This is an optimization exercise on Yosys and OpenROAD, whose aim is small area and a short achievable clock period, not a production implementation. Function was checked by simulation only, so behaviour that the tests miss may differ from the original. The series may have gaps, and a smaller design here may also do less where the tests do not look.

## flow/run.sh

```bash
#!/bin/bash
# synth_recipe.tcl (not shown) runs the flow's synth.tcl, then flattens the netlist and writes it again
# the make line also repeats each setting of config.mk as NAME=value (left out here)
make -C /OpenROAD-flow-scripts/flow DESIGN_CONFIG=/design/flow/config.mk WORK_HOME=/design/flow/orfs CLKGATE_MAP_FILE= SYNTH_SCRIPT=/design/flow/synth_recipe.tcl finish
```

## flow/constraint.sdc

```tcl
create_clock -name core_clock -period 11.0 [get_ports {Clk_100M}]
set_input_delay 2.2000 -clock core_clock [delete_from_list [all_inputs] [get_ports {Clk_100M}]]
set_output_delay 2.2000 -clock core_clock [all_outputs]
set_load 0.01 [all_outputs]
```

## flow/design.v

```verilog
`timescale 1ns / 1ps
module diverge_pipe(
	input  [14:0] X,
	input  [14:0] Y,
	input  [15:0] cx,
	input  [15:0] cy,
	output        big,
	output [15:0] nx,
	output [15:0] ny
	);
wire s1 = X[2] ^ (X[0] & X[3]) ^ (X[1] & X[2]);
wire c2 = (X[2] & (X[0] & X[3])) | (X[2] & (X[1] & X[2])) | ((X[0] & X[3]) & (X[1] & X[2]));
wire s3 = (X[0] & X[4]) ^ (X[1] & X[3]) ^ c2;
wire c4 = ((X[0] & X[4]) & (X[1] & X[3])) | ((X[0] & X[4]) & c2) | ((X[1] & X[3]) & c2);
wire s5 = X[3] ^ (X[0] & X[5]) ^ (X[1] & X[4]);
wire c6 = (X[3] & (X[0] & X[5])) | (X[3] & (X[1] & X[4])) | ((X[0] & X[5]) & (X[1] & X[4]));
wire s7 = (X[2] & X[3]) ^ s5 ^ c4;
wire c8 = ((X[2] & X[3]) & s5) | ((X[2] & X[3]) & c4) | (s5 & c4);
wire s9 = (X[0] & X[6]) ^ (X[1] & X[5]) ^ (X[2] & X[4]);
wire c10 = ((X[0] & X[6]) & (X[1] & X[5])) | ((X[0] & X[6]) & (X[2] & X[4])) | ((X[1] & X[5]) & (X[2] & X[4]));
wire s11 = c6 ^ s9 ^ c8;
wire c12 = (c6 & s9) | (c6 & c8) | (s9 & c8);
wire s13 = X[4] ^ (X[0] & X[7]) ^ (X[1] & X[6]);
wire c14 = (X[4] & (X[0] & X[7])) | (X[4] & (X[1] & X[6])) | ((X[0] & X[7]) & (X[1] & X[6]));
wire s15 = (X[2] & X[5]) ^ (X[3] & X[4]) ^ c10;
wire c16 = ((X[2] & X[5]) & (X[3] & X[4])) | ((X[2] & X[5]) & c10) | ((X[3] & X[4]) & c10);
wire s17 = s13 ^ s15 ^ c12;
wire c18 = (s13 & s15) | (s13 & c12) | (s15 & c12);
wire s19 = (X[0] & X[8]) ^ (X[1] & X[7]) ^ (X[2] & X[6]);
wire c20 = ((X[0] & X[8]) & (X[1] & X[7])) | ((X[0] & X[8]) & (X[2] & X[6])) | ((X[1] & X[7]) & (X[2] & X[6]));
wire s21 = (X[3] & X[5]) ^ c14 ^ s19;
wire c22 = ((X[3] & X[5]) & c14) | ((X[3] & X[5]) & s19) | (c14 & s19);
wire s23 = c16 ^ s21 ^ c18;
wire c24 = (c16 & s21) | (c16 & c18) | (s21 & c18);
wire s25 = X[5] ^ (X[0] & X[9]) ^ (X[1] & X[8]);
wire c26 = (X[5] & (X[0] & X[9])) | (X[5] & (X[1] & X[8])) | ((X[0] & X[9]) & (X[1] & X[8]));
wire s27 = (X[2] & X[7]) ^ (X[3] & X[6]) ^ (X[4] & X[5]);
wire c28 = ((X[2] & X[7]) & (X[3] & X[6])) | ((X[2] & X[7]) & (X[4] & X[5])) | ((X[3] & X[6]) & (X[4] & X[5]));
wire s29 = c20 ^ s25 ^ s27;
wire c30 = (c20 & s25) | (c20 & s27) | (s25 & s27);
wire s31 = c22 ^ s29 ^ c24;
wire c32 = (c22 & s29) | (c22 & c24) | (s29 & c24);
wire s33 = (X[0] & X[10]) ^ (X[1] & X[9]) ^ (X[2] & X[8]);
wire c34 = ((X[0] & X[10]) & (X[1] & X[9])) | ((X[0] & X[10]) & (X[2] & X[8])) | ((X[1] & X[9]) & (X[2] & X[8]));
wire s35 = (X[3] & X[7]) ^ (X[4] & X[6]) ^ c26;
wire c36 = ((X[3] & X[7]) & (X[4] & X[6])) | ((X[3] & X[7]) & c26) | ((X[4] & X[6]) & c26);
wire s37 = c28 ^ s33 ^ c30;
wire c38 = (c28 & s33) | (c28 & c30) | (s33 & c30);
wire s39 = s35 ^ s37 ^ c32;
wire c40 = (s35 & s37) | (s35 & c32) | (s37 & c32);
wire s41 = X[6] ^ (X[0] & X[11]) ^ (X[1] & X[10]);
wire c42 = (X[6] & (X[0] & X[11])) | (X[6] & (X[1] & X[10])) | ((X[0] & X[11]) & (X[1] & X[10]));
wire s43 = (X[2] & X[9]) ^ (X[3] & X[8]) ^ (X[4] & X[7]);
wire c44 = ((X[2] & X[9]) & (X[3] & X[8])) | ((X[2] & X[9]) & (X[4] & X[7])) | ((X[3] & X[8]) & (X[4] & X[7]));
wire s45 = (X[5] & X[6]) ^ cx[0] ^ c34;
wire c46 = ((X[5] & X[6]) & cx[0]) | ((X[5] & X[6]) & c34) | (cx[0] & c34);
wire s47 = s41 ^ s43 ^ c36;
wire c48 = (s41 & s43) | (s41 & c36) | (s43 & c36);
wire s49 = s45 ^ c38 ^ s47;
wire c50 = (s45 & c38) | (s45 & s47) | (c38 & s47);
wire s51 = (X[0] & X[12]) ^ (X[1] & X[11]) ^ (X[2] & X[10]);
wire c52 = ((X[0] & X[12]) & (X[1] & X[11])) | ((X[0] & X[12]) & (X[2] & X[10])) | ((X[1] & X[11]) & (X[2] & X[10]));
wire s53 = (X[3] & X[9]) ^ (X[4] & X[8]) ^ (X[5] & X[7]);
wire c54 = ((X[3] & X[9]) & (X[4] & X[8])) | ((X[3] & X[9]) & (X[5] & X[7])) | ((X[4] & X[8]) & (X[5] & X[7]));
wire s55 = cx[1] ^ c42 ^ c44;
wire c56 = (cx[1] & c42) | (cx[1] & c44) | (c42 & c44);
wire s57 = s51 ^ s53 ^ c46;
wire c58 = (s51 & s53) | (s51 & c46) | (s53 & c46);
wire s59 = s55 ^ c48 ^ s57;
wire c60 = (s55 & c48) | (s55 & s57) | (c48 & s57);
wire s61 = X[7] ^ (X[0] & X[13]) ^ (X[1] & X[12]);
wire c62 = (X[7] & (X[0] & X[13])) | (X[7] & (X[1] & X[12])) | ((X[0] & X[13]) & (X[1] & X[12]));
wire s63 = (X[2] & X[11]) ^ (X[3] & X[10]) ^ (X[4] & X[9]);
wire c64 = ((X[2] & X[11]) & (X[3] & X[10])) | ((X[2] & X[11]) & (X[4] & X[9])) | ((X[3] & X[10]) & (X[4] & X[9]));
wire s65 = (X[5] & X[8]) ^ (X[6] & X[7]) ^ cx[2];
wire c66 = ((X[5] & X[8]) & (X[6] & X[7])) | ((X[5] & X[8]) & cx[2]) | ((X[6] & X[7]) & cx[2]);
wire s67 = c52 ^ c54 ^ s61;
wire c68 = (c52 & c54) | (c52 & s61) | (c54 & s61);
wire s69 = s63 ^ s65 ^ c56;
wire c70 = (s63 & s65) | (s63 & c56) | (s65 & c56);
wire s71 = s67 ^ c58 ^ s69;
wire c72 = (s67 & c58) | (s67 & s69) | (c58 & s69);
wire s73 = 1'b1 ^ ~(X[14] & X[0]) ^ (X[1] & X[13]);
wire c74 = (1'b1 & ~(X[14] & X[0])) | (1'b1 & (X[1] & X[13])) | (~(X[14] & X[0]) & (X[1] & X[13]));
wire s75 = (X[2] & X[12]) ^ (X[3] & X[11]) ^ (X[4] & X[10]);
wire c76 = ((X[2] & X[12]) & (X[3] & X[11])) | ((X[2] & X[12]) & (X[4] & X[10])) | ((X[3] & X[11]) & (X[4] & X[10]));
wire s77 = (X[5] & X[9]) ^ (X[6] & X[8]) ^ cx[3];
wire c78 = ((X[5] & X[9]) & (X[6] & X[8])) | ((X[5] & X[9]) & cx[3]) | ((X[6] & X[8]) & cx[3]);
wire s79 = c62 ^ c64 ^ s73;
wire c80 = (c62 & c64) | (c62 & s73) | (c64 & s73);
wire s81 = s75 ^ c66 ^ s77;
wire c82 = (s75 & c66) | (s75 & s77) | (c66 & s77);
wire s83 = c68 ^ s79 ^ s81;
wire c84 = (c68 & s79) | (c68 & s81) | (s79 & s81);
wire s85 = c70 ^ s83 ^ c72;
wire c86 = (c70 & s83) | (c70 & c72) | (s83 & c72);
wire s87 = X[8] ^ ~(X[14] & X[1]) ^ (X[2] & X[13]);
wire c88 = (X[8] & ~(X[14] & X[1])) | (X[8] & (X[2] & X[13])) | (~(X[14] & X[1]) & (X[2] & X[13]));
wire s89 = (X[3] & X[12]) ^ (X[4] & X[11]) ^ (X[5] & X[10]);
wire c90 = ((X[3] & X[12]) & (X[4] & X[11])) | ((X[3] & X[12]) & (X[5] & X[10])) | ((X[4] & X[11]) & (X[5] & X[10]));
wire s91 = (X[6] & X[9]) ^ (X[7] & X[8]) ^ cx[4];
wire c92 = ((X[6] & X[9]) & (X[7] & X[8])) | ((X[6] & X[9]) & cx[4]) | ((X[7] & X[8]) & cx[4]);
wire s93 = c74 ^ c76 ^ s87;
wire c94 = (c74 & c76) | (c74 & s87) | (c76 & s87);
wire s95 = s89 ^ c78 ^ s91;
wire c96 = (s89 & c78) | (s89 & s91) | (c78 & s91);
wire s97 = c80 ^ s93 ^ c82;
wire c98 = (c80 & s93) | (c80 & c82) | (s93 & c82);
wire s99 = s95 ^ c84 ^ s97;
wire c100 = (s95 & c84) | (s95 & s97) | (c84 & s97);
wire s101 = ~(X[14] & X[2]) ^ (X[3] & X[13]) ^ (X[4] & X[12]);
wire c102 = (~(X[14] & X[2]) & (X[3] & X[13])) | (~(X[14] & X[2]) & (X[4] & X[12])) | ((X[3] & X[13]) & (X[4] & X[12]));
wire s103 = (X[5] & X[11]) ^ (X[6] & X[10]) ^ (X[7] & X[9]);
wire c104 = ((X[5] & X[11]) & (X[6] & X[10])) | ((X[5] & X[11]) & (X[7] & X[9])) | ((X[6] & X[10]) & (X[7] & X[9]));
wire s105 = cx[5] ^ c88 ^ c90;
wire c106 = (cx[5] & c88) | (cx[5] & c90) | (c88 & c90);
wire s107 = s101 ^ s103 ^ c92;
wire c108 = (s101 & s103) | (s101 & c92) | (s103 & c92);
wire s109 = c94 ^ s105 ^ s107;
wire c110 = (c94 & s105) | (c94 & s107) | (s105 & s107);
wire s111 = c96 ^ c98 ^ s109;
wire c112 = (c96 & c98) | (c96 & s109) | (c98 & s109);
wire s113 = X[9] ^ ~(X[14] & X[3]) ^ (X[4] & X[13]);
wire c114 = (X[9] & ~(X[14] & X[3])) | (X[9] & (X[4] & X[13])) | (~(X[14] & X[3]) & (X[4] & X[13]));
wire s115 = (X[5] & X[12]) ^ (X[6] & X[11]) ^ (X[7] & X[10]);
wire c116 = ((X[5] & X[12]) & (X[6] & X[11])) | ((X[5] & X[12]) & (X[7] & X[10])) | ((X[6] & X[11]) & (X[7] & X[10]));
wire s117 = (X[8] & X[9]) ^ cx[6] ^ c102;
wire c118 = ((X[8] & X[9]) & cx[6]) | ((X[8] & X[9]) & c102) | (cx[6] & c102);
wire s119 = c104 ^ s113 ^ s115;
wire c120 = (c104 & s113) | (c104 & s115) | (s113 & s115);
wire s121 = c106 ^ s117 ^ c108;
wire c122 = (c106 & s117) | (c106 & c108) | (s117 & c108);
wire s123 = s119 ^ c110 ^ s121;
wire c124 = (s119 & c110) | (s119 & s121) | (c110 & s121);
wire s125 = ~(X[14] & X[4]) ^ (X[5] & X[13]) ^ (X[6] & X[12]);
wire c126 = (~(X[14] & X[4]) & (X[5] & X[13])) | (~(X[14] & X[4]) & (X[6] & X[12])) | ((X[5] & X[13]) & (X[6] & X[12]));
wire s127 = (X[7] & X[11]) ^ (X[8] & X[10]) ^ cx[7];
wire c128 = ((X[7] & X[11]) & (X[8] & X[10])) | ((X[7] & X[11]) & cx[7]) | ((X[8] & X[10]) & cx[7]);
wire s129 = c114 ^ c116 ^ s125;
wire c130 = (c114 & c116) | (c114 & s125) | (c116 & s125);
wire s131 = s127 ^ c118 ^ c120;
wire c132 = (s127 & c118) | (s127 & c120) | (c118 & c120);
wire s133 = s129 ^ c122 ^ s131;
wire c134 = (s129 & c122) | (s129 & s131) | (c122 & s131);
wire s135 = X[10] ^ ~(X[14] & X[5]) ^ (X[6] & X[13]);
wire c136 = (X[10] & ~(X[14] & X[5])) | (X[10] & (X[6] & X[13])) | (~(X[14] & X[5]) & (X[6] & X[13]));
wire s137 = (X[7] & X[12]) ^ (X[8] & X[11]) ^ (X[9] & X[10]);
wire c138 = ((X[7] & X[12]) & (X[8] & X[11])) | ((X[7] & X[12]) & (X[9] & X[10])) | ((X[8] & X[11]) & (X[9] & X[10]));
wire s139 = cx[8] ^ c126 ^ s135;
wire c140 = (cx[8] & c126) | (cx[8] & s135) | (c126 & s135);
wire s141 = s137 ^ c128 ^ c130;
wire c142 = (s137 & c128) | (s137 & c130) | (c128 & c130);
wire s143 = s139 ^ c132 ^ s141;
wire c144 = (s139 & c132) | (s139 & s141) | (c132 & s141);
wire s145 = ~(X[14] & X[6]) ^ (X[7] & X[13]) ^ (X[8] & X[12]);
wire c146 = (~(X[14] & X[6]) & (X[7] & X[13])) | (~(X[14] & X[6]) & (X[8] & X[12])) | ((X[7] & X[13]) & (X[8] & X[12]));
wire s147 = (X[9] & X[11]) ^ cx[9] ^ c136;
wire c148 = ((X[9] & X[11]) & cx[9]) | ((X[9] & X[11]) & c136) | (cx[9] & c136);
wire s149 = c138 ^ s145 ^ c140;
wire c150 = (c138 & s145) | (c138 & c140) | (s145 & c140);
wire s151 = s147 ^ c142 ^ s149;
wire c152 = (s147 & c142) | (s147 & s149) | (c142 & s149);
wire s153 = X[11] ^ ~(X[14] & X[7]) ^ (X[8] & X[13]);
wire c154 = (X[11] & ~(X[14] & X[7])) | (X[11] & (X[8] & X[13])) | (~(X[14] & X[7]) & (X[8] & X[13]));
wire s155 = (X[9] & X[12]) ^ (X[10] & X[11]) ^ cx[10];
wire c156 = ((X[9] & X[12]) & (X[10] & X[11])) | ((X[9] & X[12]) & cx[10]) | ((X[10] & X[11]) & cx[10]);
wire s157 = c146 ^ s153 ^ s155;
wire c158 = (c146 & s153) | (c146 & s155) | (s153 & s155);
wire s159 = c148 ^ s157 ^ c150;
wire c160 = (c148 & s157) | (c148 & c150) | (s157 & c150);
wire s161 = ~(X[14] & X[8]) ^ (X[9] & X[13]) ^ (X[10] & X[12]);
wire c162 = (~(X[14] & X[8]) & (X[9] & X[13])) | (~(X[14] & X[8]) & (X[10] & X[12])) | ((X[9] & X[13]) & (X[10] & X[12]));
wire s163 = cx[11] ^ c154 ^ s161;
wire c164 = (cx[11] & c154) | (cx[11] & s161) | (c154 & s161);
wire s165 = c156 ^ s163 ^ c158;
wire c166 = (c156 & s163) | (c156 & c158) | (s163 & c158);
wire s167 = X[12] ^ ~(X[14] & X[9]) ^ (X[10] & X[13]);
wire c168 = (X[12] & ~(X[14] & X[9])) | (X[12] & (X[10] & X[13])) | (~(X[14] & X[9]) & (X[10] & X[13]));
wire s169 = (X[11] & X[12]) ^ cx[12] ^ c162;
wire c170 = ((X[11] & X[12]) & cx[12]) | ((X[11] & X[12]) & c162) | (cx[12] & c162);
wire s171 = s167 ^ c164 ^ s169;
wire c172 = (s167 & c164) | (s167 & s169) | (c164 & s169);
wire s173 = ~(X[14] & X[10]) ^ (X[11] & X[13]) ^ cx[13];
wire c174 = (~(X[14] & X[10]) & (X[11] & X[13])) | (~(X[14] & X[10]) & cx[13]) | ((X[11] & X[13]) & cx[13]);
wire s175 = c168 ^ s173 ^ c170;
wire c176 = (c168 & s173) | (c168 & c170) | (s173 & c170);
wire s177 = X[13] ^ ~(X[14] & X[11]) ^ (X[12] & X[13]);
wire c178 = (X[13] & ~(X[14] & X[11])) | (X[13] & (X[12] & X[13])) | (~(X[14] & X[11]) & (X[12] & X[13]));
wire s179 = cx[14] ^ s177 ^ c174;
wire c180 = (cx[14] & s177) | (cx[14] & c174) | (s177 & c174);
wire s181 = ~(X[14] & X[12]) ^ cx[15] ^ c178;
wire c182 = (~(X[14] & X[12]) & cx[15]) | (~(X[14] & X[12]) & c178) | (cx[15] & c178);
wire [27:0] xx_a, xx_b;
assign xx_a[0] = X[0]; assign xx_b[0] = 1'b0;
assign xx_a[1] = 1'b0; assign xx_b[1] = 1'b0;
assign xx_a[2] = X[1]; assign xx_b[2] = (X[0] & X[1]);
assign xx_a[3] = (X[0] & X[2]); assign xx_b[3] = 1'b0;
assign xx_a[4] = s1; assign xx_b[4] = 1'b0;
assign xx_a[5] = s3; assign xx_b[5] = 1'b0;
assign xx_a[6] = s7; assign xx_b[6] = 1'b0;
assign xx_a[7] = s11; assign xx_b[7] = 1'b0;
assign xx_a[8] = s17; assign xx_b[8] = 1'b0;
assign xx_a[9] = s23; assign xx_b[9] = 1'b0;
assign xx_a[10] = s31; assign xx_b[10] = 1'b0;
assign xx_a[11] = s39; assign xx_b[11] = 1'b0;
assign xx_a[12] = s49; assign xx_b[12] = c40;
assign xx_a[13] = c50; assign xx_b[13] = s59;
assign xx_a[14] = c60; assign xx_b[14] = s71;
assign xx_a[15] = s85; assign xx_b[15] = 1'b0;
assign xx_a[16] = s99; assign xx_b[16] = c86;
assign xx_a[17] = c100; assign xx_b[17] = s111;
assign xx_a[18] = c112; assign xx_b[18] = s123;
assign xx_a[19] = c124; assign xx_b[19] = s133;
assign xx_a[20] = c134; assign xx_b[20] = s143;
assign xx_a[21] = c144; assign xx_b[21] = s151;
assign xx_a[22] = c152; assign xx_b[22] = s159;
assign xx_a[23] = s165; assign xx_b[23] = c160;
assign xx_a[24] = s171; assign xx_b[24] = c166;
assign xx_a[25] = c172; assign xx_b[25] = s175;
assign xx_a[26] = s179; assign xx_b[26] = c176;
assign xx_a[27] = s181; assign xx_b[27] = c180;
wire s183 = Y[2] ^ (Y[0] & Y[3]) ^ (Y[1] & Y[2]);
wire c184 = (Y[2] & (Y[0] & Y[3])) | (Y[2] & (Y[1] & Y[2])) | ((Y[0] & Y[3]) & (Y[1] & Y[2]));
wire s185 = (Y[0] & Y[4]) ^ (Y[1] & Y[3]) ^ c184;
wire c186 = ((Y[0] & Y[4]) & (Y[1] & Y[3])) | ((Y[0] & Y[4]) & c184) | ((Y[1] & Y[3]) & c184);
wire s187 = Y[3] ^ (Y[0] & Y[5]) ^ (Y[1] & Y[4]);
wire c188 = (Y[3] & (Y[0] & Y[5])) | (Y[3] & (Y[1] & Y[4])) | ((Y[0] & Y[5]) & (Y[1] & Y[4]));
wire s189 = (Y[2] & Y[3]) ^ s187 ^ c186;
wire c190 = ((Y[2] & Y[3]) & s187) | ((Y[2] & Y[3]) & c186) | (s187 & c186);
wire s191 = (Y[0] & Y[6]) ^ (Y[1] & Y[5]) ^ (Y[2] & Y[4]);
wire c192 = ((Y[0] & Y[6]) & (Y[1] & Y[5])) | ((Y[0] & Y[6]) & (Y[2] & Y[4])) | ((Y[1] & Y[5]) & (Y[2] & Y[4]));
wire s193 = c188 ^ s191 ^ c190;
wire c194 = (c188 & s191) | (c188 & c190) | (s191 & c190);
wire s195 = Y[4] ^ (Y[0] & Y[7]) ^ (Y[1] & Y[6]);
wire c196 = (Y[4] & (Y[0] & Y[7])) | (Y[4] & (Y[1] & Y[6])) | ((Y[0] & Y[7]) & (Y[1] & Y[6]));
wire s197 = (Y[2] & Y[5]) ^ (Y[3] & Y[4]) ^ c192;
wire c198 = ((Y[2] & Y[5]) & (Y[3] & Y[4])) | ((Y[2] & Y[5]) & c192) | ((Y[3] & Y[4]) & c192);
wire s199 = s195 ^ s197 ^ c194;
wire c200 = (s195 & s197) | (s195 & c194) | (s197 & c194);
wire s201 = (Y[0] & Y[8]) ^ (Y[1] & Y[7]) ^ (Y[2] & Y[6]);
wire c202 = ((Y[0] & Y[8]) & (Y[1] & Y[7])) | ((Y[0] & Y[8]) & (Y[2] & Y[6])) | ((Y[1] & Y[7]) & (Y[2] & Y[6]));
wire s203 = (Y[3] & Y[5]) ^ c196 ^ s201;
wire c204 = ((Y[3] & Y[5]) & c196) | ((Y[3] & Y[5]) & s201) | (c196 & s201);
wire s205 = c198 ^ s203 ^ c200;
wire c206 = (c198 & s203) | (c198 & c200) | (s203 & c200);
wire s207 = Y[5] ^ (Y[0] & Y[9]) ^ (Y[1] & Y[8]);
wire c208 = (Y[5] & (Y[0] & Y[9])) | (Y[5] & (Y[1] & Y[8])) | ((Y[0] & Y[9]) & (Y[1] & Y[8]));
wire s209 = (Y[2] & Y[7]) ^ (Y[3] & Y[6]) ^ (Y[4] & Y[5]);
wire c210 = ((Y[2] & Y[7]) & (Y[3] & Y[6])) | ((Y[2] & Y[7]) & (Y[4] & Y[5])) | ((Y[3] & Y[6]) & (Y[4] & Y[5]));
wire s211 = c202 ^ s207 ^ s209;
wire c212 = (c202 & s207) | (c202 & s209) | (s207 & s209);
wire s213 = c204 ^ s211 ^ c206;
wire c214 = (c204 & s211) | (c204 & c206) | (s211 & c206);
wire s215 = (Y[0] & Y[10]) ^ (Y[1] & Y[9]) ^ (Y[2] & Y[8]);
wire c216 = ((Y[0] & Y[10]) & (Y[1] & Y[9])) | ((Y[0] & Y[10]) & (Y[2] & Y[8])) | ((Y[1] & Y[9]) & (Y[2] & Y[8]));
wire s217 = (Y[3] & Y[7]) ^ (Y[4] & Y[6]) ^ c208;
wire c218 = ((Y[3] & Y[7]) & (Y[4] & Y[6])) | ((Y[3] & Y[7]) & c208) | ((Y[4] & Y[6]) & c208);
wire s219 = c210 ^ s215 ^ c212;
wire c220 = (c210 & s215) | (c210 & c212) | (s215 & c212);
wire s221 = s217 ^ s219 ^ c214;
wire c222 = (s217 & s219) | (s217 & c214) | (s219 & c214);
wire s223 = Y[6] ^ (Y[0] & Y[11]) ^ (Y[1] & Y[10]);
wire c224 = (Y[6] & (Y[0] & Y[11])) | (Y[6] & (Y[1] & Y[10])) | ((Y[0] & Y[11]) & (Y[1] & Y[10]));
wire s225 = (Y[2] & Y[9]) ^ (Y[3] & Y[8]) ^ (Y[4] & Y[7]);
wire c226 = ((Y[2] & Y[9]) & (Y[3] & Y[8])) | ((Y[2] & Y[9]) & (Y[4] & Y[7])) | ((Y[3] & Y[8]) & (Y[4] & Y[7]));
wire s227 = (Y[5] & Y[6]) ^ c216 ^ s223;
wire c228 = ((Y[5] & Y[6]) & c216) | ((Y[5] & Y[6]) & s223) | (c216 & s223);
wire s229 = s225 ^ c218 ^ s227;
wire c230 = (s225 & c218) | (s225 & s227) | (c218 & s227);
wire s231 = c220 ^ s229 ^ c222;
wire c232 = (c220 & s229) | (c220 & c222) | (s229 & c222);
wire s233 = (Y[0] & Y[12]) ^ (Y[1] & Y[11]) ^ (Y[2] & Y[10]);
wire c234 = ((Y[0] & Y[12]) & (Y[1] & Y[11])) | ((Y[0] & Y[12]) & (Y[2] & Y[10])) | ((Y[1] & Y[11]) & (Y[2] & Y[10]));
wire s235 = (Y[3] & Y[9]) ^ (Y[4] & Y[8]) ^ (Y[5] & Y[7]);
wire c236 = ((Y[3] & Y[9]) & (Y[4] & Y[8])) | ((Y[3] & Y[9]) & (Y[5] & Y[7])) | ((Y[4] & Y[8]) & (Y[5] & Y[7]));
wire s237 = c224 ^ c226 ^ s233;
wire c238 = (c224 & c226) | (c224 & s233) | (c226 & s233);
wire s239 = s235 ^ c228 ^ s237;
wire c240 = (s235 & c228) | (s235 & s237) | (c228 & s237);
wire s241 = c230 ^ s239 ^ c232;
wire c242 = (c230 & s239) | (c230 & c232) | (s239 & c232);
wire s243 = Y[7] ^ (Y[0] & Y[13]) ^ (Y[1] & Y[12]);
wire c244 = (Y[7] & (Y[0] & Y[13])) | (Y[7] & (Y[1] & Y[12])) | ((Y[0] & Y[13]) & (Y[1] & Y[12]));
wire s245 = (Y[2] & Y[11]) ^ (Y[3] & Y[10]) ^ (Y[4] & Y[9]);
wire c246 = ((Y[2] & Y[11]) & (Y[3] & Y[10])) | ((Y[2] & Y[11]) & (Y[4] & Y[9])) | ((Y[3] & Y[10]) & (Y[4] & Y[9]));
wire s247 = (Y[5] & Y[8]) ^ (Y[6] & Y[7]) ^ c234;
wire c248 = ((Y[5] & Y[8]) & (Y[6] & Y[7])) | ((Y[5] & Y[8]) & c234) | ((Y[6] & Y[7]) & c234);
wire s249 = c236 ^ s243 ^ s245;
wire c250 = (c236 & s243) | (c236 & s245) | (s243 & s245);
wire s251 = c238 ^ s247 ^ s249;
wire c252 = (c238 & s247) | (c238 & s249) | (s247 & s249);
wire s253 = c240 ^ s251 ^ c242;
wire c254 = (c240 & s251) | (c240 & c242) | (s251 & c242);
wire s255 = 1'b1 ^ ~(Y[14] & Y[0]) ^ (Y[1] & Y[13]);
wire c256 = (1'b1 & ~(Y[14] & Y[0])) | (1'b1 & (Y[1] & Y[13])) | (~(Y[14] & Y[0]) & (Y[1] & Y[13]));
wire s257 = (Y[2] & Y[12]) ^ (Y[3] & Y[11]) ^ (Y[4] & Y[10]);
wire c258 = ((Y[2] & Y[12]) & (Y[3] & Y[11])) | ((Y[2] & Y[12]) & (Y[4] & Y[10])) | ((Y[3] & Y[11]) & (Y[4] & Y[10]));
wire s259 = (Y[5] & Y[9]) ^ (Y[6] & Y[8]) ^ c244;
wire c260 = ((Y[5] & Y[9]) & (Y[6] & Y[8])) | ((Y[5] & Y[9]) & c244) | ((Y[6] & Y[8]) & c244);
wire s261 = c246 ^ s255 ^ s257;
wire c262 = (c246 & s255) | (c246 & s257) | (s255 & s257);
wire s263 = c248 ^ c250 ^ s259;
wire c264 = (c248 & c250) | (c248 & s259) | (c250 & s259);
wire s265 = s261 ^ c252 ^ s263;
wire c266 = (s261 & c252) | (s261 & s263) | (c252 & s263);
wire s267 = Y[8] ^ ~(Y[14] & Y[1]) ^ (Y[2] & Y[13]);
wire c268 = (Y[8] & ~(Y[14] & Y[1])) | (Y[8] & (Y[2] & Y[13])) | (~(Y[14] & Y[1]) & (Y[2] & Y[13]));
wire s269 = (Y[3] & Y[12]) ^ (Y[4] & Y[11]) ^ (Y[5] & Y[10]);
wire c270 = ((Y[3] & Y[12]) & (Y[4] & Y[11])) | ((Y[3] & Y[12]) & (Y[5] & Y[10])) | ((Y[4] & Y[11]) & (Y[5] & Y[10]));
wire s271 = (Y[6] & Y[9]) ^ (Y[7] & Y[8]) ^ c256;
wire c272 = ((Y[6] & Y[9]) & (Y[7] & Y[8])) | ((Y[6] & Y[9]) & c256) | ((Y[7] & Y[8]) & c256);
wire s273 = c258 ^ s267 ^ s269;
wire c274 = (c258 & s267) | (c258 & s269) | (s267 & s269);
wire s275 = c260 ^ c262 ^ s271;
wire c276 = (c260 & c262) | (c260 & s271) | (c262 & s271);
wire s277 = s273 ^ c264 ^ s275;
wire c278 = (s273 & c264) | (s273 & s275) | (c264 & s275);
wire s279 = ~(Y[14] & Y[2]) ^ (Y[3] & Y[13]) ^ (Y[4] & Y[12]);
wire c280 = (~(Y[14] & Y[2]) & (Y[3] & Y[13])) | (~(Y[14] & Y[2]) & (Y[4] & Y[12])) | ((Y[3] & Y[13]) & (Y[4] & Y[12]));
wire s281 = (Y[5] & Y[11]) ^ (Y[6] & Y[10]) ^ (Y[7] & Y[9]);
wire c282 = ((Y[5] & Y[11]) & (Y[6] & Y[10])) | ((Y[5] & Y[11]) & (Y[7] & Y[9])) | ((Y[6] & Y[10]) & (Y[7] & Y[9]));
wire s283 = c268 ^ c270 ^ s279;
wire c284 = (c268 & c270) | (c268 & s279) | (c270 & s279);
wire s285 = s281 ^ c272 ^ c274;
wire c286 = (s281 & c272) | (s281 & c274) | (c272 & c274);
wire s287 = s283 ^ c276 ^ s285;
wire c288 = (s283 & c276) | (s283 & s285) | (c276 & s285);
wire s289 = Y[9] ^ ~(Y[14] & Y[3]) ^ (Y[4] & Y[13]);
wire c290 = (Y[9] & ~(Y[14] & Y[3])) | (Y[9] & (Y[4] & Y[13])) | (~(Y[14] & Y[3]) & (Y[4] & Y[13]));
wire s291 = (Y[5] & Y[12]) ^ (Y[6] & Y[11]) ^ (Y[7] & Y[10]);
wire c292 = ((Y[5] & Y[12]) & (Y[6] & Y[11])) | ((Y[5] & Y[12]) & (Y[7] & Y[10])) | ((Y[6] & Y[11]) & (Y[7] & Y[10]));
wire s293 = (Y[8] & Y[9]) ^ c280 ^ c282;
wire c294 = ((Y[8] & Y[9]) & c280) | ((Y[8] & Y[9]) & c282) | (c280 & c282);
wire s295 = s289 ^ s291 ^ c284;
wire c296 = (s289 & s291) | (s289 & c284) | (s291 & c284);
wire s297 = s293 ^ c286 ^ s295;
wire c298 = (s293 & c286) | (s293 & s295) | (c286 & s295);
wire s299 = ~(Y[14] & Y[4]) ^ (Y[5] & Y[13]) ^ (Y[6] & Y[12]);
wire c300 = (~(Y[14] & Y[4]) & (Y[5] & Y[13])) | (~(Y[14] & Y[4]) & (Y[6] & Y[12])) | ((Y[5] & Y[13]) & (Y[6] & Y[12]));
wire s301 = (Y[7] & Y[11]) ^ (Y[8] & Y[10]) ^ c290;
wire c302 = ((Y[7] & Y[11]) & (Y[8] & Y[10])) | ((Y[7] & Y[11]) & c290) | ((Y[8] & Y[10]) & c290);
wire s303 = c292 ^ s299 ^ c294;
wire c304 = (c292 & s299) | (c292 & c294) | (s299 & c294);
wire s305 = s301 ^ c296 ^ s303;
wire c306 = (s301 & c296) | (s301 & s303) | (c296 & s303);
wire s307 = Y[10] ^ ~(Y[14] & Y[5]) ^ (Y[6] & Y[13]);
wire c308 = (Y[10] & ~(Y[14] & Y[5])) | (Y[10] & (Y[6] & Y[13])) | (~(Y[14] & Y[5]) & (Y[6] & Y[13]));
wire s309 = (Y[7] & Y[12]) ^ (Y[8] & Y[11]) ^ (Y[9] & Y[10]);
wire c310 = ((Y[7] & Y[12]) & (Y[8] & Y[11])) | ((Y[7] & Y[12]) & (Y[9] & Y[10])) | ((Y[8] & Y[11]) & (Y[9] & Y[10]));
wire s311 = c300 ^ s307 ^ s309;
wire c312 = (c300 & s307) | (c300 & s309) | (s307 & s309);
wire s313 = c302 ^ s311 ^ c304;
wire c314 = (c302 & s311) | (c302 & c304) | (s311 & c304);
wire s315 = ~(Y[14] & Y[6]) ^ (Y[7] & Y[13]) ^ (Y[8] & Y[12]);
wire c316 = (~(Y[14] & Y[6]) & (Y[7] & Y[13])) | (~(Y[14] & Y[6]) & (Y[8] & Y[12])) | ((Y[7] & Y[13]) & (Y[8] & Y[12]));
wire s317 = (Y[9] & Y[11]) ^ c308 ^ c310;
wire c318 = ((Y[9] & Y[11]) & c308) | ((Y[9] & Y[11]) & c310) | (c308 & c310);
wire s319 = s315 ^ c312 ^ s317;
wire c320 = (s315 & c312) | (s315 & s317) | (c312 & s317);
wire s321 = Y[11] ^ ~(Y[14] & Y[7]) ^ (Y[8] & Y[13]);
wire c322 = (Y[11] & ~(Y[14] & Y[7])) | (Y[11] & (Y[8] & Y[13])) | (~(Y[14] & Y[7]) & (Y[8] & Y[13]));
wire s323 = (Y[9] & Y[12]) ^ (Y[10] & Y[11]) ^ c316;
wire c324 = ((Y[9] & Y[12]) & (Y[10] & Y[11])) | ((Y[9] & Y[12]) & c316) | ((Y[10] & Y[11]) & c316);
wire s325 = s321 ^ c318 ^ s323;
wire c326 = (s321 & c318) | (s321 & s323) | (c318 & s323);
wire s327 = ~(Y[14] & Y[8]) ^ (Y[9] & Y[13]) ^ (Y[10] & Y[12]);
wire c328 = (~(Y[14] & Y[8]) & (Y[9] & Y[13])) | (~(Y[14] & Y[8]) & (Y[10] & Y[12])) | ((Y[9] & Y[13]) & (Y[10] & Y[12]));
wire s329 = c322 ^ s327 ^ c324;
wire c330 = (c322 & s327) | (c322 & c324) | (s327 & c324);
wire s331 = Y[12] ^ ~(Y[14] & Y[9]) ^ (Y[10] & Y[13]);
wire c332 = (Y[12] & ~(Y[14] & Y[9])) | (Y[12] & (Y[10] & Y[13])) | (~(Y[14] & Y[9]) & (Y[10] & Y[13]));
wire s333 = (Y[11] & Y[12]) ^ c328 ^ s331;
wire c334 = ((Y[11] & Y[12]) & c328) | ((Y[11] & Y[12]) & s331) | (c328 & s331);
wire s335 = ~(Y[14] & Y[10]) ^ (Y[11] & Y[13]) ^ c332;
wire c336 = (~(Y[14] & Y[10]) & (Y[11] & Y[13])) | (~(Y[14] & Y[10]) & c332) | ((Y[11] & Y[13]) & c332);
wire s337 = Y[13] ^ ~(Y[14] & Y[11]) ^ (Y[12] & Y[13]);
wire c338 = (Y[13] & ~(Y[14] & Y[11])) | (Y[13] & (Y[12] & Y[13])) | (~(Y[14] & Y[11]) & (Y[12] & Y[13]));
wire [27:0] yy_a, yy_b;
assign yy_a[0] = Y[0]; assign yy_b[0] = 1'b0;
assign yy_a[1] = 1'b0; assign yy_b[1] = 1'b0;
assign yy_a[2] = Y[1]; assign yy_b[2] = (Y[0] & Y[1]);
assign yy_a[3] = (Y[0] & Y[2]); assign yy_b[3] = 1'b0;
assign yy_a[4] = s183; assign yy_b[4] = 1'b0;
assign yy_a[5] = s185; assign yy_b[5] = 1'b0;
assign yy_a[6] = s189; assign yy_b[6] = 1'b0;
assign yy_a[7] = s193; assign yy_b[7] = 1'b0;
assign yy_a[8] = s199; assign yy_b[8] = 1'b0;
assign yy_a[9] = s205; assign yy_b[9] = 1'b0;
assign yy_a[10] = s213; assign yy_b[10] = 1'b0;
assign yy_a[11] = s221; assign yy_b[11] = 1'b0;
assign yy_a[12] = s231; assign yy_b[12] = 1'b0;
assign yy_a[13] = s241; assign yy_b[13] = 1'b0;
assign yy_a[14] = s253; assign yy_b[14] = 1'b0;
assign yy_a[15] = s265; assign yy_b[15] = c254;
assign yy_a[16] = c266; assign yy_b[16] = s277;
assign yy_a[17] = c278; assign yy_b[17] = s287;
assign yy_a[18] = c288; assign yy_b[18] = s297;
assign yy_a[19] = c298; assign yy_b[19] = s305;
assign yy_a[20] = c306; assign yy_b[20] = s313;
assign yy_a[21] = s319; assign yy_b[21] = c314;
assign yy_a[22] = c320; assign yy_b[22] = s325;
assign yy_a[23] = c326; assign yy_b[23] = s329;
assign yy_a[24] = s333; assign yy_b[24] = c330;
assign yy_a[25] = c334; assign yy_b[25] = s335;
assign yy_a[26] = s337; assign yy_b[26] = c336;
assign yy_a[27] = ~(Y[14] & Y[12]); assign yy_b[27] = c338;
wire s339 = xx_a[0] ^ xx_b[0] ^ yy_a[0];
wire c340 = (xx_a[0] & xx_b[0]) | (xx_a[0] & yy_a[0]) | (xx_b[0] & yy_a[0]);
wire s341 = yy_b[0] ^ 1'b1 ^ s339;
wire c342 = (yy_b[0] & 1'b1) | (yy_b[0] & s339) | (1'b1 & s339);
wire s343 = xx_a[1] ^ xx_b[1] ^ yy_a[1];
wire c344 = (xx_a[1] & xx_b[1]) | (xx_a[1] & yy_a[1]) | (xx_b[1] & yy_a[1]);
wire s345 = yy_b[1] ^ 1'b1 ^ c340;
wire c346 = (yy_b[1] & 1'b1) | (yy_b[1] & c340) | (1'b1 & c340);
wire s347 = s343 ^ c342 ^ s345;
wire c348 = (s343 & c342) | (s343 & s345) | (c342 & s345);
wire s349 = xx_a[2] ^ yy_a[2] ^ 1'b1;
wire c350 = (xx_a[2] & yy_a[2]) | (xx_a[2] & 1'b1) | (yy_a[2] & 1'b1);
wire s351 = xx_b[2] ^ yy_b[2] ^ c344;
wire c352 = (xx_b[2] & yy_b[2]) | (xx_b[2] & c344) | (yy_b[2] & c344);
wire s353 = s349 ^ c346 ^ s351;
wire c354 = (s349 & c346) | (s349 & s351) | (c346 & s351);
wire s355 = xx_b[3] ^ yy_b[3] ^ 1'b1;
wire c356 = (xx_b[3] & yy_b[3]) | (xx_b[3] & 1'b1) | (yy_b[3] & 1'b1);
wire s357 = xx_a[3] ^ yy_a[3] ^ c350;
wire c358 = (xx_a[3] & yy_a[3]) | (xx_a[3] & c350) | (yy_a[3] & c350);
wire s359 = s355 ^ c352 ^ s357;
wire c360 = (s355 & c352) | (s355 & s357) | (c352 & s357);
wire s361 = xx_b[4] ^ yy_b[4] ^ 1'b1;
wire c362 = (xx_b[4] & yy_b[4]) | (xx_b[4] & 1'b1) | (yy_b[4] & 1'b1);
wire s363 = c356 ^ s361 ^ xx_a[4];
wire c364 = (c356 & s361) | (c356 & xx_a[4]) | (s361 & xx_a[4]);
wire s365 = yy_a[4] ^ c358 ^ s363;
wire c366 = (yy_a[4] & c358) | (yy_a[4] & s363) | (c358 & s363);
wire s367 = xx_b[5] ^ yy_b[5] ^ 1'b1;
wire c368 = (xx_b[5] & yy_b[5]) | (xx_b[5] & 1'b1) | (yy_b[5] & 1'b1);
wire s369 = c362 ^ s367 ^ xx_a[5];
wire c370 = (c362 & s367) | (c362 & xx_a[5]) | (s367 & xx_a[5]);
wire s371 = yy_a[5] ^ c364 ^ c366;
wire c372 = (yy_a[5] & c364) | (yy_a[5] & c366) | (c364 & c366);
wire s373 = xx_b[6] ^ yy_b[6] ^ 1'b1;
wire c374 = (xx_b[6] & yy_b[6]) | (xx_b[6] & 1'b1) | (yy_b[6] & 1'b1);
wire s375 = c368 ^ s373 ^ xx_a[6];
wire c376 = (c368 & s373) | (c368 & xx_a[6]) | (s373 & xx_a[6]);
wire s377 = yy_a[6] ^ c370 ^ c372;
wire c378 = (yy_a[6] & c370) | (yy_a[6] & c372) | (c370 & c372);
wire s379 = xx_b[7] ^ yy_b[7] ^ 1'b1;
wire c380 = (xx_b[7] & yy_b[7]) | (xx_b[7] & 1'b1) | (yy_b[7] & 1'b1);
wire s381 = c374 ^ s379 ^ xx_a[7];
wire c382 = (c374 & s379) | (c374 & xx_a[7]) | (s379 & xx_a[7]);
wire s383 = yy_a[7] ^ c376 ^ c378;
wire c384 = (yy_a[7] & c376) | (yy_a[7] & c378) | (c376 & c378);
wire s385 = xx_b[8] ^ yy_b[8] ^ 1'b1;
wire c386 = (xx_b[8] & yy_b[8]) | (xx_b[8] & 1'b1) | (yy_b[8] & 1'b1);
wire s387 = c380 ^ s385 ^ xx_a[8];
wire c388 = (c380 & s385) | (c380 & xx_a[8]) | (s385 & xx_a[8]);
wire s389 = yy_a[8] ^ c382 ^ c384;
wire c390 = (yy_a[8] & c382) | (yy_a[8] & c384) | (c382 & c384);
wire s391 = xx_b[9] ^ yy_b[9] ^ 1'b1;
wire c392 = (xx_b[9] & yy_b[9]) | (xx_b[9] & 1'b1) | (yy_b[9] & 1'b1);
wire s393 = c386 ^ s391 ^ xx_a[9];
wire c394 = (c386 & s391) | (c386 & xx_a[9]) | (s391 & xx_a[9]);
wire s395 = yy_a[9] ^ c388 ^ c390;
wire c396 = (yy_a[9] & c388) | (yy_a[9] & c390) | (c388 & c390);
wire s397 = xx_b[10] ^ yy_b[10] ^ 1'b1;
wire c398 = (xx_b[10] & yy_b[10]) | (xx_b[10] & 1'b1) | (yy_b[10] & 1'b1);
wire s399 = c392 ^ s397 ^ xx_a[10];
wire c400 = (c392 & s397) | (c392 & xx_a[10]) | (s397 & xx_a[10]);
wire s401 = yy_a[10] ^ c394 ^ c396;
wire c402 = (yy_a[10] & c394) | (yy_a[10] & c396) | (c394 & c396);
wire s403 = xx_b[11] ^ yy_b[11] ^ 1'b1;
wire c404 = (xx_b[11] & yy_b[11]) | (xx_b[11] & 1'b1) | (yy_b[11] & 1'b1);
wire s405 = c398 ^ s403 ^ xx_a[11];
wire c406 = (c398 & s403) | (c398 & xx_a[11]) | (s403 & xx_a[11]);
wire s407 = yy_a[11] ^ c400 ^ c402;
wire c408 = (yy_a[11] & c400) | (yy_a[11] & c402) | (c400 & c402);
wire s409 = yy_b[12] ^ ~cx[0] ^ c404;
wire c410 = (yy_b[12] & ~cx[0]) | (yy_b[12] & c404) | (~cx[0] & c404);
wire s411 = s409 ^ xx_a[12] ^ xx_b[12];
wire c412 = (s409 & xx_a[12]) | (s409 & xx_b[12]) | (xx_a[12] & xx_b[12]);
wire s413 = yy_a[12] ^ c406 ^ s411;
wire c414 = (yy_a[12] & c406) | (yy_a[12] & s411) | (c406 & s411);
wire s415 = yy_b[13] ^ ~cx[1] ^ c410;
wire c416 = (yy_b[13] & ~cx[1]) | (yy_b[13] & c410) | (~cx[1] & c410);
wire s417 = s415 ^ xx_a[13] ^ xx_b[13];
wire c418 = (s415 & xx_a[13]) | (s415 & xx_b[13]) | (xx_a[13] & xx_b[13]);
wire s419 = s417 ^ c412 ^ yy_a[13];
wire c420 = (s417 & c412) | (s417 & yy_a[13]) | (c412 & yy_a[13]);
wire s421 = yy_b[14] ^ ~cx[2] ^ c416;
wire c422 = (yy_b[14] & ~cx[2]) | (yy_b[14] & c416) | (~cx[2] & c416);
wire s423 = s421 ^ xx_a[14] ^ xx_b[14];
wire c424 = (s421 & xx_a[14]) | (s421 & xx_b[14]) | (xx_a[14] & xx_b[14]);
wire s425 = c418 ^ s423 ^ yy_a[14];
wire c426 = (c418 & s423) | (c418 & yy_a[14]) | (s423 & yy_a[14]);
wire s427 = xx_b[15] ^ ~cx[3] ^ c422;
wire c428 = (xx_b[15] & ~cx[3]) | (xx_b[15] & c422) | (~cx[3] & c422);
wire s429 = yy_a[15] ^ s427 ^ xx_a[15];
wire c430 = (yy_a[15] & s427) | (yy_a[15] & xx_a[15]) | (s427 & xx_a[15]);
wire s431 = c424 ^ s429 ^ yy_b[15];
wire c432 = (c424 & s429) | (c424 & yy_b[15]) | (s429 & yy_b[15]);
wire s433 = ~cx[4] ^ yy_a[16] ^ c428;
wire c434 = (~cx[4] & yy_a[16]) | (~cx[4] & c428) | (yy_a[16] & c428);
wire s435 = yy_b[16] ^ xx_a[16] ^ xx_b[16];
wire c436 = (yy_b[16] & xx_a[16]) | (yy_b[16] & xx_b[16]) | (xx_a[16] & xx_b[16]);
wire s437 = s433 ^ c430 ^ s435;
wire c438 = (s433 & c430) | (s433 & s435) | (c430 & s435);
wire s439 = ~cx[5] ^ yy_a[17] ^ yy_b[17];
wire c440 = (~cx[5] & yy_a[17]) | (~cx[5] & yy_b[17]) | (yy_a[17] & yy_b[17]);
wire s441 = xx_a[17] ^ xx_b[17] ^ c434;
wire c442 = (xx_a[17] & xx_b[17]) | (xx_a[17] & c434) | (xx_b[17] & c434);
wire s443 = s439 ^ c436 ^ s441;
wire c444 = (s439 & c436) | (s439 & s441) | (c436 & s441);
wire s445 = ~cx[6] ^ yy_a[18] ^ yy_b[18];
wire c446 = (~cx[6] & yy_a[18]) | (~cx[6] & yy_b[18]) | (yy_a[18] & yy_b[18]);
wire s447 = xx_a[18] ^ xx_b[18] ^ c440;
wire c448 = (xx_a[18] & xx_b[18]) | (xx_a[18] & c440) | (xx_b[18] & c440);
wire s449 = s445 ^ c442 ^ s447;
wire c450 = (s445 & c442) | (s445 & s447) | (c442 & s447);
wire s451 = ~cx[7] ^ yy_a[19] ^ yy_b[19];
wire c452 = (~cx[7] & yy_a[19]) | (~cx[7] & yy_b[19]) | (yy_a[19] & yy_b[19]);
wire s453 = xx_a[19] ^ xx_b[19] ^ c446;
wire c454 = (xx_a[19] & xx_b[19]) | (xx_a[19] & c446) | (xx_b[19] & c446);
wire s455 = s451 ^ c448 ^ s453;
wire c456 = (s451 & c448) | (s451 & s453) | (c448 & s453);
wire s457 = ~cx[8] ^ yy_a[20] ^ yy_b[20];
wire c458 = (~cx[8] & yy_a[20]) | (~cx[8] & yy_b[20]) | (yy_a[20] & yy_b[20]);
wire s459 = xx_a[20] ^ xx_b[20] ^ c452;
wire c460 = (xx_a[20] & xx_b[20]) | (xx_a[20] & c452) | (xx_b[20] & c452);
wire s461 = s457 ^ c454 ^ s459;
wire c462 = (s457 & c454) | (s457 & s459) | (c454 & s459);
wire s463 = ~cx[9] ^ yy_a[21] ^ yy_b[21];
wire c464 = (~cx[9] & yy_a[21]) | (~cx[9] & yy_b[21]) | (yy_a[21] & yy_b[21]);
wire s465 = xx_a[21] ^ xx_b[21] ^ c458;
wire c466 = (xx_a[21] & xx_b[21]) | (xx_a[21] & c458) | (xx_b[21] & c458);
wire s467 = s463 ^ c460 ^ s465;
wire c468 = (s463 & c460) | (s463 & s465) | (c460 & s465);
wire s469 = ~cx[10] ^ yy_a[22] ^ yy_b[22];
wire c470 = (~cx[10] & yy_a[22]) | (~cx[10] & yy_b[22]) | (yy_a[22] & yy_b[22]);
wire s471 = xx_a[22] ^ xx_b[22] ^ s469;
wire c472 = (xx_a[22] & xx_b[22]) | (xx_a[22] & s469) | (xx_b[22] & s469);
wire s473 = c464 ^ s471 ^ c466;
wire c474 = (c464 & s471) | (c464 & c466) | (s471 & c466);
wire s475 = ~cx[11] ^ yy_a[23] ^ yy_b[23];
wire c476 = (~cx[11] & yy_a[23]) | (~cx[11] & yy_b[23]) | (yy_a[23] & yy_b[23]);
wire s477 = xx_a[23] ^ xx_b[23] ^ c470;
wire c478 = (xx_a[23] & xx_b[23]) | (xx_a[23] & c470) | (xx_b[23] & c470);
wire s479 = s475 ^ c472 ^ s477;
wire c480 = (s475 & c472) | (s475 & s477) | (c472 & s477);
wire s481 = ~cx[12] ^ yy_a[24] ^ yy_b[24];
wire c482 = (~cx[12] & yy_a[24]) | (~cx[12] & yy_b[24]) | (yy_a[24] & yy_b[24]);
wire s483 = xx_a[24] ^ xx_b[24] ^ c476;
wire c484 = (xx_a[24] & xx_b[24]) | (xx_a[24] & c476) | (xx_b[24] & c476);
wire s485 = s481 ^ c478 ^ s483;
wire c486 = (s481 & c478) | (s481 & s483) | (c478 & s483);
wire s487 = ~cx[13] ^ yy_a[25] ^ yy_b[25];
wire c488 = (~cx[13] & yy_a[25]) | (~cx[13] & yy_b[25]) | (yy_a[25] & yy_b[25]);
wire s489 = xx_a[25] ^ xx_b[25] ^ s487;
wire c490 = (xx_a[25] & xx_b[25]) | (xx_a[25] & s487) | (xx_b[25] & s487);
wire s491 = c482 ^ s489 ^ c484;
wire c492 = (c482 & s489) | (c482 & c484) | (s489 & c484);
wire s493 = 1'b1 ^ ~cx[14] ^ yy_a[26];
wire c494 = (1'b1 & ~cx[14]) | (1'b1 & yy_a[26]) | (~cx[14] & yy_a[26]);
wire s495 = yy_b[26] ^ s493 ^ xx_a[26];
wire c496 = (yy_b[26] & s493) | (yy_b[26] & xx_a[26]) | (s493 & xx_a[26]);
wire s497 = xx_b[26] ^ c488 ^ s495;
wire c498 = (xx_b[26] & c488) | (xx_b[26] & s495) | (c488 & s495);
wire s499 = c490 ^ s497 ^ c492;
wire c500 = (c490 & s497) | (c490 & c492) | (s497 & c492);
wire s501 = 1'b1 ^ yy_a[27] ^ ~cx[15];
wire c502 = (1'b1 & yy_a[27]) | (1'b1 & ~cx[15]) | (yy_a[27] & ~cx[15]);
wire s503 = yy_b[27] ^ s501 ^ xx_a[27];
wire c504 = (yy_b[27] & s501) | (yy_b[27] & xx_a[27]) | (s501 & xx_a[27]);
wire s505 = c494 ^ xx_b[27] ^ s503;
wire c506 = (c494 & xx_b[27]) | (c494 & s503) | (xx_b[27] & s503);
wire s507 = c496 ^ s505 ^ c498;
wire c508 = (c496 & s505) | (c496 & c498) | (s505 & c498);
wire [27:0] ss_a, ss_b;
assign ss_a[0] = s341; assign ss_b[0] = 1'b0;
assign ss_a[1] = s347; assign ss_b[1] = 1'b0;
assign ss_a[2] = c348; assign ss_b[2] = s353;
assign ss_a[3] = c354; assign ss_b[3] = s359;
assign ss_a[4] = c360; assign ss_b[4] = s365;
assign ss_a[5] = s369; assign ss_b[5] = s371;
assign ss_a[6] = s375; assign ss_b[6] = s377;
assign ss_a[7] = s381; assign ss_b[7] = s383;
assign ss_a[8] = s387; assign ss_b[8] = s389;
assign ss_a[9] = s393; assign ss_b[9] = s395;
assign ss_a[10] = s399; assign ss_b[10] = s401;
assign ss_a[11] = s405; assign ss_b[11] = s407;
assign ss_a[12] = c408; assign ss_b[12] = s413;
assign ss_a[13] = c414; assign ss_b[13] = s419;
assign ss_a[14] = c420; assign ss_b[14] = s425;
assign ss_a[15] = c426; assign ss_b[15] = s431;
assign ss_a[16] = s437; assign ss_b[16] = c432;
assign ss_a[17] = c438; assign ss_b[17] = s443;
assign ss_a[18] = c444; assign ss_b[18] = s449;
assign ss_a[19] = c450; assign ss_b[19] = s455;
assign ss_a[20] = c456; assign ss_b[20] = s461;
assign ss_a[21] = c462; assign ss_b[21] = s467;
assign ss_a[22] = c468; assign ss_b[22] = s473;
assign ss_a[23] = s479; assign ss_b[23] = c474;
assign ss_a[24] = c480; assign ss_b[24] = s485;
assign ss_a[25] = c486; assign ss_b[25] = s491;
assign ss_a[26] = s499; assign ss_b[26] = 1'b0;
assign ss_a[27] = s507; assign ss_b[27] = c500;
wire [27:0] S = ss_a + ss_b;
assign big = ~S[27];
wire s509 = xx_a[0] ^ xx_b[0] ^ ~yy_a[0];
wire c510 = (xx_a[0] & xx_b[0]) | (xx_a[0] & ~yy_a[0]) | (xx_b[0] & ~yy_a[0]);
wire s511 = xx_a[1] ^ xx_b[1] ^ ~yy_a[1];
wire c512 = (xx_a[1] & xx_b[1]) | (xx_a[1] & ~yy_a[1]) | (xx_b[1] & ~yy_a[1]);
wire s513 = ~yy_b[1] ^ 1'b1 ^ c510;
wire c514 = (~yy_b[1] & 1'b1) | (~yy_b[1] & c510) | (1'b1 & c510);
wire s515 = xx_a[2] ^ ~yy_a[2] ^ xx_b[2];
wire c516 = (xx_a[2] & ~yy_a[2]) | (xx_a[2] & xx_b[2]) | (~yy_a[2] & xx_b[2]);
wire s517 = ~yy_b[2] ^ c512 ^ s515;
wire c518 = (~yy_b[2] & c512) | (~yy_b[2] & s515) | (c512 & s515);
wire s519 = xx_b[3] ^ ~yy_b[3] ^ xx_a[3];
wire c520 = (xx_b[3] & ~yy_b[3]) | (xx_b[3] & xx_a[3]) | (~yy_b[3] & xx_a[3]);
wire s521 = ~yy_a[3] ^ c516 ^ s519;
wire c522 = (~yy_a[3] & c516) | (~yy_a[3] & s519) | (c516 & s519);
wire s523 = xx_b[4] ^ ~yy_b[4] ^ c520;
wire c524 = (xx_b[4] & ~yy_b[4]) | (xx_b[4] & c520) | (~yy_b[4] & c520);
wire s525 = xx_a[4] ^ ~yy_a[4] ^ c522;
wire c526 = (xx_a[4] & ~yy_a[4]) | (xx_a[4] & c522) | (~yy_a[4] & c522);
wire s527 = xx_b[5] ^ ~yy_b[5] ^ c524;
wire c528 = (xx_b[5] & ~yy_b[5]) | (xx_b[5] & c524) | (~yy_b[5] & c524);
wire s529 = xx_a[5] ^ ~yy_a[5] ^ c526;
wire c530 = (xx_a[5] & ~yy_a[5]) | (xx_a[5] & c526) | (~yy_a[5] & c526);
wire s531 = xx_b[6] ^ ~yy_b[6] ^ c528;
wire c532 = (xx_b[6] & ~yy_b[6]) | (xx_b[6] & c528) | (~yy_b[6] & c528);
wire s533 = xx_a[6] ^ ~yy_a[6] ^ c530;
wire c534 = (xx_a[6] & ~yy_a[6]) | (xx_a[6] & c530) | (~yy_a[6] & c530);
wire s535 = xx_b[7] ^ ~yy_b[7] ^ c532;
wire c536 = (xx_b[7] & ~yy_b[7]) | (xx_b[7] & c532) | (~yy_b[7] & c532);
wire s537 = xx_a[7] ^ ~yy_a[7] ^ c534;
wire c538 = (xx_a[7] & ~yy_a[7]) | (xx_a[7] & c534) | (~yy_a[7] & c534);
wire s539 = xx_b[8] ^ ~yy_b[8] ^ c536;
wire c540 = (xx_b[8] & ~yy_b[8]) | (xx_b[8] & c536) | (~yy_b[8] & c536);
wire s541 = xx_a[8] ^ ~yy_a[8] ^ c538;
wire c542 = (xx_a[8] & ~yy_a[8]) | (xx_a[8] & c538) | (~yy_a[8] & c538);
wire s543 = xx_b[9] ^ ~yy_b[9] ^ c540;
wire c544 = (xx_b[9] & ~yy_b[9]) | (xx_b[9] & c540) | (~yy_b[9] & c540);
wire s545 = xx_a[9] ^ ~yy_a[9] ^ c542;
wire c546 = (xx_a[9] & ~yy_a[9]) | (xx_a[9] & c542) | (~yy_a[9] & c542);
wire s547 = xx_b[10] ^ ~yy_b[10] ^ c544;
wire c548 = (xx_b[10] & ~yy_b[10]) | (xx_b[10] & c544) | (~yy_b[10] & c544);
wire s549 = xx_a[10] ^ ~yy_a[10] ^ c546;
wire c550 = (xx_a[10] & ~yy_a[10]) | (xx_a[10] & c546) | (~yy_a[10] & c546);
wire s551 = xx_b[11] ^ ~yy_b[11] ^ c548;
wire c552 = (xx_b[11] & ~yy_b[11]) | (xx_b[11] & c548) | (~yy_b[11] & c548);
wire s553 = xx_a[11] ^ ~yy_a[11] ^ c550;
wire c554 = (xx_a[11] & ~yy_a[11]) | (xx_a[11] & c550) | (~yy_a[11] & c550);
wire s555 = ~yy_b[12] ^ xx_a[12] ^ xx_b[12];
wire c556 = (~yy_b[12] & xx_a[12]) | (~yy_b[12] & xx_b[12]) | (xx_a[12] & xx_b[12]);
wire s557 = c552 ^ ~yy_a[12] ^ s555;
wire c558 = (c552 & ~yy_a[12]) | (c552 & s555) | (~yy_a[12] & s555);
wire s559 = ~yy_b[13] ^ xx_a[13] ^ xx_b[13];
wire c560 = (~yy_b[13] & xx_a[13]) | (~yy_b[13] & xx_b[13]) | (xx_a[13] & xx_b[13]);
wire s561 = s559 ^ c556 ^ ~yy_a[13];
wire c562 = (s559 & c556) | (s559 & ~yy_a[13]) | (c556 & ~yy_a[13]);
wire s563 = ~yy_b[14] ^ xx_a[14] ^ xx_b[14];
wire c564 = (~yy_b[14] & xx_a[14]) | (~yy_b[14] & xx_b[14]) | (xx_a[14] & xx_b[14]);
wire s565 = c560 ^ s563 ^ ~yy_a[14];
wire c566 = (c560 & s563) | (c560 & ~yy_a[14]) | (s563 & ~yy_a[14]);
wire s567 = xx_b[15] ^ ~yy_a[15] ^ xx_a[15];
wire c568 = (xx_b[15] & ~yy_a[15]) | (xx_b[15] & xx_a[15]) | (~yy_a[15] & xx_a[15]);
wire s569 = c564 ^ s567 ^ ~yy_b[15];
wire c570 = (c564 & s567) | (c564 & ~yy_b[15]) | (s567 & ~yy_b[15]);
wire s571 = ~yy_a[16] ^ ~yy_b[16] ^ xx_a[16];
wire c572 = (~yy_a[16] & ~yy_b[16]) | (~yy_a[16] & xx_a[16]) | (~yy_b[16] & xx_a[16]);
wire s573 = xx_b[16] ^ s571 ^ c568;
wire c574 = (xx_b[16] & s571) | (xx_b[16] & c568) | (s571 & c568);
wire s575 = ~yy_a[17] ^ ~yy_b[17] ^ xx_a[17];
wire c576 = (~yy_a[17] & ~yy_b[17]) | (~yy_a[17] & xx_a[17]) | (~yy_b[17] & xx_a[17]);
wire s577 = xx_b[17] ^ c572 ^ s575;
wire c578 = (xx_b[17] & c572) | (xx_b[17] & s575) | (c572 & s575);
wire s579 = ~yy_a[18] ^ ~yy_b[18] ^ xx_a[18];
wire c580 = (~yy_a[18] & ~yy_b[18]) | (~yy_a[18] & xx_a[18]) | (~yy_b[18] & xx_a[18]);
wire s581 = xx_b[18] ^ c576 ^ s579;
wire c582 = (xx_b[18] & c576) | (xx_b[18] & s579) | (c576 & s579);
wire s583 = ~yy_a[19] ^ ~yy_b[19] ^ xx_a[19];
wire c584 = (~yy_a[19] & ~yy_b[19]) | (~yy_a[19] & xx_a[19]) | (~yy_b[19] & xx_a[19]);
wire s585 = xx_b[19] ^ c580 ^ s583;
wire c586 = (xx_b[19] & c580) | (xx_b[19] & s583) | (c580 & s583);
wire s587 = ~yy_a[20] ^ ~yy_b[20] ^ xx_a[20];
wire c588 = (~yy_a[20] & ~yy_b[20]) | (~yy_a[20] & xx_a[20]) | (~yy_b[20] & xx_a[20]);
wire s589 = xx_b[20] ^ c584 ^ s587;
wire c590 = (xx_b[20] & c584) | (xx_b[20] & s587) | (c584 & s587);
wire s591 = ~yy_a[21] ^ ~yy_b[21] ^ xx_a[21];
wire c592 = (~yy_a[21] & ~yy_b[21]) | (~yy_a[21] & xx_a[21]) | (~yy_b[21] & xx_a[21]);
wire s593 = xx_b[21] ^ c588 ^ s591;
wire c594 = (xx_b[21] & c588) | (xx_b[21] & s591) | (c588 & s591);
wire s595 = ~yy_a[22] ^ ~yy_b[22] ^ xx_a[22];
wire c596 = (~yy_a[22] & ~yy_b[22]) | (~yy_a[22] & xx_a[22]) | (~yy_b[22] & xx_a[22]);
wire s597 = xx_b[22] ^ c592 ^ s595;
wire c598 = (xx_b[22] & c592) | (xx_b[22] & s595) | (c592 & s595);
wire s599 = ~yy_a[23] ^ ~yy_b[23] ^ xx_a[23];
wire c600 = (~yy_a[23] & ~yy_b[23]) | (~yy_a[23] & xx_a[23]) | (~yy_b[23] & xx_a[23]);
wire s601 = xx_b[23] ^ s599 ^ c596;
wire c602 = (xx_b[23] & s599) | (xx_b[23] & c596) | (s599 & c596);
wire s603 = ~yy_a[24] ^ ~yy_b[24] ^ xx_a[24];
wire c604 = (~yy_a[24] & ~yy_b[24]) | (~yy_a[24] & xx_a[24]) | (~yy_b[24] & xx_a[24]);
wire s605 = xx_b[24] ^ s603 ^ c600;
wire c606 = (xx_b[24] & s603) | (xx_b[24] & c600) | (s603 & c600);
wire s607 = ~yy_a[25] ^ ~yy_b[25] ^ xx_a[25];
wire c608 = (~yy_a[25] & ~yy_b[25]) | (~yy_a[25] & xx_a[25]) | (~yy_b[25] & xx_a[25]);
wire s609 = xx_b[25] ^ c604 ^ s607;
wire c610 = (xx_b[25] & c604) | (xx_b[25] & s607) | (c604 & s607);
wire s611 = ~yy_a[26] ^ ~yy_b[26] ^ xx_a[26];
wire c612 = (~yy_a[26] & ~yy_b[26]) | (~yy_a[26] & xx_a[26]) | (~yy_b[26] & xx_a[26]);
wire s613 = xx_b[26] ^ s611 ^ c608;
wire c614 = (xx_b[26] & s611) | (xx_b[26] & c608) | (s611 & c608);
wire s615 = ~yy_a[27] ^ ~yy_b[27] ^ xx_a[27];
wire c616 = (~yy_a[27] & ~yy_b[27]) | (~yy_a[27] & xx_a[27]) | (~yy_b[27] & xx_a[27]);
wire s617 = xx_b[27] ^ s615 ^ c612;
wire c618 = (xx_b[27] & s615) | (xx_b[27] & c612) | (s615 & c612);
wire [27:0] dx_a, dx_b;
assign dx_a[0] = ~yy_b[0]; assign dx_b[0] = s509;
assign dx_a[1] = s511; assign dx_b[1] = s513;
assign dx_a[2] = c514; assign dx_b[2] = s517;
assign dx_a[3] = c518; assign dx_b[3] = s521;
assign dx_a[4] = s523; assign dx_b[4] = s525;
assign dx_a[5] = s527; assign dx_b[5] = s529;
assign dx_a[6] = s531; assign dx_b[6] = s533;
assign dx_a[7] = s535; assign dx_b[7] = s537;
assign dx_a[8] = s539; assign dx_b[8] = s541;
assign dx_a[9] = s543; assign dx_b[9] = s545;
assign dx_a[10] = s547; assign dx_b[10] = s549;
assign dx_a[11] = s551; assign dx_b[11] = s553;
assign dx_a[12] = c554; assign dx_b[12] = s557;
assign dx_a[13] = c558; assign dx_b[13] = s561;
assign dx_a[14] = c562; assign dx_b[14] = s565;
assign dx_a[15] = c566; assign dx_b[15] = s569;
assign dx_a[16] = s573; assign dx_b[16] = c570;
assign dx_a[17] = s577; assign dx_b[17] = c574;
assign dx_a[18] = c578; assign dx_b[18] = s581;
assign dx_a[19] = c582; assign dx_b[19] = s585;
assign dx_a[20] = c586; assign dx_b[20] = s589;
assign dx_a[21] = c590; assign dx_b[21] = s593;
assign dx_a[22] = c594; assign dx_b[22] = s597;
assign dx_a[23] = c598; assign dx_b[23] = s601;
assign dx_a[24] = s605; assign dx_b[24] = c602;
assign dx_a[25] = s609; assign dx_b[25] = c606;
assign dx_a[26] = c610; assign dx_b[26] = s613;
assign dx_a[27] = s617; assign dx_b[27] = c614;
wire [27:0] DX = dx_a + dx_b;
assign nx = DX[27:12];
wire s619 = (X[0] & Y[2]) ^ (X[1] & Y[1]) ^ (X[2] & Y[0]);
wire c620 = ((X[0] & Y[2]) & (X[1] & Y[1])) | ((X[0] & Y[2]) & (X[2] & Y[0])) | ((X[1] & Y[1]) & (X[2] & Y[0]));
wire s621 = (X[0] & Y[3]) ^ (X[1] & Y[2]) ^ (X[2] & Y[1]);
wire c622 = ((X[0] & Y[3]) & (X[1] & Y[2])) | ((X[0] & Y[3]) & (X[2] & Y[1])) | ((X[1] & Y[2]) & (X[2] & Y[1]));
wire s623 = (X[3] & Y[0]) ^ c620 ^ s621;
wire c624 = ((X[3] & Y[0]) & c620) | ((X[3] & Y[0]) & s621) | (c620 & s621);
wire s625 = (X[0] & Y[4]) ^ (X[1] & Y[3]) ^ (X[2] & Y[2]);
wire c626 = ((X[0] & Y[4]) & (X[1] & Y[3])) | ((X[0] & Y[4]) & (X[2] & Y[2])) | ((X[1] & Y[3]) & (X[2] & Y[2]));
wire s627 = (X[3] & Y[1]) ^ (X[4] & Y[0]) ^ c622;
wire c628 = ((X[3] & Y[1]) & (X[4] & Y[0])) | ((X[3] & Y[1]) & c622) | ((X[4] & Y[0]) & c622);
wire s629 = s625 ^ c624 ^ s627;
wire c630 = (s625 & c624) | (s625 & s627) | (c624 & s627);
wire s631 = (X[0] & Y[5]) ^ (X[1] & Y[4]) ^ (X[2] & Y[3]);
wire c632 = ((X[0] & Y[5]) & (X[1] & Y[4])) | ((X[0] & Y[5]) & (X[2] & Y[3])) | ((X[1] & Y[4]) & (X[2] & Y[3]));
wire s633 = (X[3] & Y[2]) ^ (X[4] & Y[1]) ^ (X[5] & Y[0]);
wire c634 = ((X[3] & Y[2]) & (X[4] & Y[1])) | ((X[3] & Y[2]) & (X[5] & Y[0])) | ((X[4] & Y[1]) & (X[5] & Y[0]));
wire s635 = c626 ^ s631 ^ s633;
wire c636 = (c626 & s631) | (c626 & s633) | (s631 & s633);
wire s637 = c628 ^ s635 ^ c630;
wire c638 = (c628 & s635) | (c628 & c630) | (s635 & c630);
wire s639 = (X[0] & Y[6]) ^ (X[1] & Y[5]) ^ (X[2] & Y[4]);
wire c640 = ((X[0] & Y[6]) & (X[1] & Y[5])) | ((X[0] & Y[6]) & (X[2] & Y[4])) | ((X[1] & Y[5]) & (X[2] & Y[4]));
wire s641 = (X[3] & Y[3]) ^ (X[4] & Y[2]) ^ (X[5] & Y[1]);
wire c642 = ((X[3] & Y[3]) & (X[4] & Y[2])) | ((X[3] & Y[3]) & (X[5] & Y[1])) | ((X[4] & Y[2]) & (X[5] & Y[1]));
wire s643 = (X[6] & Y[0]) ^ c632 ^ c634;
wire c644 = ((X[6] & Y[0]) & c632) | ((X[6] & Y[0]) & c634) | (c632 & c634);
wire s645 = s639 ^ s641 ^ c636;
wire c646 = (s639 & s641) | (s639 & c636) | (s641 & c636);
wire s647 = s643 ^ s645 ^ c638;
wire c648 = (s643 & s645) | (s643 & c638) | (s645 & c638);
wire s649 = (X[0] & Y[7]) ^ (X[1] & Y[6]) ^ (X[2] & Y[5]);
wire c650 = ((X[0] & Y[7]) & (X[1] & Y[6])) | ((X[0] & Y[7]) & (X[2] & Y[5])) | ((X[1] & Y[6]) & (X[2] & Y[5]));
wire s651 = (X[3] & Y[4]) ^ (X[4] & Y[3]) ^ (X[5] & Y[2]);
wire c652 = ((X[3] & Y[4]) & (X[4] & Y[3])) | ((X[3] & Y[4]) & (X[5] & Y[2])) | ((X[4] & Y[3]) & (X[5] & Y[2]));
wire s653 = (X[6] & Y[1]) ^ (X[7] & Y[0]) ^ c640;
wire c654 = ((X[6] & Y[1]) & (X[7] & Y[0])) | ((X[6] & Y[1]) & c640) | ((X[7] & Y[0]) & c640);
wire s655 = c642 ^ s649 ^ s651;
wire c656 = (c642 & s649) | (c642 & s651) | (s649 & s651);
wire s657 = c644 ^ s653 ^ s655;
wire c658 = (c644 & s653) | (c644 & s655) | (s653 & s655);
wire s659 = c646 ^ s657 ^ c648;
wire c660 = (c646 & s657) | (c646 & c648) | (s657 & c648);
wire s661 = (X[0] & Y[8]) ^ (X[1] & Y[7]) ^ (X[2] & Y[6]);
wire c662 = ((X[0] & Y[8]) & (X[1] & Y[7])) | ((X[0] & Y[8]) & (X[2] & Y[6])) | ((X[1] & Y[7]) & (X[2] & Y[6]));
wire s663 = (X[3] & Y[5]) ^ (X[4] & Y[4]) ^ (X[5] & Y[3]);
wire c664 = ((X[3] & Y[5]) & (X[4] & Y[4])) | ((X[3] & Y[5]) & (X[5] & Y[3])) | ((X[4] & Y[4]) & (X[5] & Y[3]));
wire s665 = (X[6] & Y[2]) ^ (X[7] & Y[1]) ^ (X[8] & Y[0]);
wire c666 = ((X[6] & Y[2]) & (X[7] & Y[1])) | ((X[6] & Y[2]) & (X[8] & Y[0])) | ((X[7] & Y[1]) & (X[8] & Y[0]));
wire s667 = c650 ^ c652 ^ s661;
wire c668 = (c650 & c652) | (c650 & s661) | (c652 & s661);
wire s669 = s663 ^ s665 ^ c654;
wire c670 = (s663 & s665) | (s663 & c654) | (s665 & c654);
wire s671 = c656 ^ s667 ^ s669;
wire c672 = (c656 & s667) | (c656 & s669) | (s667 & s669);
wire s673 = c658 ^ s671 ^ c660;
wire c674 = (c658 & s671) | (c658 & c660) | (s671 & c660);
wire s675 = (X[0] & Y[9]) ^ (X[1] & Y[8]) ^ (X[2] & Y[7]);
wire c676 = ((X[0] & Y[9]) & (X[1] & Y[8])) | ((X[0] & Y[9]) & (X[2] & Y[7])) | ((X[1] & Y[8]) & (X[2] & Y[7]));
wire s677 = (X[3] & Y[6]) ^ (X[4] & Y[5]) ^ (X[5] & Y[4]);
wire c678 = ((X[3] & Y[6]) & (X[4] & Y[5])) | ((X[3] & Y[6]) & (X[5] & Y[4])) | ((X[4] & Y[5]) & (X[5] & Y[4]));
wire s679 = (X[6] & Y[3]) ^ (X[7] & Y[2]) ^ (X[8] & Y[1]);
wire c680 = ((X[6] & Y[3]) & (X[7] & Y[2])) | ((X[6] & Y[3]) & (X[8] & Y[1])) | ((X[7] & Y[2]) & (X[8] & Y[1]));
wire s681 = (X[9] & Y[0]) ^ c662 ^ c664;
wire c682 = ((X[9] & Y[0]) & c662) | ((X[9] & Y[0]) & c664) | (c662 & c664);
wire s683 = c666 ^ s675 ^ s677;
wire c684 = (c666 & s675) | (c666 & s677) | (s675 & s677);
wire s685 = s679 ^ c668 ^ s681;
wire c686 = (s679 & c668) | (s679 & s681) | (c668 & s681);
wire s687 = s683 ^ c670 ^ s685;
wire c688 = (s683 & c670) | (s683 & s685) | (c670 & s685);
wire s689 = c672 ^ s687 ^ c674;
wire c690 = (c672 & s687) | (c672 & c674) | (s687 & c674);
wire s691 = (X[0] & Y[10]) ^ (X[1] & Y[9]) ^ (X[2] & Y[8]);
wire c692 = ((X[0] & Y[10]) & (X[1] & Y[9])) | ((X[0] & Y[10]) & (X[2] & Y[8])) | ((X[1] & Y[9]) & (X[2] & Y[8]));
wire s693 = (X[3] & Y[7]) ^ (X[4] & Y[6]) ^ (X[5] & Y[5]);
wire c694 = ((X[3] & Y[7]) & (X[4] & Y[6])) | ((X[3] & Y[7]) & (X[5] & Y[5])) | ((X[4] & Y[6]) & (X[5] & Y[5]));
wire s695 = (X[6] & Y[4]) ^ (X[7] & Y[3]) ^ (X[8] & Y[2]);
wire c696 = ((X[6] & Y[4]) & (X[7] & Y[3])) | ((X[6] & Y[4]) & (X[8] & Y[2])) | ((X[7] & Y[3]) & (X[8] & Y[2]));
wire s697 = (X[9] & Y[1]) ^ (X[10] & Y[0]) ^ c676;
wire c698 = ((X[9] & Y[1]) & (X[10] & Y[0])) | ((X[9] & Y[1]) & c676) | ((X[10] & Y[0]) & c676);
wire s699 = c678 ^ c680 ^ s691;
wire c700 = (c678 & c680) | (c678 & s691) | (c680 & s691);
wire s701 = s693 ^ s695 ^ c682;
wire c702 = (s693 & s695) | (s693 & c682) | (s695 & c682);
wire s703 = c684 ^ s697 ^ s699;
wire c704 = (c684 & s697) | (c684 & s699) | (s697 & s699);
wire s705 = c686 ^ s701 ^ s703;
wire c706 = (c686 & s701) | (c686 & s703) | (s701 & s703);
wire s707 = c688 ^ s705 ^ c690;
wire c708 = (c688 & s705) | (c688 & c690) | (s705 & c690);
wire s709 = (X[0] & Y[11]) ^ (X[1] & Y[10]) ^ (X[2] & Y[9]);
wire c710 = ((X[0] & Y[11]) & (X[1] & Y[10])) | ((X[0] & Y[11]) & (X[2] & Y[9])) | ((X[1] & Y[10]) & (X[2] & Y[9]));
wire s711 = (X[3] & Y[8]) ^ (X[4] & Y[7]) ^ (X[5] & Y[6]);
wire c712 = ((X[3] & Y[8]) & (X[4] & Y[7])) | ((X[3] & Y[8]) & (X[5] & Y[6])) | ((X[4] & Y[7]) & (X[5] & Y[6]));
wire s713 = (X[6] & Y[5]) ^ (X[7] & Y[4]) ^ (X[8] & Y[3]);
wire c714 = ((X[6] & Y[5]) & (X[7] & Y[4])) | ((X[6] & Y[5]) & (X[8] & Y[3])) | ((X[7] & Y[4]) & (X[8] & Y[3]));
wire s715 = (X[9] & Y[2]) ^ (X[10] & Y[1]) ^ (X[11] & Y[0]);
wire c716 = ((X[9] & Y[2]) & (X[10] & Y[1])) | ((X[9] & Y[2]) & (X[11] & Y[0])) | ((X[10] & Y[1]) & (X[11] & Y[0]));
wire s717 = cy[0] ^ c692 ^ c694;
wire c718 = (cy[0] & c692) | (cy[0] & c694) | (c692 & c694);
wire s719 = c696 ^ s709 ^ s711;
wire c720 = (c696 & s709) | (c696 & s711) | (s709 & s711);
wire s721 = s713 ^ s715 ^ c698;
wire c722 = (s713 & s715) | (s713 & c698) | (s715 & c698);
wire s723 = c700 ^ s717 ^ s719;
wire c724 = (c700 & s717) | (c700 & s719) | (s717 & s719);
wire s725 = c702 ^ s721 ^ c704;
wire c726 = (c702 & s721) | (c702 & c704) | (s721 & c704);
wire s727 = s723 ^ c706 ^ s725;
wire c728 = (s723 & c706) | (s723 & s725) | (c706 & s725);
wire s729 = (X[0] & Y[12]) ^ (X[1] & Y[11]) ^ (X[2] & Y[10]);
wire c730 = ((X[0] & Y[12]) & (X[1] & Y[11])) | ((X[0] & Y[12]) & (X[2] & Y[10])) | ((X[1] & Y[11]) & (X[2] & Y[10]));
wire s731 = (X[3] & Y[9]) ^ (X[4] & Y[8]) ^ (X[5] & Y[7]);
wire c732 = ((X[3] & Y[9]) & (X[4] & Y[8])) | ((X[3] & Y[9]) & (X[5] & Y[7])) | ((X[4] & Y[8]) & (X[5] & Y[7]));
wire s733 = (X[6] & Y[6]) ^ (X[7] & Y[5]) ^ (X[8] & Y[4]);
wire c734 = ((X[6] & Y[6]) & (X[7] & Y[5])) | ((X[6] & Y[6]) & (X[8] & Y[4])) | ((X[7] & Y[5]) & (X[8] & Y[4]));
wire s735 = (X[9] & Y[3]) ^ (X[10] & Y[2]) ^ (X[11] & Y[1]);
wire c736 = ((X[9] & Y[3]) & (X[10] & Y[2])) | ((X[9] & Y[3]) & (X[11] & Y[1])) | ((X[10] & Y[2]) & (X[11] & Y[1]));
wire s737 = (X[12] & Y[0]) ^ cy[1] ^ c710;
wire c738 = ((X[12] & Y[0]) & cy[1]) | ((X[12] & Y[0]) & c710) | (cy[1] & c710);
wire s739 = c712 ^ c714 ^ c716;
wire c740 = (c712 & c714) | (c712 & c716) | (c714 & c716);
wire s741 = s729 ^ s731 ^ s733;
wire c742 = (s729 & s731) | (s729 & s733) | (s731 & s733);
wire s743 = s735 ^ c718 ^ c720;
wire c744 = (s735 & c718) | (s735 & c720) | (c718 & c720);
wire s745 = s737 ^ s739 ^ s741;
wire c746 = (s737 & s739) | (s737 & s741) | (s739 & s741);
wire s747 = c722 ^ c724 ^ s743;
wire c748 = (c722 & c724) | (c722 & s743) | (c724 & s743);
wire s749 = s745 ^ c726 ^ s747;
wire c750 = (s745 & c726) | (s745 & s747) | (c726 & s747);
wire s751 = (X[0] & Y[13]) ^ (X[1] & Y[12]) ^ (X[2] & Y[11]);
wire c752 = ((X[0] & Y[13]) & (X[1] & Y[12])) | ((X[0] & Y[13]) & (X[2] & Y[11])) | ((X[1] & Y[12]) & (X[2] & Y[11]));
wire s753 = (X[3] & Y[10]) ^ (X[4] & Y[9]) ^ (X[5] & Y[8]);
wire c754 = ((X[3] & Y[10]) & (X[4] & Y[9])) | ((X[3] & Y[10]) & (X[5] & Y[8])) | ((X[4] & Y[9]) & (X[5] & Y[8]));
wire s755 = (X[6] & Y[7]) ^ (X[7] & Y[6]) ^ (X[8] & Y[5]);
wire c756 = ((X[6] & Y[7]) & (X[7] & Y[6])) | ((X[6] & Y[7]) & (X[8] & Y[5])) | ((X[7] & Y[6]) & (X[8] & Y[5]));
wire s757 = (X[9] & Y[4]) ^ (X[10] & Y[3]) ^ (X[11] & Y[2]);
wire c758 = ((X[9] & Y[4]) & (X[10] & Y[3])) | ((X[9] & Y[4]) & (X[11] & Y[2])) | ((X[10] & Y[3]) & (X[11] & Y[2]));
wire s759 = (X[12] & Y[1]) ^ (X[13] & Y[0]) ^ cy[2];
wire c760 = ((X[12] & Y[1]) & (X[13] & Y[0])) | ((X[12] & Y[1]) & cy[2]) | ((X[13] & Y[0]) & cy[2]);
wire s761 = c730 ^ c732 ^ c734;
wire c762 = (c730 & c732) | (c730 & c734) | (c732 & c734);
wire s763 = c736 ^ s751 ^ s753;
wire c764 = (c736 & s751) | (c736 & s753) | (s751 & s753);
wire s765 = s755 ^ s757 ^ s759;
wire c766 = (s755 & s757) | (s755 & s759) | (s757 & s759);
wire s767 = c738 ^ c740 ^ c742;
wire c768 = (c738 & c740) | (c738 & c742) | (c740 & c742);
wire s769 = s761 ^ s763 ^ s765;
wire c770 = (s761 & s763) | (s761 & s765) | (s763 & s765);
wire s771 = c744 ^ c746 ^ s767;
wire c772 = (c744 & c746) | (c744 & s767) | (c746 & s767);
wire s773 = s769 ^ c748 ^ s771;
wire c774 = (s769 & c748) | (s769 & s771) | (c748 & s771);
wire s775 = ~(X[14] & Y[0]) ^ ~(Y[14] & X[0]) ^ (X[1] & Y[13]);
wire c776 = (~(X[14] & Y[0]) & ~(Y[14] & X[0])) | (~(X[14] & Y[0]) & (X[1] & Y[13])) | (~(Y[14] & X[0]) & (X[1] & Y[13]));
wire s777 = (X[2] & Y[12]) ^ (X[3] & Y[11]) ^ (X[4] & Y[10]);
wire c778 = ((X[2] & Y[12]) & (X[3] & Y[11])) | ((X[2] & Y[12]) & (X[4] & Y[10])) | ((X[3] & Y[11]) & (X[4] & Y[10]));
wire s779 = (X[5] & Y[9]) ^ (X[6] & Y[8]) ^ (X[7] & Y[7]);
wire c780 = ((X[5] & Y[9]) & (X[6] & Y[8])) | ((X[5] & Y[9]) & (X[7] & Y[7])) | ((X[6] & Y[8]) & (X[7] & Y[7]));
wire s781 = (X[8] & Y[6]) ^ (X[9] & Y[5]) ^ (X[10] & Y[4]);
wire c782 = ((X[8] & Y[6]) & (X[9] & Y[5])) | ((X[8] & Y[6]) & (X[10] & Y[4])) | ((X[9] & Y[5]) & (X[10] & Y[4]));
wire s783 = (X[11] & Y[3]) ^ (X[12] & Y[2]) ^ (X[13] & Y[1]);
wire c784 = ((X[11] & Y[3]) & (X[12] & Y[2])) | ((X[11] & Y[3]) & (X[13] & Y[1])) | ((X[12] & Y[2]) & (X[13] & Y[1]));
wire s785 = cy[3] ^ c752 ^ c754;
wire c786 = (cy[3] & c752) | (cy[3] & c754) | (c752 & c754);
wire s787 = c756 ^ c758 ^ s775;
wire c788 = (c756 & c758) | (c756 & s775) | (c758 & s775);
wire s789 = s777 ^ s779 ^ s781;
wire c790 = (s777 & s779) | (s777 & s781) | (s779 & s781);
wire s791 = s783 ^ c760 ^ c762;
wire c792 = (s783 & c760) | (s783 & c762) | (c760 & c762);
wire s793 = c764 ^ s785 ^ s787;
wire c794 = (c764 & s785) | (c764 & s787) | (s785 & s787);
wire s795 = s789 ^ c766 ^ c768;
wire c796 = (s789 & c766) | (s789 & c768) | (c766 & c768);
wire s797 = s791 ^ s793 ^ c770;
wire c798 = (s791 & s793) | (s791 & c770) | (s793 & c770);
wire s799 = c772 ^ s795 ^ s797;
wire c800 = (c772 & s795) | (c772 & s797) | (s795 & s797);
wire s801 = 1'b1 ^ ~(X[14] & Y[1]) ^ ~(Y[14] & X[1]);
wire c802 = (1'b1 & ~(X[14] & Y[1])) | (1'b1 & ~(Y[14] & X[1])) | (~(X[14] & Y[1]) & ~(Y[14] & X[1]));
wire s803 = (X[2] & Y[13]) ^ (X[3] & Y[12]) ^ (X[4] & Y[11]);
wire c804 = ((X[2] & Y[13]) & (X[3] & Y[12])) | ((X[2] & Y[13]) & (X[4] & Y[11])) | ((X[3] & Y[12]) & (X[4] & Y[11]));
wire s805 = (X[5] & Y[10]) ^ (X[6] & Y[9]) ^ (X[7] & Y[8]);
wire c806 = ((X[5] & Y[10]) & (X[6] & Y[9])) | ((X[5] & Y[10]) & (X[7] & Y[8])) | ((X[6] & Y[9]) & (X[7] & Y[8]));
wire s807 = (X[8] & Y[7]) ^ (X[9] & Y[6]) ^ (X[10] & Y[5]);
wire c808 = ((X[8] & Y[7]) & (X[9] & Y[6])) | ((X[8] & Y[7]) & (X[10] & Y[5])) | ((X[9] & Y[6]) & (X[10] & Y[5]));
wire s809 = (X[11] & Y[4]) ^ (X[12] & Y[3]) ^ (X[13] & Y[2]);
wire c810 = ((X[11] & Y[4]) & (X[12] & Y[3])) | ((X[11] & Y[4]) & (X[13] & Y[2])) | ((X[12] & Y[3]) & (X[13] & Y[2]));
wire s811 = cy[4] ^ c776 ^ c778;
wire c812 = (cy[4] & c776) | (cy[4] & c778) | (c776 & c778);
wire s813 = c780 ^ c782 ^ c784;
wire c814 = (c780 & c782) | (c780 & c784) | (c782 & c784);
wire s815 = s801 ^ s803 ^ s805;
wire c816 = (s801 & s803) | (s801 & s805) | (s803 & s805);
wire s817 = s807 ^ s809 ^ c786;
wire c818 = (s807 & s809) | (s807 & c786) | (s809 & c786);
wire s819 = c788 ^ c790 ^ s811;
wire c820 = (c788 & c790) | (c788 & s811) | (c790 & s811);
wire s821 = s813 ^ s815 ^ c792;
wire c822 = (s813 & s815) | (s813 & c792) | (s815 & c792);
wire s823 = s817 ^ c794 ^ s819;
wire c824 = (s817 & c794) | (s817 & s819) | (c794 & s819);
wire s825 = c796 ^ s821 ^ s823;
wire c826 = (c796 & s821) | (c796 & s823) | (s821 & s823);
wire s827 = c798 ^ s825 ^ c800;
wire c828 = (c798 & s825) | (c798 & c800) | (s825 & c800);
wire s829 = ~(X[14] & Y[2]) ^ ~(Y[14] & X[2]) ^ (X[3] & Y[13]);
wire c830 = (~(X[14] & Y[2]) & ~(Y[14] & X[2])) | (~(X[14] & Y[2]) & (X[3] & Y[13])) | (~(Y[14] & X[2]) & (X[3] & Y[13]));
wire s831 = (X[4] & Y[12]) ^ (X[5] & Y[11]) ^ (X[6] & Y[10]);
wire c832 = ((X[4] & Y[12]) & (X[5] & Y[11])) | ((X[4] & Y[12]) & (X[6] & Y[10])) | ((X[5] & Y[11]) & (X[6] & Y[10]));
wire s833 = (X[7] & Y[9]) ^ (X[8] & Y[8]) ^ (X[9] & Y[7]);
wire c834 = ((X[7] & Y[9]) & (X[8] & Y[8])) | ((X[7] & Y[9]) & (X[9] & Y[7])) | ((X[8] & Y[8]) & (X[9] & Y[7]));
wire s835 = (X[10] & Y[6]) ^ (X[11] & Y[5]) ^ (X[12] & Y[4]);
wire c836 = ((X[10] & Y[6]) & (X[11] & Y[5])) | ((X[10] & Y[6]) & (X[12] & Y[4])) | ((X[11] & Y[5]) & (X[12] & Y[4]));
wire s837 = (X[13] & Y[3]) ^ cy[5] ^ c802;
wire c838 = ((X[13] & Y[3]) & cy[5]) | ((X[13] & Y[3]) & c802) | (cy[5] & c802);
wire s839 = c804 ^ c806 ^ c808;
wire c840 = (c804 & c806) | (c804 & c808) | (c806 & c808);
wire s841 = c810 ^ s829 ^ s831;
wire c842 = (c810 & s829) | (c810 & s831) | (s829 & s831);
wire s843 = s833 ^ s835 ^ c812;
wire c844 = (s833 & s835) | (s833 & c812) | (s835 & c812);
wire s845 = c814 ^ c816 ^ s837;
wire c846 = (c814 & c816) | (c814 & s837) | (c816 & s837);
wire s847 = s839 ^ s841 ^ c818;
wire c848 = (s839 & s841) | (s839 & c818) | (s841 & c818);
wire s849 = c820 ^ s843 ^ s845;
wire c850 = (c820 & s843) | (c820 & s845) | (s843 & s845);
wire s851 = c822 ^ s847 ^ c824;
wire c852 = (c822 & s847) | (c822 & c824) | (s847 & c824);
wire s853 = s849 ^ c826 ^ s851;
wire c854 = (s849 & c826) | (s849 & s851) | (c826 & s851);
wire s855 = ~(X[14] & Y[3]) ^ ~(Y[14] & X[3]) ^ (X[4] & Y[13]);
wire c856 = (~(X[14] & Y[3]) & ~(Y[14] & X[3])) | (~(X[14] & Y[3]) & (X[4] & Y[13])) | (~(Y[14] & X[3]) & (X[4] & Y[13]));
wire s857 = (X[5] & Y[12]) ^ (X[6] & Y[11]) ^ (X[7] & Y[10]);
wire c858 = ((X[5] & Y[12]) & (X[6] & Y[11])) | ((X[5] & Y[12]) & (X[7] & Y[10])) | ((X[6] & Y[11]) & (X[7] & Y[10]));
wire s859 = (X[8] & Y[9]) ^ (X[9] & Y[8]) ^ (X[10] & Y[7]);
wire c860 = ((X[8] & Y[9]) & (X[9] & Y[8])) | ((X[8] & Y[9]) & (X[10] & Y[7])) | ((X[9] & Y[8]) & (X[10] & Y[7]));
wire s861 = (X[11] & Y[6]) ^ (X[12] & Y[5]) ^ (X[13] & Y[4]);
wire c862 = ((X[11] & Y[6]) & (X[12] & Y[5])) | ((X[11] & Y[6]) & (X[13] & Y[4])) | ((X[12] & Y[5]) & (X[13] & Y[4]));
wire s863 = cy[6] ^ c830 ^ c832;
wire c864 = (cy[6] & c830) | (cy[6] & c832) | (c830 & c832);
wire s865 = c834 ^ c836 ^ s855;
wire c866 = (c834 & c836) | (c834 & s855) | (c836 & s855);
wire s867 = s857 ^ s859 ^ s861;
wire c868 = (s857 & s859) | (s857 & s861) | (s859 & s861);
wire s869 = c838 ^ c840 ^ c842;
wire c870 = (c838 & c840) | (c838 & c842) | (c840 & c842);
wire s871 = s863 ^ s865 ^ s867;
wire c872 = (s863 & s865) | (s863 & s867) | (s865 & s867);
wire s873 = c844 ^ c846 ^ s869;
wire c874 = (c844 & c846) | (c844 & s869) | (c846 & s869);
wire s875 = s871 ^ c848 ^ c850;
wire c876 = (s871 & c848) | (s871 & c850) | (c848 & c850);
wire s877 = s873 ^ c852 ^ s875;
wire c878 = (s873 & c852) | (s873 & s875) | (c852 & s875);
wire s879 = ~(X[14] & Y[4]) ^ ~(Y[14] & X[4]) ^ (X[5] & Y[13]);
wire c880 = (~(X[14] & Y[4]) & ~(Y[14] & X[4])) | (~(X[14] & Y[4]) & (X[5] & Y[13])) | (~(Y[14] & X[4]) & (X[5] & Y[13]));
wire s881 = (X[6] & Y[12]) ^ (X[7] & Y[11]) ^ (X[8] & Y[10]);
wire c882 = ((X[6] & Y[12]) & (X[7] & Y[11])) | ((X[6] & Y[12]) & (X[8] & Y[10])) | ((X[7] & Y[11]) & (X[8] & Y[10]));
wire s883 = (X[9] & Y[9]) ^ (X[10] & Y[8]) ^ (X[11] & Y[7]);
wire c884 = ((X[9] & Y[9]) & (X[10] & Y[8])) | ((X[9] & Y[9]) & (X[11] & Y[7])) | ((X[10] & Y[8]) & (X[11] & Y[7]));
wire s885 = (X[12] & Y[6]) ^ (X[13] & Y[5]) ^ cy[7];
wire c886 = ((X[12] & Y[6]) & (X[13] & Y[5])) | ((X[12] & Y[6]) & cy[7]) | ((X[13] & Y[5]) & cy[7]);
wire s887 = c856 ^ c858 ^ c860;
wire c888 = (c856 & c858) | (c856 & c860) | (c858 & c860);
wire s889 = c862 ^ s879 ^ s881;
wire c890 = (c862 & s879) | (c862 & s881) | (s879 & s881);
wire s891 = s883 ^ s885 ^ c864;
wire c892 = (s883 & s885) | (s883 & c864) | (s885 & c864);
wire s893 = c866 ^ c868 ^ s887;
wire c894 = (c866 & c868) | (c866 & s887) | (c868 & s887);
wire s895 = s889 ^ c870 ^ s891;
wire c896 = (s889 & c870) | (s889 & s891) | (c870 & s891);
wire s897 = c872 ^ s893 ^ c874;
wire c898 = (c872 & s893) | (c872 & c874) | (s893 & c874);
wire s899 = s895 ^ c876 ^ s897;
wire c900 = (s895 & c876) | (s895 & s897) | (c876 & s897);
wire s901 = ~(X[14] & Y[5]) ^ ~(Y[14] & X[5]) ^ (X[6] & Y[13]);
wire c902 = (~(X[14] & Y[5]) & ~(Y[14] & X[5])) | (~(X[14] & Y[5]) & (X[6] & Y[13])) | (~(Y[14] & X[5]) & (X[6] & Y[13]));
wire s903 = (X[7] & Y[12]) ^ (X[8] & Y[11]) ^ (X[9] & Y[10]);
wire c904 = ((X[7] & Y[12]) & (X[8] & Y[11])) | ((X[7] & Y[12]) & (X[9] & Y[10])) | ((X[8] & Y[11]) & (X[9] & Y[10]));
wire s905 = (X[10] & Y[9]) ^ (X[11] & Y[8]) ^ (X[12] & Y[7]);
wire c906 = ((X[10] & Y[9]) & (X[11] & Y[8])) | ((X[10] & Y[9]) & (X[12] & Y[7])) | ((X[11] & Y[8]) & (X[12] & Y[7]));
wire s907 = (X[13] & Y[6]) ^ cy[8] ^ c880;
wire c908 = ((X[13] & Y[6]) & cy[8]) | ((X[13] & Y[6]) & c880) | (cy[8] & c880);
wire s909 = c882 ^ c884 ^ s901;
wire c910 = (c882 & c884) | (c882 & s901) | (c884 & s901);
wire s911 = s903 ^ s905 ^ c886;
wire c912 = (s903 & s905) | (s903 & c886) | (s905 & c886);
wire s913 = c888 ^ c890 ^ s907;
wire c914 = (c888 & c890) | (c888 & s907) | (c890 & s907);
wire s915 = s909 ^ s911 ^ c892;
wire c916 = (s909 & s911) | (s909 & c892) | (s911 & c892);
wire s917 = c894 ^ s913 ^ c896;
wire c918 = (c894 & s913) | (c894 & c896) | (s913 & c896);
wire s919 = s915 ^ c898 ^ s917;
wire c920 = (s915 & c898) | (s915 & s917) | (c898 & s917);
wire s921 = ~(X[14] & Y[6]) ^ ~(Y[14] & X[6]) ^ (X[7] & Y[13]);
wire c922 = (~(X[14] & Y[6]) & ~(Y[14] & X[6])) | (~(X[14] & Y[6]) & (X[7] & Y[13])) | (~(Y[14] & X[6]) & (X[7] & Y[13]));
wire s923 = (X[8] & Y[12]) ^ (X[9] & Y[11]) ^ (X[10] & Y[10]);
wire c924 = ((X[8] & Y[12]) & (X[9] & Y[11])) | ((X[8] & Y[12]) & (X[10] & Y[10])) | ((X[9] & Y[11]) & (X[10] & Y[10]));
wire s925 = (X[11] & Y[9]) ^ (X[12] & Y[8]) ^ (X[13] & Y[7]);
wire c926 = ((X[11] & Y[9]) & (X[12] & Y[8])) | ((X[11] & Y[9]) & (X[13] & Y[7])) | ((X[12] & Y[8]) & (X[13] & Y[7]));
wire s927 = cy[9] ^ c902 ^ c904;
wire c928 = (cy[9] & c902) | (cy[9] & c904) | (c902 & c904);
wire s929 = c906 ^ s921 ^ s923;
wire c930 = (c906 & s921) | (c906 & s923) | (s921 & s923);
wire s931 = s925 ^ c908 ^ c910;
wire c932 = (s925 & c908) | (s925 & c910) | (c908 & c910);
wire s933 = s927 ^ c912 ^ s929;
wire c934 = (s927 & c912) | (s927 & s929) | (c912 & s929);
wire s935 = c914 ^ s931 ^ s933;
wire c936 = (c914 & s931) | (c914 & s933) | (s931 & s933);
wire s937 = c916 ^ s935 ^ c918;
wire c938 = (c916 & s935) | (c916 & c918) | (s935 & c918);
wire s939 = ~(X[14] & Y[7]) ^ ~(Y[14] & X[7]) ^ (X[8] & Y[13]);
wire c940 = (~(X[14] & Y[7]) & ~(Y[14] & X[7])) | (~(X[14] & Y[7]) & (X[8] & Y[13])) | (~(Y[14] & X[7]) & (X[8] & Y[13]));
wire s941 = (X[9] & Y[12]) ^ (X[10] & Y[11]) ^ (X[11] & Y[10]);
wire c942 = ((X[9] & Y[12]) & (X[10] & Y[11])) | ((X[9] & Y[12]) & (X[11] & Y[10])) | ((X[10] & Y[11]) & (X[11] & Y[10]));
wire s943 = (X[12] & Y[9]) ^ (X[13] & Y[8]) ^ cy[10];
wire c944 = ((X[12] & Y[9]) & (X[13] & Y[8])) | ((X[12] & Y[9]) & cy[10]) | ((X[13] & Y[8]) & cy[10]);
wire s945 = c922 ^ c924 ^ c926;
wire c946 = (c922 & c924) | (c922 & c926) | (c924 & c926);
wire s947 = s939 ^ s941 ^ s943;
wire c948 = (s939 & s941) | (s939 & s943) | (s941 & s943);
wire s949 = c928 ^ c930 ^ s945;
wire c950 = (c928 & c930) | (c928 & s945) | (c930 & s945);
wire s951 = s947 ^ c932 ^ c934;
wire c952 = (s947 & c932) | (s947 & c934) | (c932 & c934);
wire s953 = s949 ^ c936 ^ s951;
wire c954 = (s949 & c936) | (s949 & s951) | (c936 & s951);
wire s955 = ~(X[14] & Y[8]) ^ ~(Y[14] & X[8]) ^ (X[9] & Y[13]);
wire c956 = (~(X[14] & Y[8]) & ~(Y[14] & X[8])) | (~(X[14] & Y[8]) & (X[9] & Y[13])) | (~(Y[14] & X[8]) & (X[9] & Y[13]));
wire s957 = (X[10] & Y[12]) ^ (X[11] & Y[11]) ^ (X[12] & Y[10]);
wire c958 = ((X[10] & Y[12]) & (X[11] & Y[11])) | ((X[10] & Y[12]) & (X[12] & Y[10])) | ((X[11] & Y[11]) & (X[12] & Y[10]));
wire s959 = (X[13] & Y[9]) ^ cy[11] ^ c940;
wire c960 = ((X[13] & Y[9]) & cy[11]) | ((X[13] & Y[9]) & c940) | (cy[11] & c940);
wire s961 = c942 ^ s955 ^ s957;
wire c962 = (c942 & s955) | (c942 & s957) | (s955 & s957);
wire s963 = c944 ^ c946 ^ s959;
wire c964 = (c944 & c946) | (c944 & s959) | (c946 & s959);
wire s965 = s961 ^ c948 ^ c950;
wire c966 = (s961 & c948) | (s961 & c950) | (c948 & c950);
wire s967 = s963 ^ c952 ^ s965;
wire c968 = (s963 & c952) | (s963 & s965) | (c952 & s965);
wire s969 = ~(X[14] & Y[9]) ^ ~(Y[14] & X[9]) ^ (X[10] & Y[13]);
wire c970 = (~(X[14] & Y[9]) & ~(Y[14] & X[9])) | (~(X[14] & Y[9]) & (X[10] & Y[13])) | (~(Y[14] & X[9]) & (X[10] & Y[13]));
wire s971 = (X[11] & Y[12]) ^ (X[12] & Y[11]) ^ (X[13] & Y[10]);
wire c972 = ((X[11] & Y[12]) & (X[12] & Y[11])) | ((X[11] & Y[12]) & (X[13] & Y[10])) | ((X[12] & Y[11]) & (X[13] & Y[10]));
wire s973 = cy[12] ^ c956 ^ c958;
wire c974 = (cy[12] & c956) | (cy[12] & c958) | (c956 & c958);
wire s975 = s969 ^ s971 ^ c960;
wire c976 = (s969 & s971) | (s969 & c960) | (s971 & c960);
wire s977 = c962 ^ s973 ^ c964;
wire c978 = (c962 & s973) | (c962 & c964) | (s973 & c964);
wire s979 = s975 ^ c966 ^ s977;
wire c980 = (s975 & c966) | (s975 & s977) | (c966 & s977);
wire s981 = ~(X[14] & Y[10]) ^ ~(Y[14] & X[10]) ^ (X[11] & Y[13]);
wire c982 = (~(X[14] & Y[10]) & ~(Y[14] & X[10])) | (~(X[14] & Y[10]) & (X[11] & Y[13])) | (~(Y[14] & X[10]) & (X[11] & Y[13]));
wire s983 = (X[12] & Y[12]) ^ (X[13] & Y[11]) ^ cy[13];
wire c984 = ((X[12] & Y[12]) & (X[13] & Y[11])) | ((X[12] & Y[12]) & cy[13]) | ((X[13] & Y[11]) & cy[13]);
wire s985 = c970 ^ c972 ^ s981;
wire c986 = (c970 & c972) | (c970 & s981) | (c972 & s981);
wire s987 = s983 ^ c974 ^ s985;
wire c988 = (s983 & c974) | (s983 & s985) | (c974 & s985);
wire s989 = c976 ^ s987 ^ c978;
wire c990 = (c976 & s987) | (c976 & c978) | (s987 & c978);
wire s991 = ~(X[14] & Y[11]) ^ ~(Y[14] & X[11]) ^ (X[12] & Y[13]);
wire c992 = (~(X[14] & Y[11]) & ~(Y[14] & X[11])) | (~(X[14] & Y[11]) & (X[12] & Y[13])) | (~(Y[14] & X[11]) & (X[12] & Y[13]));
wire s993 = (X[13] & Y[12]) ^ cy[14] ^ c982;
wire c994 = ((X[13] & Y[12]) & cy[14]) | ((X[13] & Y[12]) & c982) | (cy[14] & c982);
wire s995 = s991 ^ c984 ^ c986;
wire c996 = (s991 & c984) | (s991 & c986) | (c984 & c986);
wire s997 = s993 ^ c988 ^ s995;
wire c998 = (s993 & c988) | (s993 & s995) | (c988 & s995);
wire s999 = ~(X[14] & Y[12]) ^ ~(Y[14] & X[12]) ^ (X[13] & Y[13]);
wire c1000 = (~(X[14] & Y[12]) & ~(Y[14] & X[12])) | (~(X[14] & Y[12]) & (X[13] & Y[13])) | (~(Y[14] & X[12]) & (X[13] & Y[13]));
wire s1001 = cy[15] ^ c992 ^ s999;
wire c1002 = (cy[15] & c992) | (cy[15] & s999) | (c992 & s999);
wire s1003 = c994 ^ s1001 ^ c996;
wire c1004 = (c994 & s1001) | (c994 & c996) | (s1001 & c996);
wire [27:0] dy_a, dy_b;
assign dy_a[0] = 1'b0; assign dy_b[0] = 1'b0;
assign dy_a[1] = (X[0] & Y[0]); assign dy_b[1] = 1'b0;
assign dy_a[2] = (X[0] & Y[1]); assign dy_b[2] = (X[1] & Y[0]);
assign dy_a[3] = s619; assign dy_b[3] = 1'b0;
assign dy_a[4] = s623; assign dy_b[4] = 1'b0;
assign dy_a[5] = s629; assign dy_b[5] = 1'b0;
assign dy_a[6] = s637; assign dy_b[6] = 1'b0;
assign dy_a[7] = s647; assign dy_b[7] = 1'b0;
assign dy_a[8] = s659; assign dy_b[8] = 1'b0;
assign dy_a[9] = s673; assign dy_b[9] = 1'b0;
assign dy_a[10] = s689; assign dy_b[10] = 1'b0;
assign dy_a[11] = s707; assign dy_b[11] = 1'b0;
assign dy_a[12] = s727; assign dy_b[12] = c708;
assign dy_a[13] = c728; assign dy_b[13] = s749;
assign dy_a[14] = c750; assign dy_b[14] = s773;
assign dy_a[15] = c774; assign dy_b[15] = s799;
assign dy_a[16] = s827; assign dy_b[16] = 1'b0;
assign dy_a[17] = s853; assign dy_b[17] = c828;
assign dy_a[18] = c854; assign dy_b[18] = s877;
assign dy_a[19] = c878; assign dy_b[19] = s899;
assign dy_a[20] = c900; assign dy_b[20] = s919;
assign dy_a[21] = c920; assign dy_b[21] = s937;
assign dy_a[22] = s953; assign dy_b[22] = c938;
assign dy_a[23] = c954; assign dy_b[23] = s967;
assign dy_a[24] = c968; assign dy_b[24] = s979;
assign dy_a[25] = c980; assign dy_b[25] = s989;
assign dy_a[26] = s997; assign dy_b[26] = c990;
assign dy_a[27] = c998; assign dy_b[27] = s1003;
wire [27:0] DY = dy_a + dy_b;
assign ny = DY[27:12];
endmodule
module diverge_tail(
	input  [15:0] a,
	input  [27:0] acc1,
	input  [27:0] acc2,
	input  [15:0] c,
	output [27:0] e1,
	output [15:0] e2
	);
wire s1 = a[2] ^ (a[0] & a[3]) ^ (a[1] & a[2]);
wire c2 = (a[2] & (a[0] & a[3])) | (a[2] & (a[1] & a[2])) | ((a[0] & a[3]) & (a[1] & a[2]));
wire s3 = (a[0] & a[4]) ^ (a[1] & a[3]) ^ c2;
wire c4 = ((a[0] & a[4]) & (a[1] & a[3])) | ((a[0] & a[4]) & c2) | ((a[1] & a[3]) & c2);
wire s5 = a[3] ^ (a[0] & a[5]) ^ (a[1] & a[4]);
wire c6 = (a[3] & (a[0] & a[5])) | (a[3] & (a[1] & a[4])) | ((a[0] & a[5]) & (a[1] & a[4]));
wire s7 = (a[2] & a[3]) ^ s5 ^ c4;
wire c8 = ((a[2] & a[3]) & s5) | ((a[2] & a[3]) & c4) | (s5 & c4);
wire s9 = (a[0] & a[6]) ^ (a[1] & a[5]) ^ (a[2] & a[4]);
wire c10 = ((a[0] & a[6]) & (a[1] & a[5])) | ((a[0] & a[6]) & (a[2] & a[4])) | ((a[1] & a[5]) & (a[2] & a[4]));
wire s11 = c6 ^ s9 ^ c8;
wire c12 = (c6 & s9) | (c6 & c8) | (s9 & c8);
wire s13 = a[4] ^ (a[0] & a[7]) ^ (a[1] & a[6]);
wire c14 = (a[4] & (a[0] & a[7])) | (a[4] & (a[1] & a[6])) | ((a[0] & a[7]) & (a[1] & a[6]));
wire s15 = (a[2] & a[5]) ^ (a[3] & a[4]) ^ c10;
wire c16 = ((a[2] & a[5]) & (a[3] & a[4])) | ((a[2] & a[5]) & c10) | ((a[3] & a[4]) & c10);
wire s17 = s13 ^ s15 ^ c12;
wire c18 = (s13 & s15) | (s13 & c12) | (s15 & c12);
wire s19 = (a[0] & a[8]) ^ (a[1] & a[7]) ^ (a[2] & a[6]);
wire c20 = ((a[0] & a[8]) & (a[1] & a[7])) | ((a[0] & a[8]) & (a[2] & a[6])) | ((a[1] & a[7]) & (a[2] & a[6]));
wire s21 = (a[3] & a[5]) ^ c14 ^ s19;
wire c22 = ((a[3] & a[5]) & c14) | ((a[3] & a[5]) & s19) | (c14 & s19);
wire s23 = c16 ^ s21 ^ c18;
wire c24 = (c16 & s21) | (c16 & c18) | (s21 & c18);
wire s25 = a[5] ^ (a[0] & a[9]) ^ (a[1] & a[8]);
wire c26 = (a[5] & (a[0] & a[9])) | (a[5] & (a[1] & a[8])) | ((a[0] & a[9]) & (a[1] & a[8]));
wire s27 = (a[2] & a[7]) ^ (a[3] & a[6]) ^ (a[4] & a[5]);
wire c28 = ((a[2] & a[7]) & (a[3] & a[6])) | ((a[2] & a[7]) & (a[4] & a[5])) | ((a[3] & a[6]) & (a[4] & a[5]));
wire s29 = c20 ^ s25 ^ s27;
wire c30 = (c20 & s25) | (c20 & s27) | (s25 & s27);
wire s31 = c22 ^ s29 ^ c24;
wire c32 = (c22 & s29) | (c22 & c24) | (s29 & c24);
wire s33 = (a[0] & a[10]) ^ (a[1] & a[9]) ^ (a[2] & a[8]);
wire c34 = ((a[0] & a[10]) & (a[1] & a[9])) | ((a[0] & a[10]) & (a[2] & a[8])) | ((a[1] & a[9]) & (a[2] & a[8]));
wire s35 = (a[3] & a[7]) ^ (a[4] & a[6]) ^ c26;
wire c36 = ((a[3] & a[7]) & (a[4] & a[6])) | ((a[3] & a[7]) & c26) | ((a[4] & a[6]) & c26);
wire s37 = c28 ^ s33 ^ c30;
wire c38 = (c28 & s33) | (c28 & c30) | (s33 & c30);
wire s39 = s35 ^ s37 ^ c32;
wire c40 = (s35 & s37) | (s35 & c32) | (s37 & c32);
wire s41 = a[6] ^ (a[0] & a[11]) ^ (a[1] & a[10]);
wire c42 = (a[6] & (a[0] & a[11])) | (a[6] & (a[1] & a[10])) | ((a[0] & a[11]) & (a[1] & a[10]));
wire s43 = (a[2] & a[9]) ^ (a[3] & a[8]) ^ (a[4] & a[7]);
wire c44 = ((a[2] & a[9]) & (a[3] & a[8])) | ((a[2] & a[9]) & (a[4] & a[7])) | ((a[3] & a[8]) & (a[4] & a[7]));
wire s45 = (a[5] & a[6]) ^ c34 ^ s41;
wire c46 = ((a[5] & a[6]) & c34) | ((a[5] & a[6]) & s41) | (c34 & s41);
wire s47 = s43 ^ c36 ^ s45;
wire c48 = (s43 & c36) | (s43 & s45) | (c36 & s45);
wire s49 = c38 ^ s47 ^ c40;
wire c50 = (c38 & s47) | (c38 & c40) | (s47 & c40);
wire s51 = (a[0] & a[12]) ^ (a[1] & a[11]) ^ (a[2] & a[10]);
wire c52 = ((a[0] & a[12]) & (a[1] & a[11])) | ((a[0] & a[12]) & (a[2] & a[10])) | ((a[1] & a[11]) & (a[2] & a[10]));
wire s53 = (a[3] & a[9]) ^ (a[4] & a[8]) ^ (a[5] & a[7]);
wire c54 = ((a[3] & a[9]) & (a[4] & a[8])) | ((a[3] & a[9]) & (a[5] & a[7])) | ((a[4] & a[8]) & (a[5] & a[7]));
wire s55 = c42 ^ c44 ^ s51;
wire c56 = (c42 & c44) | (c42 & s51) | (c44 & s51);
wire s57 = s53 ^ c46 ^ s55;
wire c58 = (s53 & c46) | (s53 & s55) | (c46 & s55);
wire s59 = c48 ^ s57 ^ c50;
wire c60 = (c48 & s57) | (c48 & c50) | (s57 & c50);
wire s61 = a[7] ^ (a[0] & a[13]) ^ (a[1] & a[12]);
wire c62 = (a[7] & (a[0] & a[13])) | (a[7] & (a[1] & a[12])) | ((a[0] & a[13]) & (a[1] & a[12]));
wire s63 = (a[2] & a[11]) ^ (a[3] & a[10]) ^ (a[4] & a[9]);
wire c64 = ((a[2] & a[11]) & (a[3] & a[10])) | ((a[2] & a[11]) & (a[4] & a[9])) | ((a[3] & a[10]) & (a[4] & a[9]));
wire s65 = (a[5] & a[8]) ^ (a[6] & a[7]) ^ c52;
wire c66 = ((a[5] & a[8]) & (a[6] & a[7])) | ((a[5] & a[8]) & c52) | ((a[6] & a[7]) & c52);
wire s67 = c54 ^ s61 ^ s63;
wire c68 = (c54 & s61) | (c54 & s63) | (s61 & s63);
wire s69 = c56 ^ s65 ^ s67;
wire c70 = (c56 & s65) | (c56 & s67) | (s65 & s67);
wire s71 = c58 ^ s69 ^ c60;
wire c72 = (c58 & s69) | (c58 & c60) | (s69 & c60);
wire s73 = (a[0] & a[14]) ^ (a[1] & a[13]) ^ (a[2] & a[12]);
wire c74 = ((a[0] & a[14]) & (a[1] & a[13])) | ((a[0] & a[14]) & (a[2] & a[12])) | ((a[1] & a[13]) & (a[2] & a[12]));
wire s75 = (a[3] & a[11]) ^ (a[4] & a[10]) ^ (a[5] & a[9]);
wire c76 = ((a[3] & a[11]) & (a[4] & a[10])) | ((a[3] & a[11]) & (a[5] & a[9])) | ((a[4] & a[10]) & (a[5] & a[9]));
wire s77 = (a[6] & a[8]) ^ c62 ^ c64;
wire c78 = ((a[6] & a[8]) & c62) | ((a[6] & a[8]) & c64) | (c62 & c64);
wire s79 = s73 ^ s75 ^ c66;
wire c80 = (s73 & s75) | (s73 & c66) | (s75 & c66);
wire s81 = c68 ^ s77 ^ s79;
wire c82 = (c68 & s77) | (c68 & s79) | (s77 & s79);
wire s83 = c70 ^ s81 ^ c72;
wire c84 = (c70 & s81) | (c70 & c72) | (s81 & c72);
wire s85 = a[8] ^ 1'b1 ^ ~(a[15] & a[0]);
wire c86 = (a[8] & 1'b1) | (a[8] & ~(a[15] & a[0])) | (1'b1 & ~(a[15] & a[0]));
wire s87 = (a[1] & a[14]) ^ (a[2] & a[13]) ^ (a[3] & a[12]);
wire c88 = ((a[1] & a[14]) & (a[2] & a[13])) | ((a[1] & a[14]) & (a[3] & a[12])) | ((a[2] & a[13]) & (a[3] & a[12]));
wire s89 = (a[4] & a[11]) ^ (a[5] & a[10]) ^ (a[6] & a[9]);
wire c90 = ((a[4] & a[11]) & (a[5] & a[10])) | ((a[4] & a[11]) & (a[6] & a[9])) | ((a[5] & a[10]) & (a[6] & a[9]));
wire s91 = (a[7] & a[8]) ^ c74 ^ c76;
wire c92 = ((a[7] & a[8]) & c74) | ((a[7] & a[8]) & c76) | (c74 & c76);
wire s93 = s85 ^ s87 ^ s89;
wire c94 = (s85 & s87) | (s85 & s89) | (s87 & s89);
wire s95 = c78 ^ s91 ^ s93;
wire c96 = (c78 & s91) | (c78 & s93) | (s91 & s93);
wire s97 = c80 ^ s95 ^ c82;
wire c98 = (c80 & s95) | (c80 & c82) | (s95 & c82);
wire s99 = ~(a[15] & a[1]) ^ (a[2] & a[14]) ^ (a[3] & a[13]);
wire c100 = (~(a[15] & a[1]) & (a[2] & a[14])) | (~(a[15] & a[1]) & (a[3] & a[13])) | ((a[2] & a[14]) & (a[3] & a[13]));
wire s101 = (a[4] & a[12]) ^ (a[5] & a[11]) ^ (a[6] & a[10]);
wire c102 = ((a[4] & a[12]) & (a[5] & a[11])) | ((a[4] & a[12]) & (a[6] & a[10])) | ((a[5] & a[11]) & (a[6] & a[10]));
wire s103 = (a[7] & a[9]) ^ c86 ^ c88;
wire c104 = ((a[7] & a[9]) & c86) | ((a[7] & a[9]) & c88) | (c86 & c88);
wire s105 = c90 ^ s99 ^ s101;
wire c106 = (c90 & s99) | (c90 & s101) | (s99 & s101);
wire s107 = c92 ^ c94 ^ s103;
wire c108 = (c92 & c94) | (c92 & s103) | (c94 & s103);
wire s109 = s105 ^ c96 ^ s107;
wire c110 = (s105 & c96) | (s105 & s107) | (c96 & s107);
wire s111 = a[9] ^ ~(a[15] & a[2]) ^ (a[3] & a[14]);
wire c112 = (a[9] & ~(a[15] & a[2])) | (a[9] & (a[3] & a[14])) | (~(a[15] & a[2]) & (a[3] & a[14]));
wire s113 = (a[4] & a[13]) ^ (a[5] & a[12]) ^ (a[6] & a[11]);
wire c114 = ((a[4] & a[13]) & (a[5] & a[12])) | ((a[4] & a[13]) & (a[6] & a[11])) | ((a[5] & a[12]) & (a[6] & a[11]));
wire s115 = (a[7] & a[10]) ^ (a[8] & a[9]) ^ c100;
wire c116 = ((a[7] & a[10]) & (a[8] & a[9])) | ((a[7] & a[10]) & c100) | ((a[8] & a[9]) & c100);
wire s117 = c102 ^ s111 ^ s113;
wire c118 = (c102 & s111) | (c102 & s113) | (s111 & s113);
wire s119 = c104 ^ c106 ^ s115;
wire c120 = (c104 & c106) | (c104 & s115) | (c106 & s115);
wire s121 = s117 ^ c108 ^ s119;
wire c122 = (s117 & c108) | (s117 & s119) | (c108 & s119);
wire s123 = ~(a[15] & a[3]) ^ (a[4] & a[14]) ^ (a[5] & a[13]);
wire c124 = (~(a[15] & a[3]) & (a[4] & a[14])) | (~(a[15] & a[3]) & (a[5] & a[13])) | ((a[4] & a[14]) & (a[5] & a[13]));
wire s125 = (a[6] & a[12]) ^ (a[7] & a[11]) ^ (a[8] & a[10]);
wire c126 = ((a[6] & a[12]) & (a[7] & a[11])) | ((a[6] & a[12]) & (a[8] & a[10])) | ((a[7] & a[11]) & (a[8] & a[10]));
wire s127 = c112 ^ c114 ^ s123;
wire c128 = (c112 & c114) | (c112 & s123) | (c114 & s123);
wire s129 = s125 ^ c116 ^ c118;
wire c130 = (s125 & c116) | (s125 & c118) | (c116 & c118);
wire s131 = s127 ^ c120 ^ s129;
wire c132 = (s127 & c120) | (s127 & s129) | (c120 & s129);
wire s133 = a[10] ^ ~(a[15] & a[4]) ^ (a[5] & a[14]);
wire c134 = (a[10] & ~(a[15] & a[4])) | (a[10] & (a[5] & a[14])) | (~(a[15] & a[4]) & (a[5] & a[14]));
wire s135 = (a[6] & a[13]) ^ (a[7] & a[12]) ^ (a[8] & a[11]);
wire c136 = ((a[6] & a[13]) & (a[7] & a[12])) | ((a[6] & a[13]) & (a[8] & a[11])) | ((a[7] & a[12]) & (a[8] & a[11]));
wire s137 = (a[9] & a[10]) ^ c124 ^ c126;
wire c138 = ((a[9] & a[10]) & c124) | ((a[9] & a[10]) & c126) | (c124 & c126);
wire s139 = s133 ^ s135 ^ c128;
wire c140 = (s133 & s135) | (s133 & c128) | (s135 & c128);
wire s141 = s137 ^ c130 ^ s139;
wire c142 = (s137 & c130) | (s137 & s139) | (c130 & s139);
wire s143 = ~(a[15] & a[5]) ^ (a[6] & a[14]) ^ (a[7] & a[13]);
wire c144 = (~(a[15] & a[5]) & (a[6] & a[14])) | (~(a[15] & a[5]) & (a[7] & a[13])) | ((a[6] & a[14]) & (a[7] & a[13]));
wire s145 = (a[8] & a[12]) ^ (a[9] & a[11]) ^ c134;
wire c146 = ((a[8] & a[12]) & (a[9] & a[11])) | ((a[8] & a[12]) & c134) | ((a[9] & a[11]) & c134);
wire s147 = c136 ^ s143 ^ c138;
wire c148 = (c136 & s143) | (c136 & c138) | (s143 & c138);
wire s149 = s145 ^ c140 ^ s147;
wire c150 = (s145 & c140) | (s145 & s147) | (c140 & s147);
wire s151 = a[11] ^ ~(a[15] & a[6]) ^ (a[7] & a[14]);
wire c152 = (a[11] & ~(a[15] & a[6])) | (a[11] & (a[7] & a[14])) | (~(a[15] & a[6]) & (a[7] & a[14]));
wire s153 = (a[8] & a[13]) ^ (a[9] & a[12]) ^ (a[10] & a[11]);
wire c154 = ((a[8] & a[13]) & (a[9] & a[12])) | ((a[8] & a[13]) & (a[10] & a[11])) | ((a[9] & a[12]) & (a[10] & a[11]));
wire s155 = c144 ^ s151 ^ s153;
wire c156 = (c144 & s151) | (c144 & s153) | (s151 & s153);
wire s157 = c146 ^ s155 ^ c148;
wire c158 = (c146 & s155) | (c146 & c148) | (s155 & c148);
wire s159 = ~(a[15] & a[7]) ^ (a[8] & a[14]) ^ (a[9] & a[13]);
wire c160 = (~(a[15] & a[7]) & (a[8] & a[14])) | (~(a[15] & a[7]) & (a[9] & a[13])) | ((a[8] & a[14]) & (a[9] & a[13]));
wire s161 = (a[10] & a[12]) ^ c152 ^ c154;
wire c162 = ((a[10] & a[12]) & c152) | ((a[10] & a[12]) & c154) | (c152 & c154);
wire s163 = s159 ^ c156 ^ s161;
wire c164 = (s159 & c156) | (s159 & s161) | (c156 & s161);
wire s165 = a[12] ^ ~(a[15] & a[8]) ^ (a[9] & a[14]);
wire c166 = (a[12] & ~(a[15] & a[8])) | (a[12] & (a[9] & a[14])) | (~(a[15] & a[8]) & (a[9] & a[14]));
wire s167 = (a[10] & a[13]) ^ (a[11] & a[12]) ^ c160;
wire c168 = ((a[10] & a[13]) & (a[11] & a[12])) | ((a[10] & a[13]) & c160) | ((a[11] & a[12]) & c160);
wire s169 = s165 ^ c162 ^ s167;
wire c170 = (s165 & c162) | (s165 & s167) | (c162 & s167);
wire s171 = ~(a[15] & a[9]) ^ (a[10] & a[14]) ^ (a[11] & a[13]);
wire c172 = (~(a[15] & a[9]) & (a[10] & a[14])) | (~(a[15] & a[9]) & (a[11] & a[13])) | ((a[10] & a[14]) & (a[11] & a[13]));
wire s173 = c166 ^ s171 ^ c168;
wire c174 = (c166 & s171) | (c166 & c168) | (s171 & c168);
wire s175 = a[13] ^ ~(a[15] & a[10]) ^ (a[11] & a[14]);
wire c176 = (a[13] & ~(a[15] & a[10])) | (a[13] & (a[11] & a[14])) | (~(a[15] & a[10]) & (a[11] & a[14]));
wire s177 = (a[12] & a[13]) ^ c172 ^ s175;
wire c178 = ((a[12] & a[13]) & c172) | ((a[12] & a[13]) & s175) | (c172 & s175);
wire s179 = ~(a[15] & a[11]) ^ (a[12] & a[14]) ^ c176;
wire c180 = (~(a[15] & a[11]) & (a[12] & a[14])) | (~(a[15] & a[11]) & c176) | ((a[12] & a[14]) & c176);
wire [27:0] qq_a, qq_b;
assign qq_a[0] = a[0]; assign qq_b[0] = 1'b0;
assign qq_a[1] = 1'b0; assign qq_b[1] = 1'b0;
assign qq_a[2] = a[1]; assign qq_b[2] = (a[0] & a[1]);
assign qq_a[3] = (a[0] & a[2]); assign qq_b[3] = 1'b0;
assign qq_a[4] = s1; assign qq_b[4] = 1'b0;
assign qq_a[5] = s3; assign qq_b[5] = 1'b0;
assign qq_a[6] = s7; assign qq_b[6] = 1'b0;
assign qq_a[7] = s11; assign qq_b[7] = 1'b0;
assign qq_a[8] = s17; assign qq_b[8] = 1'b0;
assign qq_a[9] = s23; assign qq_b[9] = 1'b0;
assign qq_a[10] = s31; assign qq_b[10] = 1'b0;
assign qq_a[11] = s39; assign qq_b[11] = 1'b0;
assign qq_a[12] = s49; assign qq_b[12] = 1'b0;
assign qq_a[13] = s59; assign qq_b[13] = 1'b0;
assign qq_a[14] = s71; assign qq_b[14] = 1'b0;
assign qq_a[15] = s83; assign qq_b[15] = 1'b0;
assign qq_a[16] = s97; assign qq_b[16] = c84;
assign qq_a[17] = s109; assign qq_b[17] = c98;
assign qq_a[18] = c110; assign qq_b[18] = s121;
assign qq_a[19] = c122; assign qq_b[19] = s131;
assign qq_a[20] = c132; assign qq_b[20] = s141;
assign qq_a[21] = c142; assign qq_b[21] = s149;
assign qq_a[22] = c150; assign qq_b[22] = s157;
assign qq_a[23] = s163; assign qq_b[23] = c158;
assign qq_a[24] = c164; assign qq_b[24] = s169;
assign qq_a[25] = c170; assign qq_b[25] = s173;
assign qq_a[26] = s177; assign qq_b[26] = c174;
assign qq_a[27] = c178; assign qq_b[27] = s179;
wire s181 = qq_a[0] ^ qq_b[0] ^ acc1[0];
wire c182 = (qq_a[0] & qq_b[0]) | (qq_a[0] & acc1[0]) | (qq_b[0] & acc1[0]);
wire s183 = qq_a[1] ^ qq_b[1] ^ acc1[1];
wire c184 = (qq_a[1] & qq_b[1]) | (qq_a[1] & acc1[1]) | (qq_b[1] & acc1[1]);
wire s185 = qq_a[2] ^ qq_b[2] ^ acc1[2];
wire c186 = (qq_a[2] & qq_b[2]) | (qq_a[2] & acc1[2]) | (qq_b[2] & acc1[2]);
wire s187 = qq_b[3] ^ qq_a[3] ^ acc1[3];
wire c188 = (qq_b[3] & qq_a[3]) | (qq_b[3] & acc1[3]) | (qq_a[3] & acc1[3]);
wire s189 = qq_b[4] ^ acc1[4] ^ c188;
wire c190 = (qq_b[4] & acc1[4]) | (qq_b[4] & c188) | (acc1[4] & c188);
wire s191 = qq_b[5] ^ acc1[5] ^ c190;
wire c192 = (qq_b[5] & acc1[5]) | (qq_b[5] & c190) | (acc1[5] & c190);
wire s193 = qq_b[6] ^ acc1[6] ^ c192;
wire c194 = (qq_b[6] & acc1[6]) | (qq_b[6] & c192) | (acc1[6] & c192);
wire s195 = qq_b[7] ^ acc1[7] ^ c194;
wire c196 = (qq_b[7] & acc1[7]) | (qq_b[7] & c194) | (acc1[7] & c194);
wire s197 = qq_b[8] ^ acc1[8] ^ c196;
wire c198 = (qq_b[8] & acc1[8]) | (qq_b[8] & c196) | (acc1[8] & c196);
wire s199 = qq_b[9] ^ acc1[9] ^ c198;
wire c200 = (qq_b[9] & acc1[9]) | (qq_b[9] & c198) | (acc1[9] & c198);
wire s201 = qq_b[10] ^ acc1[10] ^ c200;
wire c202 = (qq_b[10] & acc1[10]) | (qq_b[10] & c200) | (acc1[10] & c200);
wire s203 = qq_b[11] ^ acc1[11] ^ c202;
wire c204 = (qq_b[11] & acc1[11]) | (qq_b[11] & c202) | (acc1[11] & c202);
wire s205 = qq_b[12] ^ acc1[12] ^ c204;
wire c206 = (qq_b[12] & acc1[12]) | (qq_b[12] & c204) | (acc1[12] & c204);
wire s207 = qq_b[13] ^ acc1[13] ^ c206;
wire c208 = (qq_b[13] & acc1[13]) | (qq_b[13] & c206) | (acc1[13] & c206);
wire s209 = qq_b[14] ^ acc1[14] ^ c208;
wire c210 = (qq_b[14] & acc1[14]) | (qq_b[14] & c208) | (acc1[14] & c208);
wire s211 = qq_b[15] ^ acc1[15] ^ c210;
wire c212 = (qq_b[15] & acc1[15]) | (qq_b[15] & c210) | (acc1[15] & c210);
wire s213 = acc1[16] ^ qq_a[16] ^ qq_b[16];
wire c214 = (acc1[16] & qq_a[16]) | (acc1[16] & qq_b[16]) | (qq_a[16] & qq_b[16]);
wire s215 = acc1[17] ^ qq_a[17] ^ qq_b[17];
wire c216 = (acc1[17] & qq_a[17]) | (acc1[17] & qq_b[17]) | (qq_a[17] & qq_b[17]);
wire s217 = acc1[18] ^ qq_a[18] ^ qq_b[18];
wire c218 = (acc1[18] & qq_a[18]) | (acc1[18] & qq_b[18]) | (qq_a[18] & qq_b[18]);
wire s219 = acc1[19] ^ qq_a[19] ^ qq_b[19];
wire c220 = (acc1[19] & qq_a[19]) | (acc1[19] & qq_b[19]) | (qq_a[19] & qq_b[19]);
wire s221 = acc1[20] ^ qq_a[20] ^ qq_b[20];
wire c222 = (acc1[20] & qq_a[20]) | (acc1[20] & qq_b[20]) | (qq_a[20] & qq_b[20]);
wire s223 = acc1[21] ^ qq_a[21] ^ qq_b[21];
wire c224 = (acc1[21] & qq_a[21]) | (acc1[21] & qq_b[21]) | (qq_a[21] & qq_b[21]);
wire s225 = acc1[22] ^ qq_a[22] ^ qq_b[22];
wire c226 = (acc1[22] & qq_a[22]) | (acc1[22] & qq_b[22]) | (qq_a[22] & qq_b[22]);
wire s227 = acc1[23] ^ qq_a[23] ^ qq_b[23];
wire c228 = (acc1[23] & qq_a[23]) | (acc1[23] & qq_b[23]) | (qq_a[23] & qq_b[23]);
wire s229 = acc1[24] ^ qq_a[24] ^ qq_b[24];
wire c230 = (acc1[24] & qq_a[24]) | (acc1[24] & qq_b[24]) | (qq_a[24] & qq_b[24]);
wire s231 = acc1[25] ^ qq_a[25] ^ qq_b[25];
wire c232 = (acc1[25] & qq_a[25]) | (acc1[25] & qq_b[25]) | (qq_a[25] & qq_b[25]);
wire s233 = acc1[26] ^ qq_a[26] ^ qq_b[26];
wire c234 = (acc1[26] & qq_a[26]) | (acc1[26] & qq_b[26]) | (qq_a[26] & qq_b[26]);
wire s235 = acc1[27] ^ qq_a[27] ^ qq_b[27];
wire c236 = (acc1[27] & qq_a[27]) | (acc1[27] & qq_b[27]) | (qq_a[27] & qq_b[27]);
wire [27:0] e1r_a, e1r_b;
assign e1r_a[0] = s181; assign e1r_b[0] = 1'b0;
assign e1r_a[1] = c182; assign e1r_b[1] = s183;
assign e1r_a[2] = c184; assign e1r_b[2] = s185;
assign e1r_a[3] = c186; assign e1r_b[3] = s187;
assign e1r_a[4] = qq_a[4]; assign e1r_b[4] = s189;
assign e1r_a[5] = qq_a[5]; assign e1r_b[5] = s191;
assign e1r_a[6] = qq_a[6]; assign e1r_b[6] = s193;
assign e1r_a[7] = qq_a[7]; assign e1r_b[7] = s195;
assign e1r_a[8] = qq_a[8]; assign e1r_b[8] = s197;
assign e1r_a[9] = qq_a[9]; assign e1r_b[9] = s199;
assign e1r_a[10] = qq_a[10]; assign e1r_b[10] = s201;
assign e1r_a[11] = qq_a[11]; assign e1r_b[11] = s203;
assign e1r_a[12] = qq_a[12]; assign e1r_b[12] = s205;
assign e1r_a[13] = qq_a[13]; assign e1r_b[13] = s207;
assign e1r_a[14] = qq_a[14]; assign e1r_b[14] = s209;
assign e1r_a[15] = qq_a[15]; assign e1r_b[15] = s211;
assign e1r_a[16] = c212; assign e1r_b[16] = s213;
assign e1r_a[17] = s215; assign e1r_b[17] = c214;
assign e1r_a[18] = s217; assign e1r_b[18] = c216;
assign e1r_a[19] = c218; assign e1r_b[19] = s219;
assign e1r_a[20] = c220; assign e1r_b[20] = s221;
assign e1r_a[21] = c222; assign e1r_b[21] = s223;
assign e1r_a[22] = c224; assign e1r_b[22] = s225;
assign e1r_a[23] = c226; assign e1r_b[23] = s227;
assign e1r_a[24] = s229; assign e1r_b[24] = c228;
assign e1r_a[25] = c230; assign e1r_b[25] = s231;
assign e1r_a[26] = c232; assign e1r_b[26] = s233;
assign e1r_a[27] = s235; assign e1r_b[27] = c234;
assign e1 = e1r_a + e1r_b;
wire s237 = acc2[0] ^ ~qq_a[0] ^ ~qq_b[0];
wire c238 = (acc2[0] & ~qq_a[0]) | (acc2[0] & ~qq_b[0]) | (~qq_a[0] & ~qq_b[0]);
wire s239 = acc2[1] ^ ~qq_a[1] ^ ~qq_b[1];
wire c240 = (acc2[1] & ~qq_a[1]) | (acc2[1] & ~qq_b[1]) | (~qq_a[1] & ~qq_b[1]);
wire s241 = 1'b1 ^ c238 ^ s239;
wire c242 = (1'b1 & c238) | (1'b1 & s239) | (c238 & s239);
wire s243 = acc2[2] ^ ~qq_a[2] ^ ~qq_b[2];
wire c244 = (acc2[2] & ~qq_a[2]) | (acc2[2] & ~qq_b[2]) | (~qq_a[2] & ~qq_b[2]);
wire s245 = c240 ^ s243 ^ c242;
wire c246 = (c240 & s243) | (c240 & c242) | (s243 & c242);
wire s247 = acc2[3] ^ ~qq_b[3] ^ ~qq_a[3];
wire c248 = (acc2[3] & ~qq_b[3]) | (acc2[3] & ~qq_a[3]) | (~qq_b[3] & ~qq_a[3]);
wire s249 = c244 ^ s247 ^ c246;
wire c250 = (c244 & s247) | (c244 & c246) | (s247 & c246);
wire s251 = acc2[4] ^ ~qq_b[4] ^ c248;
wire c252 = (acc2[4] & ~qq_b[4]) | (acc2[4] & c248) | (~qq_b[4] & c248);
wire s253 = ~qq_a[4] ^ s251 ^ c250;
wire c254 = (~qq_a[4] & s251) | (~qq_a[4] & c250) | (s251 & c250);
wire s255 = acc2[5] ^ ~qq_b[5] ^ c252;
wire c256 = (acc2[5] & ~qq_b[5]) | (acc2[5] & c252) | (~qq_b[5] & c252);
wire s257 = ~qq_a[5] ^ s255 ^ c254;
wire c258 = (~qq_a[5] & s255) | (~qq_a[5] & c254) | (s255 & c254);
wire s259 = acc2[6] ^ ~qq_b[6] ^ c256;
wire c260 = (acc2[6] & ~qq_b[6]) | (acc2[6] & c256) | (~qq_b[6] & c256);
wire s261 = ~qq_a[6] ^ s259 ^ c258;
wire c262 = (~qq_a[6] & s259) | (~qq_a[6] & c258) | (s259 & c258);
wire s263 = acc2[7] ^ ~qq_b[7] ^ c260;
wire c264 = (acc2[7] & ~qq_b[7]) | (acc2[7] & c260) | (~qq_b[7] & c260);
wire s265 = ~qq_a[7] ^ s263 ^ c262;
wire c266 = (~qq_a[7] & s263) | (~qq_a[7] & c262) | (s263 & c262);
wire s267 = acc2[8] ^ ~qq_b[8] ^ c264;
wire c268 = (acc2[8] & ~qq_b[8]) | (acc2[8] & c264) | (~qq_b[8] & c264);
wire s269 = ~qq_a[8] ^ s267 ^ c266;
wire c270 = (~qq_a[8] & s267) | (~qq_a[8] & c266) | (s267 & c266);
wire s271 = acc2[9] ^ ~qq_b[9] ^ c268;
wire c272 = (acc2[9] & ~qq_b[9]) | (acc2[9] & c268) | (~qq_b[9] & c268);
wire s273 = ~qq_a[9] ^ s271 ^ c270;
wire c274 = (~qq_a[9] & s271) | (~qq_a[9] & c270) | (s271 & c270);
wire s275 = acc2[10] ^ ~qq_b[10] ^ c272;
wire c276 = (acc2[10] & ~qq_b[10]) | (acc2[10] & c272) | (~qq_b[10] & c272);
wire s277 = ~qq_a[10] ^ s275 ^ c274;
wire c278 = (~qq_a[10] & s275) | (~qq_a[10] & c274) | (s275 & c274);
wire s279 = acc2[11] ^ ~qq_b[11] ^ c276;
wire c280 = (acc2[11] & ~qq_b[11]) | (acc2[11] & c276) | (~qq_b[11] & c276);
wire s281 = ~qq_a[11] ^ s279 ^ c278;
wire c282 = (~qq_a[11] & s279) | (~qq_a[11] & c278) | (s279 & c278);
wire s283 = acc2[12] ^ ~qq_b[12] ^ c[0];
wire c284 = (acc2[12] & ~qq_b[12]) | (acc2[12] & c[0]) | (~qq_b[12] & c[0]);
wire s285 = s283 ^ c280 ^ ~qq_a[12];
wire c286 = (s283 & c280) | (s283 & ~qq_a[12]) | (c280 & ~qq_a[12]);
wire s287 = acc2[13] ^ ~qq_b[13] ^ c[1];
wire c288 = (acc2[13] & ~qq_b[13]) | (acc2[13] & c[1]) | (~qq_b[13] & c[1]);
wire s289 = c284 ^ s287 ^ ~qq_a[13];
wire c290 = (c284 & s287) | (c284 & ~qq_a[13]) | (s287 & ~qq_a[13]);
wire s291 = acc2[14] ^ ~qq_b[14] ^ c[2];
wire c292 = (acc2[14] & ~qq_b[14]) | (acc2[14] & c[2]) | (~qq_b[14] & c[2]);
wire s293 = c288 ^ s291 ^ ~qq_a[14];
wire c294 = (c288 & s291) | (c288 & ~qq_a[14]) | (s291 & ~qq_a[14]);
wire s295 = acc2[15] ^ ~qq_b[15] ^ c[3];
wire c296 = (acc2[15] & ~qq_b[15]) | (acc2[15] & c[3]) | (~qq_b[15] & c[3]);
wire s297 = c292 ^ s295 ^ ~qq_a[15];
wire c298 = (c292 & s295) | (c292 & ~qq_a[15]) | (s295 & ~qq_a[15]);
wire s299 = acc2[16] ^ c[4] ^ c296;
wire c300 = (acc2[16] & c[4]) | (acc2[16] & c296) | (c[4] & c296);
wire s301 = s299 ^ ~qq_a[16] ^ ~qq_b[16];
wire c302 = (s299 & ~qq_a[16]) | (s299 & ~qq_b[16]) | (~qq_a[16] & ~qq_b[16]);
wire s303 = acc2[17] ^ c[5] ^ c300;
wire c304 = (acc2[17] & c[5]) | (acc2[17] & c300) | (c[5] & c300);
wire s305 = s303 ^ ~qq_a[17] ^ ~qq_b[17];
wire c306 = (s303 & ~qq_a[17]) | (s303 & ~qq_b[17]) | (~qq_a[17] & ~qq_b[17]);
wire s307 = acc2[18] ^ c[6] ^ c304;
wire c308 = (acc2[18] & c[6]) | (acc2[18] & c304) | (c[6] & c304);
wire s309 = ~qq_a[18] ^ s307 ^ ~qq_b[18];
wire c310 = (~qq_a[18] & s307) | (~qq_a[18] & ~qq_b[18]) | (s307 & ~qq_b[18]);
wire s311 = acc2[19] ^ c[7] ^ c308;
wire c312 = (acc2[19] & c[7]) | (acc2[19] & c308) | (c[7] & c308);
wire s313 = ~qq_a[19] ^ ~qq_b[19] ^ s311;
wire c314 = (~qq_a[19] & ~qq_b[19]) | (~qq_a[19] & s311) | (~qq_b[19] & s311);
wire s315 = acc2[20] ^ c[8] ^ ~qq_a[20];
wire c316 = (acc2[20] & c[8]) | (acc2[20] & ~qq_a[20]) | (c[8] & ~qq_a[20]);
wire s317 = ~qq_b[20] ^ c312 ^ s315;
wire c318 = (~qq_b[20] & c312) | (~qq_b[20] & s315) | (c312 & s315);
wire s319 = acc2[21] ^ c[9] ^ ~qq_a[21];
wire c320 = (acc2[21] & c[9]) | (acc2[21] & ~qq_a[21]) | (c[9] & ~qq_a[21]);
wire s321 = ~qq_b[21] ^ c316 ^ s319;
wire c322 = (~qq_b[21] & c316) | (~qq_b[21] & s319) | (c316 & s319);
wire s323 = acc2[22] ^ c[10] ^ ~qq_a[22];
wire c324 = (acc2[22] & c[10]) | (acc2[22] & ~qq_a[22]) | (c[10] & ~qq_a[22]);
wire s325 = ~qq_b[22] ^ c320 ^ s323;
wire c326 = (~qq_b[22] & c320) | (~qq_b[22] & s323) | (c320 & s323);
wire s327 = acc2[23] ^ c[11] ^ ~qq_a[23];
wire c328 = (acc2[23] & c[11]) | (acc2[23] & ~qq_a[23]) | (c[11] & ~qq_a[23]);
wire s329 = ~qq_b[23] ^ s327 ^ c324;
wire c330 = (~qq_b[23] & s327) | (~qq_b[23] & c324) | (s327 & c324);
wire s331 = acc2[24] ^ c[12] ^ ~qq_a[24];
wire c332 = (acc2[24] & c[12]) | (acc2[24] & ~qq_a[24]) | (c[12] & ~qq_a[24]);
wire s333 = ~qq_b[24] ^ c328 ^ s331;
wire c334 = (~qq_b[24] & c328) | (~qq_b[24] & s331) | (c328 & s331);
wire s335 = acc2[25] ^ c[13] ^ ~qq_a[25];
wire c336 = (acc2[25] & c[13]) | (acc2[25] & ~qq_a[25]) | (c[13] & ~qq_a[25]);
wire s337 = ~qq_b[25] ^ c332 ^ s335;
wire c338 = (~qq_b[25] & c332) | (~qq_b[25] & s335) | (c332 & s335);
wire s339 = acc2[26] ^ c[14] ^ ~qq_a[26];
wire c340 = (acc2[26] & c[14]) | (acc2[26] & ~qq_a[26]) | (c[14] & ~qq_a[26]);
wire s341 = ~qq_b[26] ^ s339 ^ c336;
wire c342 = (~qq_b[26] & s339) | (~qq_b[26] & c336) | (s339 & c336);
wire s343 = acc2[27] ^ c[15] ^ ~qq_a[27];
wire c344 = (acc2[27] & c[15]) | (acc2[27] & ~qq_a[27]) | (c[15] & ~qq_a[27]);
wire s345 = ~qq_b[27] ^ c340 ^ s343;
wire c346 = (~qq_b[27] & c340) | (~qq_b[27] & s343) | (c340 & s343);
wire [27:0] e2r_a, e2r_b;
assign e2r_a[0] = s237; assign e2r_b[0] = 1'b0;
assign e2r_a[1] = s241; assign e2r_b[1] = 1'b0;
assign e2r_a[2] = s245; assign e2r_b[2] = 1'b0;
assign e2r_a[3] = s249; assign e2r_b[3] = 1'b0;
assign e2r_a[4] = s253; assign e2r_b[4] = 1'b0;
assign e2r_a[5] = s257; assign e2r_b[5] = 1'b0;
assign e2r_a[6] = s261; assign e2r_b[6] = 1'b0;
assign e2r_a[7] = s265; assign e2r_b[7] = 1'b0;
assign e2r_a[8] = s269; assign e2r_b[8] = 1'b0;
assign e2r_a[9] = s273; assign e2r_b[9] = 1'b0;
assign e2r_a[10] = s277; assign e2r_b[10] = 1'b0;
assign e2r_a[11] = s281; assign e2r_b[11] = 1'b0;
assign e2r_a[12] = s285; assign e2r_b[12] = c282;
assign e2r_a[13] = c286; assign e2r_b[13] = s289;
assign e2r_a[14] = c290; assign e2r_b[14] = s293;
assign e2r_a[15] = c294; assign e2r_b[15] = s297;
assign e2r_a[16] = c298; assign e2r_b[16] = s301;
assign e2r_a[17] = s305; assign e2r_b[17] = c302;
assign e2r_a[18] = s309; assign e2r_b[18] = c306;
assign e2r_a[19] = c310; assign e2r_b[19] = s313;
assign e2r_a[20] = c314; assign e2r_b[20] = s317;
assign e2r_a[21] = c318; assign e2r_b[21] = s321;
assign e2r_a[22] = c322; assign e2r_b[22] = s325;
assign e2r_a[23] = c326; assign e2r_b[23] = s329;
assign e2r_a[24] = s333; assign e2r_b[24] = c330;
assign e2r_a[25] = c334; assign e2r_b[25] = s337;
assign e2r_a[26] = c338; assign e2r_b[26] = s341;
assign e2r_a[27] = s345; assign e2r_b[27] = c342;
wire [27:0] E2 = e2r_a + e2r_b;
assign e2 = E2[27:12];
endmodule
`timescale 1ns / 1ps
module fractal(
input Clk_100M, reset,
input [15:0]startX,  
input [15:0]startY,
input [15:0]stepX,  
input [15:0]stepY,
output [7:0] divOut,
output [18:0] addr_w,
output wire display,
output wire wea
    );
reg [2:0]  cc;
reg [9:0]  colCount;
reg [8:0]  rowCount;
reg        tempGo;
reg [15:0] xRegTemp;      
reg [15:0] yRegTemp;      
reg [15:0] sX, sY;        
reg [15:0] xReg1;         
reg [15:0] yReg1;
reg [18:0] currAddr;
wire load = (cc == 3'd5);
reg [1:0] colBits, rowBits;
always @(*) begin
	case (cc[1:0])
		2'd0:    begin colBits = colCount[3:2]; rowBits = rowCount[3:2]; end
		2'd1:    begin colBits = colCount[5:4]; rowBits = rowCount[5:4]; end
		2'd2:    begin colBits = colCount[7:6]; rowBits = rowCount[7:6]; end
		default: begin colBits = colCount[9:8]; rowBits = {1'b0, rowCount[8]}; end
	endcase
end
wire [15:0] newX = startX + xRegTemp;
wire [15:0] newY = startY + yRegTemp;
always @(posedge Clk_100M) begin
	if (reset) begin
		cc       <= 3'd0;
		colCount <= 10'h3ff;
		rowCount <= 9'd0;
		tempGo   <= 1'b0;
		xRegTemp <= 16'd0;
		yRegTemp <= 16'd0;
		xReg1    <= 16'd0;
		yReg1    <= 16'd0;
		currAddr <= 19'd0;
	end else begin
		cc <= load ? 3'd0 : cc + 3'd1;
		if (load) begin
			xReg1    <= newX;
			yReg1    <= newY;
			xRegTemp <= stepX * colCount[1:0];
			yRegTemp <= stepY * rowCount[1:0];
			currAddr <= (colCount == 10'd0 && rowCount == 9'd0) ? 19'd0 : currAddr + 19'd1;
			if (colCount == 10'd639)
				tempGo <= 1'b1;
		end else if (!cc[2]) begin
			xRegTemp <= xRegTemp + sX * colBits;
			yRegTemp <= yRegTemp + sY * rowBits;
		end
		if (cc == 3'd4) begin
			if (colCount == 10'd639) begin
				colCount <= 10'd0;
				rowCount <= (rowCount == 9'd479) ? 9'd0 : rowCount + 9'd1;
			end else begin
				colCount <= colCount + 10'd1;
			end
		end
	end
end
always @(posedge Clk_100M) begin
	if (reset) begin
		sX <= 16'd0;
		sY <= 16'd0;
	end else begin
		sX <= load ? {stepX[13:0], 2'b00} : {sX[13:0], 2'b00};
		sY <= load ? {stepY[13:0], 2'b00} : {sY[13:0], 2'b00};
	end
end
assign addr_w  = currAddr;
assign display = tempGo;
assign wea     = 1'b1;
function inrange;
	input [15:0] v;
	inrange = (v[15:13] == 3'b000) | (v[15:13] == 3'b111) | (v == 16'h2000);
endfunction
reg [15:0] mx, my;
reg        mEsc;          
reg [2:0]  mIdx;          
wire        uBig;
wire [15:0] unx, uny;
diverge_pipe step(.X(mx[14:0]), .Y(my[14:0]), .cx(xReg1), .cy(yReg1),
	.big(uBig), .nx(unx), .ny(uny));
wire        uOut = uBig | ~inrange(mx) | ~inrange(my);
always @(posedge Clk_100M) begin
	if (load) begin
		mx   <= newX;
		my   <= newY;
		mEsc <= 1'b0;
	end else begin
		mx   <= unx;
		my   <= uny;
		mEsc <= mEsc | uOut;
		if (!mEsc) mIdx <= cc;
	end
end
reg [15:0] cxT, cyT;      
reg [15:0] dIn;
reg [15:0] tA;            
reg [15:0] tX;            
reg [27:0] acc;
reg        tEsc;
reg [2:0]  tIdx;
reg        resEsc;
reg [2:0]  resIdx;
reg        outEsc;
reg [2:0]  outIdx;
wire        accOn = (cc == 3'd1) | (cc == 3'd4);
wire [15:0] sqIn  = {(cc == 3'd2) ? dIn[15] : dIn[14], dIn[14:0]};
wire [27:0] e1;
wire [15:0] e2;
diverge_tail tail(.a(sqIn), .acc1(accOn ? acc : 28'd0), .acc2(acc),
	.c((cc == 3'd1) ? cxT : cyT), .e1(e1), .e2(e2));
wire        tBig = e1 > 28'h400_0000;
always @(posedge Clk_100M) begin
	case (cc)
		3'd5: begin
			cxT  <= xReg1;
			cyT  <= yReg1;
			dIn  <= unx;
			tA   <= uny;
			tEsc <= mEsc | uOut;
			tIdx <= mEsc ? mIdx : 3'd5;
		end
		3'd0: begin
			acc  <= e1;
			dIn  <= tA;
			tA   <= {dIn[14], dIn[14:0]} - {tA[14], tA[14:0]};
			if (!tEsc) tIdx <= 3'd6;
			tEsc <= tEsc | ~inrange(dIn) | ~inrange(tA);
		end
		3'd1: begin
			acc  <= e1;
			dIn  <= tA;
			tX   <= e2;
			tEsc <= tEsc | tBig;
		end
		3'd2: begin
			dIn  <= tX;
			tA   <= e2;
		end
		3'd3: begin
			acc  <= e1;
			dIn  <= tA;
			if (!tEsc) tIdx <= 3'd7;
			tEsc <= tEsc | ~inrange(dIn) | ~inrange(tA);
		end
		default: begin
			resEsc <= tEsc | tBig;
			resIdx <= tIdx;
		end
	endcase
	if (cc == 3'd3) begin
		outEsc <= resEsc;
		outIdx <= resIdx;
	end
end
assign divOut = outEsc ? {5'd0, outIdx} : 8'd100;
endmodule
```

## flow/config.mk

```make
export PLATFORM = sky130hd
export DESIGN_NAME = fractal
export DESIGN_NICKNAME = fractal
export VERILOG_FILES = /design/flow/design.v
export SDC_FILE = /design/flow/constraint.sdc
export NUM_CORES = 4
export LEC_CHECK = 0
export ABC_CLOCK_PERIOD_IN_PS = 6000
export CAP_MARGIN = 20
export CORE_MARGIN = 2
export CORE_UTILIZATION = 45
export SETUP_SLACK_MARGIN = 4.0
export SLEW_MARGIN = 20
```

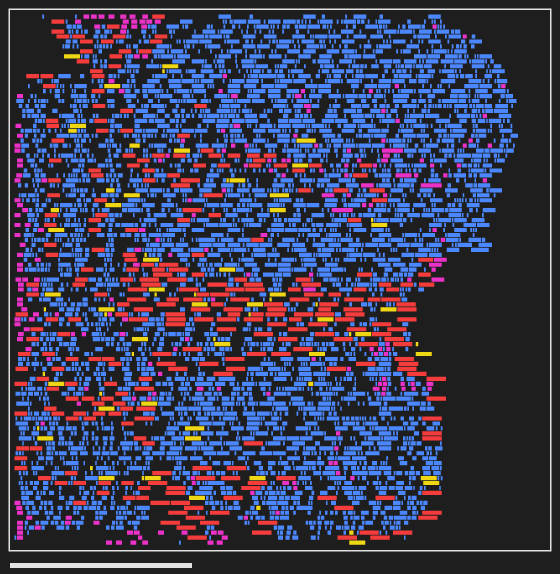
run_1/placement_by_type.png
Scale bar: 100 um.
| color | class | cells | share of their area |
|---|---|---|---|
| magenta | remaining buffers and delay cells | 223 | 5.1% |
| red | sequential cells | 290 | 17% |
| yellow | clock drivers and dummy loads | 69 | 2.9% |
| blue | combinational and other logic | 3854 | 75% |
Core Area: 84880 um2
Post-Layout Inst Area: 43320 um2

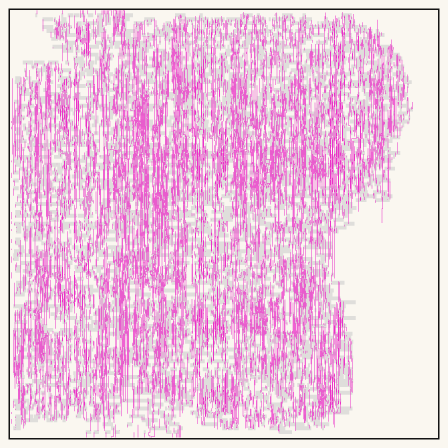
run_1/layer_met2.png
Cells faint in the background.
main direction: vertical
wire length on this layer: 52.0 mm
share of all routed wire: 49%
longest straight run: 93.5 um

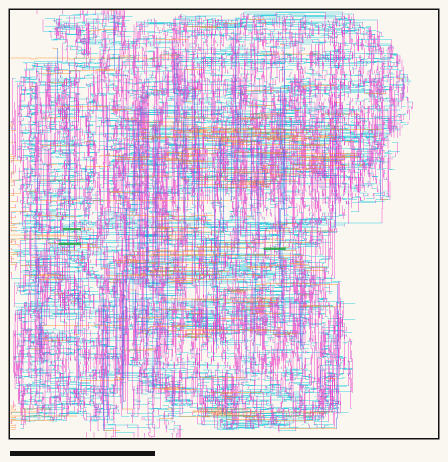
run_1/wires.png
Scale bar: 100 um.
| color | layer | wire length |
|---|---|---|
| cyan | metal 1 | 43.7 mm |
| magenta | metal 2 | 52.0 mm |
| orange | metal 3 | 6280 um |
| blue | metal 4 | 4290 um |
| green | metal 5 | 38.6 um |

==> results.txt, run 1 <==
post-synthesis cell count=4320; largest family of logic cells by synthesized area=adder cells; grt met3 use=under 10%; number of remaining DRC errors=0; synthesized area per cell=8.885 um2; Yosys cell types=74; placer congestion estimate=between 0.8 and 0.9; max_slew headroom=28.70%; gr ovfl total=0; CTS root buffer=clkbuf_16; Starting Density=between 40% and 50%; Final Net Count=between 5000 and 6000; Hold WS=0.4185 ns; Total Routed Length=~110 mm; Slew Limit Fails=0; adder-cell share of the synthesized area=39.73%; unrepaired setup endpoints after global routing=true; antenna violations before repair=3; status=finished clean; clk slew on worst S/H paths=~0.060 ns; full die area=87650 um2; post-route insts no fill=~5600; WS Path Type=flop to flop; Crit path largest cell delay=0.47 ns; MaxCap Viol Count=0; post-synthesis compound-gate area fraction=9.981%; DR vias/cell=about 5.3; Max Fclk=approximately 130 MHz; mux share of post-synthesis cell area=1.007%; worst path required time=roughly 11 ns; commonest non-fill, non-tap cell in the layout=inv_1; synthesized area=38380 um2; largest net degree at the start of global routing=85; asr flop ratio synth=0%; Detailed Route Iter0 Violations=between 1500 and 2000; EDFF count, synth=~120; share of layout cells above drive strength 1=roughly 8.5%; Final TNS setup=0 ns; Detail Route Antenna Nets=0; DP HPWL=a little over 80 mm; Slowest-stage cell, CP=edfxtp_1; #FFs+latches synth=290; global routing's busiest layer=met2; worst-skew pair later-pin latency=between 0.5 and 0.6 ns; CTS Sinks=290; Hold Vio Cnt, Final=0; main flop type after synthesis=dfxtp_1; DR WL/cell=19.04 um; top cell type's share of synthesized area=30.93%; HP Class=flop to flop; nature of the critical path startpoint=flop; Critical Path Fanout Max=5; 1st-pass router iterations=6; register area share after synthesis=~18%; CTS tree=built; met1 Usage GRT=between 30% and 40%; WP data arrival=~8 ns; Min Clock Period, post-route=around 7.6 ns; skew final=roughly 0.038 ns; Yosys top cell by area=fa_1; CP endpoint kind=flop; setup slack at placement=between 2 and 2.5 ns; number of global-route vias before repair=slightly above 30000; first-pass GRT wire length=approximately 170 mm; I/O pin total=between 90 and 100; Total GRT Usage=about a quarter
==> run 1: routing by layer <==
metal  part of all wire [%]  wire (um)
met5                  0.036         38
met4                    4.0       4290
met3                    5.9       6283
met2                     49      51960
met1                     41      43680
==> run 1: cell families (layout without fill, tap and decap cells) <==
logic type / after synthesis / after routing
other: 2 / 6
AOI/OAI and AO/OA: 609 / 609
and+or+nand+nor: 1341 / 1341
muxes: 38 / 38
adders and majority gates: 864 / 864
buffers and inverters: 975 / 1089
xor gates and xnor gates: 201 / 201
DFF: 290 / 290
==> run 1: cell usage after synthesis, drive strengths merged (7+ instances only) <==
library cell  instances
inv                 788
fa                  593
nand2               521
and2                290
ha                  266
nor2                250
a21oi               196
dfxtp               167
clkbuf              161
o21ai               133
xnor2               133
edfxtp              123
xor2                 68
a21o                 53
nor3                 45
nand3                42
a211oi               33
mux2i                33
nor2b                31
nand2b               28
and3                 27
a22oi                26
a31oi                26
o21a                 22
nand4                19
or3                  19
nor4                 18
buf                  17
o21bai               15
o211ai               12
or2                  12
or4                  11
clkinv                9
nand3b                9
o2111ai               8
o31ai                 8
a211o                 7
a21boi                7
nor3b                 7
o22ai                 7
==> run 1: critical path, delay by kind of cell (launching register included) <==
family | cells | cell delay (ns)
adders and majority gates | 14 | 4.22
and+or+nand+nor | 6 | 1.24
AOI/OAI and AO/OA | 5 | 0.89
buffers and inverters | 8 | 0.58
DFF | 1 | 0.47
==> run 1: final timing paths <==
kind	depth (start not counted)	end	from	slack [ns]
setup / recovery	33	tEsc$_DFFE_PP_	dIn[3]$_DFFE_PP_	3.36
setup reg to reg	33	tEsc$_DFFE_PP_	dIn[3]$_DFFE_PP_	3.36
hold / removal	0	outIdx[1]$_DFFE_PP_	resIdx[1]$_DFFE_PN_	0.42
hold reg to reg	0	outIdx[1]$_DFFE_PP_	resIdx[1]$_DFFE_PN_	0.42
==> run 1: sequential cells by signal (all words and copies together) (netlist names), 3 cells and up <==
| signal | count |
|---|---|
| currAddr | 19 |
| sX | 14 |
| my | 16 |
| mx | 16 |
| cyT | 16 |
| cxT | 16 |
| yReg1 | 16 |
| tX | 16 |
| tA | 16 |
| colCount | 10 |
| tIdx | 3 |
| resIdx | 3 |
| yRegTemp | 16 |
| sY | 14 |
| mIdx | 3 |
| cc | 3 |
| outIdx | 3 |
| acc | 28 |
| xReg1 | 16 |
| rowCount | 9 |
| xRegTemp | 16 |
| dIn | 16 |
==> run 1: final cells by class <==
type                    instances  area (um2)
clock inverters                17       173.9
repair buffers                223        2117
clock buffers                  52        1055
well taps                    1144        1431
diodes                          2       5.005
multi-input cells            3057       28410
inverters                     797        3058
fillers                      8102       41560
flip-flops and latches        290        7071
==> run 1: stage by stage <==
step	area (um2)	util [%]
5_1_grt	43310	51.03
4_1_cts	42700	50.30
6_report	43320	51.03
3_3_place_gp	40500	47.71
2_1_floorplan	38530	-
3_5_place_dp	40500	47.71
==> run 1: repair_timing <==
| action | in CTS | in global routing |
|---|---|---|
| endpoints found under the setup margin | 74 | 55 |
| pin swaps | 40 | 38 |
| resized for setup | 112 | 102 |
| setup buffers | 54 | 27 |
| endpoints found under the hold margin | 0 | 0 |
| cloned | 3 | 1 |
| hold buffers | 0 | 0 |
run_1/clocks.png
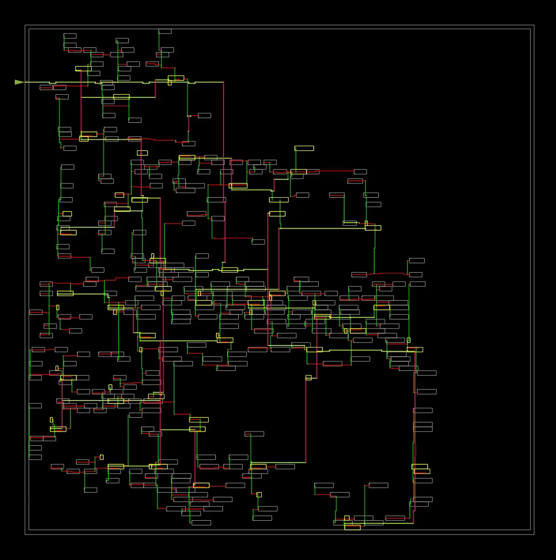

==> run 2: too many edits to list; what changed since run 1 <==
flow/design.v: 1779 -> 1775 lines; modules unchanged: 1
  diverge_pipe: edited, 1165 -> 1161 lines
  diverge_tail: edited, 445 -> 445 lines
--- a/flow/config.mk
+++ b/flow/config.mk
@@ -6,5 +6,4 @@
 export NUM_CORES = 4
 export LEC_CHECK = 0
-export ABC_CLOCK_PERIOD_IN_PS = 6000
 export CAP_MARGIN = 20
 export CORE_MARGIN = 2
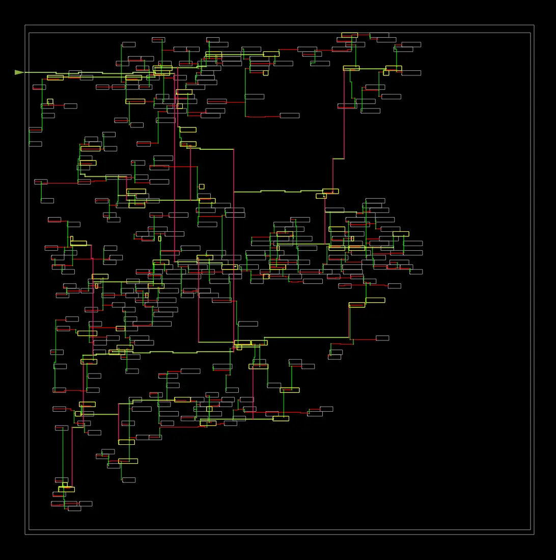
run_2/clocks.png
CTS Buf Count: 36
skew final: 0.01957 ns
clkbuf count: 45
sequential cell count: 290

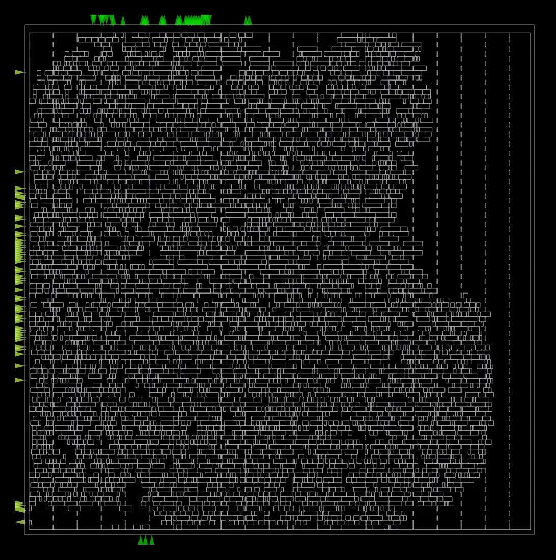
run_2/placement.png
Core Area: 82370 um2
Tapcells: 1070
row count: 105
final-layout fill cell count: 7807

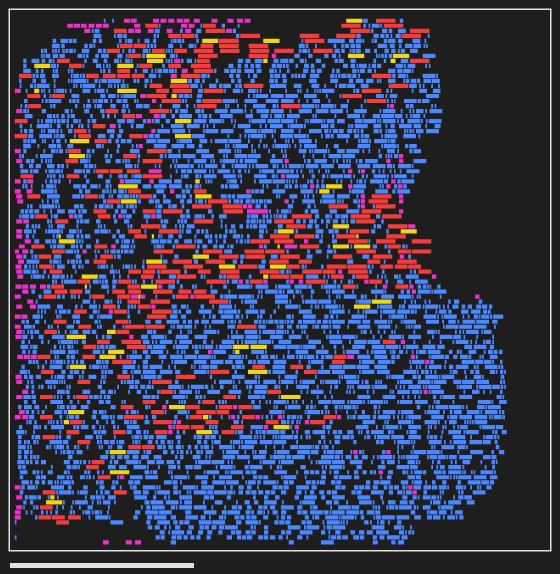
run_2/placement_by_type.png
Scale bar: 100 um.
| color | class | cells | share of their area |
|---|---|---|---|
| magenta | remaining buffers and delay cells | 176 | 4.0% |
| blue | combinational and other logic | 3746 | 75% |
| yellow | clock drivers and dummy loads | 66 | 3.5% |
| red | sequential cells | 290 | 18% |
sequential cell area share: 17.05%
Post-Route Utilization: 50.19%

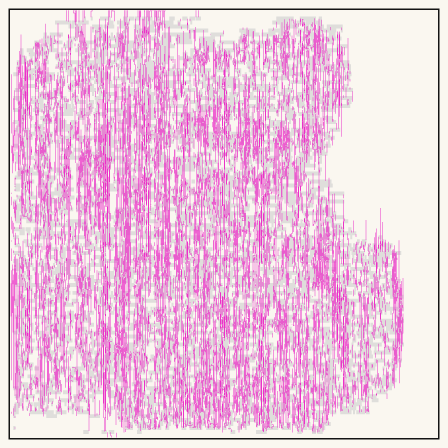
run_2/layer_met2.png
Cells faint in the background.
main direction: vertical
share of all routed wire: 50%
longest straight run: 103 um
wire length on this layer: 52.5 mm
via count: 29150
GRT met2 Usage: 44.05%
Total Routed Length: 105.5 mm

==> results.txt, run 2 <==
most frequent cells in the layout=741 x inv_1, 511 x fa_1, 460 x nand2_1; status=finished clean; Largest regs=acc (28), currAddr (19); Synth Warn #=1; DP HPWL=~80 mm; clk slew on worst S/H paths=about 0.060 ns; DR WL/cell=19.72 um; first-pass GRT wire length=around 170 mm; HP Class=flop to flop; CTS max path bufs=3; asr flop ratio synth=0%; gr ovfl total=0; worst-skew pair later-pin latency=roughly 0.57 ns; CP endpoint kind=flop; WP data arrival=around 7.1 ns; Detailed Route Iter0 Violations=about 2300; share of layout cells above drive strength 1=5.493%; Largest Register=acc; CTS Sinks=290; number of remaining DRC errors=0; MaxCap Viol Count=0; nature of the critical path startpoint=flop; I/O pin total=95; synthesized area=about 38000 um2; CTS root buffer=clkbuf_16; global routing's busiest layer=met2; Final Cycle Share=between 60% and 70%; top cell type's share of synthesized area=between 20% and 30%; Crit path largest cell delay=0.53 ns; placer congestion estimate=about 0.9; main flop type after synthesis=dfxtp_1; Post-Layout Inst Area=41340 um2; Slew Limit Fails=0; post-route setup slack=4.228 ns; Final TNS setup=0 ns; post-synthesis cell count=approximately 4200; Area Overhead vs Synth=10.16%; WS Path Type=flop to flop; cell family with most CP delay=adder cells; Die H=292.8 um; EDFF count, synth=~120; top-count cell post-synth=inv_1; Starting Density=~46%; Final Net Count=between 5000 and 6000; Post-synth top cells=746 x inv_1, 512 x fa_1, 462 x nand2_1; Post-CTS Hold Fix Bufs=0; CP cell instances=buf_6 -> clkinvlp_4 -> nor2_1 -> fa_1 -> fa_1 -> inv_1 -> fa_1 -> inv_1 -> ha_1 -> inv_1 -> fa_1 -> inv_1 -> ha_1 -> a21o_1 -> a311oi_4 -> nand2_2 -> xor2_1 -> or4_1 -> or4_1 -> nor4_2 -> nand3_1 -> a211o_1; antenna violations before repair=0; H-tree depth=2; Min Clock Period, post-route=between 6 and 7 ns; Post-Place Cell Area=around 40000 um2; number of global-route vias before repair=30060; Die X=292.8 um; 1st-pass router iterations=6; Worst-Margin Slew=1.198 ns; Area contributors post-synth=fa_1 27%, edfxtp_1 9.8%, ha_1 9.8%, dfxtp_1 8.9%, inv_1 7.5%; final setup fails=0; Hold WS=0.4217 ns; met1 Usage GRT=roughly a third; setup slack at placement=3.412 ns; Yosys top cell by area=fa_1; Slowest-stage cell, CP=fa_1; Total GRT Usage=between 20% and 30%; Max Fclk=about 150 MHz; worst path required time=11.32 ns; max_slew headroom=approximately a fifth; full die area=between 80000 and 90000 um2; register area share after synthesis=roughly a fifth; unrepaired setup endpoints after global routing=true; synthesized area per cell=between 8 and 9 um2; Yosys cell types=74; largest net degree at the start of global routing=85; CTS tree=built; Buf/Inv on CP=6; Hold Vio Cnt, Final=0; max FFs per register=28; #FFs+latches synth=290; grt met3 use=~2.9%; PortBufs=90; commonest non-fill, non-tap cell in the layout=inv_1; Detail Route Antenna Nets=0; Critical Path Fanout Max=14; DR vias/cell=roughly 5.5
run 2: timing repair:
item,CTS,global route
endpoints found under the setup margin,22,27
setup buffers,3,34
hold endpoints to repair,0,0
pin swaps,2,7
cloned,1,0
resized for setup,15,39
run 2: worst reg2reg max path, delay by kind of cell (launching register included):
family                     cells  cell delay, ns
AOI/OAI and AO/OA              3            0.95
xor gates and xnor gates       1            0.18
adders and majority gates      6            2.65
buffers and inverters          6            0.61
DFF                            1            0.34
and+or+nand+nor                6            1.80
run 2: layer usage:
layer / wire (um) / part of all wire [%]
met1: 44940 / 43
met2: 52500 / 50
met4: 2514 / 2.4
met5: 0 / 0
met3: 5528 / 5.2
run 2: cell type report:
type                    count  area, um2
diodes                      1      2.502
clock buffers              45       1008
clock inverters            21      372.9
fillers                  7807      41030
inverters                 760       2887
multi-input cells        2986      27080
flip-flops and latches    290       7049
well taps                1070       1339
repair buffers            176       1605
run 2: cells by family (layout without fill, tap and decap cells):
kind of cell	Yosys count	in the layout	synth area share, %
XOR/XNOR	308	308	7.188
AO/OA/AOI/OAI	707	707	12.09
multiplexers	59	59	1.624
other	2	5	0.02001
flip-flops	290	290	18.75
adder cells (fa/ha/maj)	807	807	37.15
buffers and inverters	948	1002	9.565
AND/OR/NAND/NOR	1101	1101	13.62
run 2: worst paths after layout:
path	startpoint	to	depth (start not counted)	slack, ns
max	dIn[1]$_DFFE_PP_	resEsc$_DFFE_PN_	22	4.23
min	resIdx[2]$_DFFE_PN_	outIdx[2]$_DFFE_PP_	0	0.42
max reg2reg	dIn[1]$_DFFE_PP_	resEsc$_DFFE_PN_	22	4.23
min reg2reg	resIdx[2]$_DFFE_PN_	outIdx[2]$_DFFE_PP_	0	0.42
run 2: per-stage QoR:
| step | std cells | util (%) |
|---|---|---|
| 6_report | 5349 | 50.19 |
| 3_5_place_dp | 5244 | 47.88 |
| 5_1_grt | 5348 | 50.18 |
| 2_1_floorplan | 4224 | - |
| 3_3_place_gp | 5244 | 47.88 |
| 4_1_cts | 5314 | 49.70 |
run_2/io_placement.png
Scale bar: 100 um. Pins as bars across the die edge, other pins in gray.
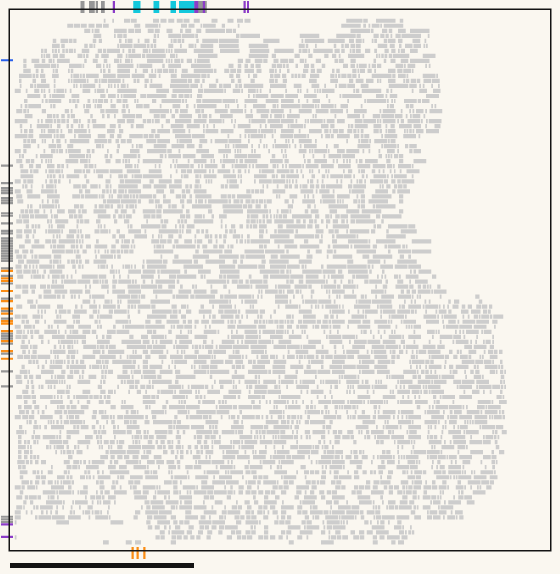

==> run 3: changes to the inputs <==
--- a/flow/design.v
+++ b/flow/design.v
@@ -1715,3 +1715,2 @@
 reg [15:0] tA;            
-reg [15:0] tX;            
 reg [27:0] acc;
@@ -1731,8 +1730,16 @@
 always @(posedge Clk_100M) begin
+	acc <= e1;
+	dIn <= load ? unx : tA;
+	if (load)
+		tA <= uny;
+	else if (cc == 3'd0)
+		tA <= {dIn[14], dIn[14:0]} - {tA[14], tA[14:0]};
+	else
+		tA <= e2;
+	if (load) begin
+		cxT <= xReg1;
+		cyT <= yReg1;
+	end
 	case (cc)
 		3'd5: begin
-			cxT  <= xReg1;
-			cyT  <= yReg1;
-			dIn  <= unx;
-			tA   <= uny;
 			tEsc <= mEsc | uOut;
@@ -1741,5 +1748,2 @@
 		3'd0: begin
-			acc  <= e1;
-			dIn  <= tA;
-			tA   <= {dIn[14], dIn[14:0]} - {tA[14], tA[14:0]};
 			if (!tEsc) tIdx <= 3'd6;
@@ -1748,14 +1752,5 @@
 		3'd1: begin
-			acc  <= e1;
-			dIn  <= tA;
-			tX   <= e2;
 			tEsc <= tEsc | tBig;
 		end
-		3'd2: begin
-			dIn  <= tX;
-			tA   <= e2;
-		end
 		3'd3: begin
-			acc  <= e1;
-			dIn  <= tA;
 			if (!tEsc) tIdx <= 3'd7;
@@ -1763,3 +1758,3 @@
 		end
-		default: begin
+		3'd4: begin
 			resEsc <= tEsc | tBig;
@@ -1767,2 +1762,3 @@
 		end
+		default: ;
 	endcase
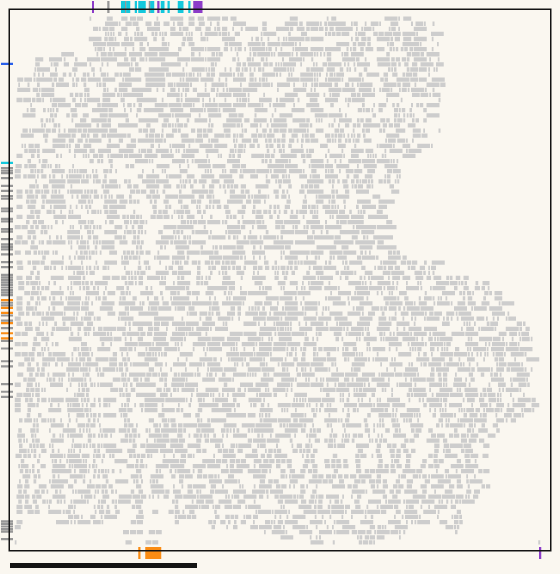
run_3/io_placement.png
Scale bar: 100 um. Pins as bars across the die edge, other pins in gray.
| color | port | pins | direction | edge |
|---|---|---|---|---|
| purple | `divOut` | 8 | output | 7 top, 1 bottom |
| orange | `startY` | 16 | input | 10 bottom, 6 left |
| blue | `Clk_100M` | 1 | input | left |
| cyan | `addr_w` | 19 | output | 18 top, 1 left |
all pins by edge: 56 left, 28 top, 11 bottom

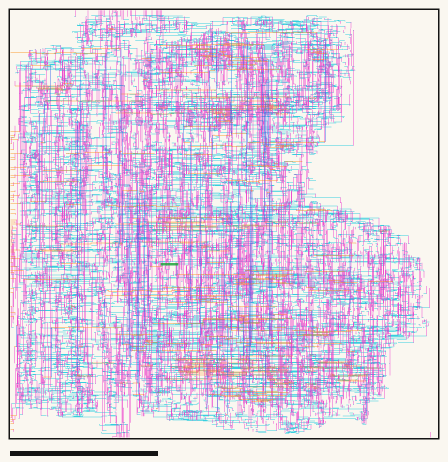
run_3/wires.png
Scale bar: 100 um.
| color | layer | wire length |
|---|---|---|
| blue | metal 4 | 3410 um |
| magenta | metal 2 | 47.3 mm |
| cyan | metal 1 | 42.4 mm |
| green | metal 5 | 10.1 um |
| orange | metal 3 | 5060 um |
DR WL/cell: 18.30 um
Total Routed Length: 98.27 mm

==> results.txt, run 3 <==
WP data arrival=about 7.2 ns; Crit. Startpoint=cc[0]$_SDFF_PP0_; DP HPWL=77.29 mm; Largest regs=acc (28), currAddr (19); Worst-Margin Slew=slightly below 1 ns; final setup fails=0; largest net degree at the start of global routing=87; Final Cycle Share=a little over three fifths; Detailed Route Iter0 Violations=1840; full die area=about 83000 um2; share of layout cells above drive strength 1=under 10%; Die X=roughly 290 um; unrepaired setup endpoints after global routing=true; CTS Buf Count=35; gr ovfl total=0; Area contributors post-synth=fa_1 28%, dfxtp_1 12%, ha_1 10%, inv_1 7.7%, xnor2_1 5.1%; MaxCap Viol Count=0; Area Overhead vs Synth=10.19%; Yosys top cell by area=fa_1; H-tree depth=2; Final Net Count=between 5000 and 6000; number of remaining DRC errors=0; max_slew headroom=~33%; DR vias/cell=approximately 5.3; final-layout fill cell count=about 7800; #FFs+latches synth=274; Detail Route Antenna Nets=0; CTS Sinks=274; top-count cell post-synth=inv_1; nature of the critical path startpoint=flop; Critical Path Fanout Max=4; Worst R2R Start=cc[0]$_SDFF_PP0_; I/O pin total=95; Synth Warn #=1; Worst Setup EP=tEsc$_DFFE_PP_; status=finished clean; clk slew on worst S/H paths=0.06 ns; post-route insts no fill=5369; synthesized area per cell=8.577 um2; worst path required time=11.31 ns
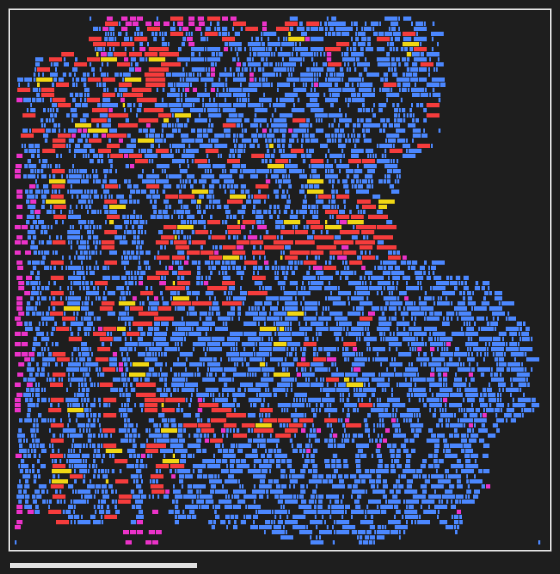
run_3/placement_by_type.png
Scale bar: 100 um.
| color | class | cells | share of their area |
|---|---|---|---|
| yellow | clock drivers and dummy loads | 63 | 3.0% |
| red | sequential cells | 274 | 15% |
| magenta | remaining buffers and delay cells | 175 | 4.1% |
| blue | combinational and other logic | 3796 | 77% |

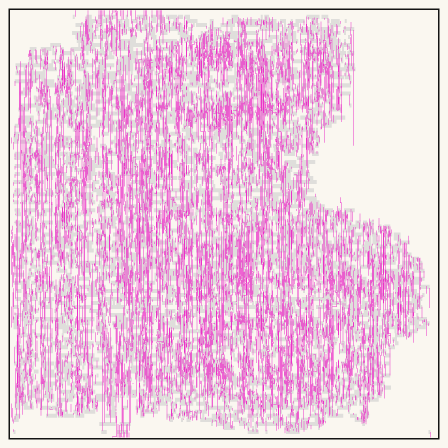
run_3/layer_met2.png
Cells faint in the background.
wire length on this layer: 47.3 mm
longest straight run: 119 um
via count: 28500
GRT met2 Usage: 40.69%

==> run 3: changes by cell type after synthesis, moves of 15 or more <==
cell	change
a22oi_1	-23
nor2_1	+32
nand2_1	+15
edfxtp_1	-76
dfxtp_1	+60
a21oi_1	+28
==> run 3: metrics by stage <==
step / setup WS (ns) / instance area [um2] / utilization [%] / hold slack (ns)
4_1_cts: 3.833 / 39670 / 49.32 / 0.4226
5_1_grt: 3.904 / 40240 / 50.03 / 0.4322
2_1_floorplan: 4.003 / 36540 / - / 0.4003
6_report: 4.095 / 40240 / 50.04 / 0.4240
3_3_place_gp: 3.676 / 38410 / 47.77 / 0.4030
3_5_place_dp: 3.551 / 38410 / 47.77 / 0.4079
==> run 3: cells by family (layout without fill, tap and decap cells) <==
kind of cell,count (synthesis),count (layout),synth area share [%]
xor+xnor,293,293,7.027
other cells,2,5,0.02056
flops,274,274,16.31
compound gates,718,718,12.47
simple gates,1163,1163,14.79
fa+ha+maj,804,804,37.99
mux,54,54,1.549
buf+inv,950,998,9.840
==> run 3: cell type report <==
class	instances	share of cell area, %
well taps	1060	3.296
diodes	1	0.006219
clock buffers	45	2.425
multi-input cells	3036	67.61
inverters	760	7.267
repair buffers	175	3.968
clock inverters	18	0.5006
flip-flops and latches	274	14.93
==> run 3: timing repair <==
action                     CTS  global route
pin swaps                    0            20
setup endpoints to repair   20            22
resized for setup           23            98
setup buffers                1            34
==> run 3: worst min path at each step <==
stage,startpoint,to,slack (ns),cells after the start
final,tIdx[1]$_DFFE_PP_,resIdx[1]$_DFFE_PP_,0.42,0
after global routing,tIdx[1]$_DFFE_PP_,resIdx[1]$_DFFE_PP_,0.43,0
after CTS,tIdx[1]$_DFFE_PP_,resIdx[1]$_DFFE_PP_,0.42,0
after detailed placement,tIdx[1]$_DFFE_PP_,resIdx[1]$_DFFE_PP_,0.41,0
after global placement,tIdx[1]$_DFFE_PP_,resIdx[1]$_DFFE_PP_,0.40,0
after floorplan,resEsc$_DFFE_PP_,outEsc$_DFFE_PP_,0.40,0
==> run 3: per-layer routing <==
metal  routed length, um  up-vias  global-route usage (%)
met5                  10        -                       0
met4                3410        2                   7.796
met3                5058      134                   2.685
met2               47350      745                   40.69
met1               42450    13960                   32.03
li1                    -    13660                       -
==> run 3: critical path, cell delays in order, from the launching register on <==
cell	delay, ns
dfxtp_4	0.36
inv_4	0.04
ha_4	0.15
nor2b_4	0.13
mux2_4	0.23
buf_4	0.11
nand2_2	0.06
fa_1	0.54
inv_1	0.05
fa_1	0.39
inv_2	0.08
fa_1	0.43
inv_2	0.06
fa_1	0.41
inv_2	0.09
fa_1	0.48
ha_4	0.29
and4_4	0.20
and2_4	0.15
a221o_1	0.33
a211o_1	0.28
o21ba_4	0.24
xnor2_2	0.07
or4b_4	0.53
nor4b_4	0.27
nand4bb_1	0.20
a211o_1	0.31
a31o_1	0.18
run_3/clocks.png
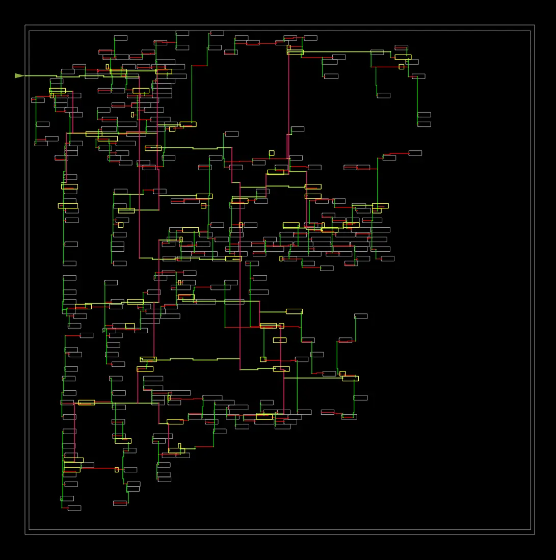

==> run 4: too many edits to list; what changed since run 3 <==
flow/design.v: 1771 -> 1786 lines; modules unchanged: 0
  diverge_pipe: edited, 1161 -> 1165 lines
  diverge_tail: edited, 445 -> 449 lines
  fractal: edited, 163 -> 170 lines
==> module fractal as of run 4 <==
module fractal(
input Clk_100M, reset,
input [15:0]startX,  
input [15:0]startY,
input [15:0]stepX,  
input [15:0]stepY,
output [7:0] divOut,
output [18:0] addr_w,
output wire display,
output wire wea
    );
reg [2:0]  cc;
reg [9:0]  colCount;
reg [8:0]  rowCount;
reg        tempGo;
reg [15:0] xRegTemp;      
reg [15:0] yRegTemp;      
reg [15:0] sX, sY;        
reg [15:0] xReg1;         
reg [15:0] yReg1;
reg [18:0] currAddr;
wire load = (cc == 3'd5);
reg [1:0] colBits, rowBits;
always @(*) begin
	case (cc[1:0])
		2'd0:    begin colBits = colCount[3:2]; rowBits = rowCount[3:2]; end
		2'd1:    begin colBits = colCount[5:4]; rowBits = rowCount[5:4]; end
		2'd2:    begin colBits = colCount[7:6]; rowBits = rowCount[7:6]; end
		default: begin colBits = colCount[9:8]; rowBits = {1'b0, rowCount[8]}; end
	endcase
end
wire [15:0] newX = startX + xRegTemp;
wire [15:0] newY = startY + yRegTemp;
always @(posedge Clk_100M) begin
	if (reset) begin
		cc       <= 3'd0;
		colCount <= 10'h3ff;
		rowCount <= 9'd0;
		tempGo   <= 1'b0;
		xRegTemp <= 16'd0;
		yRegTemp <= 16'd0;
		xReg1    <= 16'd0;
		yReg1    <= 16'd0;
		currAddr <= 19'd0;
	end else begin
		cc <= load ? 3'd0 : cc + 3'd1;
		if (load) begin
			xReg1    <= newX;
			yReg1    <= newY;
			xRegTemp <= stepX * colCount[1:0];
			yRegTemp <= stepY * rowCount[1:0];
			currAddr <= (colCount == 10'd0 && rowCount == 9'd0) ? 19'd0 : currAddr + 19'd1;
			if (colCount == 10'd639)
				tempGo <= 1'b1;
		end else if (!cc[2]) begin
			xRegTemp <= xRegTemp + sX * colBits;
			yRegTemp <= yRegTemp + sY * rowBits;
		end
		if (cc == 3'd4) begin
			if (colCount == 10'd639) begin
				colCount <= 10'd0;
				rowCount <= (rowCount == 9'd479) ? 9'd0 : rowCount + 9'd1;
			end else begin
				colCount <= colCount + 10'd1;
			end
		end
	end
end
always @(posedge Clk_100M) begin
	if (reset) begin
		sX <= 16'd0;
		sY <= 16'd0;
	end else begin
		sX <= load ? {stepX[13:0], 2'b00} : {sX[13:0], 2'b00};
		sY <= load ? {stepY[13:0], 2'b00} : {sY[13:0], 2'b00};
	end
end
assign addr_w  = currAddr;
assign display = tempGo;
assign wea     = 1'b1;
function inrange;
	input [15:0] v;
	inrange = (v[15:13] == 3'b000) | (v[15:13] == 3'b111) | (v == 16'h2000);
endfunction
reg [15:0] mx, my;
reg        mEsc;          
reg [2:0]  mIdx;          
wire        uBig;
wire [15:0] unx, uny;
diverge_pipe step(.X(mx[14:0]), .Y(my[14:0]), .cx(xReg1), .cy(yReg1),
	.big(uBig), .nx(unx), .ny(uny));
wire        uOut = uBig | ~inrange(mx) | ~inrange(my);
always @(posedge Clk_100M) begin
	if (load) begin
		mx   <= newX;
		my   <= newY;
		mEsc <= 1'b0;
	end else begin
		mx   <= unx;
		my   <= uny;
		mEsc <= mEsc | uOut;
		if (!mEsc) mIdx <= cc;
	end
end
reg [15:0] cxT, cyT;      
reg [15:0] dIn;
reg [15:0] tA;            
reg [27:0] acc;
reg        tEsc;
reg [2:0]  tIdx;
reg        resEsc;
reg [2:0]  resIdx;
reg        outEsc;
reg [2:0]  outIdx;
reg        accOn;         
reg        selX;          
reg        selU;          
always @(posedge Clk_100M) begin
	accOn <= (cc == 3'd0) | (cc == 3'd3);
	selX  <= (cc == 3'd0);
	selU  <= (cc == 3'd1);
end
wire [15:0] sqIn  = {selU ? dIn[15] : dIn[14], dIn[14:0]};
wire [27:0] e1;
wire [15:0] e2;
diverge_tail tail(.a(sqIn), .acc1(accOn ? acc : 28'hbff_ffff), .acc2(acc),
	.c(selX ? cxT : cyT), .e1(e1), .e2(e2));
wire        tBig = ~e1[27];
always @(posedge Clk_100M) begin
	acc <= e1;
	dIn <= load ? unx : tA;
	if (load)
		tA <= uny;
	else if (cc == 3'd0)
		tA <= {dIn[14], dIn[14:0]} - {tA[14], tA[14:0]};
	else
		tA <= e2;
	if (load) begin
		cxT <= xReg1;
		cyT <= yReg1;
	end
	case (cc)
		3'd5: begin
			tEsc <= mEsc | uOut;
			tIdx <= mEsc ? mIdx : 3'd5;
		end
		3'd0: begin
			if (!tEsc) tIdx <= 3'd6;
			tEsc <= tEsc | ~inrange(dIn) | ~inrange(tA);
		end
		3'd1: begin
			tEsc <= tEsc | tBig;
		end
		3'd3: begin
			if (!tEsc) tIdx <= 3'd7;
			tEsc <= tEsc | ~inrange(dIn) | ~inrange(tA);
		end
		3'd4: begin
			resEsc <= tEsc | tBig;
			resIdx <= tIdx;
		end
		default: ;
	endcase
	if (cc == 3'd3) begin
		outEsc <= resEsc;
		outIdx <= resIdx;
	end
end
assign divOut = outEsc ? {5'd0, outIdx} : 8'd100;
endmodule
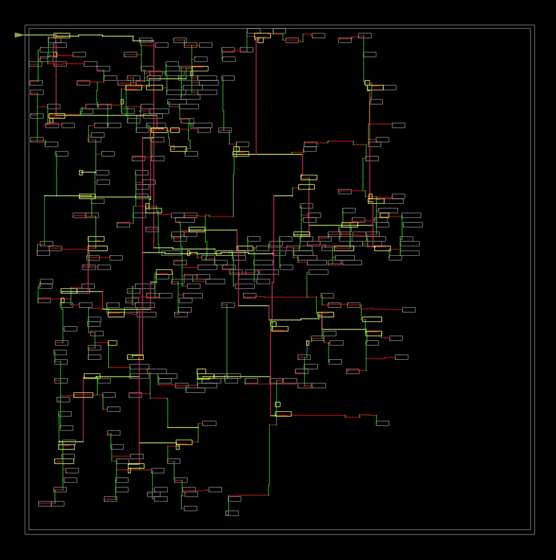
run_4/clocks.png
skew final: 0.02469 ns
clkbuf count: 43
CTS Sinks: 277

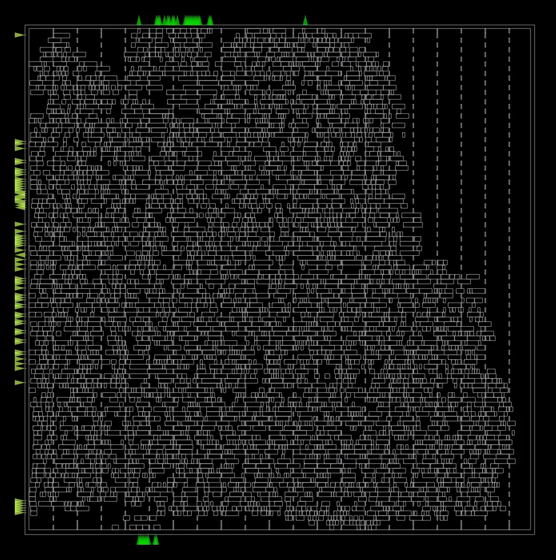
run_4/placement.png
Core Area: 83160 um2
sequential cell area share: 14.77%

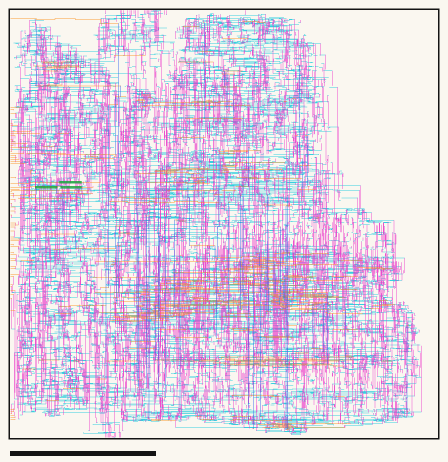
run_4/wires.png
Scale bar: 100 um.
| color | layer | wire length |
|---|---|---|
| orange | metal 3 | 5680 um |
| cyan | metal 1 | 42.2 mm |
| blue | metal 4 | 3400 um |
| green | metal 5 | 40.5 um |
| magenta | metal 2 | 48.4 mm |

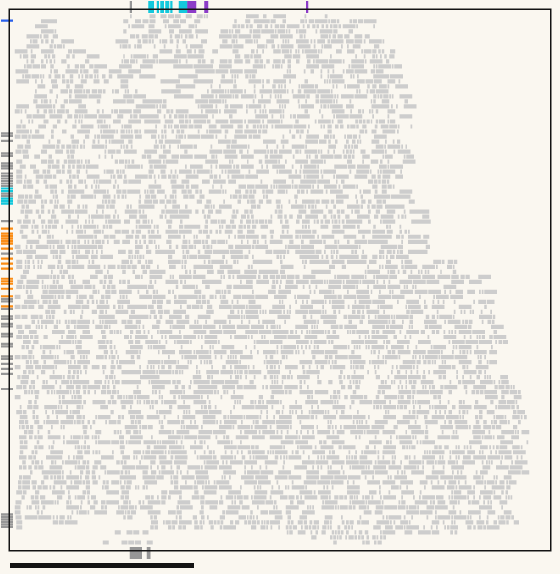
run_4/io_placement.png
Scale bar: 100 um. Pins as bars across the die edge, other pins in gray.
| color | port | pins | direction | edge |
|---|---|---|---|---|
| purple | `divOut` | 8 | output | top |
| blue | `Clk_100M` | 1 | input | left |
| orange | `startY` | 16 | input | left |
| cyan | `addr_w` | 19 | output | 14 top, 5 left |
all pins by edge: 63 left, 23 top, 9 bottom

==> results.txt, run 4 <==
placed cell count=5361; Post-Layout Inst Area=between 40000 and 50000 um2; post-route setup slack=around 4.3 ns; I/O pin total=between 90 and 100; PortBufs=90; Area contributors post-synth=fa_1 32%, dfxtp_1 12%, ha_1 9.9%, inv_1 7.9%, nand2_1 5.3%; worst-skew pair later-pin latency=0.56 ns; final setup fails=0; Post-Place Cell Area=39540 um2; Total GRT Usage=between 20% and 30%; unrepaired setup endpoints after global routing=true; Largest regs=acc (28), currAddr (19); Critical Path Fanout Max=15; HP Class=flop to flop; Hold WS=~0.42 ns; main flop type after synthesis=dfxtp_1; 1st-pass router iterations=6; Min Clock Period, post-route=about 6.7 ns; post-synthesis cell count=about 4300; nature of the critical path startpoint=flop; register area share after synthesis=between 10% and 20%; Detail Route Antenna Nets=0; MaxCap Viol Count=0; DR vias/cell=approximately 5.3; WP data arrival=7.11 ns; placer congestion estimate=about 0.9; post-route insts no fill=approximately 5400; H-tree depth=2; Largest Register=acc; synthesized area=about 38000 um2; top cell type's share of synthesized area=31.68%; antenna violations before repair=3; WS Path Type=flop to flop; top-count cell post-synth=inv_1; gr ovfl total=0; asr flop ratio synth=0%; first-pass GRT wire length=around 160 mm; Post-CTS Hold Fix Bufs=0; Total Routed Length=approximately 100 mm; CTS tree=built; EDFF count, synth=47; CTS root buffer=clkbuf_16; Post-Route Utilization=between 40% and 50%; Slew Limit Fails=0; worst path required time=approximately 11 ns; CP endpoint kind=flop; Die H=slightly below 300 um; number of global-route vias before repair=roughly 30000; clk slew on worst S/H paths=0.08 ns; Yosys cell types=slightly above 80; Post-synth top cells=795 x inv_1, 595 x fa_1, 530 x nand2_1; Starting Density=between 40 and 50%; Die X=just under 300 um; commonest non-fill, non-tap cell in the layout=inv_1; max_slew headroom=30.70%; largest net degree at the start of global routing=~70; worst hold path cell count=0; CTS max path bufs=3; status=finished clean; via count=28570; most frequent cells in the layout=793 x inv_1, 595 x fa_1, 529 x nand2_1; Yosys top cell by area=fa_1; DR WL/cell=between 15 and 20 um; Final Net Count=roughly 5300; DP HPWL=77.63 mm; Max Fclk=about 150 MHz; Worst-Margin Slew=between 1 and 1.5 ns; number of remaining DRC errors=0; Synth Warn #=1
[run 4: changes by cell type after synthesis, sizes merged, moves of 49 or more]
| cell | before | now |
|---|---|---|
| and2 | 162 | 264 |
| a22oi | 93 | 2 |
| fa | 508 | 595 |
| xnor2 | 212 | 135 |
| nand2 | 477 | 530 |
| inv | 755 | 804 |
[run 4: path summary, 6_finish.rpt]
path,from,end,slack (ns)
worst min register to register,resIdx[1]$_DFFE_PN_,outIdx[1]$_DFFE_PP_,0.42
worst min-delay path,resIdx[1]$_DFFE_PN_,outIdx[1]$_DFFE_PP_,0.42
worst max-delay path,dIn[11]$_DFF_P_,tA[15]$_DFF_P_,4.30
worst max register to register,dIn[11]$_DFF_P_,tA[15]$_DFF_P_,4.30
[run 4: layout make-up]
type | instances | area [um2]
tap | 1080 | 1351
inverter | 813 | 3069
clock inverter | 18 | 230.2
timing repair buffer | 137 | 1251
fill | 7990 | 42380
sequential | 277 | 6025
clock buffer | 43 | 945.9
multi-input combinational | 3058 | 27900
antenna | 1 | 2.502
[run 4: timing repair]
action | 4_1_cts | 5_1_grt
gates cloned | 0 | 0
setup buffers | 0 | 4
gates resized for setup | 5 | 9
endpoints found under the hold margin | 0 | 0
setup endpoints to repair | 17 | 10
[run 4: cell families (layout without fill, tap and decap cells)]
group | Yosys count | count (layout) | share of synthesized area (%)
multiplexers | 42 | 42 | 1.155
XOR/XNOR | 205 | 205 | 4.795
AND/OR/NAND/NOR | 1313 | 1313 | 16.64
other | 2 | 5 | 0.01997
buffers and inverters | 984 | 1011 | 9.876
adder cells (fa/ha/maj) | 892 | 892 | 41.56
flip-flops | 277 | 277 | 16.00
AO/OA/AOI/OAI | 602 | 602 | 9.956
[run 4: metal layers]
metal | part of all wire [%] | GRT usage (%) | routed length (um)
met1 | 42 | 31.17 | 42170
met2 | 49 | 41.13 | 48390
met3 | 5.7 | 3.026 | 5677
met4 | 3.4 | 7.905 | 3400
met5 | 0.040 | 0 | 40
[run 4: worst max-delay path, stage by stage (launching register included)]
cell and delay (ns):
dfxtp_1 0.90, inv_1 0.25, nor2_1 0.20, fa_1 0.21, inv_1 0.06, fa_1 0.39
fa_1 0.49, inv_1 0.05, fa_1 0.46, fa_1 0.55, inv_1 0.07, fa_1 0.47
ha_1 0.35, a21o_1 0.18, a21o_1 0.19, a211oi_1 0.27, o21ai_2 0.18, a221o_1 0.43
a211o_1 0.32, a21o_1 0.19, xnor2_1 0.18, o221ai_1 0.13
run_4/placement_by_type.png
Scale bar: 100 um.
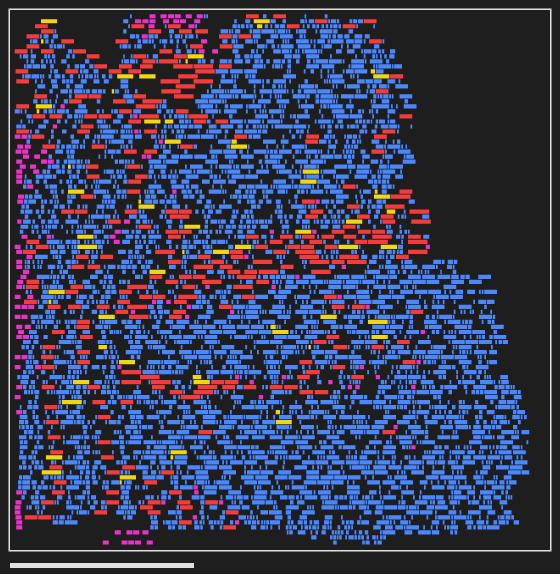

==> run 5: changes to the inputs <==
==> flow/flow/run.sh (new file) <==
#!/bin/bash
# Layout flow: the standard flow (standard.sh) with one change to synthesis.
# Yosys's synth normally runs "abc -fast" before ORFS extracts full adders
# (extract_fa); abc restructures the adder trees first, and the adders it
# leaves are found with mixed polarities, which puts an inverter between many
# pairs of full-adder cells. Here the adders are extracted before "abc -fast".
# Everything else (registers, flattening, renaming, the rest of ORFS) is the
# standard flow.
set -euo pipefail
cd "$(dirname "$0")/.."
{
  cat <<'TCL'
proc synth {args} {
  if {[lsearch -exact $args "fine:"] >= 0} {
    yosys synth -nofsm -noshare -noabc {*}$args
    yosys extract_fa
    yosys abc -fast
    yosys opt -fast
  } else {
    yosys synth -nofsm -noshare {*}$args
  }
}
TCL
  tail -n +2 synth_recipe.tcl
} > flow/fa_synth.tcl
sed "s#$PWD/synth_recipe.tcl#$PWD/flow/fa_synth.tcl#g" standard.sh > flow/fa_standard.sh
grep -q fa_synth.tcl flow/fa_standard.sh
bash flow/fa_standard.sh > flow_make.log 2>&1
==> flow/standard.sh (new file) <==
#!/bin/bash
# synth_recipe.tcl (not shown) runs the flow's synth.tcl, then flattens the netlist and writes it again
# the make line also repeats each setting of config.mk as NAME=value (left out here)
make -C /OpenROAD-flow-scripts/flow DESIGN_CONFIG=/design/flow/config.mk WORK_HOME=/design/flow/orfs CLKGATE_MAP_FILE= SYNTH_SCRIPT=/design/flow/synth_recipe.tcl "${@:-finish}"
removed: flow/run.sh
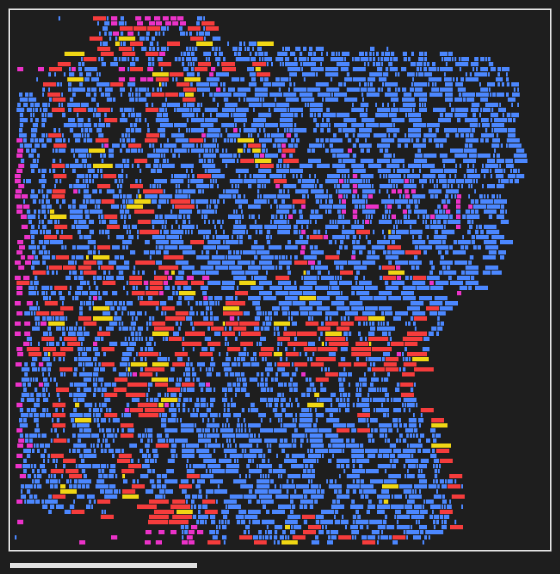
run_5/placement_by_type.png
Scale bar: 100 um.
| color | class | cells | share of their area |
|---|---|---|---|
| blue | combinational and other logic | 3446 | 77% |
| red | sequential cells | 277 | 16% |
| magenta | remaining buffers and delay cells | 165 | 3.8% |
| yellow | clock drivers and dummy loads | 66 | 3.2% |
Post-Layout Inst Area: 40000 um2
Post-Route Utilization: 49.74%

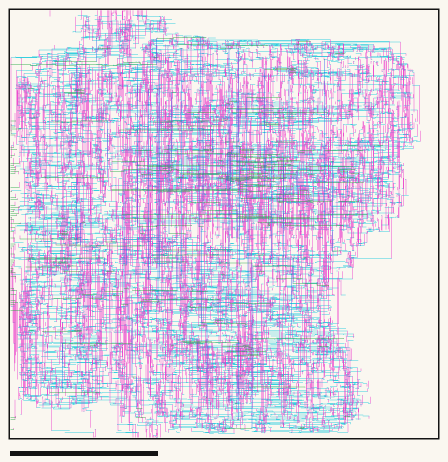
run_5/wires.png
Scale bar: 100 um.
| color | layer | wire length |
|---|---|---|
| green | metal 3 | 4080 um |
| cyan | metal 1 | 41.4 mm |
| magenta | metal 2 | 48.5 mm |
| blue | metal 4 | 2750 um |

==> results.txt, run 5 <==
CTS Buf Count=36; main flop type after synthesis=dfxtp_1; clk slew on worst S/H paths=around 0.060 ns; Slew Limit Fails=0; PortBufs=90; placed cell count=4905; Post-CTS Hold Fix Bufs=0; EDFF count, synth=47; DR vias/cell=approximately 5.3; antenna violations before repair=0; placer congestion estimate=about 0.89; Yosys cell types=87; row count=around 100; Core Area=roughly 80000 um2; nature of the critical path startpoint=flop; most used cell, CP=fa_1; Area contributors post-synth=fa_1 33%, dfxtp_1 13%, ha_1 10%, and2_1 7.0%, inv_1 4.0%; gr ovfl total=0; Worst-Margin Slew=around 1 ns; cell family with most CP delay=adder cells; Yosys top cell by area=fa_1; synthesized area per cell=approximately 9.4 um2; largest net degree at the start of global routing=74; post-route insts no fill=approximately 5000; Total Routed Length=slightly below 100 mm; Total GRT Usage=between 20% and 30%; DR WL/cell=19.29 um; top cell type's share of synthesized area=roughly 33%; I/O pin total=95; Largest Register=acc; CTS Sinks=approximately 280; Final Net Count=between 4000 and 5000; setup slack at placement=approximately 3.4 ns; MaxCap Viol Count=0; Antenna Cells=0; status=finished clean; register area share after synthesis=~16%; Detailed Route Iter0 Violations=roughly 1700; Critical Path Fanout Max=18; CTS tree=built; DP HPWL=roughly 76 mm; Die H=slightly below 300 um; WS Path Type=flop to flop; Hold Vio Cnt, Final=0; 1st-pass router iterations=7; synthesized area=between 30000 and 40000 um2; post-synthesis cell count=3883; Detail Route Antenna Nets=0; CP cell instances=buf_4 -> clkinvlp_4 -> buf_4 -> nor2_1 -> fa_1 -> fa_1 -> fa_1 -> fa_1 -> inv_1 -> fa_1 -> inv_1 -> fa_1 -> inv_1 -> ha_1 -> and4_1 -> and2_1 -> o2111ai_1 -> a21oi_1 -> o31ai_1 -> xnor2_1 -> o21ai_0; max_slew headroom=around 30%; number of global-route vias before repair=between 20000 and 30000; final setup fails=0; share of layout cells above drive strength 1=5.640%; max FFs per register=28; CP endpoint kind=flop; Final Cycle Share=between 60% and 70%
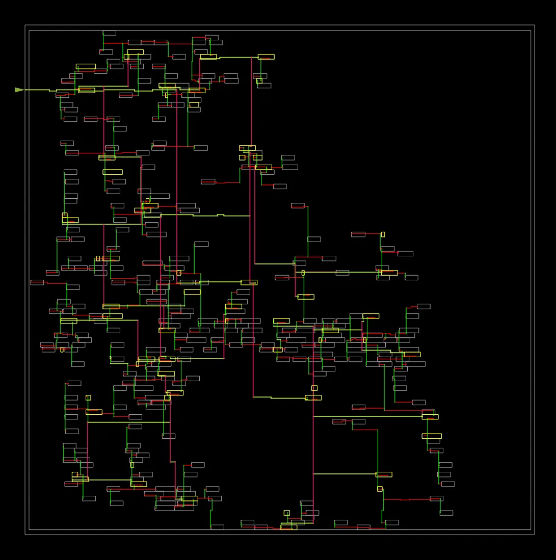
run_5/clocks.png
worst-skew pair later-pin latency: 0.58 ns
sequential cell count: 277
clkbuf count: 45
skew final: 0.02907 ns

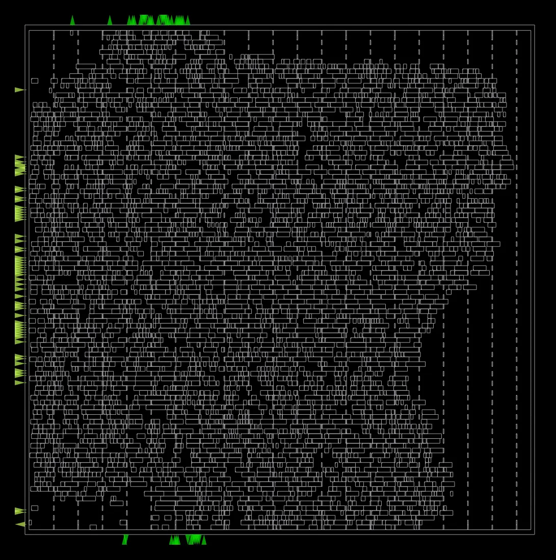
run_5/placement.png
sequential cell area share: 15.10%
final-layout fill cell count: 7682

==> run 5: path summary, 6_finish.rpt <==
check                           depth (start not counted)        startpoint               end  slack [ns]
worst max-delay path                                   21    my[12]$_DFF_P_     mx[8]$_DFF_P_        4.30
worst min-delay path                                    0  resEsc$_DFFE_PN_  outEsc$_DFFE_PP_        0.42
worst max register to register                         21    my[12]$_DFF_P_     mx[8]$_DFF_P_        4.30
worst min register to register                          0  resEsc$_DFFE_PN_  outEsc$_DFFE_PP_        0.42
==> run 5: cell families (layout without fill, tap and decap cells) <==
group	after synthesis	in the layout	synth area share [%]
simple gates	1325	1325	17.99
fa+ha+maj	899	899	43.19
buf+inv	564	633	5.894
compound gates	560	560	10.07
flops	277	277	16.49
xor+xnor	213	213	5.115
mux	43	43	1.232
other cells	2	4	0.02059
==> run 5: layout make-up <==
type                            count  area [um2]
Sequential cell                   277        6041
Inverter                          401        1568
Fill cell                        7682       40410
Clock inverter                     21       236.5
Timing Repair Buffer              165        1485
Clock buffer                       45       985.9
Timing Repair inverter              1       5.005
Multi-Input combinational cell   3044       28360
Tap cell                         1060        1326
==> run 5: timing repair <==
| action | 4_1_cts | 5_1_grt |
|---|---|---|
| gates resized for setup | 18 | 27 |
| endpoints found under the setup margin | 27 | 34 |
| pin swaps | 1 | 0 |
| buffers inserted | 11 | 31 |
| cloned | 0 | 1 |
==> run 5: metrics by stage <==
step | instance area (um2) | hold slack [ns]
final | 40000 | 0.4195
after detailed placement | 38330 | 0.4066
after CTS | 39670 | 0.4216
after global routing | 40000 | 0.4212
after global placement | 38330 | 0.4044
after floorplan | 36480 | 0.4003
==> run 5: worst register-to-register path: stages (launching register included) <==
cell and delay (ns):
dfxtp_1 0.31, buf_4 0.30, clkinvlp_4 0.26, buf_4 0.19, nor2_1 0.12, fa_1 0.47
fa_1 0.45, fa_1 0.39, fa_1 0.57, inv_1 0.08, fa_1 0.53, inv_1 0.08
fa_1 0.53, inv_1 0.04, ha_1 0.34, and4_1 0.20, and2_1 0.18, o2111ai_1 0.12
a21oi_1 0.46, o31ai_1 0.23, xnor2_1 0.55, o21ai_0 0.14
==> run 5: per-layer routing <==
| layer | global-route usage, % | routed length [um] | share of wire (%) | vias up |
|---|---|---|---|---|
| met3 | 2.607 | 4082 | 4.2 | 117 |
| met5 | 0 | 0 | 0 | - |
| met2 | 42.77 | 48470 | 50 | 560 |
| met1 | 31.41 | 41420 | 43 | 13310 |
| met4 | 6.572 | 2751 | 2.8 | 0 |
| li1 | - | - | - | 12730 |
run_5/io_placement.png
Scale bar: 100 um. Pins as bars across the die edge, other pins in gray.
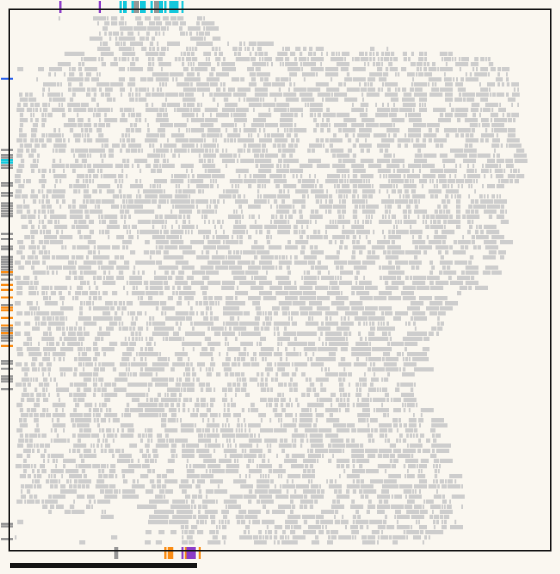

==> run 6: changes to the inputs <==
--- a/flow/config.mk
+++ b/flow/config.mk
@@ -10,3 +10,3 @@
 export CORE_UTILIZATION = 45
-export SETUP_SLACK_MARGIN = 4.0
+export SETUP_SLACK_MARGIN = 3.0
 export SLEW_MARGIN = 20
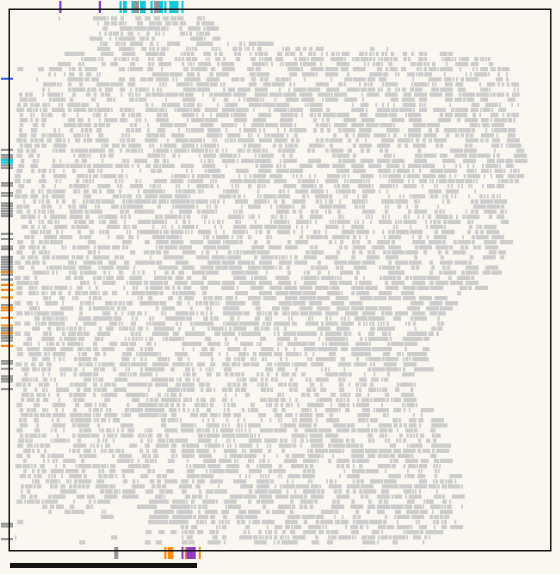
run_6/io_placement.png
Scale bar: 100 um. Pins as bars across the die edge, other pins in gray.
| color | port | pins | direction | edge |
|---|---|---|---|---|
| purple | `divOut` | 8 | output | 6 bottom, 2 top |
| orange | `startY` | 16 | input | 10 left, 6 bottom |
| blue | `Clk_100M` | 1 | input | left |
| cyan | `addr_w` | 19 | output | 17 top, 2 left |
PortBufs: 90
Die X: 288.7 um
Die H: 288.7 um

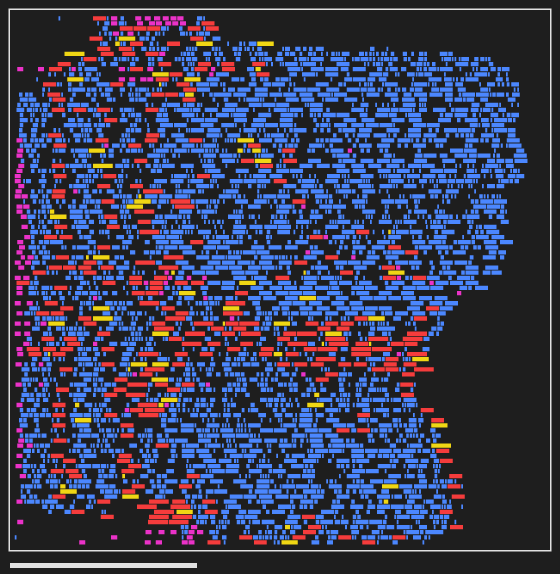
run_6/placement_by_type.png
Scale bar: 100 um.
| color | class | cells | share of their area |
|---|---|---|---|
| red | sequential cells | 277 | 16% |
| magenta | remaining buffers and delay cells | 123 | 3.0% |
| blue | combinational and other logic | 3445 | 78% |
| yellow | clock drivers and dummy loads | 66 | 3.2% |

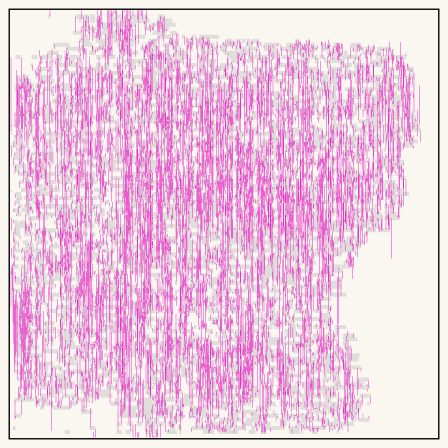
run_6/layer_met2.png
Cells faint in the background.
wire length on this layer: 48.4 mm
main direction: vertical
nets with wire on the layer: 4015
share of all routed wire: 50%
longest straight run: 130 um
Total Routed Length: 96.38 mm
GRT met2 Usage: 42.73%
via count: 26630

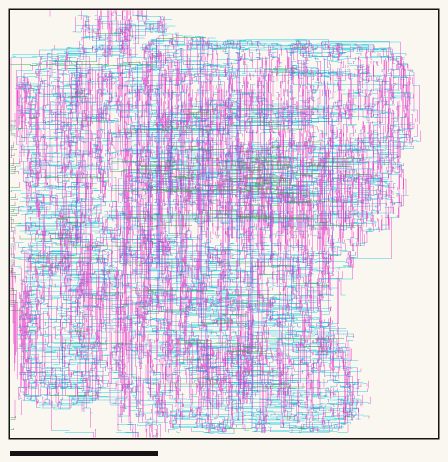
run_6/wires.png
Scale bar: 100 um.
| color | layer | wire length |
|---|---|---|
| cyan | metal 1 | 41.3 mm |
| blue | metal 4 | 2850 um |
| magenta | metal 2 | 48.4 mm |
| green | metal 3 | 3870 um |

==> results.txt, run 6 <==
CTS max path bufs=3; top cell type's share of synthesized area=approximately 33%; Final Net Count=4848; footprint of the multi-input gates=28330 um2; Area contributors post-synth=fa_1 33%, dfxtp_1 13%, ha_1 10%, and2_1 7.0%, inv_1 4.0%; CTS Buf Count=36; Slew Limit Fails=0; Total GRT Usage=about 24%; DP HPWL=76.47 mm; max_slew headroom=29.95%; Hold Vio Cnt, Final=0; asr flop ratio synth=0%; WS Path Type=flop to flop; most frequent cells in the layout=600 x fa_1, 411 x and2_1, 386 x inv_1; row count=104; Worst-Margin Slew=around 1 ns; worst path required time=about 11 ns; gr ovfl total=0; Post-synth top cells=600 x fa_1, 411 x and2_1, 386 x inv_1; synthesized area=approximately 36000 um2; Yosys top cell by area=fa_1; Area Overhead vs Synth=8.453%; Crit path largest cell delay=0.76 ns; highest metal used=met4; Antenna Cells=0; unrepaired setup endpoints after global routing=false; skew final=about 0.03 ns; WL met1=41.27 mm; MaxCap Viol Count=0; DR WL met3=approximately 3.9 mm; top-count cell post-synth=fa_1; EDFF count, synth=between 40 and 50; Detail Route Antenna Nets=0; worst-skew pair later-pin latency=between 0.5 and 0.6 ns; register area share after synthesis=between 10% and 20%; placer congestion estimate=a little under 0.9; I/O pin total=between 90 and 100; post-cts resize count=0; Post-CTS Hold Fix Bufs=0; Core Area=about 80000 um2; setup slack at placement=approximately 3.4 ns; Min Clock Period, post-route=~7.6 ns; max FFs per register=28; Max Fclk=between 100 and 150 MHz; Final TNS setup=0 ns; Reg area=~6000 um2; antenna violations before repair=0; WP data arrival=between 7 and 8 ns; largest net degree at the start of global routing=74; Critical Path Fanout Max=17; CP endpoint kind=flop; Slowest-stage cell, CP=clkinv_1; post-synthesis cell count=between 3000 and 4000; share of layout cells above drive strength 1=under 10%; nature of the critical path startpoint=flop; status=finished clean; number of global-route vias before repair=roughly 28000; first-pass GRT wire length=~160 mm; number of remaining DRC errors=0; synthesized area per cell=9.393 um2; post-route setup slack=about 3.4 ns; final setup fails=0; HP Class=flop to flop; 1st-pass router iterations=7; Largest regs=acc (28), currAddr (19)
-- run 6: cell count changes in the layout (fill, tap and decap cells not counted), sizes merged --
cell      previous run  this run
buf                 76        34
clkinvlp            18         5
inv                383       393
clkinv              18        20
-- run 6: cells by family after synthesis --
group                    synth area share (%)
AND/OR/NAND/NOR                         17.99
adder cells (fa/ha/maj)                 43.19
buffers and inverters                   5.894
AO/OA/AOI/OAI                           10.07
flip-flops                              16.49
XOR/XNOR                                5.115
multiplexers                            1.232
other                                 0.02059
-- run 6: metrics by stage --
| step | util [%] | cell area (um2) | hold WS (ns) | instances |
|---|---|---|---|---|
| after detailed placement | 47.66 | 38330 | 0.4066 | 4905 |
| after global routing | 49.19 | 39560 | 0.4212 | 4971 |
| after global placement | 47.66 | 38330 | 0.4044 | 4905 |
| after floorplan | - | 36480 | 0.4003 | 3885 |
| after CTS | 49.18 | 39550 | 0.4216 | 4971 |
| final | 49.19 | 39560 | 0.4202 | 4971 |
-- run 6: layout make-up --
cell class	count	area share, %
multi-input cells	3044	71.62
repair buffers	123	2.897
clock buffers	45	2.493
clock inverters	21	0.5978
flip-flops and latches	277	15.21
inverters	401	3.821
well taps	1060	3.353
-- run 6: path summary, 6_finish.rpt --
| path | start | end | slack [ns] | cells past startpoint |
|---|---|---|---|---|
| worst min-delay path | resIdx[0]$_DFFE_PN_ | outIdx[0]$_DFFE_PP_ | 0.42 | 0 |
| worst max register to register | mx[9]$_DFF_P_ | tEsc$_DFFE_PP_ | 3.40 | 19 |
| worst max-delay path | mx[9]$_DFF_P_ | tEsc$_DFFE_PP_ | 3.40 | 19 |
| worst min register to register | resIdx[0]$_DFFE_PN_ | outIdx[0]$_DFFE_PP_ | 0.42 | 0 |
-- run 6: critical path, delay by kind of cell (launching register included) --
family / cells / cell delay, ns
flip-flops: 1 / 0.69
buffers and inverters: 3 / 0.89
AO/OA/AOI/OAI: 8 / 1.72
AND/OR/NAND/NOR: 1 / 0.56
adder cells (fa/ha/maj): 7 / 3.47
-- run 6: metal layers --
| metal | global-route usage [%] | up-vias |
|---|---|---|
| met5 | 0 | - |
| met4 | 6.765 | 0 |
| met3 | 2.472 | 114 |
| met2 | 42.73 | 546 |
| met1 | 31.30 | 13340 |
| li1 | - | 12640 |
run_6/placement.png
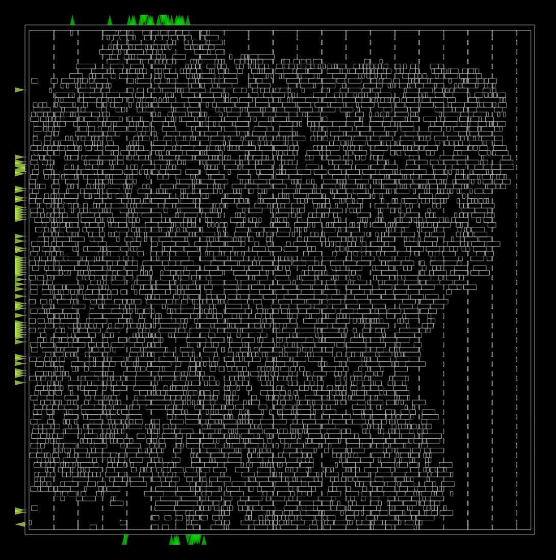

==> run 7: changes to the inputs <==
--- a/flow/config.mk
+++ b/flow/config.mk
@@ -10,3 +10,3 @@
 export CORE_UTILIZATION = 45
-export SETUP_SLACK_MARGIN = 3.0
+export SETUP_SLACK_MARGIN = 5.0
 export SLEW_MARGIN = 20
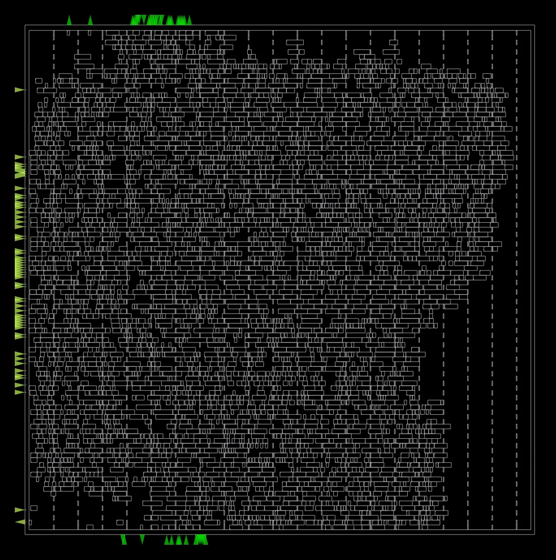
run_7/placement.png
sequential cell area share: 14.75%
post-route insts no fill: 5095
row count: 104
Post-Route Utilization: 51.69%

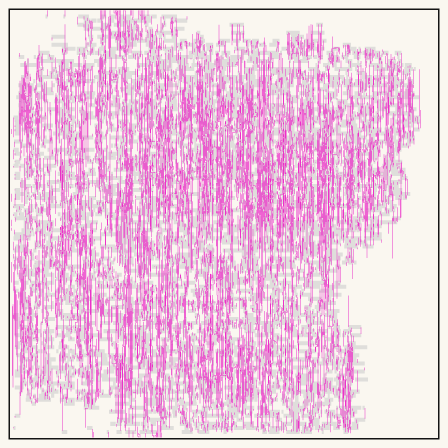
run_7/layer_met2.png
Cells faint in the background.
share of all routed wire: 48%
longest straight run: 139 um

==> results.txt, run 7 <==
setup slack at placement=approximately 3.4 ns; Starting Density=45.35%; origin of the worst min-delay path=resIdx[1]$_DFFE_PN_; MaxCap Viol Count=0; worst hold path cell count=0; CTS tree=built; H-tree depth=2; nature of the critical path startpoint=flop; CTS max path bufs=3; top-count cell post-synth=fa_1; via count=27340; Die X=~290 um; max_slew headroom=about a fifth; Die H=approximately 290 um; synthesized area=roughly 36000 um2; commonest non-fill, non-tap cell in the layout=fa_1; Max Fclk=about 160 MHz; CTS Buf Count=37; Worst-Margin Slew=approximately 1.2 ns; Final Cycle Share=a little under three fifths; PortBufs=90; Final Net Count=4972; Simple-Gate Fraction of Synth Area=17.99%; hold endpoint=outIdx[1]$_DFFE_PP_; post-route setup slack=4.858 ns; Yosys top cell by area=fa_1; placed cell count=approximately 4900; WS Path Type=flop to flop; Post-Place Cell Area=approximately 38000 um2; CP endpoint kind=flop; max FFs per register=28; largest family of logic cells by synthesized area=adder cells; Slew Limit Fails=0; mux share of post-synthesis cell area=under 10%; Critical Path Fanout Max=4; number of remaining DRC errors=0; top cell type's share of synthesized area=about a third; skew final=between 0.01 and 0.015 ns; Yosys cell types=87; I/O pin total=between 90 and 100; Synth Warn #=1; WP data arrival=~6.5 ns; footprint of the multi-input gates=roughly 29000 um2; Post-Layout Inst Area=around 42000 um2; Final TNS setup=0 ns; final setup fails=0; DP HPWL=approximately 77 mm; #FFs+latches synth=approximately 280; Post-synth top cells=600 x fa_1, 411 x and2_1, 386 x inv_1; adder-cell share of the synthesized area=a little over two fifths; Detail Route Antenna Nets=0; reg2reg setup slack=between 4 and 5 ns; DR vias/cell=5.367; full die area=83340 um2; Hold Vio Cnt, Final=0; Detailed Route Iter0 Violations=approximately 1700; 1st-pass router iterations=7; EDFF count, synth=between 40 and 50; Area contributors post-synth=fa_1 33%, dfxtp_1 13%, ha_1 10%, and2_1 7.0%, inv_1 4.0%; Min Clock Period, post-route=about 6.1 ns; HP Class=flop to flop; status=finished clean; CTS root buffer=clkbuf_16; r2r worst-path depth=23; antenna violations before repair=2; final-layout fill cell count=between 7000 and 8000; Antenna Cells=0; share of layout cells above drive strength 1=about a tenth; Largest Register=acc; gr ovfl total=0; asr flop ratio synth=0%; synthesized area per cell=around 9.4 um2; Reg area=6133 um2; most frequent cells in the layout=570 x fa_1, 409 x and2_1, 363 x inv_1; clk slew on worst S/H paths=~0.06 ns; largest net degree at the start of global routing=79; Core Area=~80000 um2; unrepaired setup endpoints after global routing=true; CTS Sinks=between 200 and 300; register area share after synthesis=between 10% and 20%; post-synthesis compound-gate area fraction=10.07%; Worst R2R Start=my[9]$_DFF_P_; main flop type after synthesis=dfxtp_1
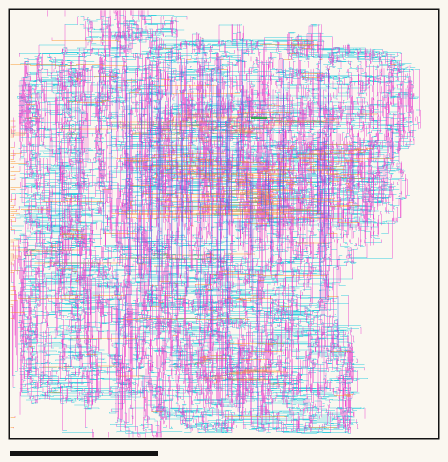
run_7/wires.png
Scale bar: 100 um.
| color | layer | wire length |
|---|---|---|
| cyan | metal 1 | 42.2 mm |
| blue | metal 4 | 4900 um |
| green | metal 5 | 9.20 um |
| orange | metal 3 | 5360 um |
| magenta | metal 2 | 49.1 mm |
Total Routed Length: 101.5 mm
Total GRT Usage: 25.12%

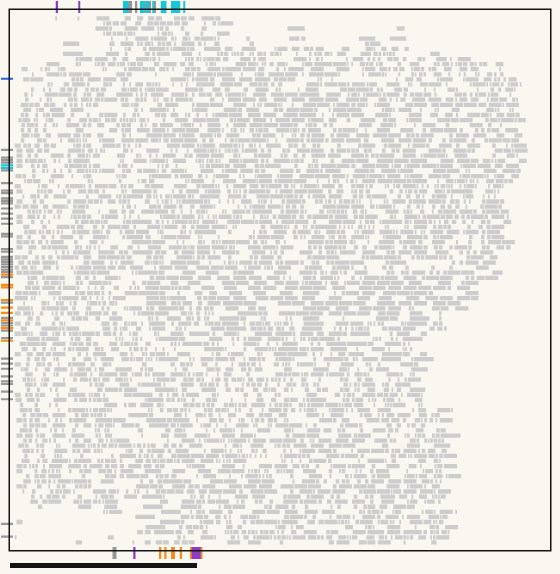
run_7/io_placement.png
Scale bar: 100 um. Pins as bars across the die edge, other pins in gray.
| color | port | pins | direction | edge |
|---|---|---|---|---|
| orange | `startY` | 16 | input | 9 left, 7 bottom |
| blue | `Clk_100M` | 1 | input | left |
| purple | `divOut` | 8 | output | 6 bottom, 2 top |
| cyan | `addr_w` | 19 | output | 17 top, 2 left |

[run 7: cell counts after synthesis]
Identical to the previous run, type by type.
[run 7: final cells by class]
type	count	share of cell area (%)
Clock buffer	48	2.423
Clock inverter	19	0.5719
Inverter	401	3.922
Multi-Input combinational cell	3044	69.35
Sequential cell	277	14.75
Tap cell	1060	3.190
Timing Repair Buffer	246	5.788
[run 7: cell families after synthesis]
family                     count (synthesis)
adders and majority gates                899
other                                      2
xor gates and xnor gates                 213
AOI/OAI and AO/OA                        560
buffers and inverters                    564
and+or+nand+nor                         1325
muxes                                     43
DFF                                      277
[run 7: worst max-delay path, stage by stage, from the launching register on]
cell	delay, ns
dfxtp_2	0.35
buf_12	0.13
clkinvlp_4	0.17
buf_12	0.19
fa_1	0.53
inv_2	0.05
fa_2	0.34
fa_1	0.55
fa_2	0.25
inv_2	0.05
fa_1	0.54
inv_2	0.05
fa_1	0.47
ha_1	0.30
a21o_1	0.16
a21o_1	0.14
a21o_1	0.15
a21o_1	0.17
a21oi_2	0.16
o21ai_2	0.07
or4_4	0.50
a2111oi_4	0.31
buf_6	0.18
o221ai_2	0.08
[run 7: per-layer routing]
metal  track usage [%]  wire length, um  vias up  part of all wire, %
li1                  -                -    12880                    -
met1             32.18            42180    13550                   42
met2             42.60            49090      740                   48
met3             3.626             5359      168                  5.3
met4             10.57             4896        2                  4.8
met5                 0                9        -               0.0089
[run 7: worst max path at each step]
| stage | start | end | slack (ns) |
|---|---|---|---|
| after global routing | my[9]$_DFF_P_ | tEsc$_DFFE_PP_ | 4.67 |
| after detailed placement | my[10]$_DFF_P_ | tEsc$_DFFE_PP_ | 3.41 |
| after floorplan | my[7]$_DFF_P_ | tEsc$_DFFE_PP_ | 4.96 |
| final | my[9]$_DFF_P_ | tEsc$_DFFE_PP_ | 4.86 |
| after CTS | mx[14]$_DFF_P_ | tEsc$_DFFE_PP_ | 4.82 |
| after global placement | my[10]$_DFF_P_ | tEsc$_DFFE_PP_ | 3.61 |
[run 7: repair_timing]
item	in CTS	in global routing
hold buffers	0	0
gates resized for setup	185	71
pin swaps	58	43
endpoints found under the setup margin	68	47
buffers inserted	101	19
gates cloned	4	1
[run 7: through the flow]
stage / hold WS [ns] / util [%]
2_1_floorplan: 0.4003 / -
5_1_grt: 0.4281 / 51.69
4_1_cts: 0.4147 / 51.15
3_3_place_gp: 0.4026 / 47.68
3_5_place_dp: 0.4070 / 47.68
6_report: 0.4180 / 51.69
run_7/placement_by_type.png
Scale bar: 100 um.
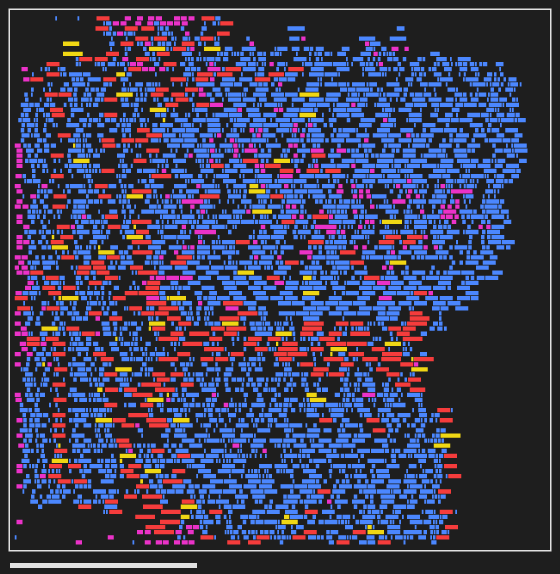

--- run 8: outline of the changes from run 7 ---
flow/design.v: 1786 -> 1793 lines; modules unchanged: 1
  diverge_pipe: edited, 1165 -> 1167 lines
  fractal: edited, 170 -> 175 lines
==> module fractal as of run 8 <==
module fractal(
input Clk_100M, reset,
input [15:0]startX,  
input [15:0]startY,
input [15:0]stepX,  
input [15:0]stepY,
output [7:0] divOut,
output [18:0] addr_w,
output wire display,
output wire wea
    );
reg [2:0]  cc;
reg [9:0]  colCount;
reg [8:0]  rowCount;
reg        tempGo;
reg [15:0] xRegTemp;      
reg [15:0] yRegTemp;      
reg [15:0] sX, sY;        
reg [15:0] xReg1;         
reg [15:0] yReg1;
reg [18:0] currAddr;
wire load = (cc == 3'd5);
reg [1:0] colBits, rowBits;
always @(*) begin
	case (cc[1:0])
		2'd0:    begin colBits = colCount[3:2]; rowBits = rowCount[3:2]; end
		2'd1:    begin colBits = colCount[5:4]; rowBits = rowCount[5:4]; end
		2'd2:    begin colBits = colCount[7:6]; rowBits = rowCount[7:6]; end
		default: begin colBits = colCount[9:8]; rowBits = {1'b0, rowCount[8]}; end
	endcase
end
wire [15:0] newX = startX + xRegTemp;
wire [15:0] newY = startY + yRegTemp;
always @(posedge Clk_100M) begin
	if (reset) begin
		cc       <= 3'd0;
		colCount <= 10'h3ff;
		rowCount <= 9'd0;
		tempGo   <= 1'b0;
		xRegTemp <= 16'd0;
		yRegTemp <= 16'd0;
		xReg1    <= 16'd0;
		yReg1    <= 16'd0;
		currAddr <= 19'd0;
	end else begin
		cc <= load ? 3'd0 : cc + 3'd1;
		if (load) begin
			xReg1    <= newX;
			yReg1    <= newY;
			xRegTemp <= stepX * colCount[1:0];
			yRegTemp <= stepY * rowCount[1:0];
			currAddr <= (colCount == 10'd0 && rowCount == 9'd0) ? 19'd0 : currAddr + 19'd1;
			if (colCount == 10'd639)
				tempGo <= 1'b1;
		end else if (!cc[2]) begin
			xRegTemp <= xRegTemp + sX * colBits;
			yRegTemp <= yRegTemp + sY * rowBits;
		end
		if (cc == 3'd4) begin
			if (colCount == 10'd639) begin
				colCount <= 10'd0;
				rowCount <= (rowCount == 9'd479) ? 9'd0 : rowCount + 9'd1;
			end else begin
				colCount <= colCount + 10'd1;
			end
		end
	end
end
always @(posedge Clk_100M) begin
	if (reset) begin
		sX <= 16'd0;
		sY <= 16'd0;
	end else begin
		sX <= load ? {stepX[13:0], 2'b00} : {sX[13:0], 2'b00};
		sY <= load ? {stepY[13:0], 2'b00} : {sY[13:0], 2'b00};
	end
end
assign addr_w  = currAddr;
assign display = tempGo;
assign wea     = 1'b1;
function inrange;
	input [15:0] v;
	inrange = (v[15:13] == 3'b000) | (v[15:13] == 3'b111) | (v == 16'h2000);
endfunction
reg [15:0] mx, my;
reg [14:0] pxn, pyn;      
reg        mEsc;          
reg [2:0]  mIdx;          
wire        uBig;
wire [15:0] unx, uny;
diverge_pipe step(.X(mx[14:0]), .Y(my[14:0]), .Xp(~pxn), .Yp(~pyn), .cx(xReg1), .cy(yReg1),
	.big(uBig), .nx(unx), .ny(uny));
wire        uOut = uBig | ~inrange(mx) | ~inrange(my);
always @(posedge Clk_100M) begin
	if (load) begin
		mx   <= newX;
		my   <= newY;
		pxn  <= ~newX[14:0];
		pyn  <= ~newY[14:0];
		mEsc <= 1'b0;
	end else begin
		mx   <= unx;
		my   <= uny;
		pxn  <= ~unx[14:0];
		pyn  <= ~uny[14:0];
		mEsc <= mEsc | uOut;
		if (!mEsc) mIdx <= cc;
	end
end
reg [15:0] cxT, cyT;      
reg [15:0] dIn;
reg [15:0] tA;            
reg [27:0] acc;
reg        tEsc;
reg [2:0]  tIdx;
reg        resEsc;
reg [2:0]  resIdx;
reg        outEsc;
reg [2:0]  outIdx;
reg        accOn;         
reg        selX;          
reg        selU;          
always @(posedge Clk_100M) begin
	accOn <= (cc == 3'd0) | (cc == 3'd3);
	selX  <= (cc == 3'd0);
	selU  <= (cc == 3'd1);
end
wire [15:0] sqIn  = {selU ? dIn[15] : dIn[14], dIn[14:0]};
wire [27:0] e1;
wire [15:0] e2;
diverge_tail tail(.a(sqIn), .acc1(accOn ? acc : 28'hbff_ffff), .acc2(acc),
	.c(selX ? cxT : cyT), .e1(e1), .e2(e2));
wire        tBig = ~e1[27];
always @(posedge Clk_100M) begin
	acc <= e1;
	dIn <= load ? unx : tA;
	if (load)
		tA <= uny;
	else if (cc == 3'd0)
		tA <= {dIn[14], dIn[14:0]} - {tA[14], tA[14:0]};
	else
		tA <= e2;
	if (load) begin
		cxT <= xReg1;
		cyT <= yReg1;
	end
	case (cc)
		3'd5: begin
			tEsc <= mEsc | uOut;
			tIdx <= mEsc ? mIdx : 3'd5;
		end
		3'd0: begin
			if (!tEsc) tIdx <= 3'd6;
			tEsc <= tEsc | ~inrange(dIn) | ~inrange(tA);
		end
		3'd1: begin
			tEsc <= tEsc | tBig;
		end
		3'd3: begin
			if (!tEsc) tIdx <= 3'd7;
			tEsc <= tEsc | ~inrange(dIn) | ~inrange(tA);
		end
		3'd4: begin
			resEsc <= tEsc | tBig;
			resIdx <= tIdx;
		end
		default: ;
	endcase
	if (cc == 3'd3) begin
		outEsc <= resEsc;
		outIdx <= resIdx;
	end
end
assign divOut = outEsc ? {5'd0, outIdx} : 8'd100;
endmodule
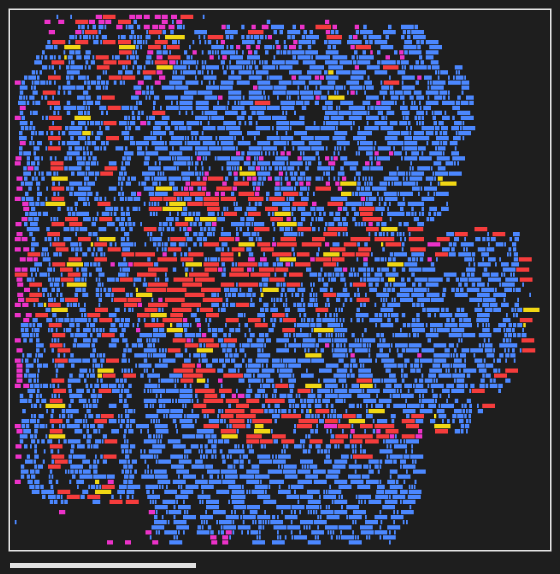
run_8/placement_by_type.png
Scale bar: 100 um.
| color | class | cells | share of their area |
|---|---|---|---|
| red | sequential cells | 307 | 17% |
| yellow | clock drivers and dummy loads | 69 | 3.3% |
| magenta | remaining buffers and delay cells | 211 | 4.6% |
| blue | combinational and other logic | 3498 | 75% |
Post-Layout Inst Area: 41740 um2
row count: 105
sequential cell area share: 16.33%
Post-Route Utilization: 51.08%

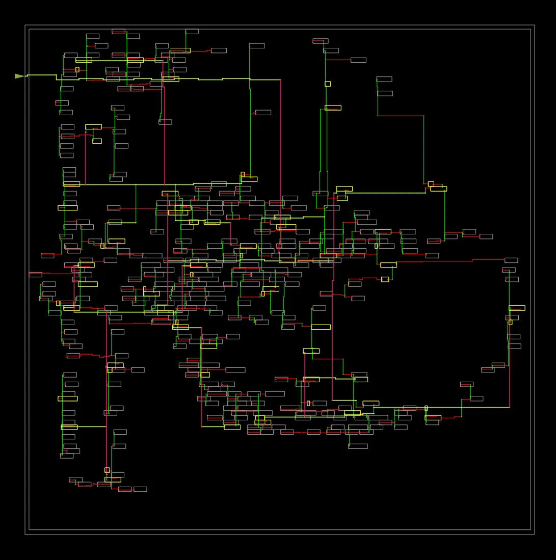
run_8/clocks.png
CTS Sinks: 307
sequential cell count: 307
CTS Buf Count: 38

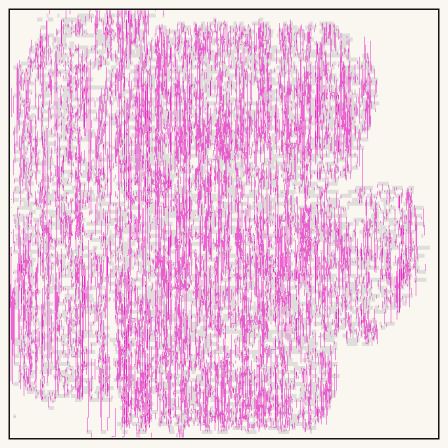
run_8/layer_met2.png
Cells faint in the background.
wire length on this layer: 49.4 mm
nets with wire on the layer: 4207

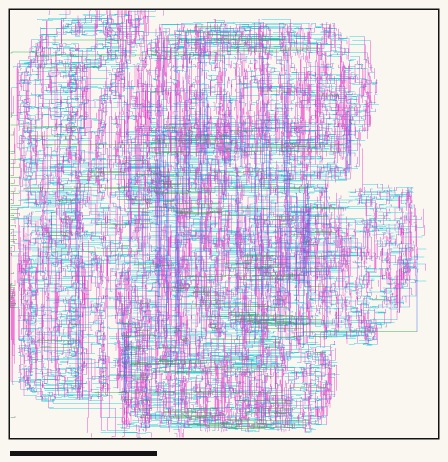
run_8/wires.png
Scale bar: 100 um.
| color | layer | wire length |
|---|---|---|
| cyan | metal 1 | 43.8 mm |
| magenta | metal 2 | 49.4 mm |
| green | metal 3 | 5020 um |
| blue | metal 4 | 4360 um |

==> results.txt, run 8 <==
status=finished clean; 1st-pass router iterations=6; worst-skew pair later-pin latency=0.58 ns; skew final=0.02443 ns; Area contributors post-synth=fa_1 32%, dfxtp_1 14%, ha_1 10%, and2_1 4.9%, nor2_1 4.8%; H-tree depth=2; Post-synth top cells=600 x fa_1, 469 x nor2_1, 407 x inv_1; Crit path largest cell delay=between 0.5 and 0.6 ns; clk slew on worst S/H paths=0.07 ns; Total Routed Length=between 100 and 150 mm; Critical Path Fanout Max=8; Buf/Inv on CP=5; nature of the critical path startpoint=flop; global routing's busiest layer=met2; unrepaired setup endpoints after global routing=true; placer congestion estimate=about 0.93; Worst-Margin Slew=around 1.1 ns; DR WL/cell=roughly 20 um; GRT met2 Usage=between 40 and 50%; I/O pin total=between 90 and 100; Starting Density=45.25%; largest net degree at the start of global routing=93; first-pass GRT wire length=about 160 mm; max_slew headroom=24.77%; asr flop ratio synth=0%; main flop type after synthesis=dfxtp_1; Final TNS setup=0 ns; grt met3 use=2.784%; DP HPWL=about 81 mm; number of global-route vias before repair=roughly 29000; r2r worst-path depth=20; synthesized area=~37000 um2; Total GRT Usage=24.59%; post-synthesis cell count=approximately 3900; top cell type's share of synthesized area=about 32%; most used cell, CP=fa_1; MaxCap Viol Count=0; worst path required time=11.30 ns; Slew Limit Fails=0; antenna violations before repair=0
==> run 8: changes by cell type in the layout (fill, tap and decap cells not counted), sizes merged, moves of 11 or more <==
cell	delta
clkinvlp	-11
and2	-122
buf	-32
inv	+40
dfxtp	+30
a211oi	+19
nor3	-16
and3	+11
or2	+16
nand2	-28
a31oi	+11
a21oi	+11
nor2	+149
==> run 8: how the worst max path moves through the flow <==
stage	from	end	slack [ns]
after global routing	mx[14]$_DFF_P_	tEsc$_DFFE_PP_	4.91
after global placement	my[12]$_DFF_P_	tEsc$_DFFE_PP_	4.43
after detailed placement	mx[6]$_DFF_P_	tEsc$_DFFE_PP_	4.31
after floorplan	my[13]$_DFF_P_	dIn[12]$_DFF_P_	5.01
final	my[6]$_DFF_P_	tEsc$_DFFE_PP_	5.09
after CTS	my[7]$_DFF_P_	tEsc$_DFFE_PP_	5.00
==> run 8: final cells by class <==
class	count	area [um2]
tap	1070	1339
timing repair buffer	211	1856
fill	7693	39980
inverter	427	1703
multi-input combinational	3071	28670
clock inverter	21	324.1
sequential	307	6817
clock buffer	48	1028
==> run 8: kinds of logic after synthesis <==
group | synth area share (%)
buffers and inverters | 5.887
and+or+nand+nor | 17.21
xor gates and xnor gates | 4.970
muxes | 1.262
adders and majority gates | 42.60
DFF | 17.89
other | 0.02031
AOI/OAI and AO/OA | 10.16
==> run 8: metal layers <==
layer	routed length [um]	up-vias
met2	49350	704
met4	4357	0
li1	-	13030
met5	0	-
met1	43840	13840
met3	5018	156
==> run 8: timing repair <==
| item | 4_1_cts | 5_1_grt |
|---|---|---|
| hold buffers | 0 | 0 |
| resized for setup | 162 | 125 |
| setup endpoints to repair | 61 | 50 |
| setup buffers | 65 | 30 |
| pin swaps | 45 | 84 |
==> run 8: per-stage QoR <==
step / utilization, % / cells / setup WS [ns] / instance area, um2
3_3_place_gp: 47.57 / 4991 / 4.430 / 38870
6_report: 51.08 / 5155 / 5.087 / 41740
5_1_grt: 51.08 / 5155 / 4.913 / 41740
4_1_cts: 50.31 / 5125 / 4.996 / 41110
3_5_place_dp: 47.57 / 4991 / 4.313 / 38870
2_1_floorplan: - / 3948 / 5.013 / 37000
==> run 8: worst register-to-register path: cells and delay by family (launching register included) <==
family	cells	cell delay, ns
AND/OR/NAND/NOR	2	0.64
AO/OA/AOI/OAI	5	1.07
adder cells (fa/ha/maj)	8	3.20
flip-flops	1	0.38
buffers and inverters	5	0.36
run_8/io_placement.png
Scale bar: 100 um. Pins as bars across the die edge, other pins in gray.
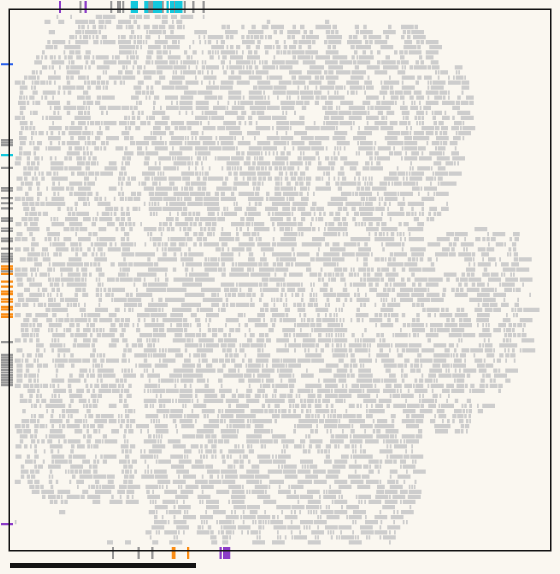

==> run 9: changes to the inputs <==
--- a/flow/config.mk
+++ b/flow/config.mk
@@ -9,3 +9,3 @@
 export CORE_MARGIN = 2
-export CORE_UTILIZATION = 45
+export CORE_UTILIZATION = 60
 export SETUP_SLACK_MARGIN = 5.0
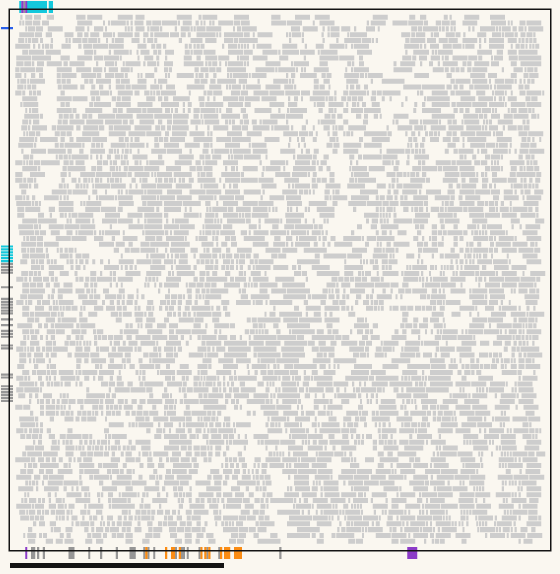
run_9/io_placement.png
Scale bar: 100 um. Pins as bars across the die edge, other pins in gray.
| color | port | pins | direction | edge |
|---|---|---|---|---|
| orange | `startY` | 16 | input | bottom |
| cyan | `addr_w` | 19 | output | 13 top, 6 left |
| blue | `Clk_100M` | 1 | input | left |
| purple | `divOut` | 8 | output | 6 bottom, 2 top |

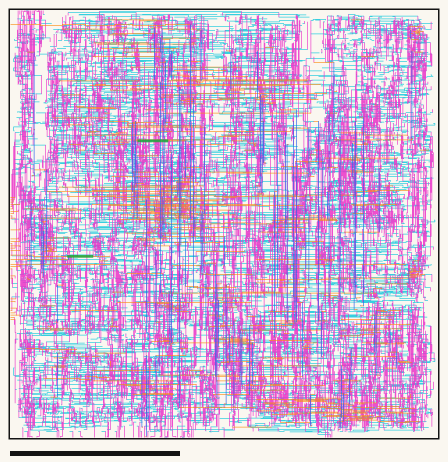
run_9/wires.png
Scale bar: 100 um.
| color | layer | wire length |
|---|---|---|
| magenta | metal 2 | 50.2 mm |
| green | metal 5 | 30.4 um |
| orange | metal 3 | 7690 um |
| cyan | metal 1 | 45.1 mm |
| blue | metal 4 | 4460 um |
DR WL/cell: 22.02 um
via count: 28580
Total Routed Length: 107.5 mm
Total GRT Usage: 34.52%

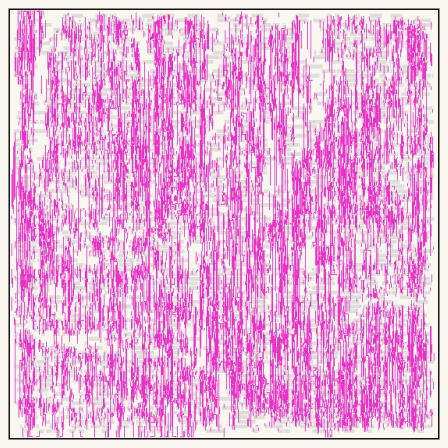
run_9/layer_met2.png
Cells faint in the background.
share of all routed wire: 47%
longest straight run: 148 um
GRT met2 Usage: 55.57%

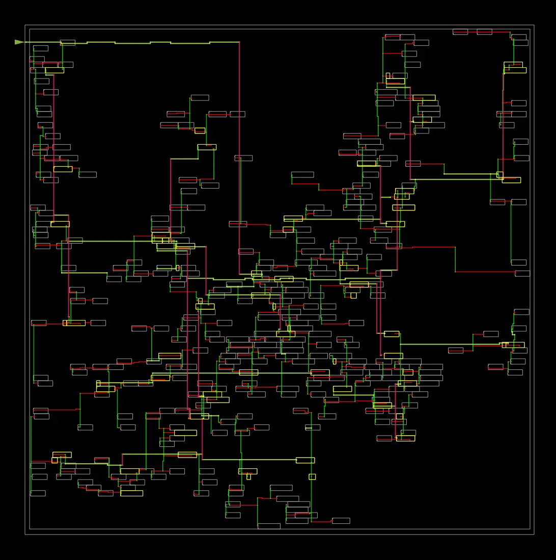
run_9/clocks.png
clkbuf count: 49

==> results.txt, run 9 <==
CTS Buf Count=39; footprint of the multi-input gates=approximately 29000 um2; largest family of logic cells by synthesized area=adder cells; WP data arrival=6.28 ns; Slowest-stage cell, CP=fa_1; Detailed Route Iter0 Violations=2270; Final Cycle Share=around 54%; commonest non-fill, non-tap cell in the layout=fa_1; post-synthesis compound-gate area fraction=between 10 and 15%; status=finished clean; synthesized area per cell=approximately 9.4 um2; Final TNS setup=0 ns; Detail Route Antenna Nets=0; Critical Path Fanout Max=8; top-count cell post-synth=fa_1; origin of the worst min-delay path=resIdx[2]$_DFFE_PN_; cell family with most CP delay=adder cells; CTS root buffer=clkbuf_16; DR vias/cell=5.856; Area contributors post-synth=fa_1 32%, dfxtp_1 14%, ha_1 10%, and2_1 4.9%, nor2_1 4.8%; post-synthesis cell count=approximately 4000; CTS max path bufs=3; Largest regs=acc (28), currAddr (19); top cell type's share of synthesized area=around 32%; number of global-route vias before repair=slightly below 30000; PortBufs=90; Die H=~250 um; max_slew headroom=between 20 and 30%; placed cell count=approximately 4700; Crit path largest cell delay=~0.57 ns; number of remaining DRC errors=0; worst path required time=between 10 and 15 ns; main flop type after synthesis=dfxtp_1; WS Path Type=flop to flop; asr flop ratio synth=0%; max FFs per register=28; H-tree depth=2; Starting Density=around three fifths; CP cell instances=and2_1 -> fa_1 -> fa_1 -> fa_1 -> fa_1 -> buf_4 -> fa_1 -> fa_1 -> ha_1 -> nand3_2 -> or4_4 -> a31o_1 -> a21oi_2 -> o21ai_2 -> a2111oi_4 -> o311ai_1; largest net degree at the start of global routing=73; Post-Synth XOR/XNOR Area=4.970%; most used cell, CP=fa_1; Hold Vio Cnt, Final=0; worst hold path cell count=0; Simple-Gate Fraction of Synth Area=between 15 and 20%; register area share after synthesis=17.89%; Post-CTS Hold Fix Bufs=0; worst-skew pair later-pin latency=between 0.5 and 0.6 ns; I/O pin total=95; Slew Limit Fails=0; Core Area=just over 60000 um2; Area Overhead vs Synth=12.45%; CTS Sinks=between 300 and 400; share of layout cells above drive strength 1=about 11%; Largest Register=acc; CTS tree=built; DP HPWL=83.84 mm; row count=91; clk slew on worst S/H paths=about 0.060 ns; Max Fclk=between 150 and 200 MHz; mux share of post-synthesis cell area=1.262%; HP Class=flop to flop; r2r worst-path depth=16
==> run 9: worst reg2reg max path, cell delays in order, from the launching register on <==
cell	delay, ns
dfxtp_4	0.39
and2_1	0.18
fa_1	0.57
fa_1	0.45
fa_1	0.55
fa_1	0.46
buf_4	0.17
fa_1	0.43
fa_1	0.48
ha_1	0.34
nand3_2	0.08
or4_4	0.54
a31o_1	0.22
a21oi_2	0.22
o21ai_2	0.10
a2111oi_4	0.38
o311ai_1	0.13
==> run 9: cell families after synthesis <==
kind of cell | count (synthesis)
simple gates | 1339
fa+ha+maj | 899
compound gates | 575
buf+inv | 570
flops | 307
xor+xnor | 209
mux | 45
other cells | 2
==> run 9: worst max path at each step <==
stage	start	to	slack, ns	cells past startpoint
finish	mx[9]$_DFF_P_	tEsc$_DFFE_PP_	5.04	16
global route	mx[9]$_DFF_P_	tEsc$_DFFE_PP_	4.89	17
CTS	my[0]$_DFF_P_	tEsc$_DFFE_PP_	5.00	21
detailed placement	my[3]$_DFF_P_	pxn[11]$_DFF_P_	4.16	20
global placement	my[12]$_DFF_P_	mx[6]$_DFF_P_	3.91	19
floorplan	my[13]$_DFF_P_	dIn[12]$_DFF_P_	5.01	21
==> run 9: per-stage QoR <==
step / utilization (%) / worst slack (ns) / hold slack, ns / cell area (um2)
detailed placement: 62.70 / 4.162 / 0.4168 / 38480
global placement: 62.70 / 3.914 / 0.4033 / 38480
floorplan: - / 5.013 / 0.4003 / 37000
CTS: 66.44 / 5.000 / 0.4337 / 40780
finish: 67.76 / 5.039 / 0.4345 / 41590
global route: 67.75 / 4.894 / 0.4377 / 41580
==> run 9: metal layers <==
layer,global-route usage (%),vias up,share of wire (%)
met2,55.57,999,47
li1,-,13030,-
met4,13.02,4,4.2
met3,5.788,220,7.2
met5,0,-,0.028
met1,47.10,14320,42
==> run 9: layout make-up <==
cell class / instances / share of cell area, %
Clock buffer: 49 / 2.557
Tap cell: 790 / 2.377
Clock inverter: 21 / 0.7943
Antenna cell: 4 / 0.02407
Inverter: 427 / 4.074
Sequential cell: 307 / 16.41
Multi-Input combinational cell: 3071 / 69.26
Timing Repair Buffer: 211 / 4.510
==> run 9: timing repair <==
| action | CTS | global route |
|---|---|---|
| setup buffers | 58 | 42 |
| endpoints found under the setup margin | 74 | 55 |
| pin swaps | 51 | 58 |
| resized for setup | 184 | 115 |
| gates cloned | 0 | 0 |
run_9/placement.png
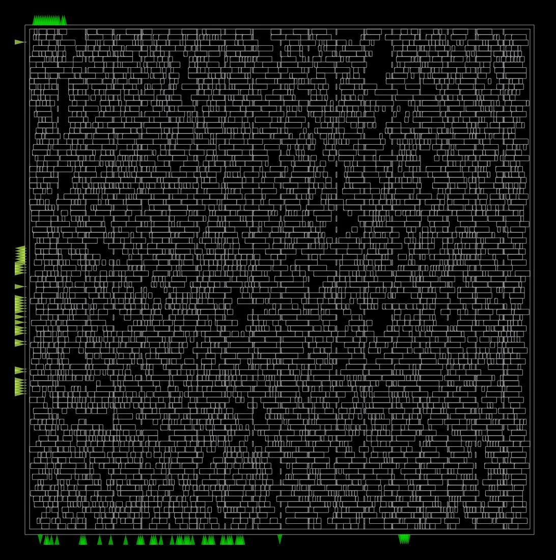

==> run 10: changes to the inputs <==
--- a/flow/design.v
+++ b/flow/design.v
@@ -1704,4 +1704,6 @@
 reg [14:0] pxn, pyn;      
-reg        mEsc;          
+reg        mAcc;          
+reg        eB;            
 reg [2:0]  mIdx;          
+reg        first;         
 wire        uBig;
@@ -1710,4 +1712,7 @@
 	.big(uBig), .nx(unx), .ny(uny));
-wire        uOut = uBig | ~inrange(mx) | ~inrange(my);
+wire        mEsc   = mAcc | (eB & ~first);           
+wire        mRange = ~inrange(mx) | ~inrange(my);     
 always @(posedge Clk_100M) begin
+	first <= load;
+	eB    <= uBig;
 	if (load) begin
@@ -1717,3 +1722,3 @@
 		pyn  <= ~newY[14:0];
-		mEsc <= 1'b0;
+		mAcc <= 1'b0;
 	end else begin
@@ -1723,3 +1728,3 @@
 		pyn  <= ~uny[14:0];
-		mEsc <= mEsc | uOut;
+		mAcc <= mEsc | mRange;
 		if (!mEsc) mIdx <= cc;
@@ -1731,4 +1736,5 @@
 reg [27:0] acc;
-reg        tEsc;
+reg        tEsc;          
 reg [2:0]  tIdx;
+reg        bD;            
 reg        resEsc;
@@ -1764,13 +1770,16 @@
 	end
+	bD <= tBig;
 	case (cc)
 		3'd5: begin
-			tEsc <= mEsc | uOut;
-			tIdx <= mEsc ? mIdx : 3'd5;
+			tEsc   <= mEsc | mRange;
+			tIdx   <= mEsc ? mIdx : 3'd5;
+			resEsc <= tEsc | bD;
+			resIdx <= tIdx;
 		end
 		3'd0: begin
-			if (!tEsc) tIdx <= 3'd6;
-			tEsc <= tEsc | ~inrange(dIn) | ~inrange(tA);
+			if (!(tEsc | eB)) tIdx <= 3'd6;
+			tEsc <= tEsc | eB | ~inrange(dIn) | ~inrange(tA);
 		end
-		3'd1: begin
-			tEsc <= tEsc | tBig;
+		3'd2: begin
+			tEsc <= tEsc | bD;
 		end
@@ -1780,6 +1789,2 @@
 		end
-		3'd4: begin
-			resEsc <= tEsc | tBig;
-			resIdx <= tIdx;
-		end
 		default: ;
--- a/flow/config.mk
+++ b/flow/config.mk
@@ -9,3 +9,3 @@
 export CORE_MARGIN = 2
-export CORE_UTILIZATION = 60
+export CORE_UTILIZATION = 45
 export SETUP_SLACK_MARGIN = 5.0
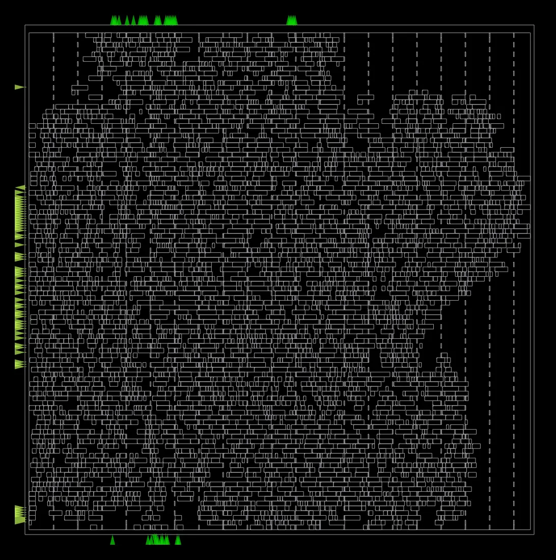
run_10/placement.png
sequential cell area share: 16.50%
sequential cell count: 310
row count: 104

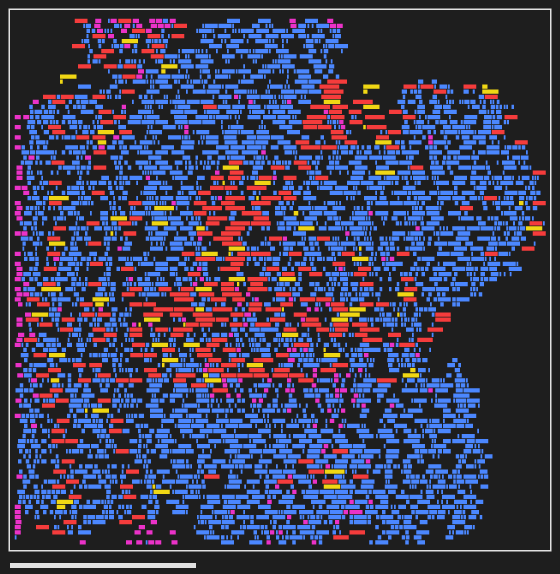
run_10/placement_by_type.png
Scale bar: 100 um.
| color | class | cells | share of their area |
|---|---|---|---|
| magenta | remaining buffers and delay cells | 203 | 4.4% |
| yellow | clock drivers and dummy loads | 76 | 3.5% |
| blue | combinational and other logic | 3486 | 75% |
| red | sequential cells | 310 | 17% |

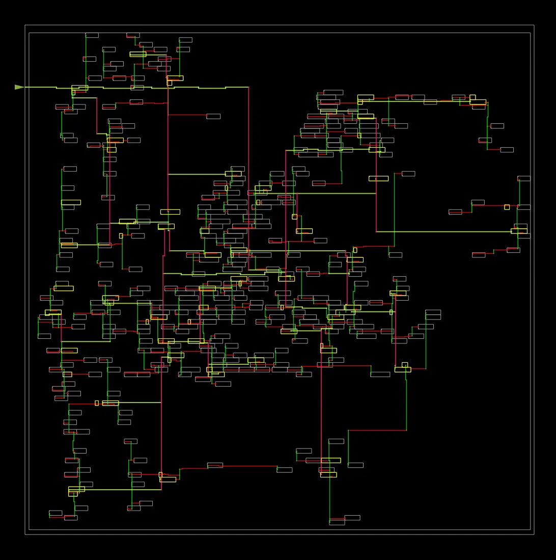
run_10/clocks.png
skew final: 0.02941 ns
CTS Sinks: 310
clkbuf count: 55

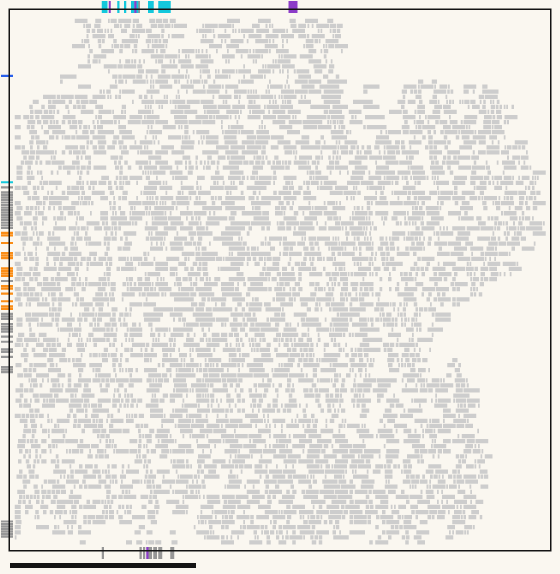
run_10/io_placement.png
Scale bar: 100 um. Pins as bars across the die edge, other pins in gray.
| color | port | pins | direction | edge |
|---|---|---|---|---|
| purple | `divOut` | 8 | output | 7 top, 1 bottom |
| cyan | `addr_w` | 19 | output | 18 top, 1 left |
| orange | `startY` | 16 | input | left |
| blue | `Clk_100M` | 1 | input | left |
Die H: 290.1 um
Die X: 290.1 um

==> results.txt, run 10 <==
Largest Register=acc; Total Routed Length=about 110 mm; Max Fclk=approximately 170 MHz; CTS root buffer=clkbuf_16; synthesized area per cell=about 9.3 um2; register area share after synthesis=~18%; max_slew headroom=32.22%; most frequent cells in the layout=578 x fa_1, 449 x nor2_1, 406 x inv_1; Final TNS setup=0 ns; largest family of logic cells by synthesized area=adder cells; Area Overhead vs Synth=13.17%; Slew Limit Fails=0; share of layout cells above drive strength 1=between 10% and 20%; worst-skew pair later-pin latency=0.61 ns; WP data arrival=between 6 and 7 ns; via count=27630; antenna violations before repair=0; Core Area=80810 um2; CP endpoint kind=flop; HP Class=flop to flop; top cell type's share of synthesized area=about a third; Min Clock Period, post-route=5.930 ns; Detailed Route Iter0 Violations=roughly 1800; Detail Route Antenna Nets=0; Post-synth top cells=600 x fa_1, 465 x nor2_1, 422 x inv_1; clk slew on worst S/H paths=approximately 0.060 ns; Post-CTS Hold Fix Bufs=0; Final Net Count=5007; DR WL/cell=between 20 and 25 um; setup slack at placement=roughly 4.2 ns; Critical Path Fanout Max=9; CTS max path bufs=3; post-synthesis cell count=approximately 3900; #FFs+latches synth=310; full die area=approximately 84000 um2; CP cell instances=clkinv_8 -> nor2_2 -> fa_2 -> fa_1 -> fa_1 -> ha_4 -> inv_1 -> fa_1 -> inv_1 -> fa_1 -> inv_1 -> ha_4 -> a21oi_4 -> o21ai_1 -> o31a_1 -> a311oi_4 -> buf_4 -> xnor2_1 -> nand2_1 -> and2_1 -> inv_1; Worst-Margin Slew=just over 1 ns; Total GRT Usage=approximately 25%; Yosys cell types=80; Final Cycle Share=between 50% and 60%; final setup fails=0; status=finished clean; first-pass GRT wire length=between 150 and 200 mm; Buf/Inv on CP=6; MaxCap Viol Count=0; placer congestion estimate=between 0.9 and 1; Antenna Cells=0; Yosys top cell by area=fa_1; adder-cell share of the synthesized area=a little over two fifths; Area contributors post-synth=fa_1 33%, dfxtp_1 14%, ha_1 10%, and2_1 4.9%, nor2_1 4.7%; reg2reg setup slack=about 5 ns; gr ovfl total=0; Slowest-stage cell, CP=fa_1; number of global-route vias before repair=28760; DR vias/cell=between 5 and 6; 1st-pass router iterations=5; unrepaired setup endpoints after global routing=true; CTS tree=built; number of remaining DRC errors=0; max FFs per register=28; EDFF count, synth=47; Post-Synth XOR/XNOR Area=a little under 5%; Simple-Gate Fraction of Synth Area=17.12%; cell family with most CP delay=adder cells; top-count cell post-synth=fa_1; I/O pin total=95; post-synthesis compound-gate area fraction=9.868%; asr flop ratio synth=0%; CTS Buf Count=41; PortBufs=90; Largest regs=acc (28), currAddr (19); H-tree depth=2; Synth Warn #=1; mux share of post-synthesis cell area=under 10%
run 10: cell types whose count changed in the layout (fill, tap and decap cells not counted), sizes merged, moves of 6 or more:
| cell | before | now |
|---|---|---|
| a2111oi | 4 | 11 |
| a211oi | 42 | 35 |
| a21o | 51 | 65 |
| a21oi | 216 | 201 |
| buf | 120 | 114 |
| inv | 416 | 427 |
| nand2 | 306 | 314 |
| nor3 | 54 | 63 |
| or3 | 11 | 19 |
run 10: cell type report:
type                            count  area, um2
Clock buffer                       55       1139
Timing Repair Buffer              203       1770
Inverter                          438       1775
Tap cell                         1060       1326
Sequential cell                   310       6877
Fill cell                        7358      39140
Multi-Input combinational cell   3048      28510
Clock inverter                     21      276.5
run 10: what timing repair did:
| item | CTS | global route |
|---|---|---|
| cloned | 0 | 0 |
| resized for setup | 177 | 102 |
| setup endpoints to repair | 72 | 47 |
| pin swaps | 26 | 44 |
| buffers inserted | 54 | 32 |
run 10: metrics by stage:
stage	utilization [%]	instance area (um2)
6_report	51.57	41670
5_1_grt	51.57	41670
4_1_cts	50.82	41070
3_5_place_dp	47.93	38730
3_3_place_gp	47.93	38730
2_1_floorplan	-	36870
run 10: layer usage:
layer  wire, um  vias to the layer above  track usage (%)
met1      45720                    13800            33.70
li1           -                    12950                -
met5          0                        -                0
met4       3016                        0            7.025
met2      51460                      739            43.18
met3       5430                      135            3.653
run 10: kinds of logic after synthesis:
logic type	after synthesis
AND/OR/NAND/NOR	1335
adder cells (fa/ha/maj)	899
buffers and inverters	584
AO/OA/AOI/OAI	563
flip-flops	310
XOR/XNOR	205
multiplexers	42
other	2
run 10: path summary, 6_finish.rpt:
kind,start,endpoint,depth (start not counted)
max,my[11]$_DFF_P_,mx[6]$_DFF_P_,21
min,resEsc$_DFFE_PP_,outEsc$_DFFE_PP_,0
max reg2reg,my[11]$_DFF_P_,mx[6]$_DFF_P_,21
min reg2reg,resEsc$_DFFE_PP_,outEsc$_DFFE_PP_,0

==> gallery <==
Cell outlines without signal wires.
shot_01.png
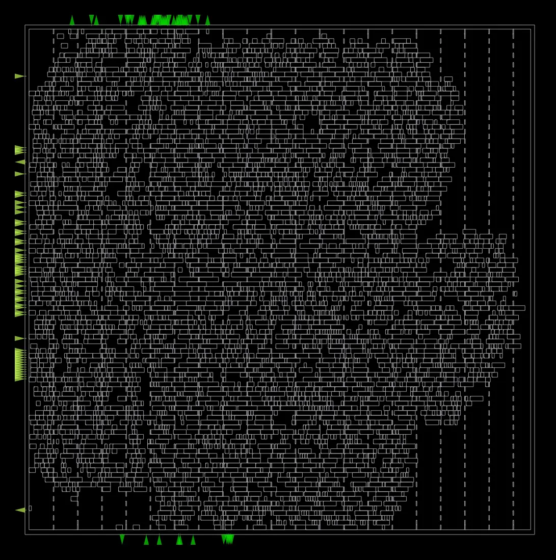
shot_02.png
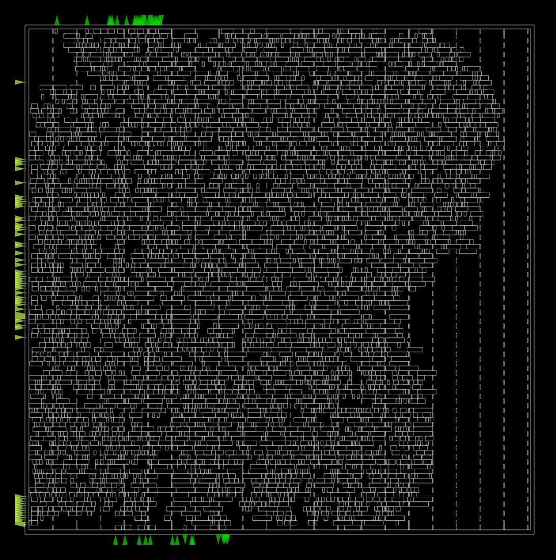
run 1 -> shot_02.png
run 8 -> shot_01.png


==> screenshots <==
Signal wires on met2.
Cells faint in the background.
picture 1
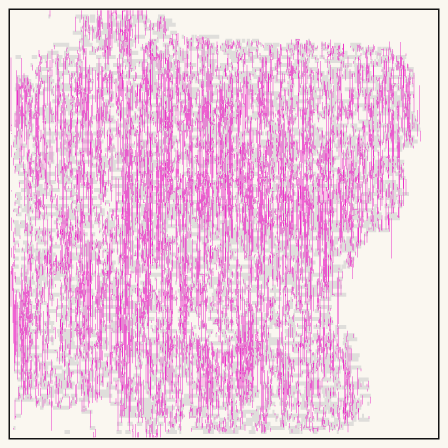
picture 2
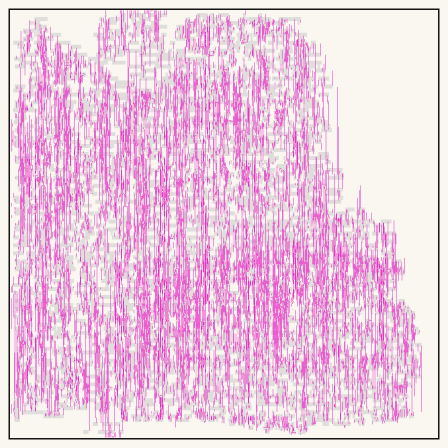
picture 3
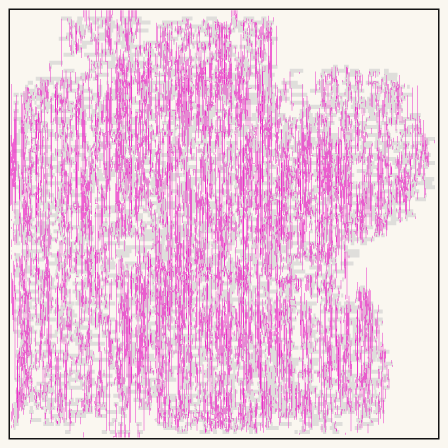
Picture 1 is run 5.
Picture 3 is run 10.
Picture 2 is run 4.

Key to picture 1:
wire length on this layer: 48.5 mm
main direction: vertical
share of all routed wire: 50%
longest straight run: 138 um

## afterwards: timing with drivers on the ports
The results above use ideal ports. As a check the final layouts listed here were re-extracted and re-timed, cells and wires unchanged.
Step 1: set_driving_cell puts a clkbuf_16 on Clk_100M and a buf_2 on each other input, an assumption about the parent block.
Step 2 moves the port delays by t, midway between the first and last clock arrival at a register: inputs arrive t later, outputs are due t later. That takes back most of the time a late clock gives input paths.
Slacks: no drivers / after step 1 / after step 2; pairs: no drivers / after step 1.
run | t (ns) | setup slack, ns | latest minus earliest clock arrival (ns)
run 1 | 0.637 | 3.359 / 3.359 / 3.359 | 0.038 / 0.038
run 2 | 0.623 | 4.228 / 4.228 / 4.228 | 0.020 / 0.019
run 3 | 0.609 | 4.095 / 4.095 / 4.095 | 0.022 / 0.022
run 4 | 0.613 | 4.300 / 4.300 / 4.300 | 0.025 / 0.025
run 5 | 0.632 | 4.302 / 4.302 / 4.302 | 0.029 / 0.030
run 6 | 0.627 | 3.399 / 3.399 / 3.399 | 0.031 / 0.031
run 7 | 0.627 | 4.858 / 4.858 / 4.858 | 0.013 / 0.013
run 8 | 0.636 | 5.087 / 5.087 / 5.087 | 0.024 / 0.024
run 9 | 0.633 | 5.039 / 5.039 / 5.039 | 0.034 / 0.034
run 10 | 0.666 | 5.070 / 5.070 / 5.070 | 0.030 / 0.030
After both steps setup and hold are still met in every run listed.
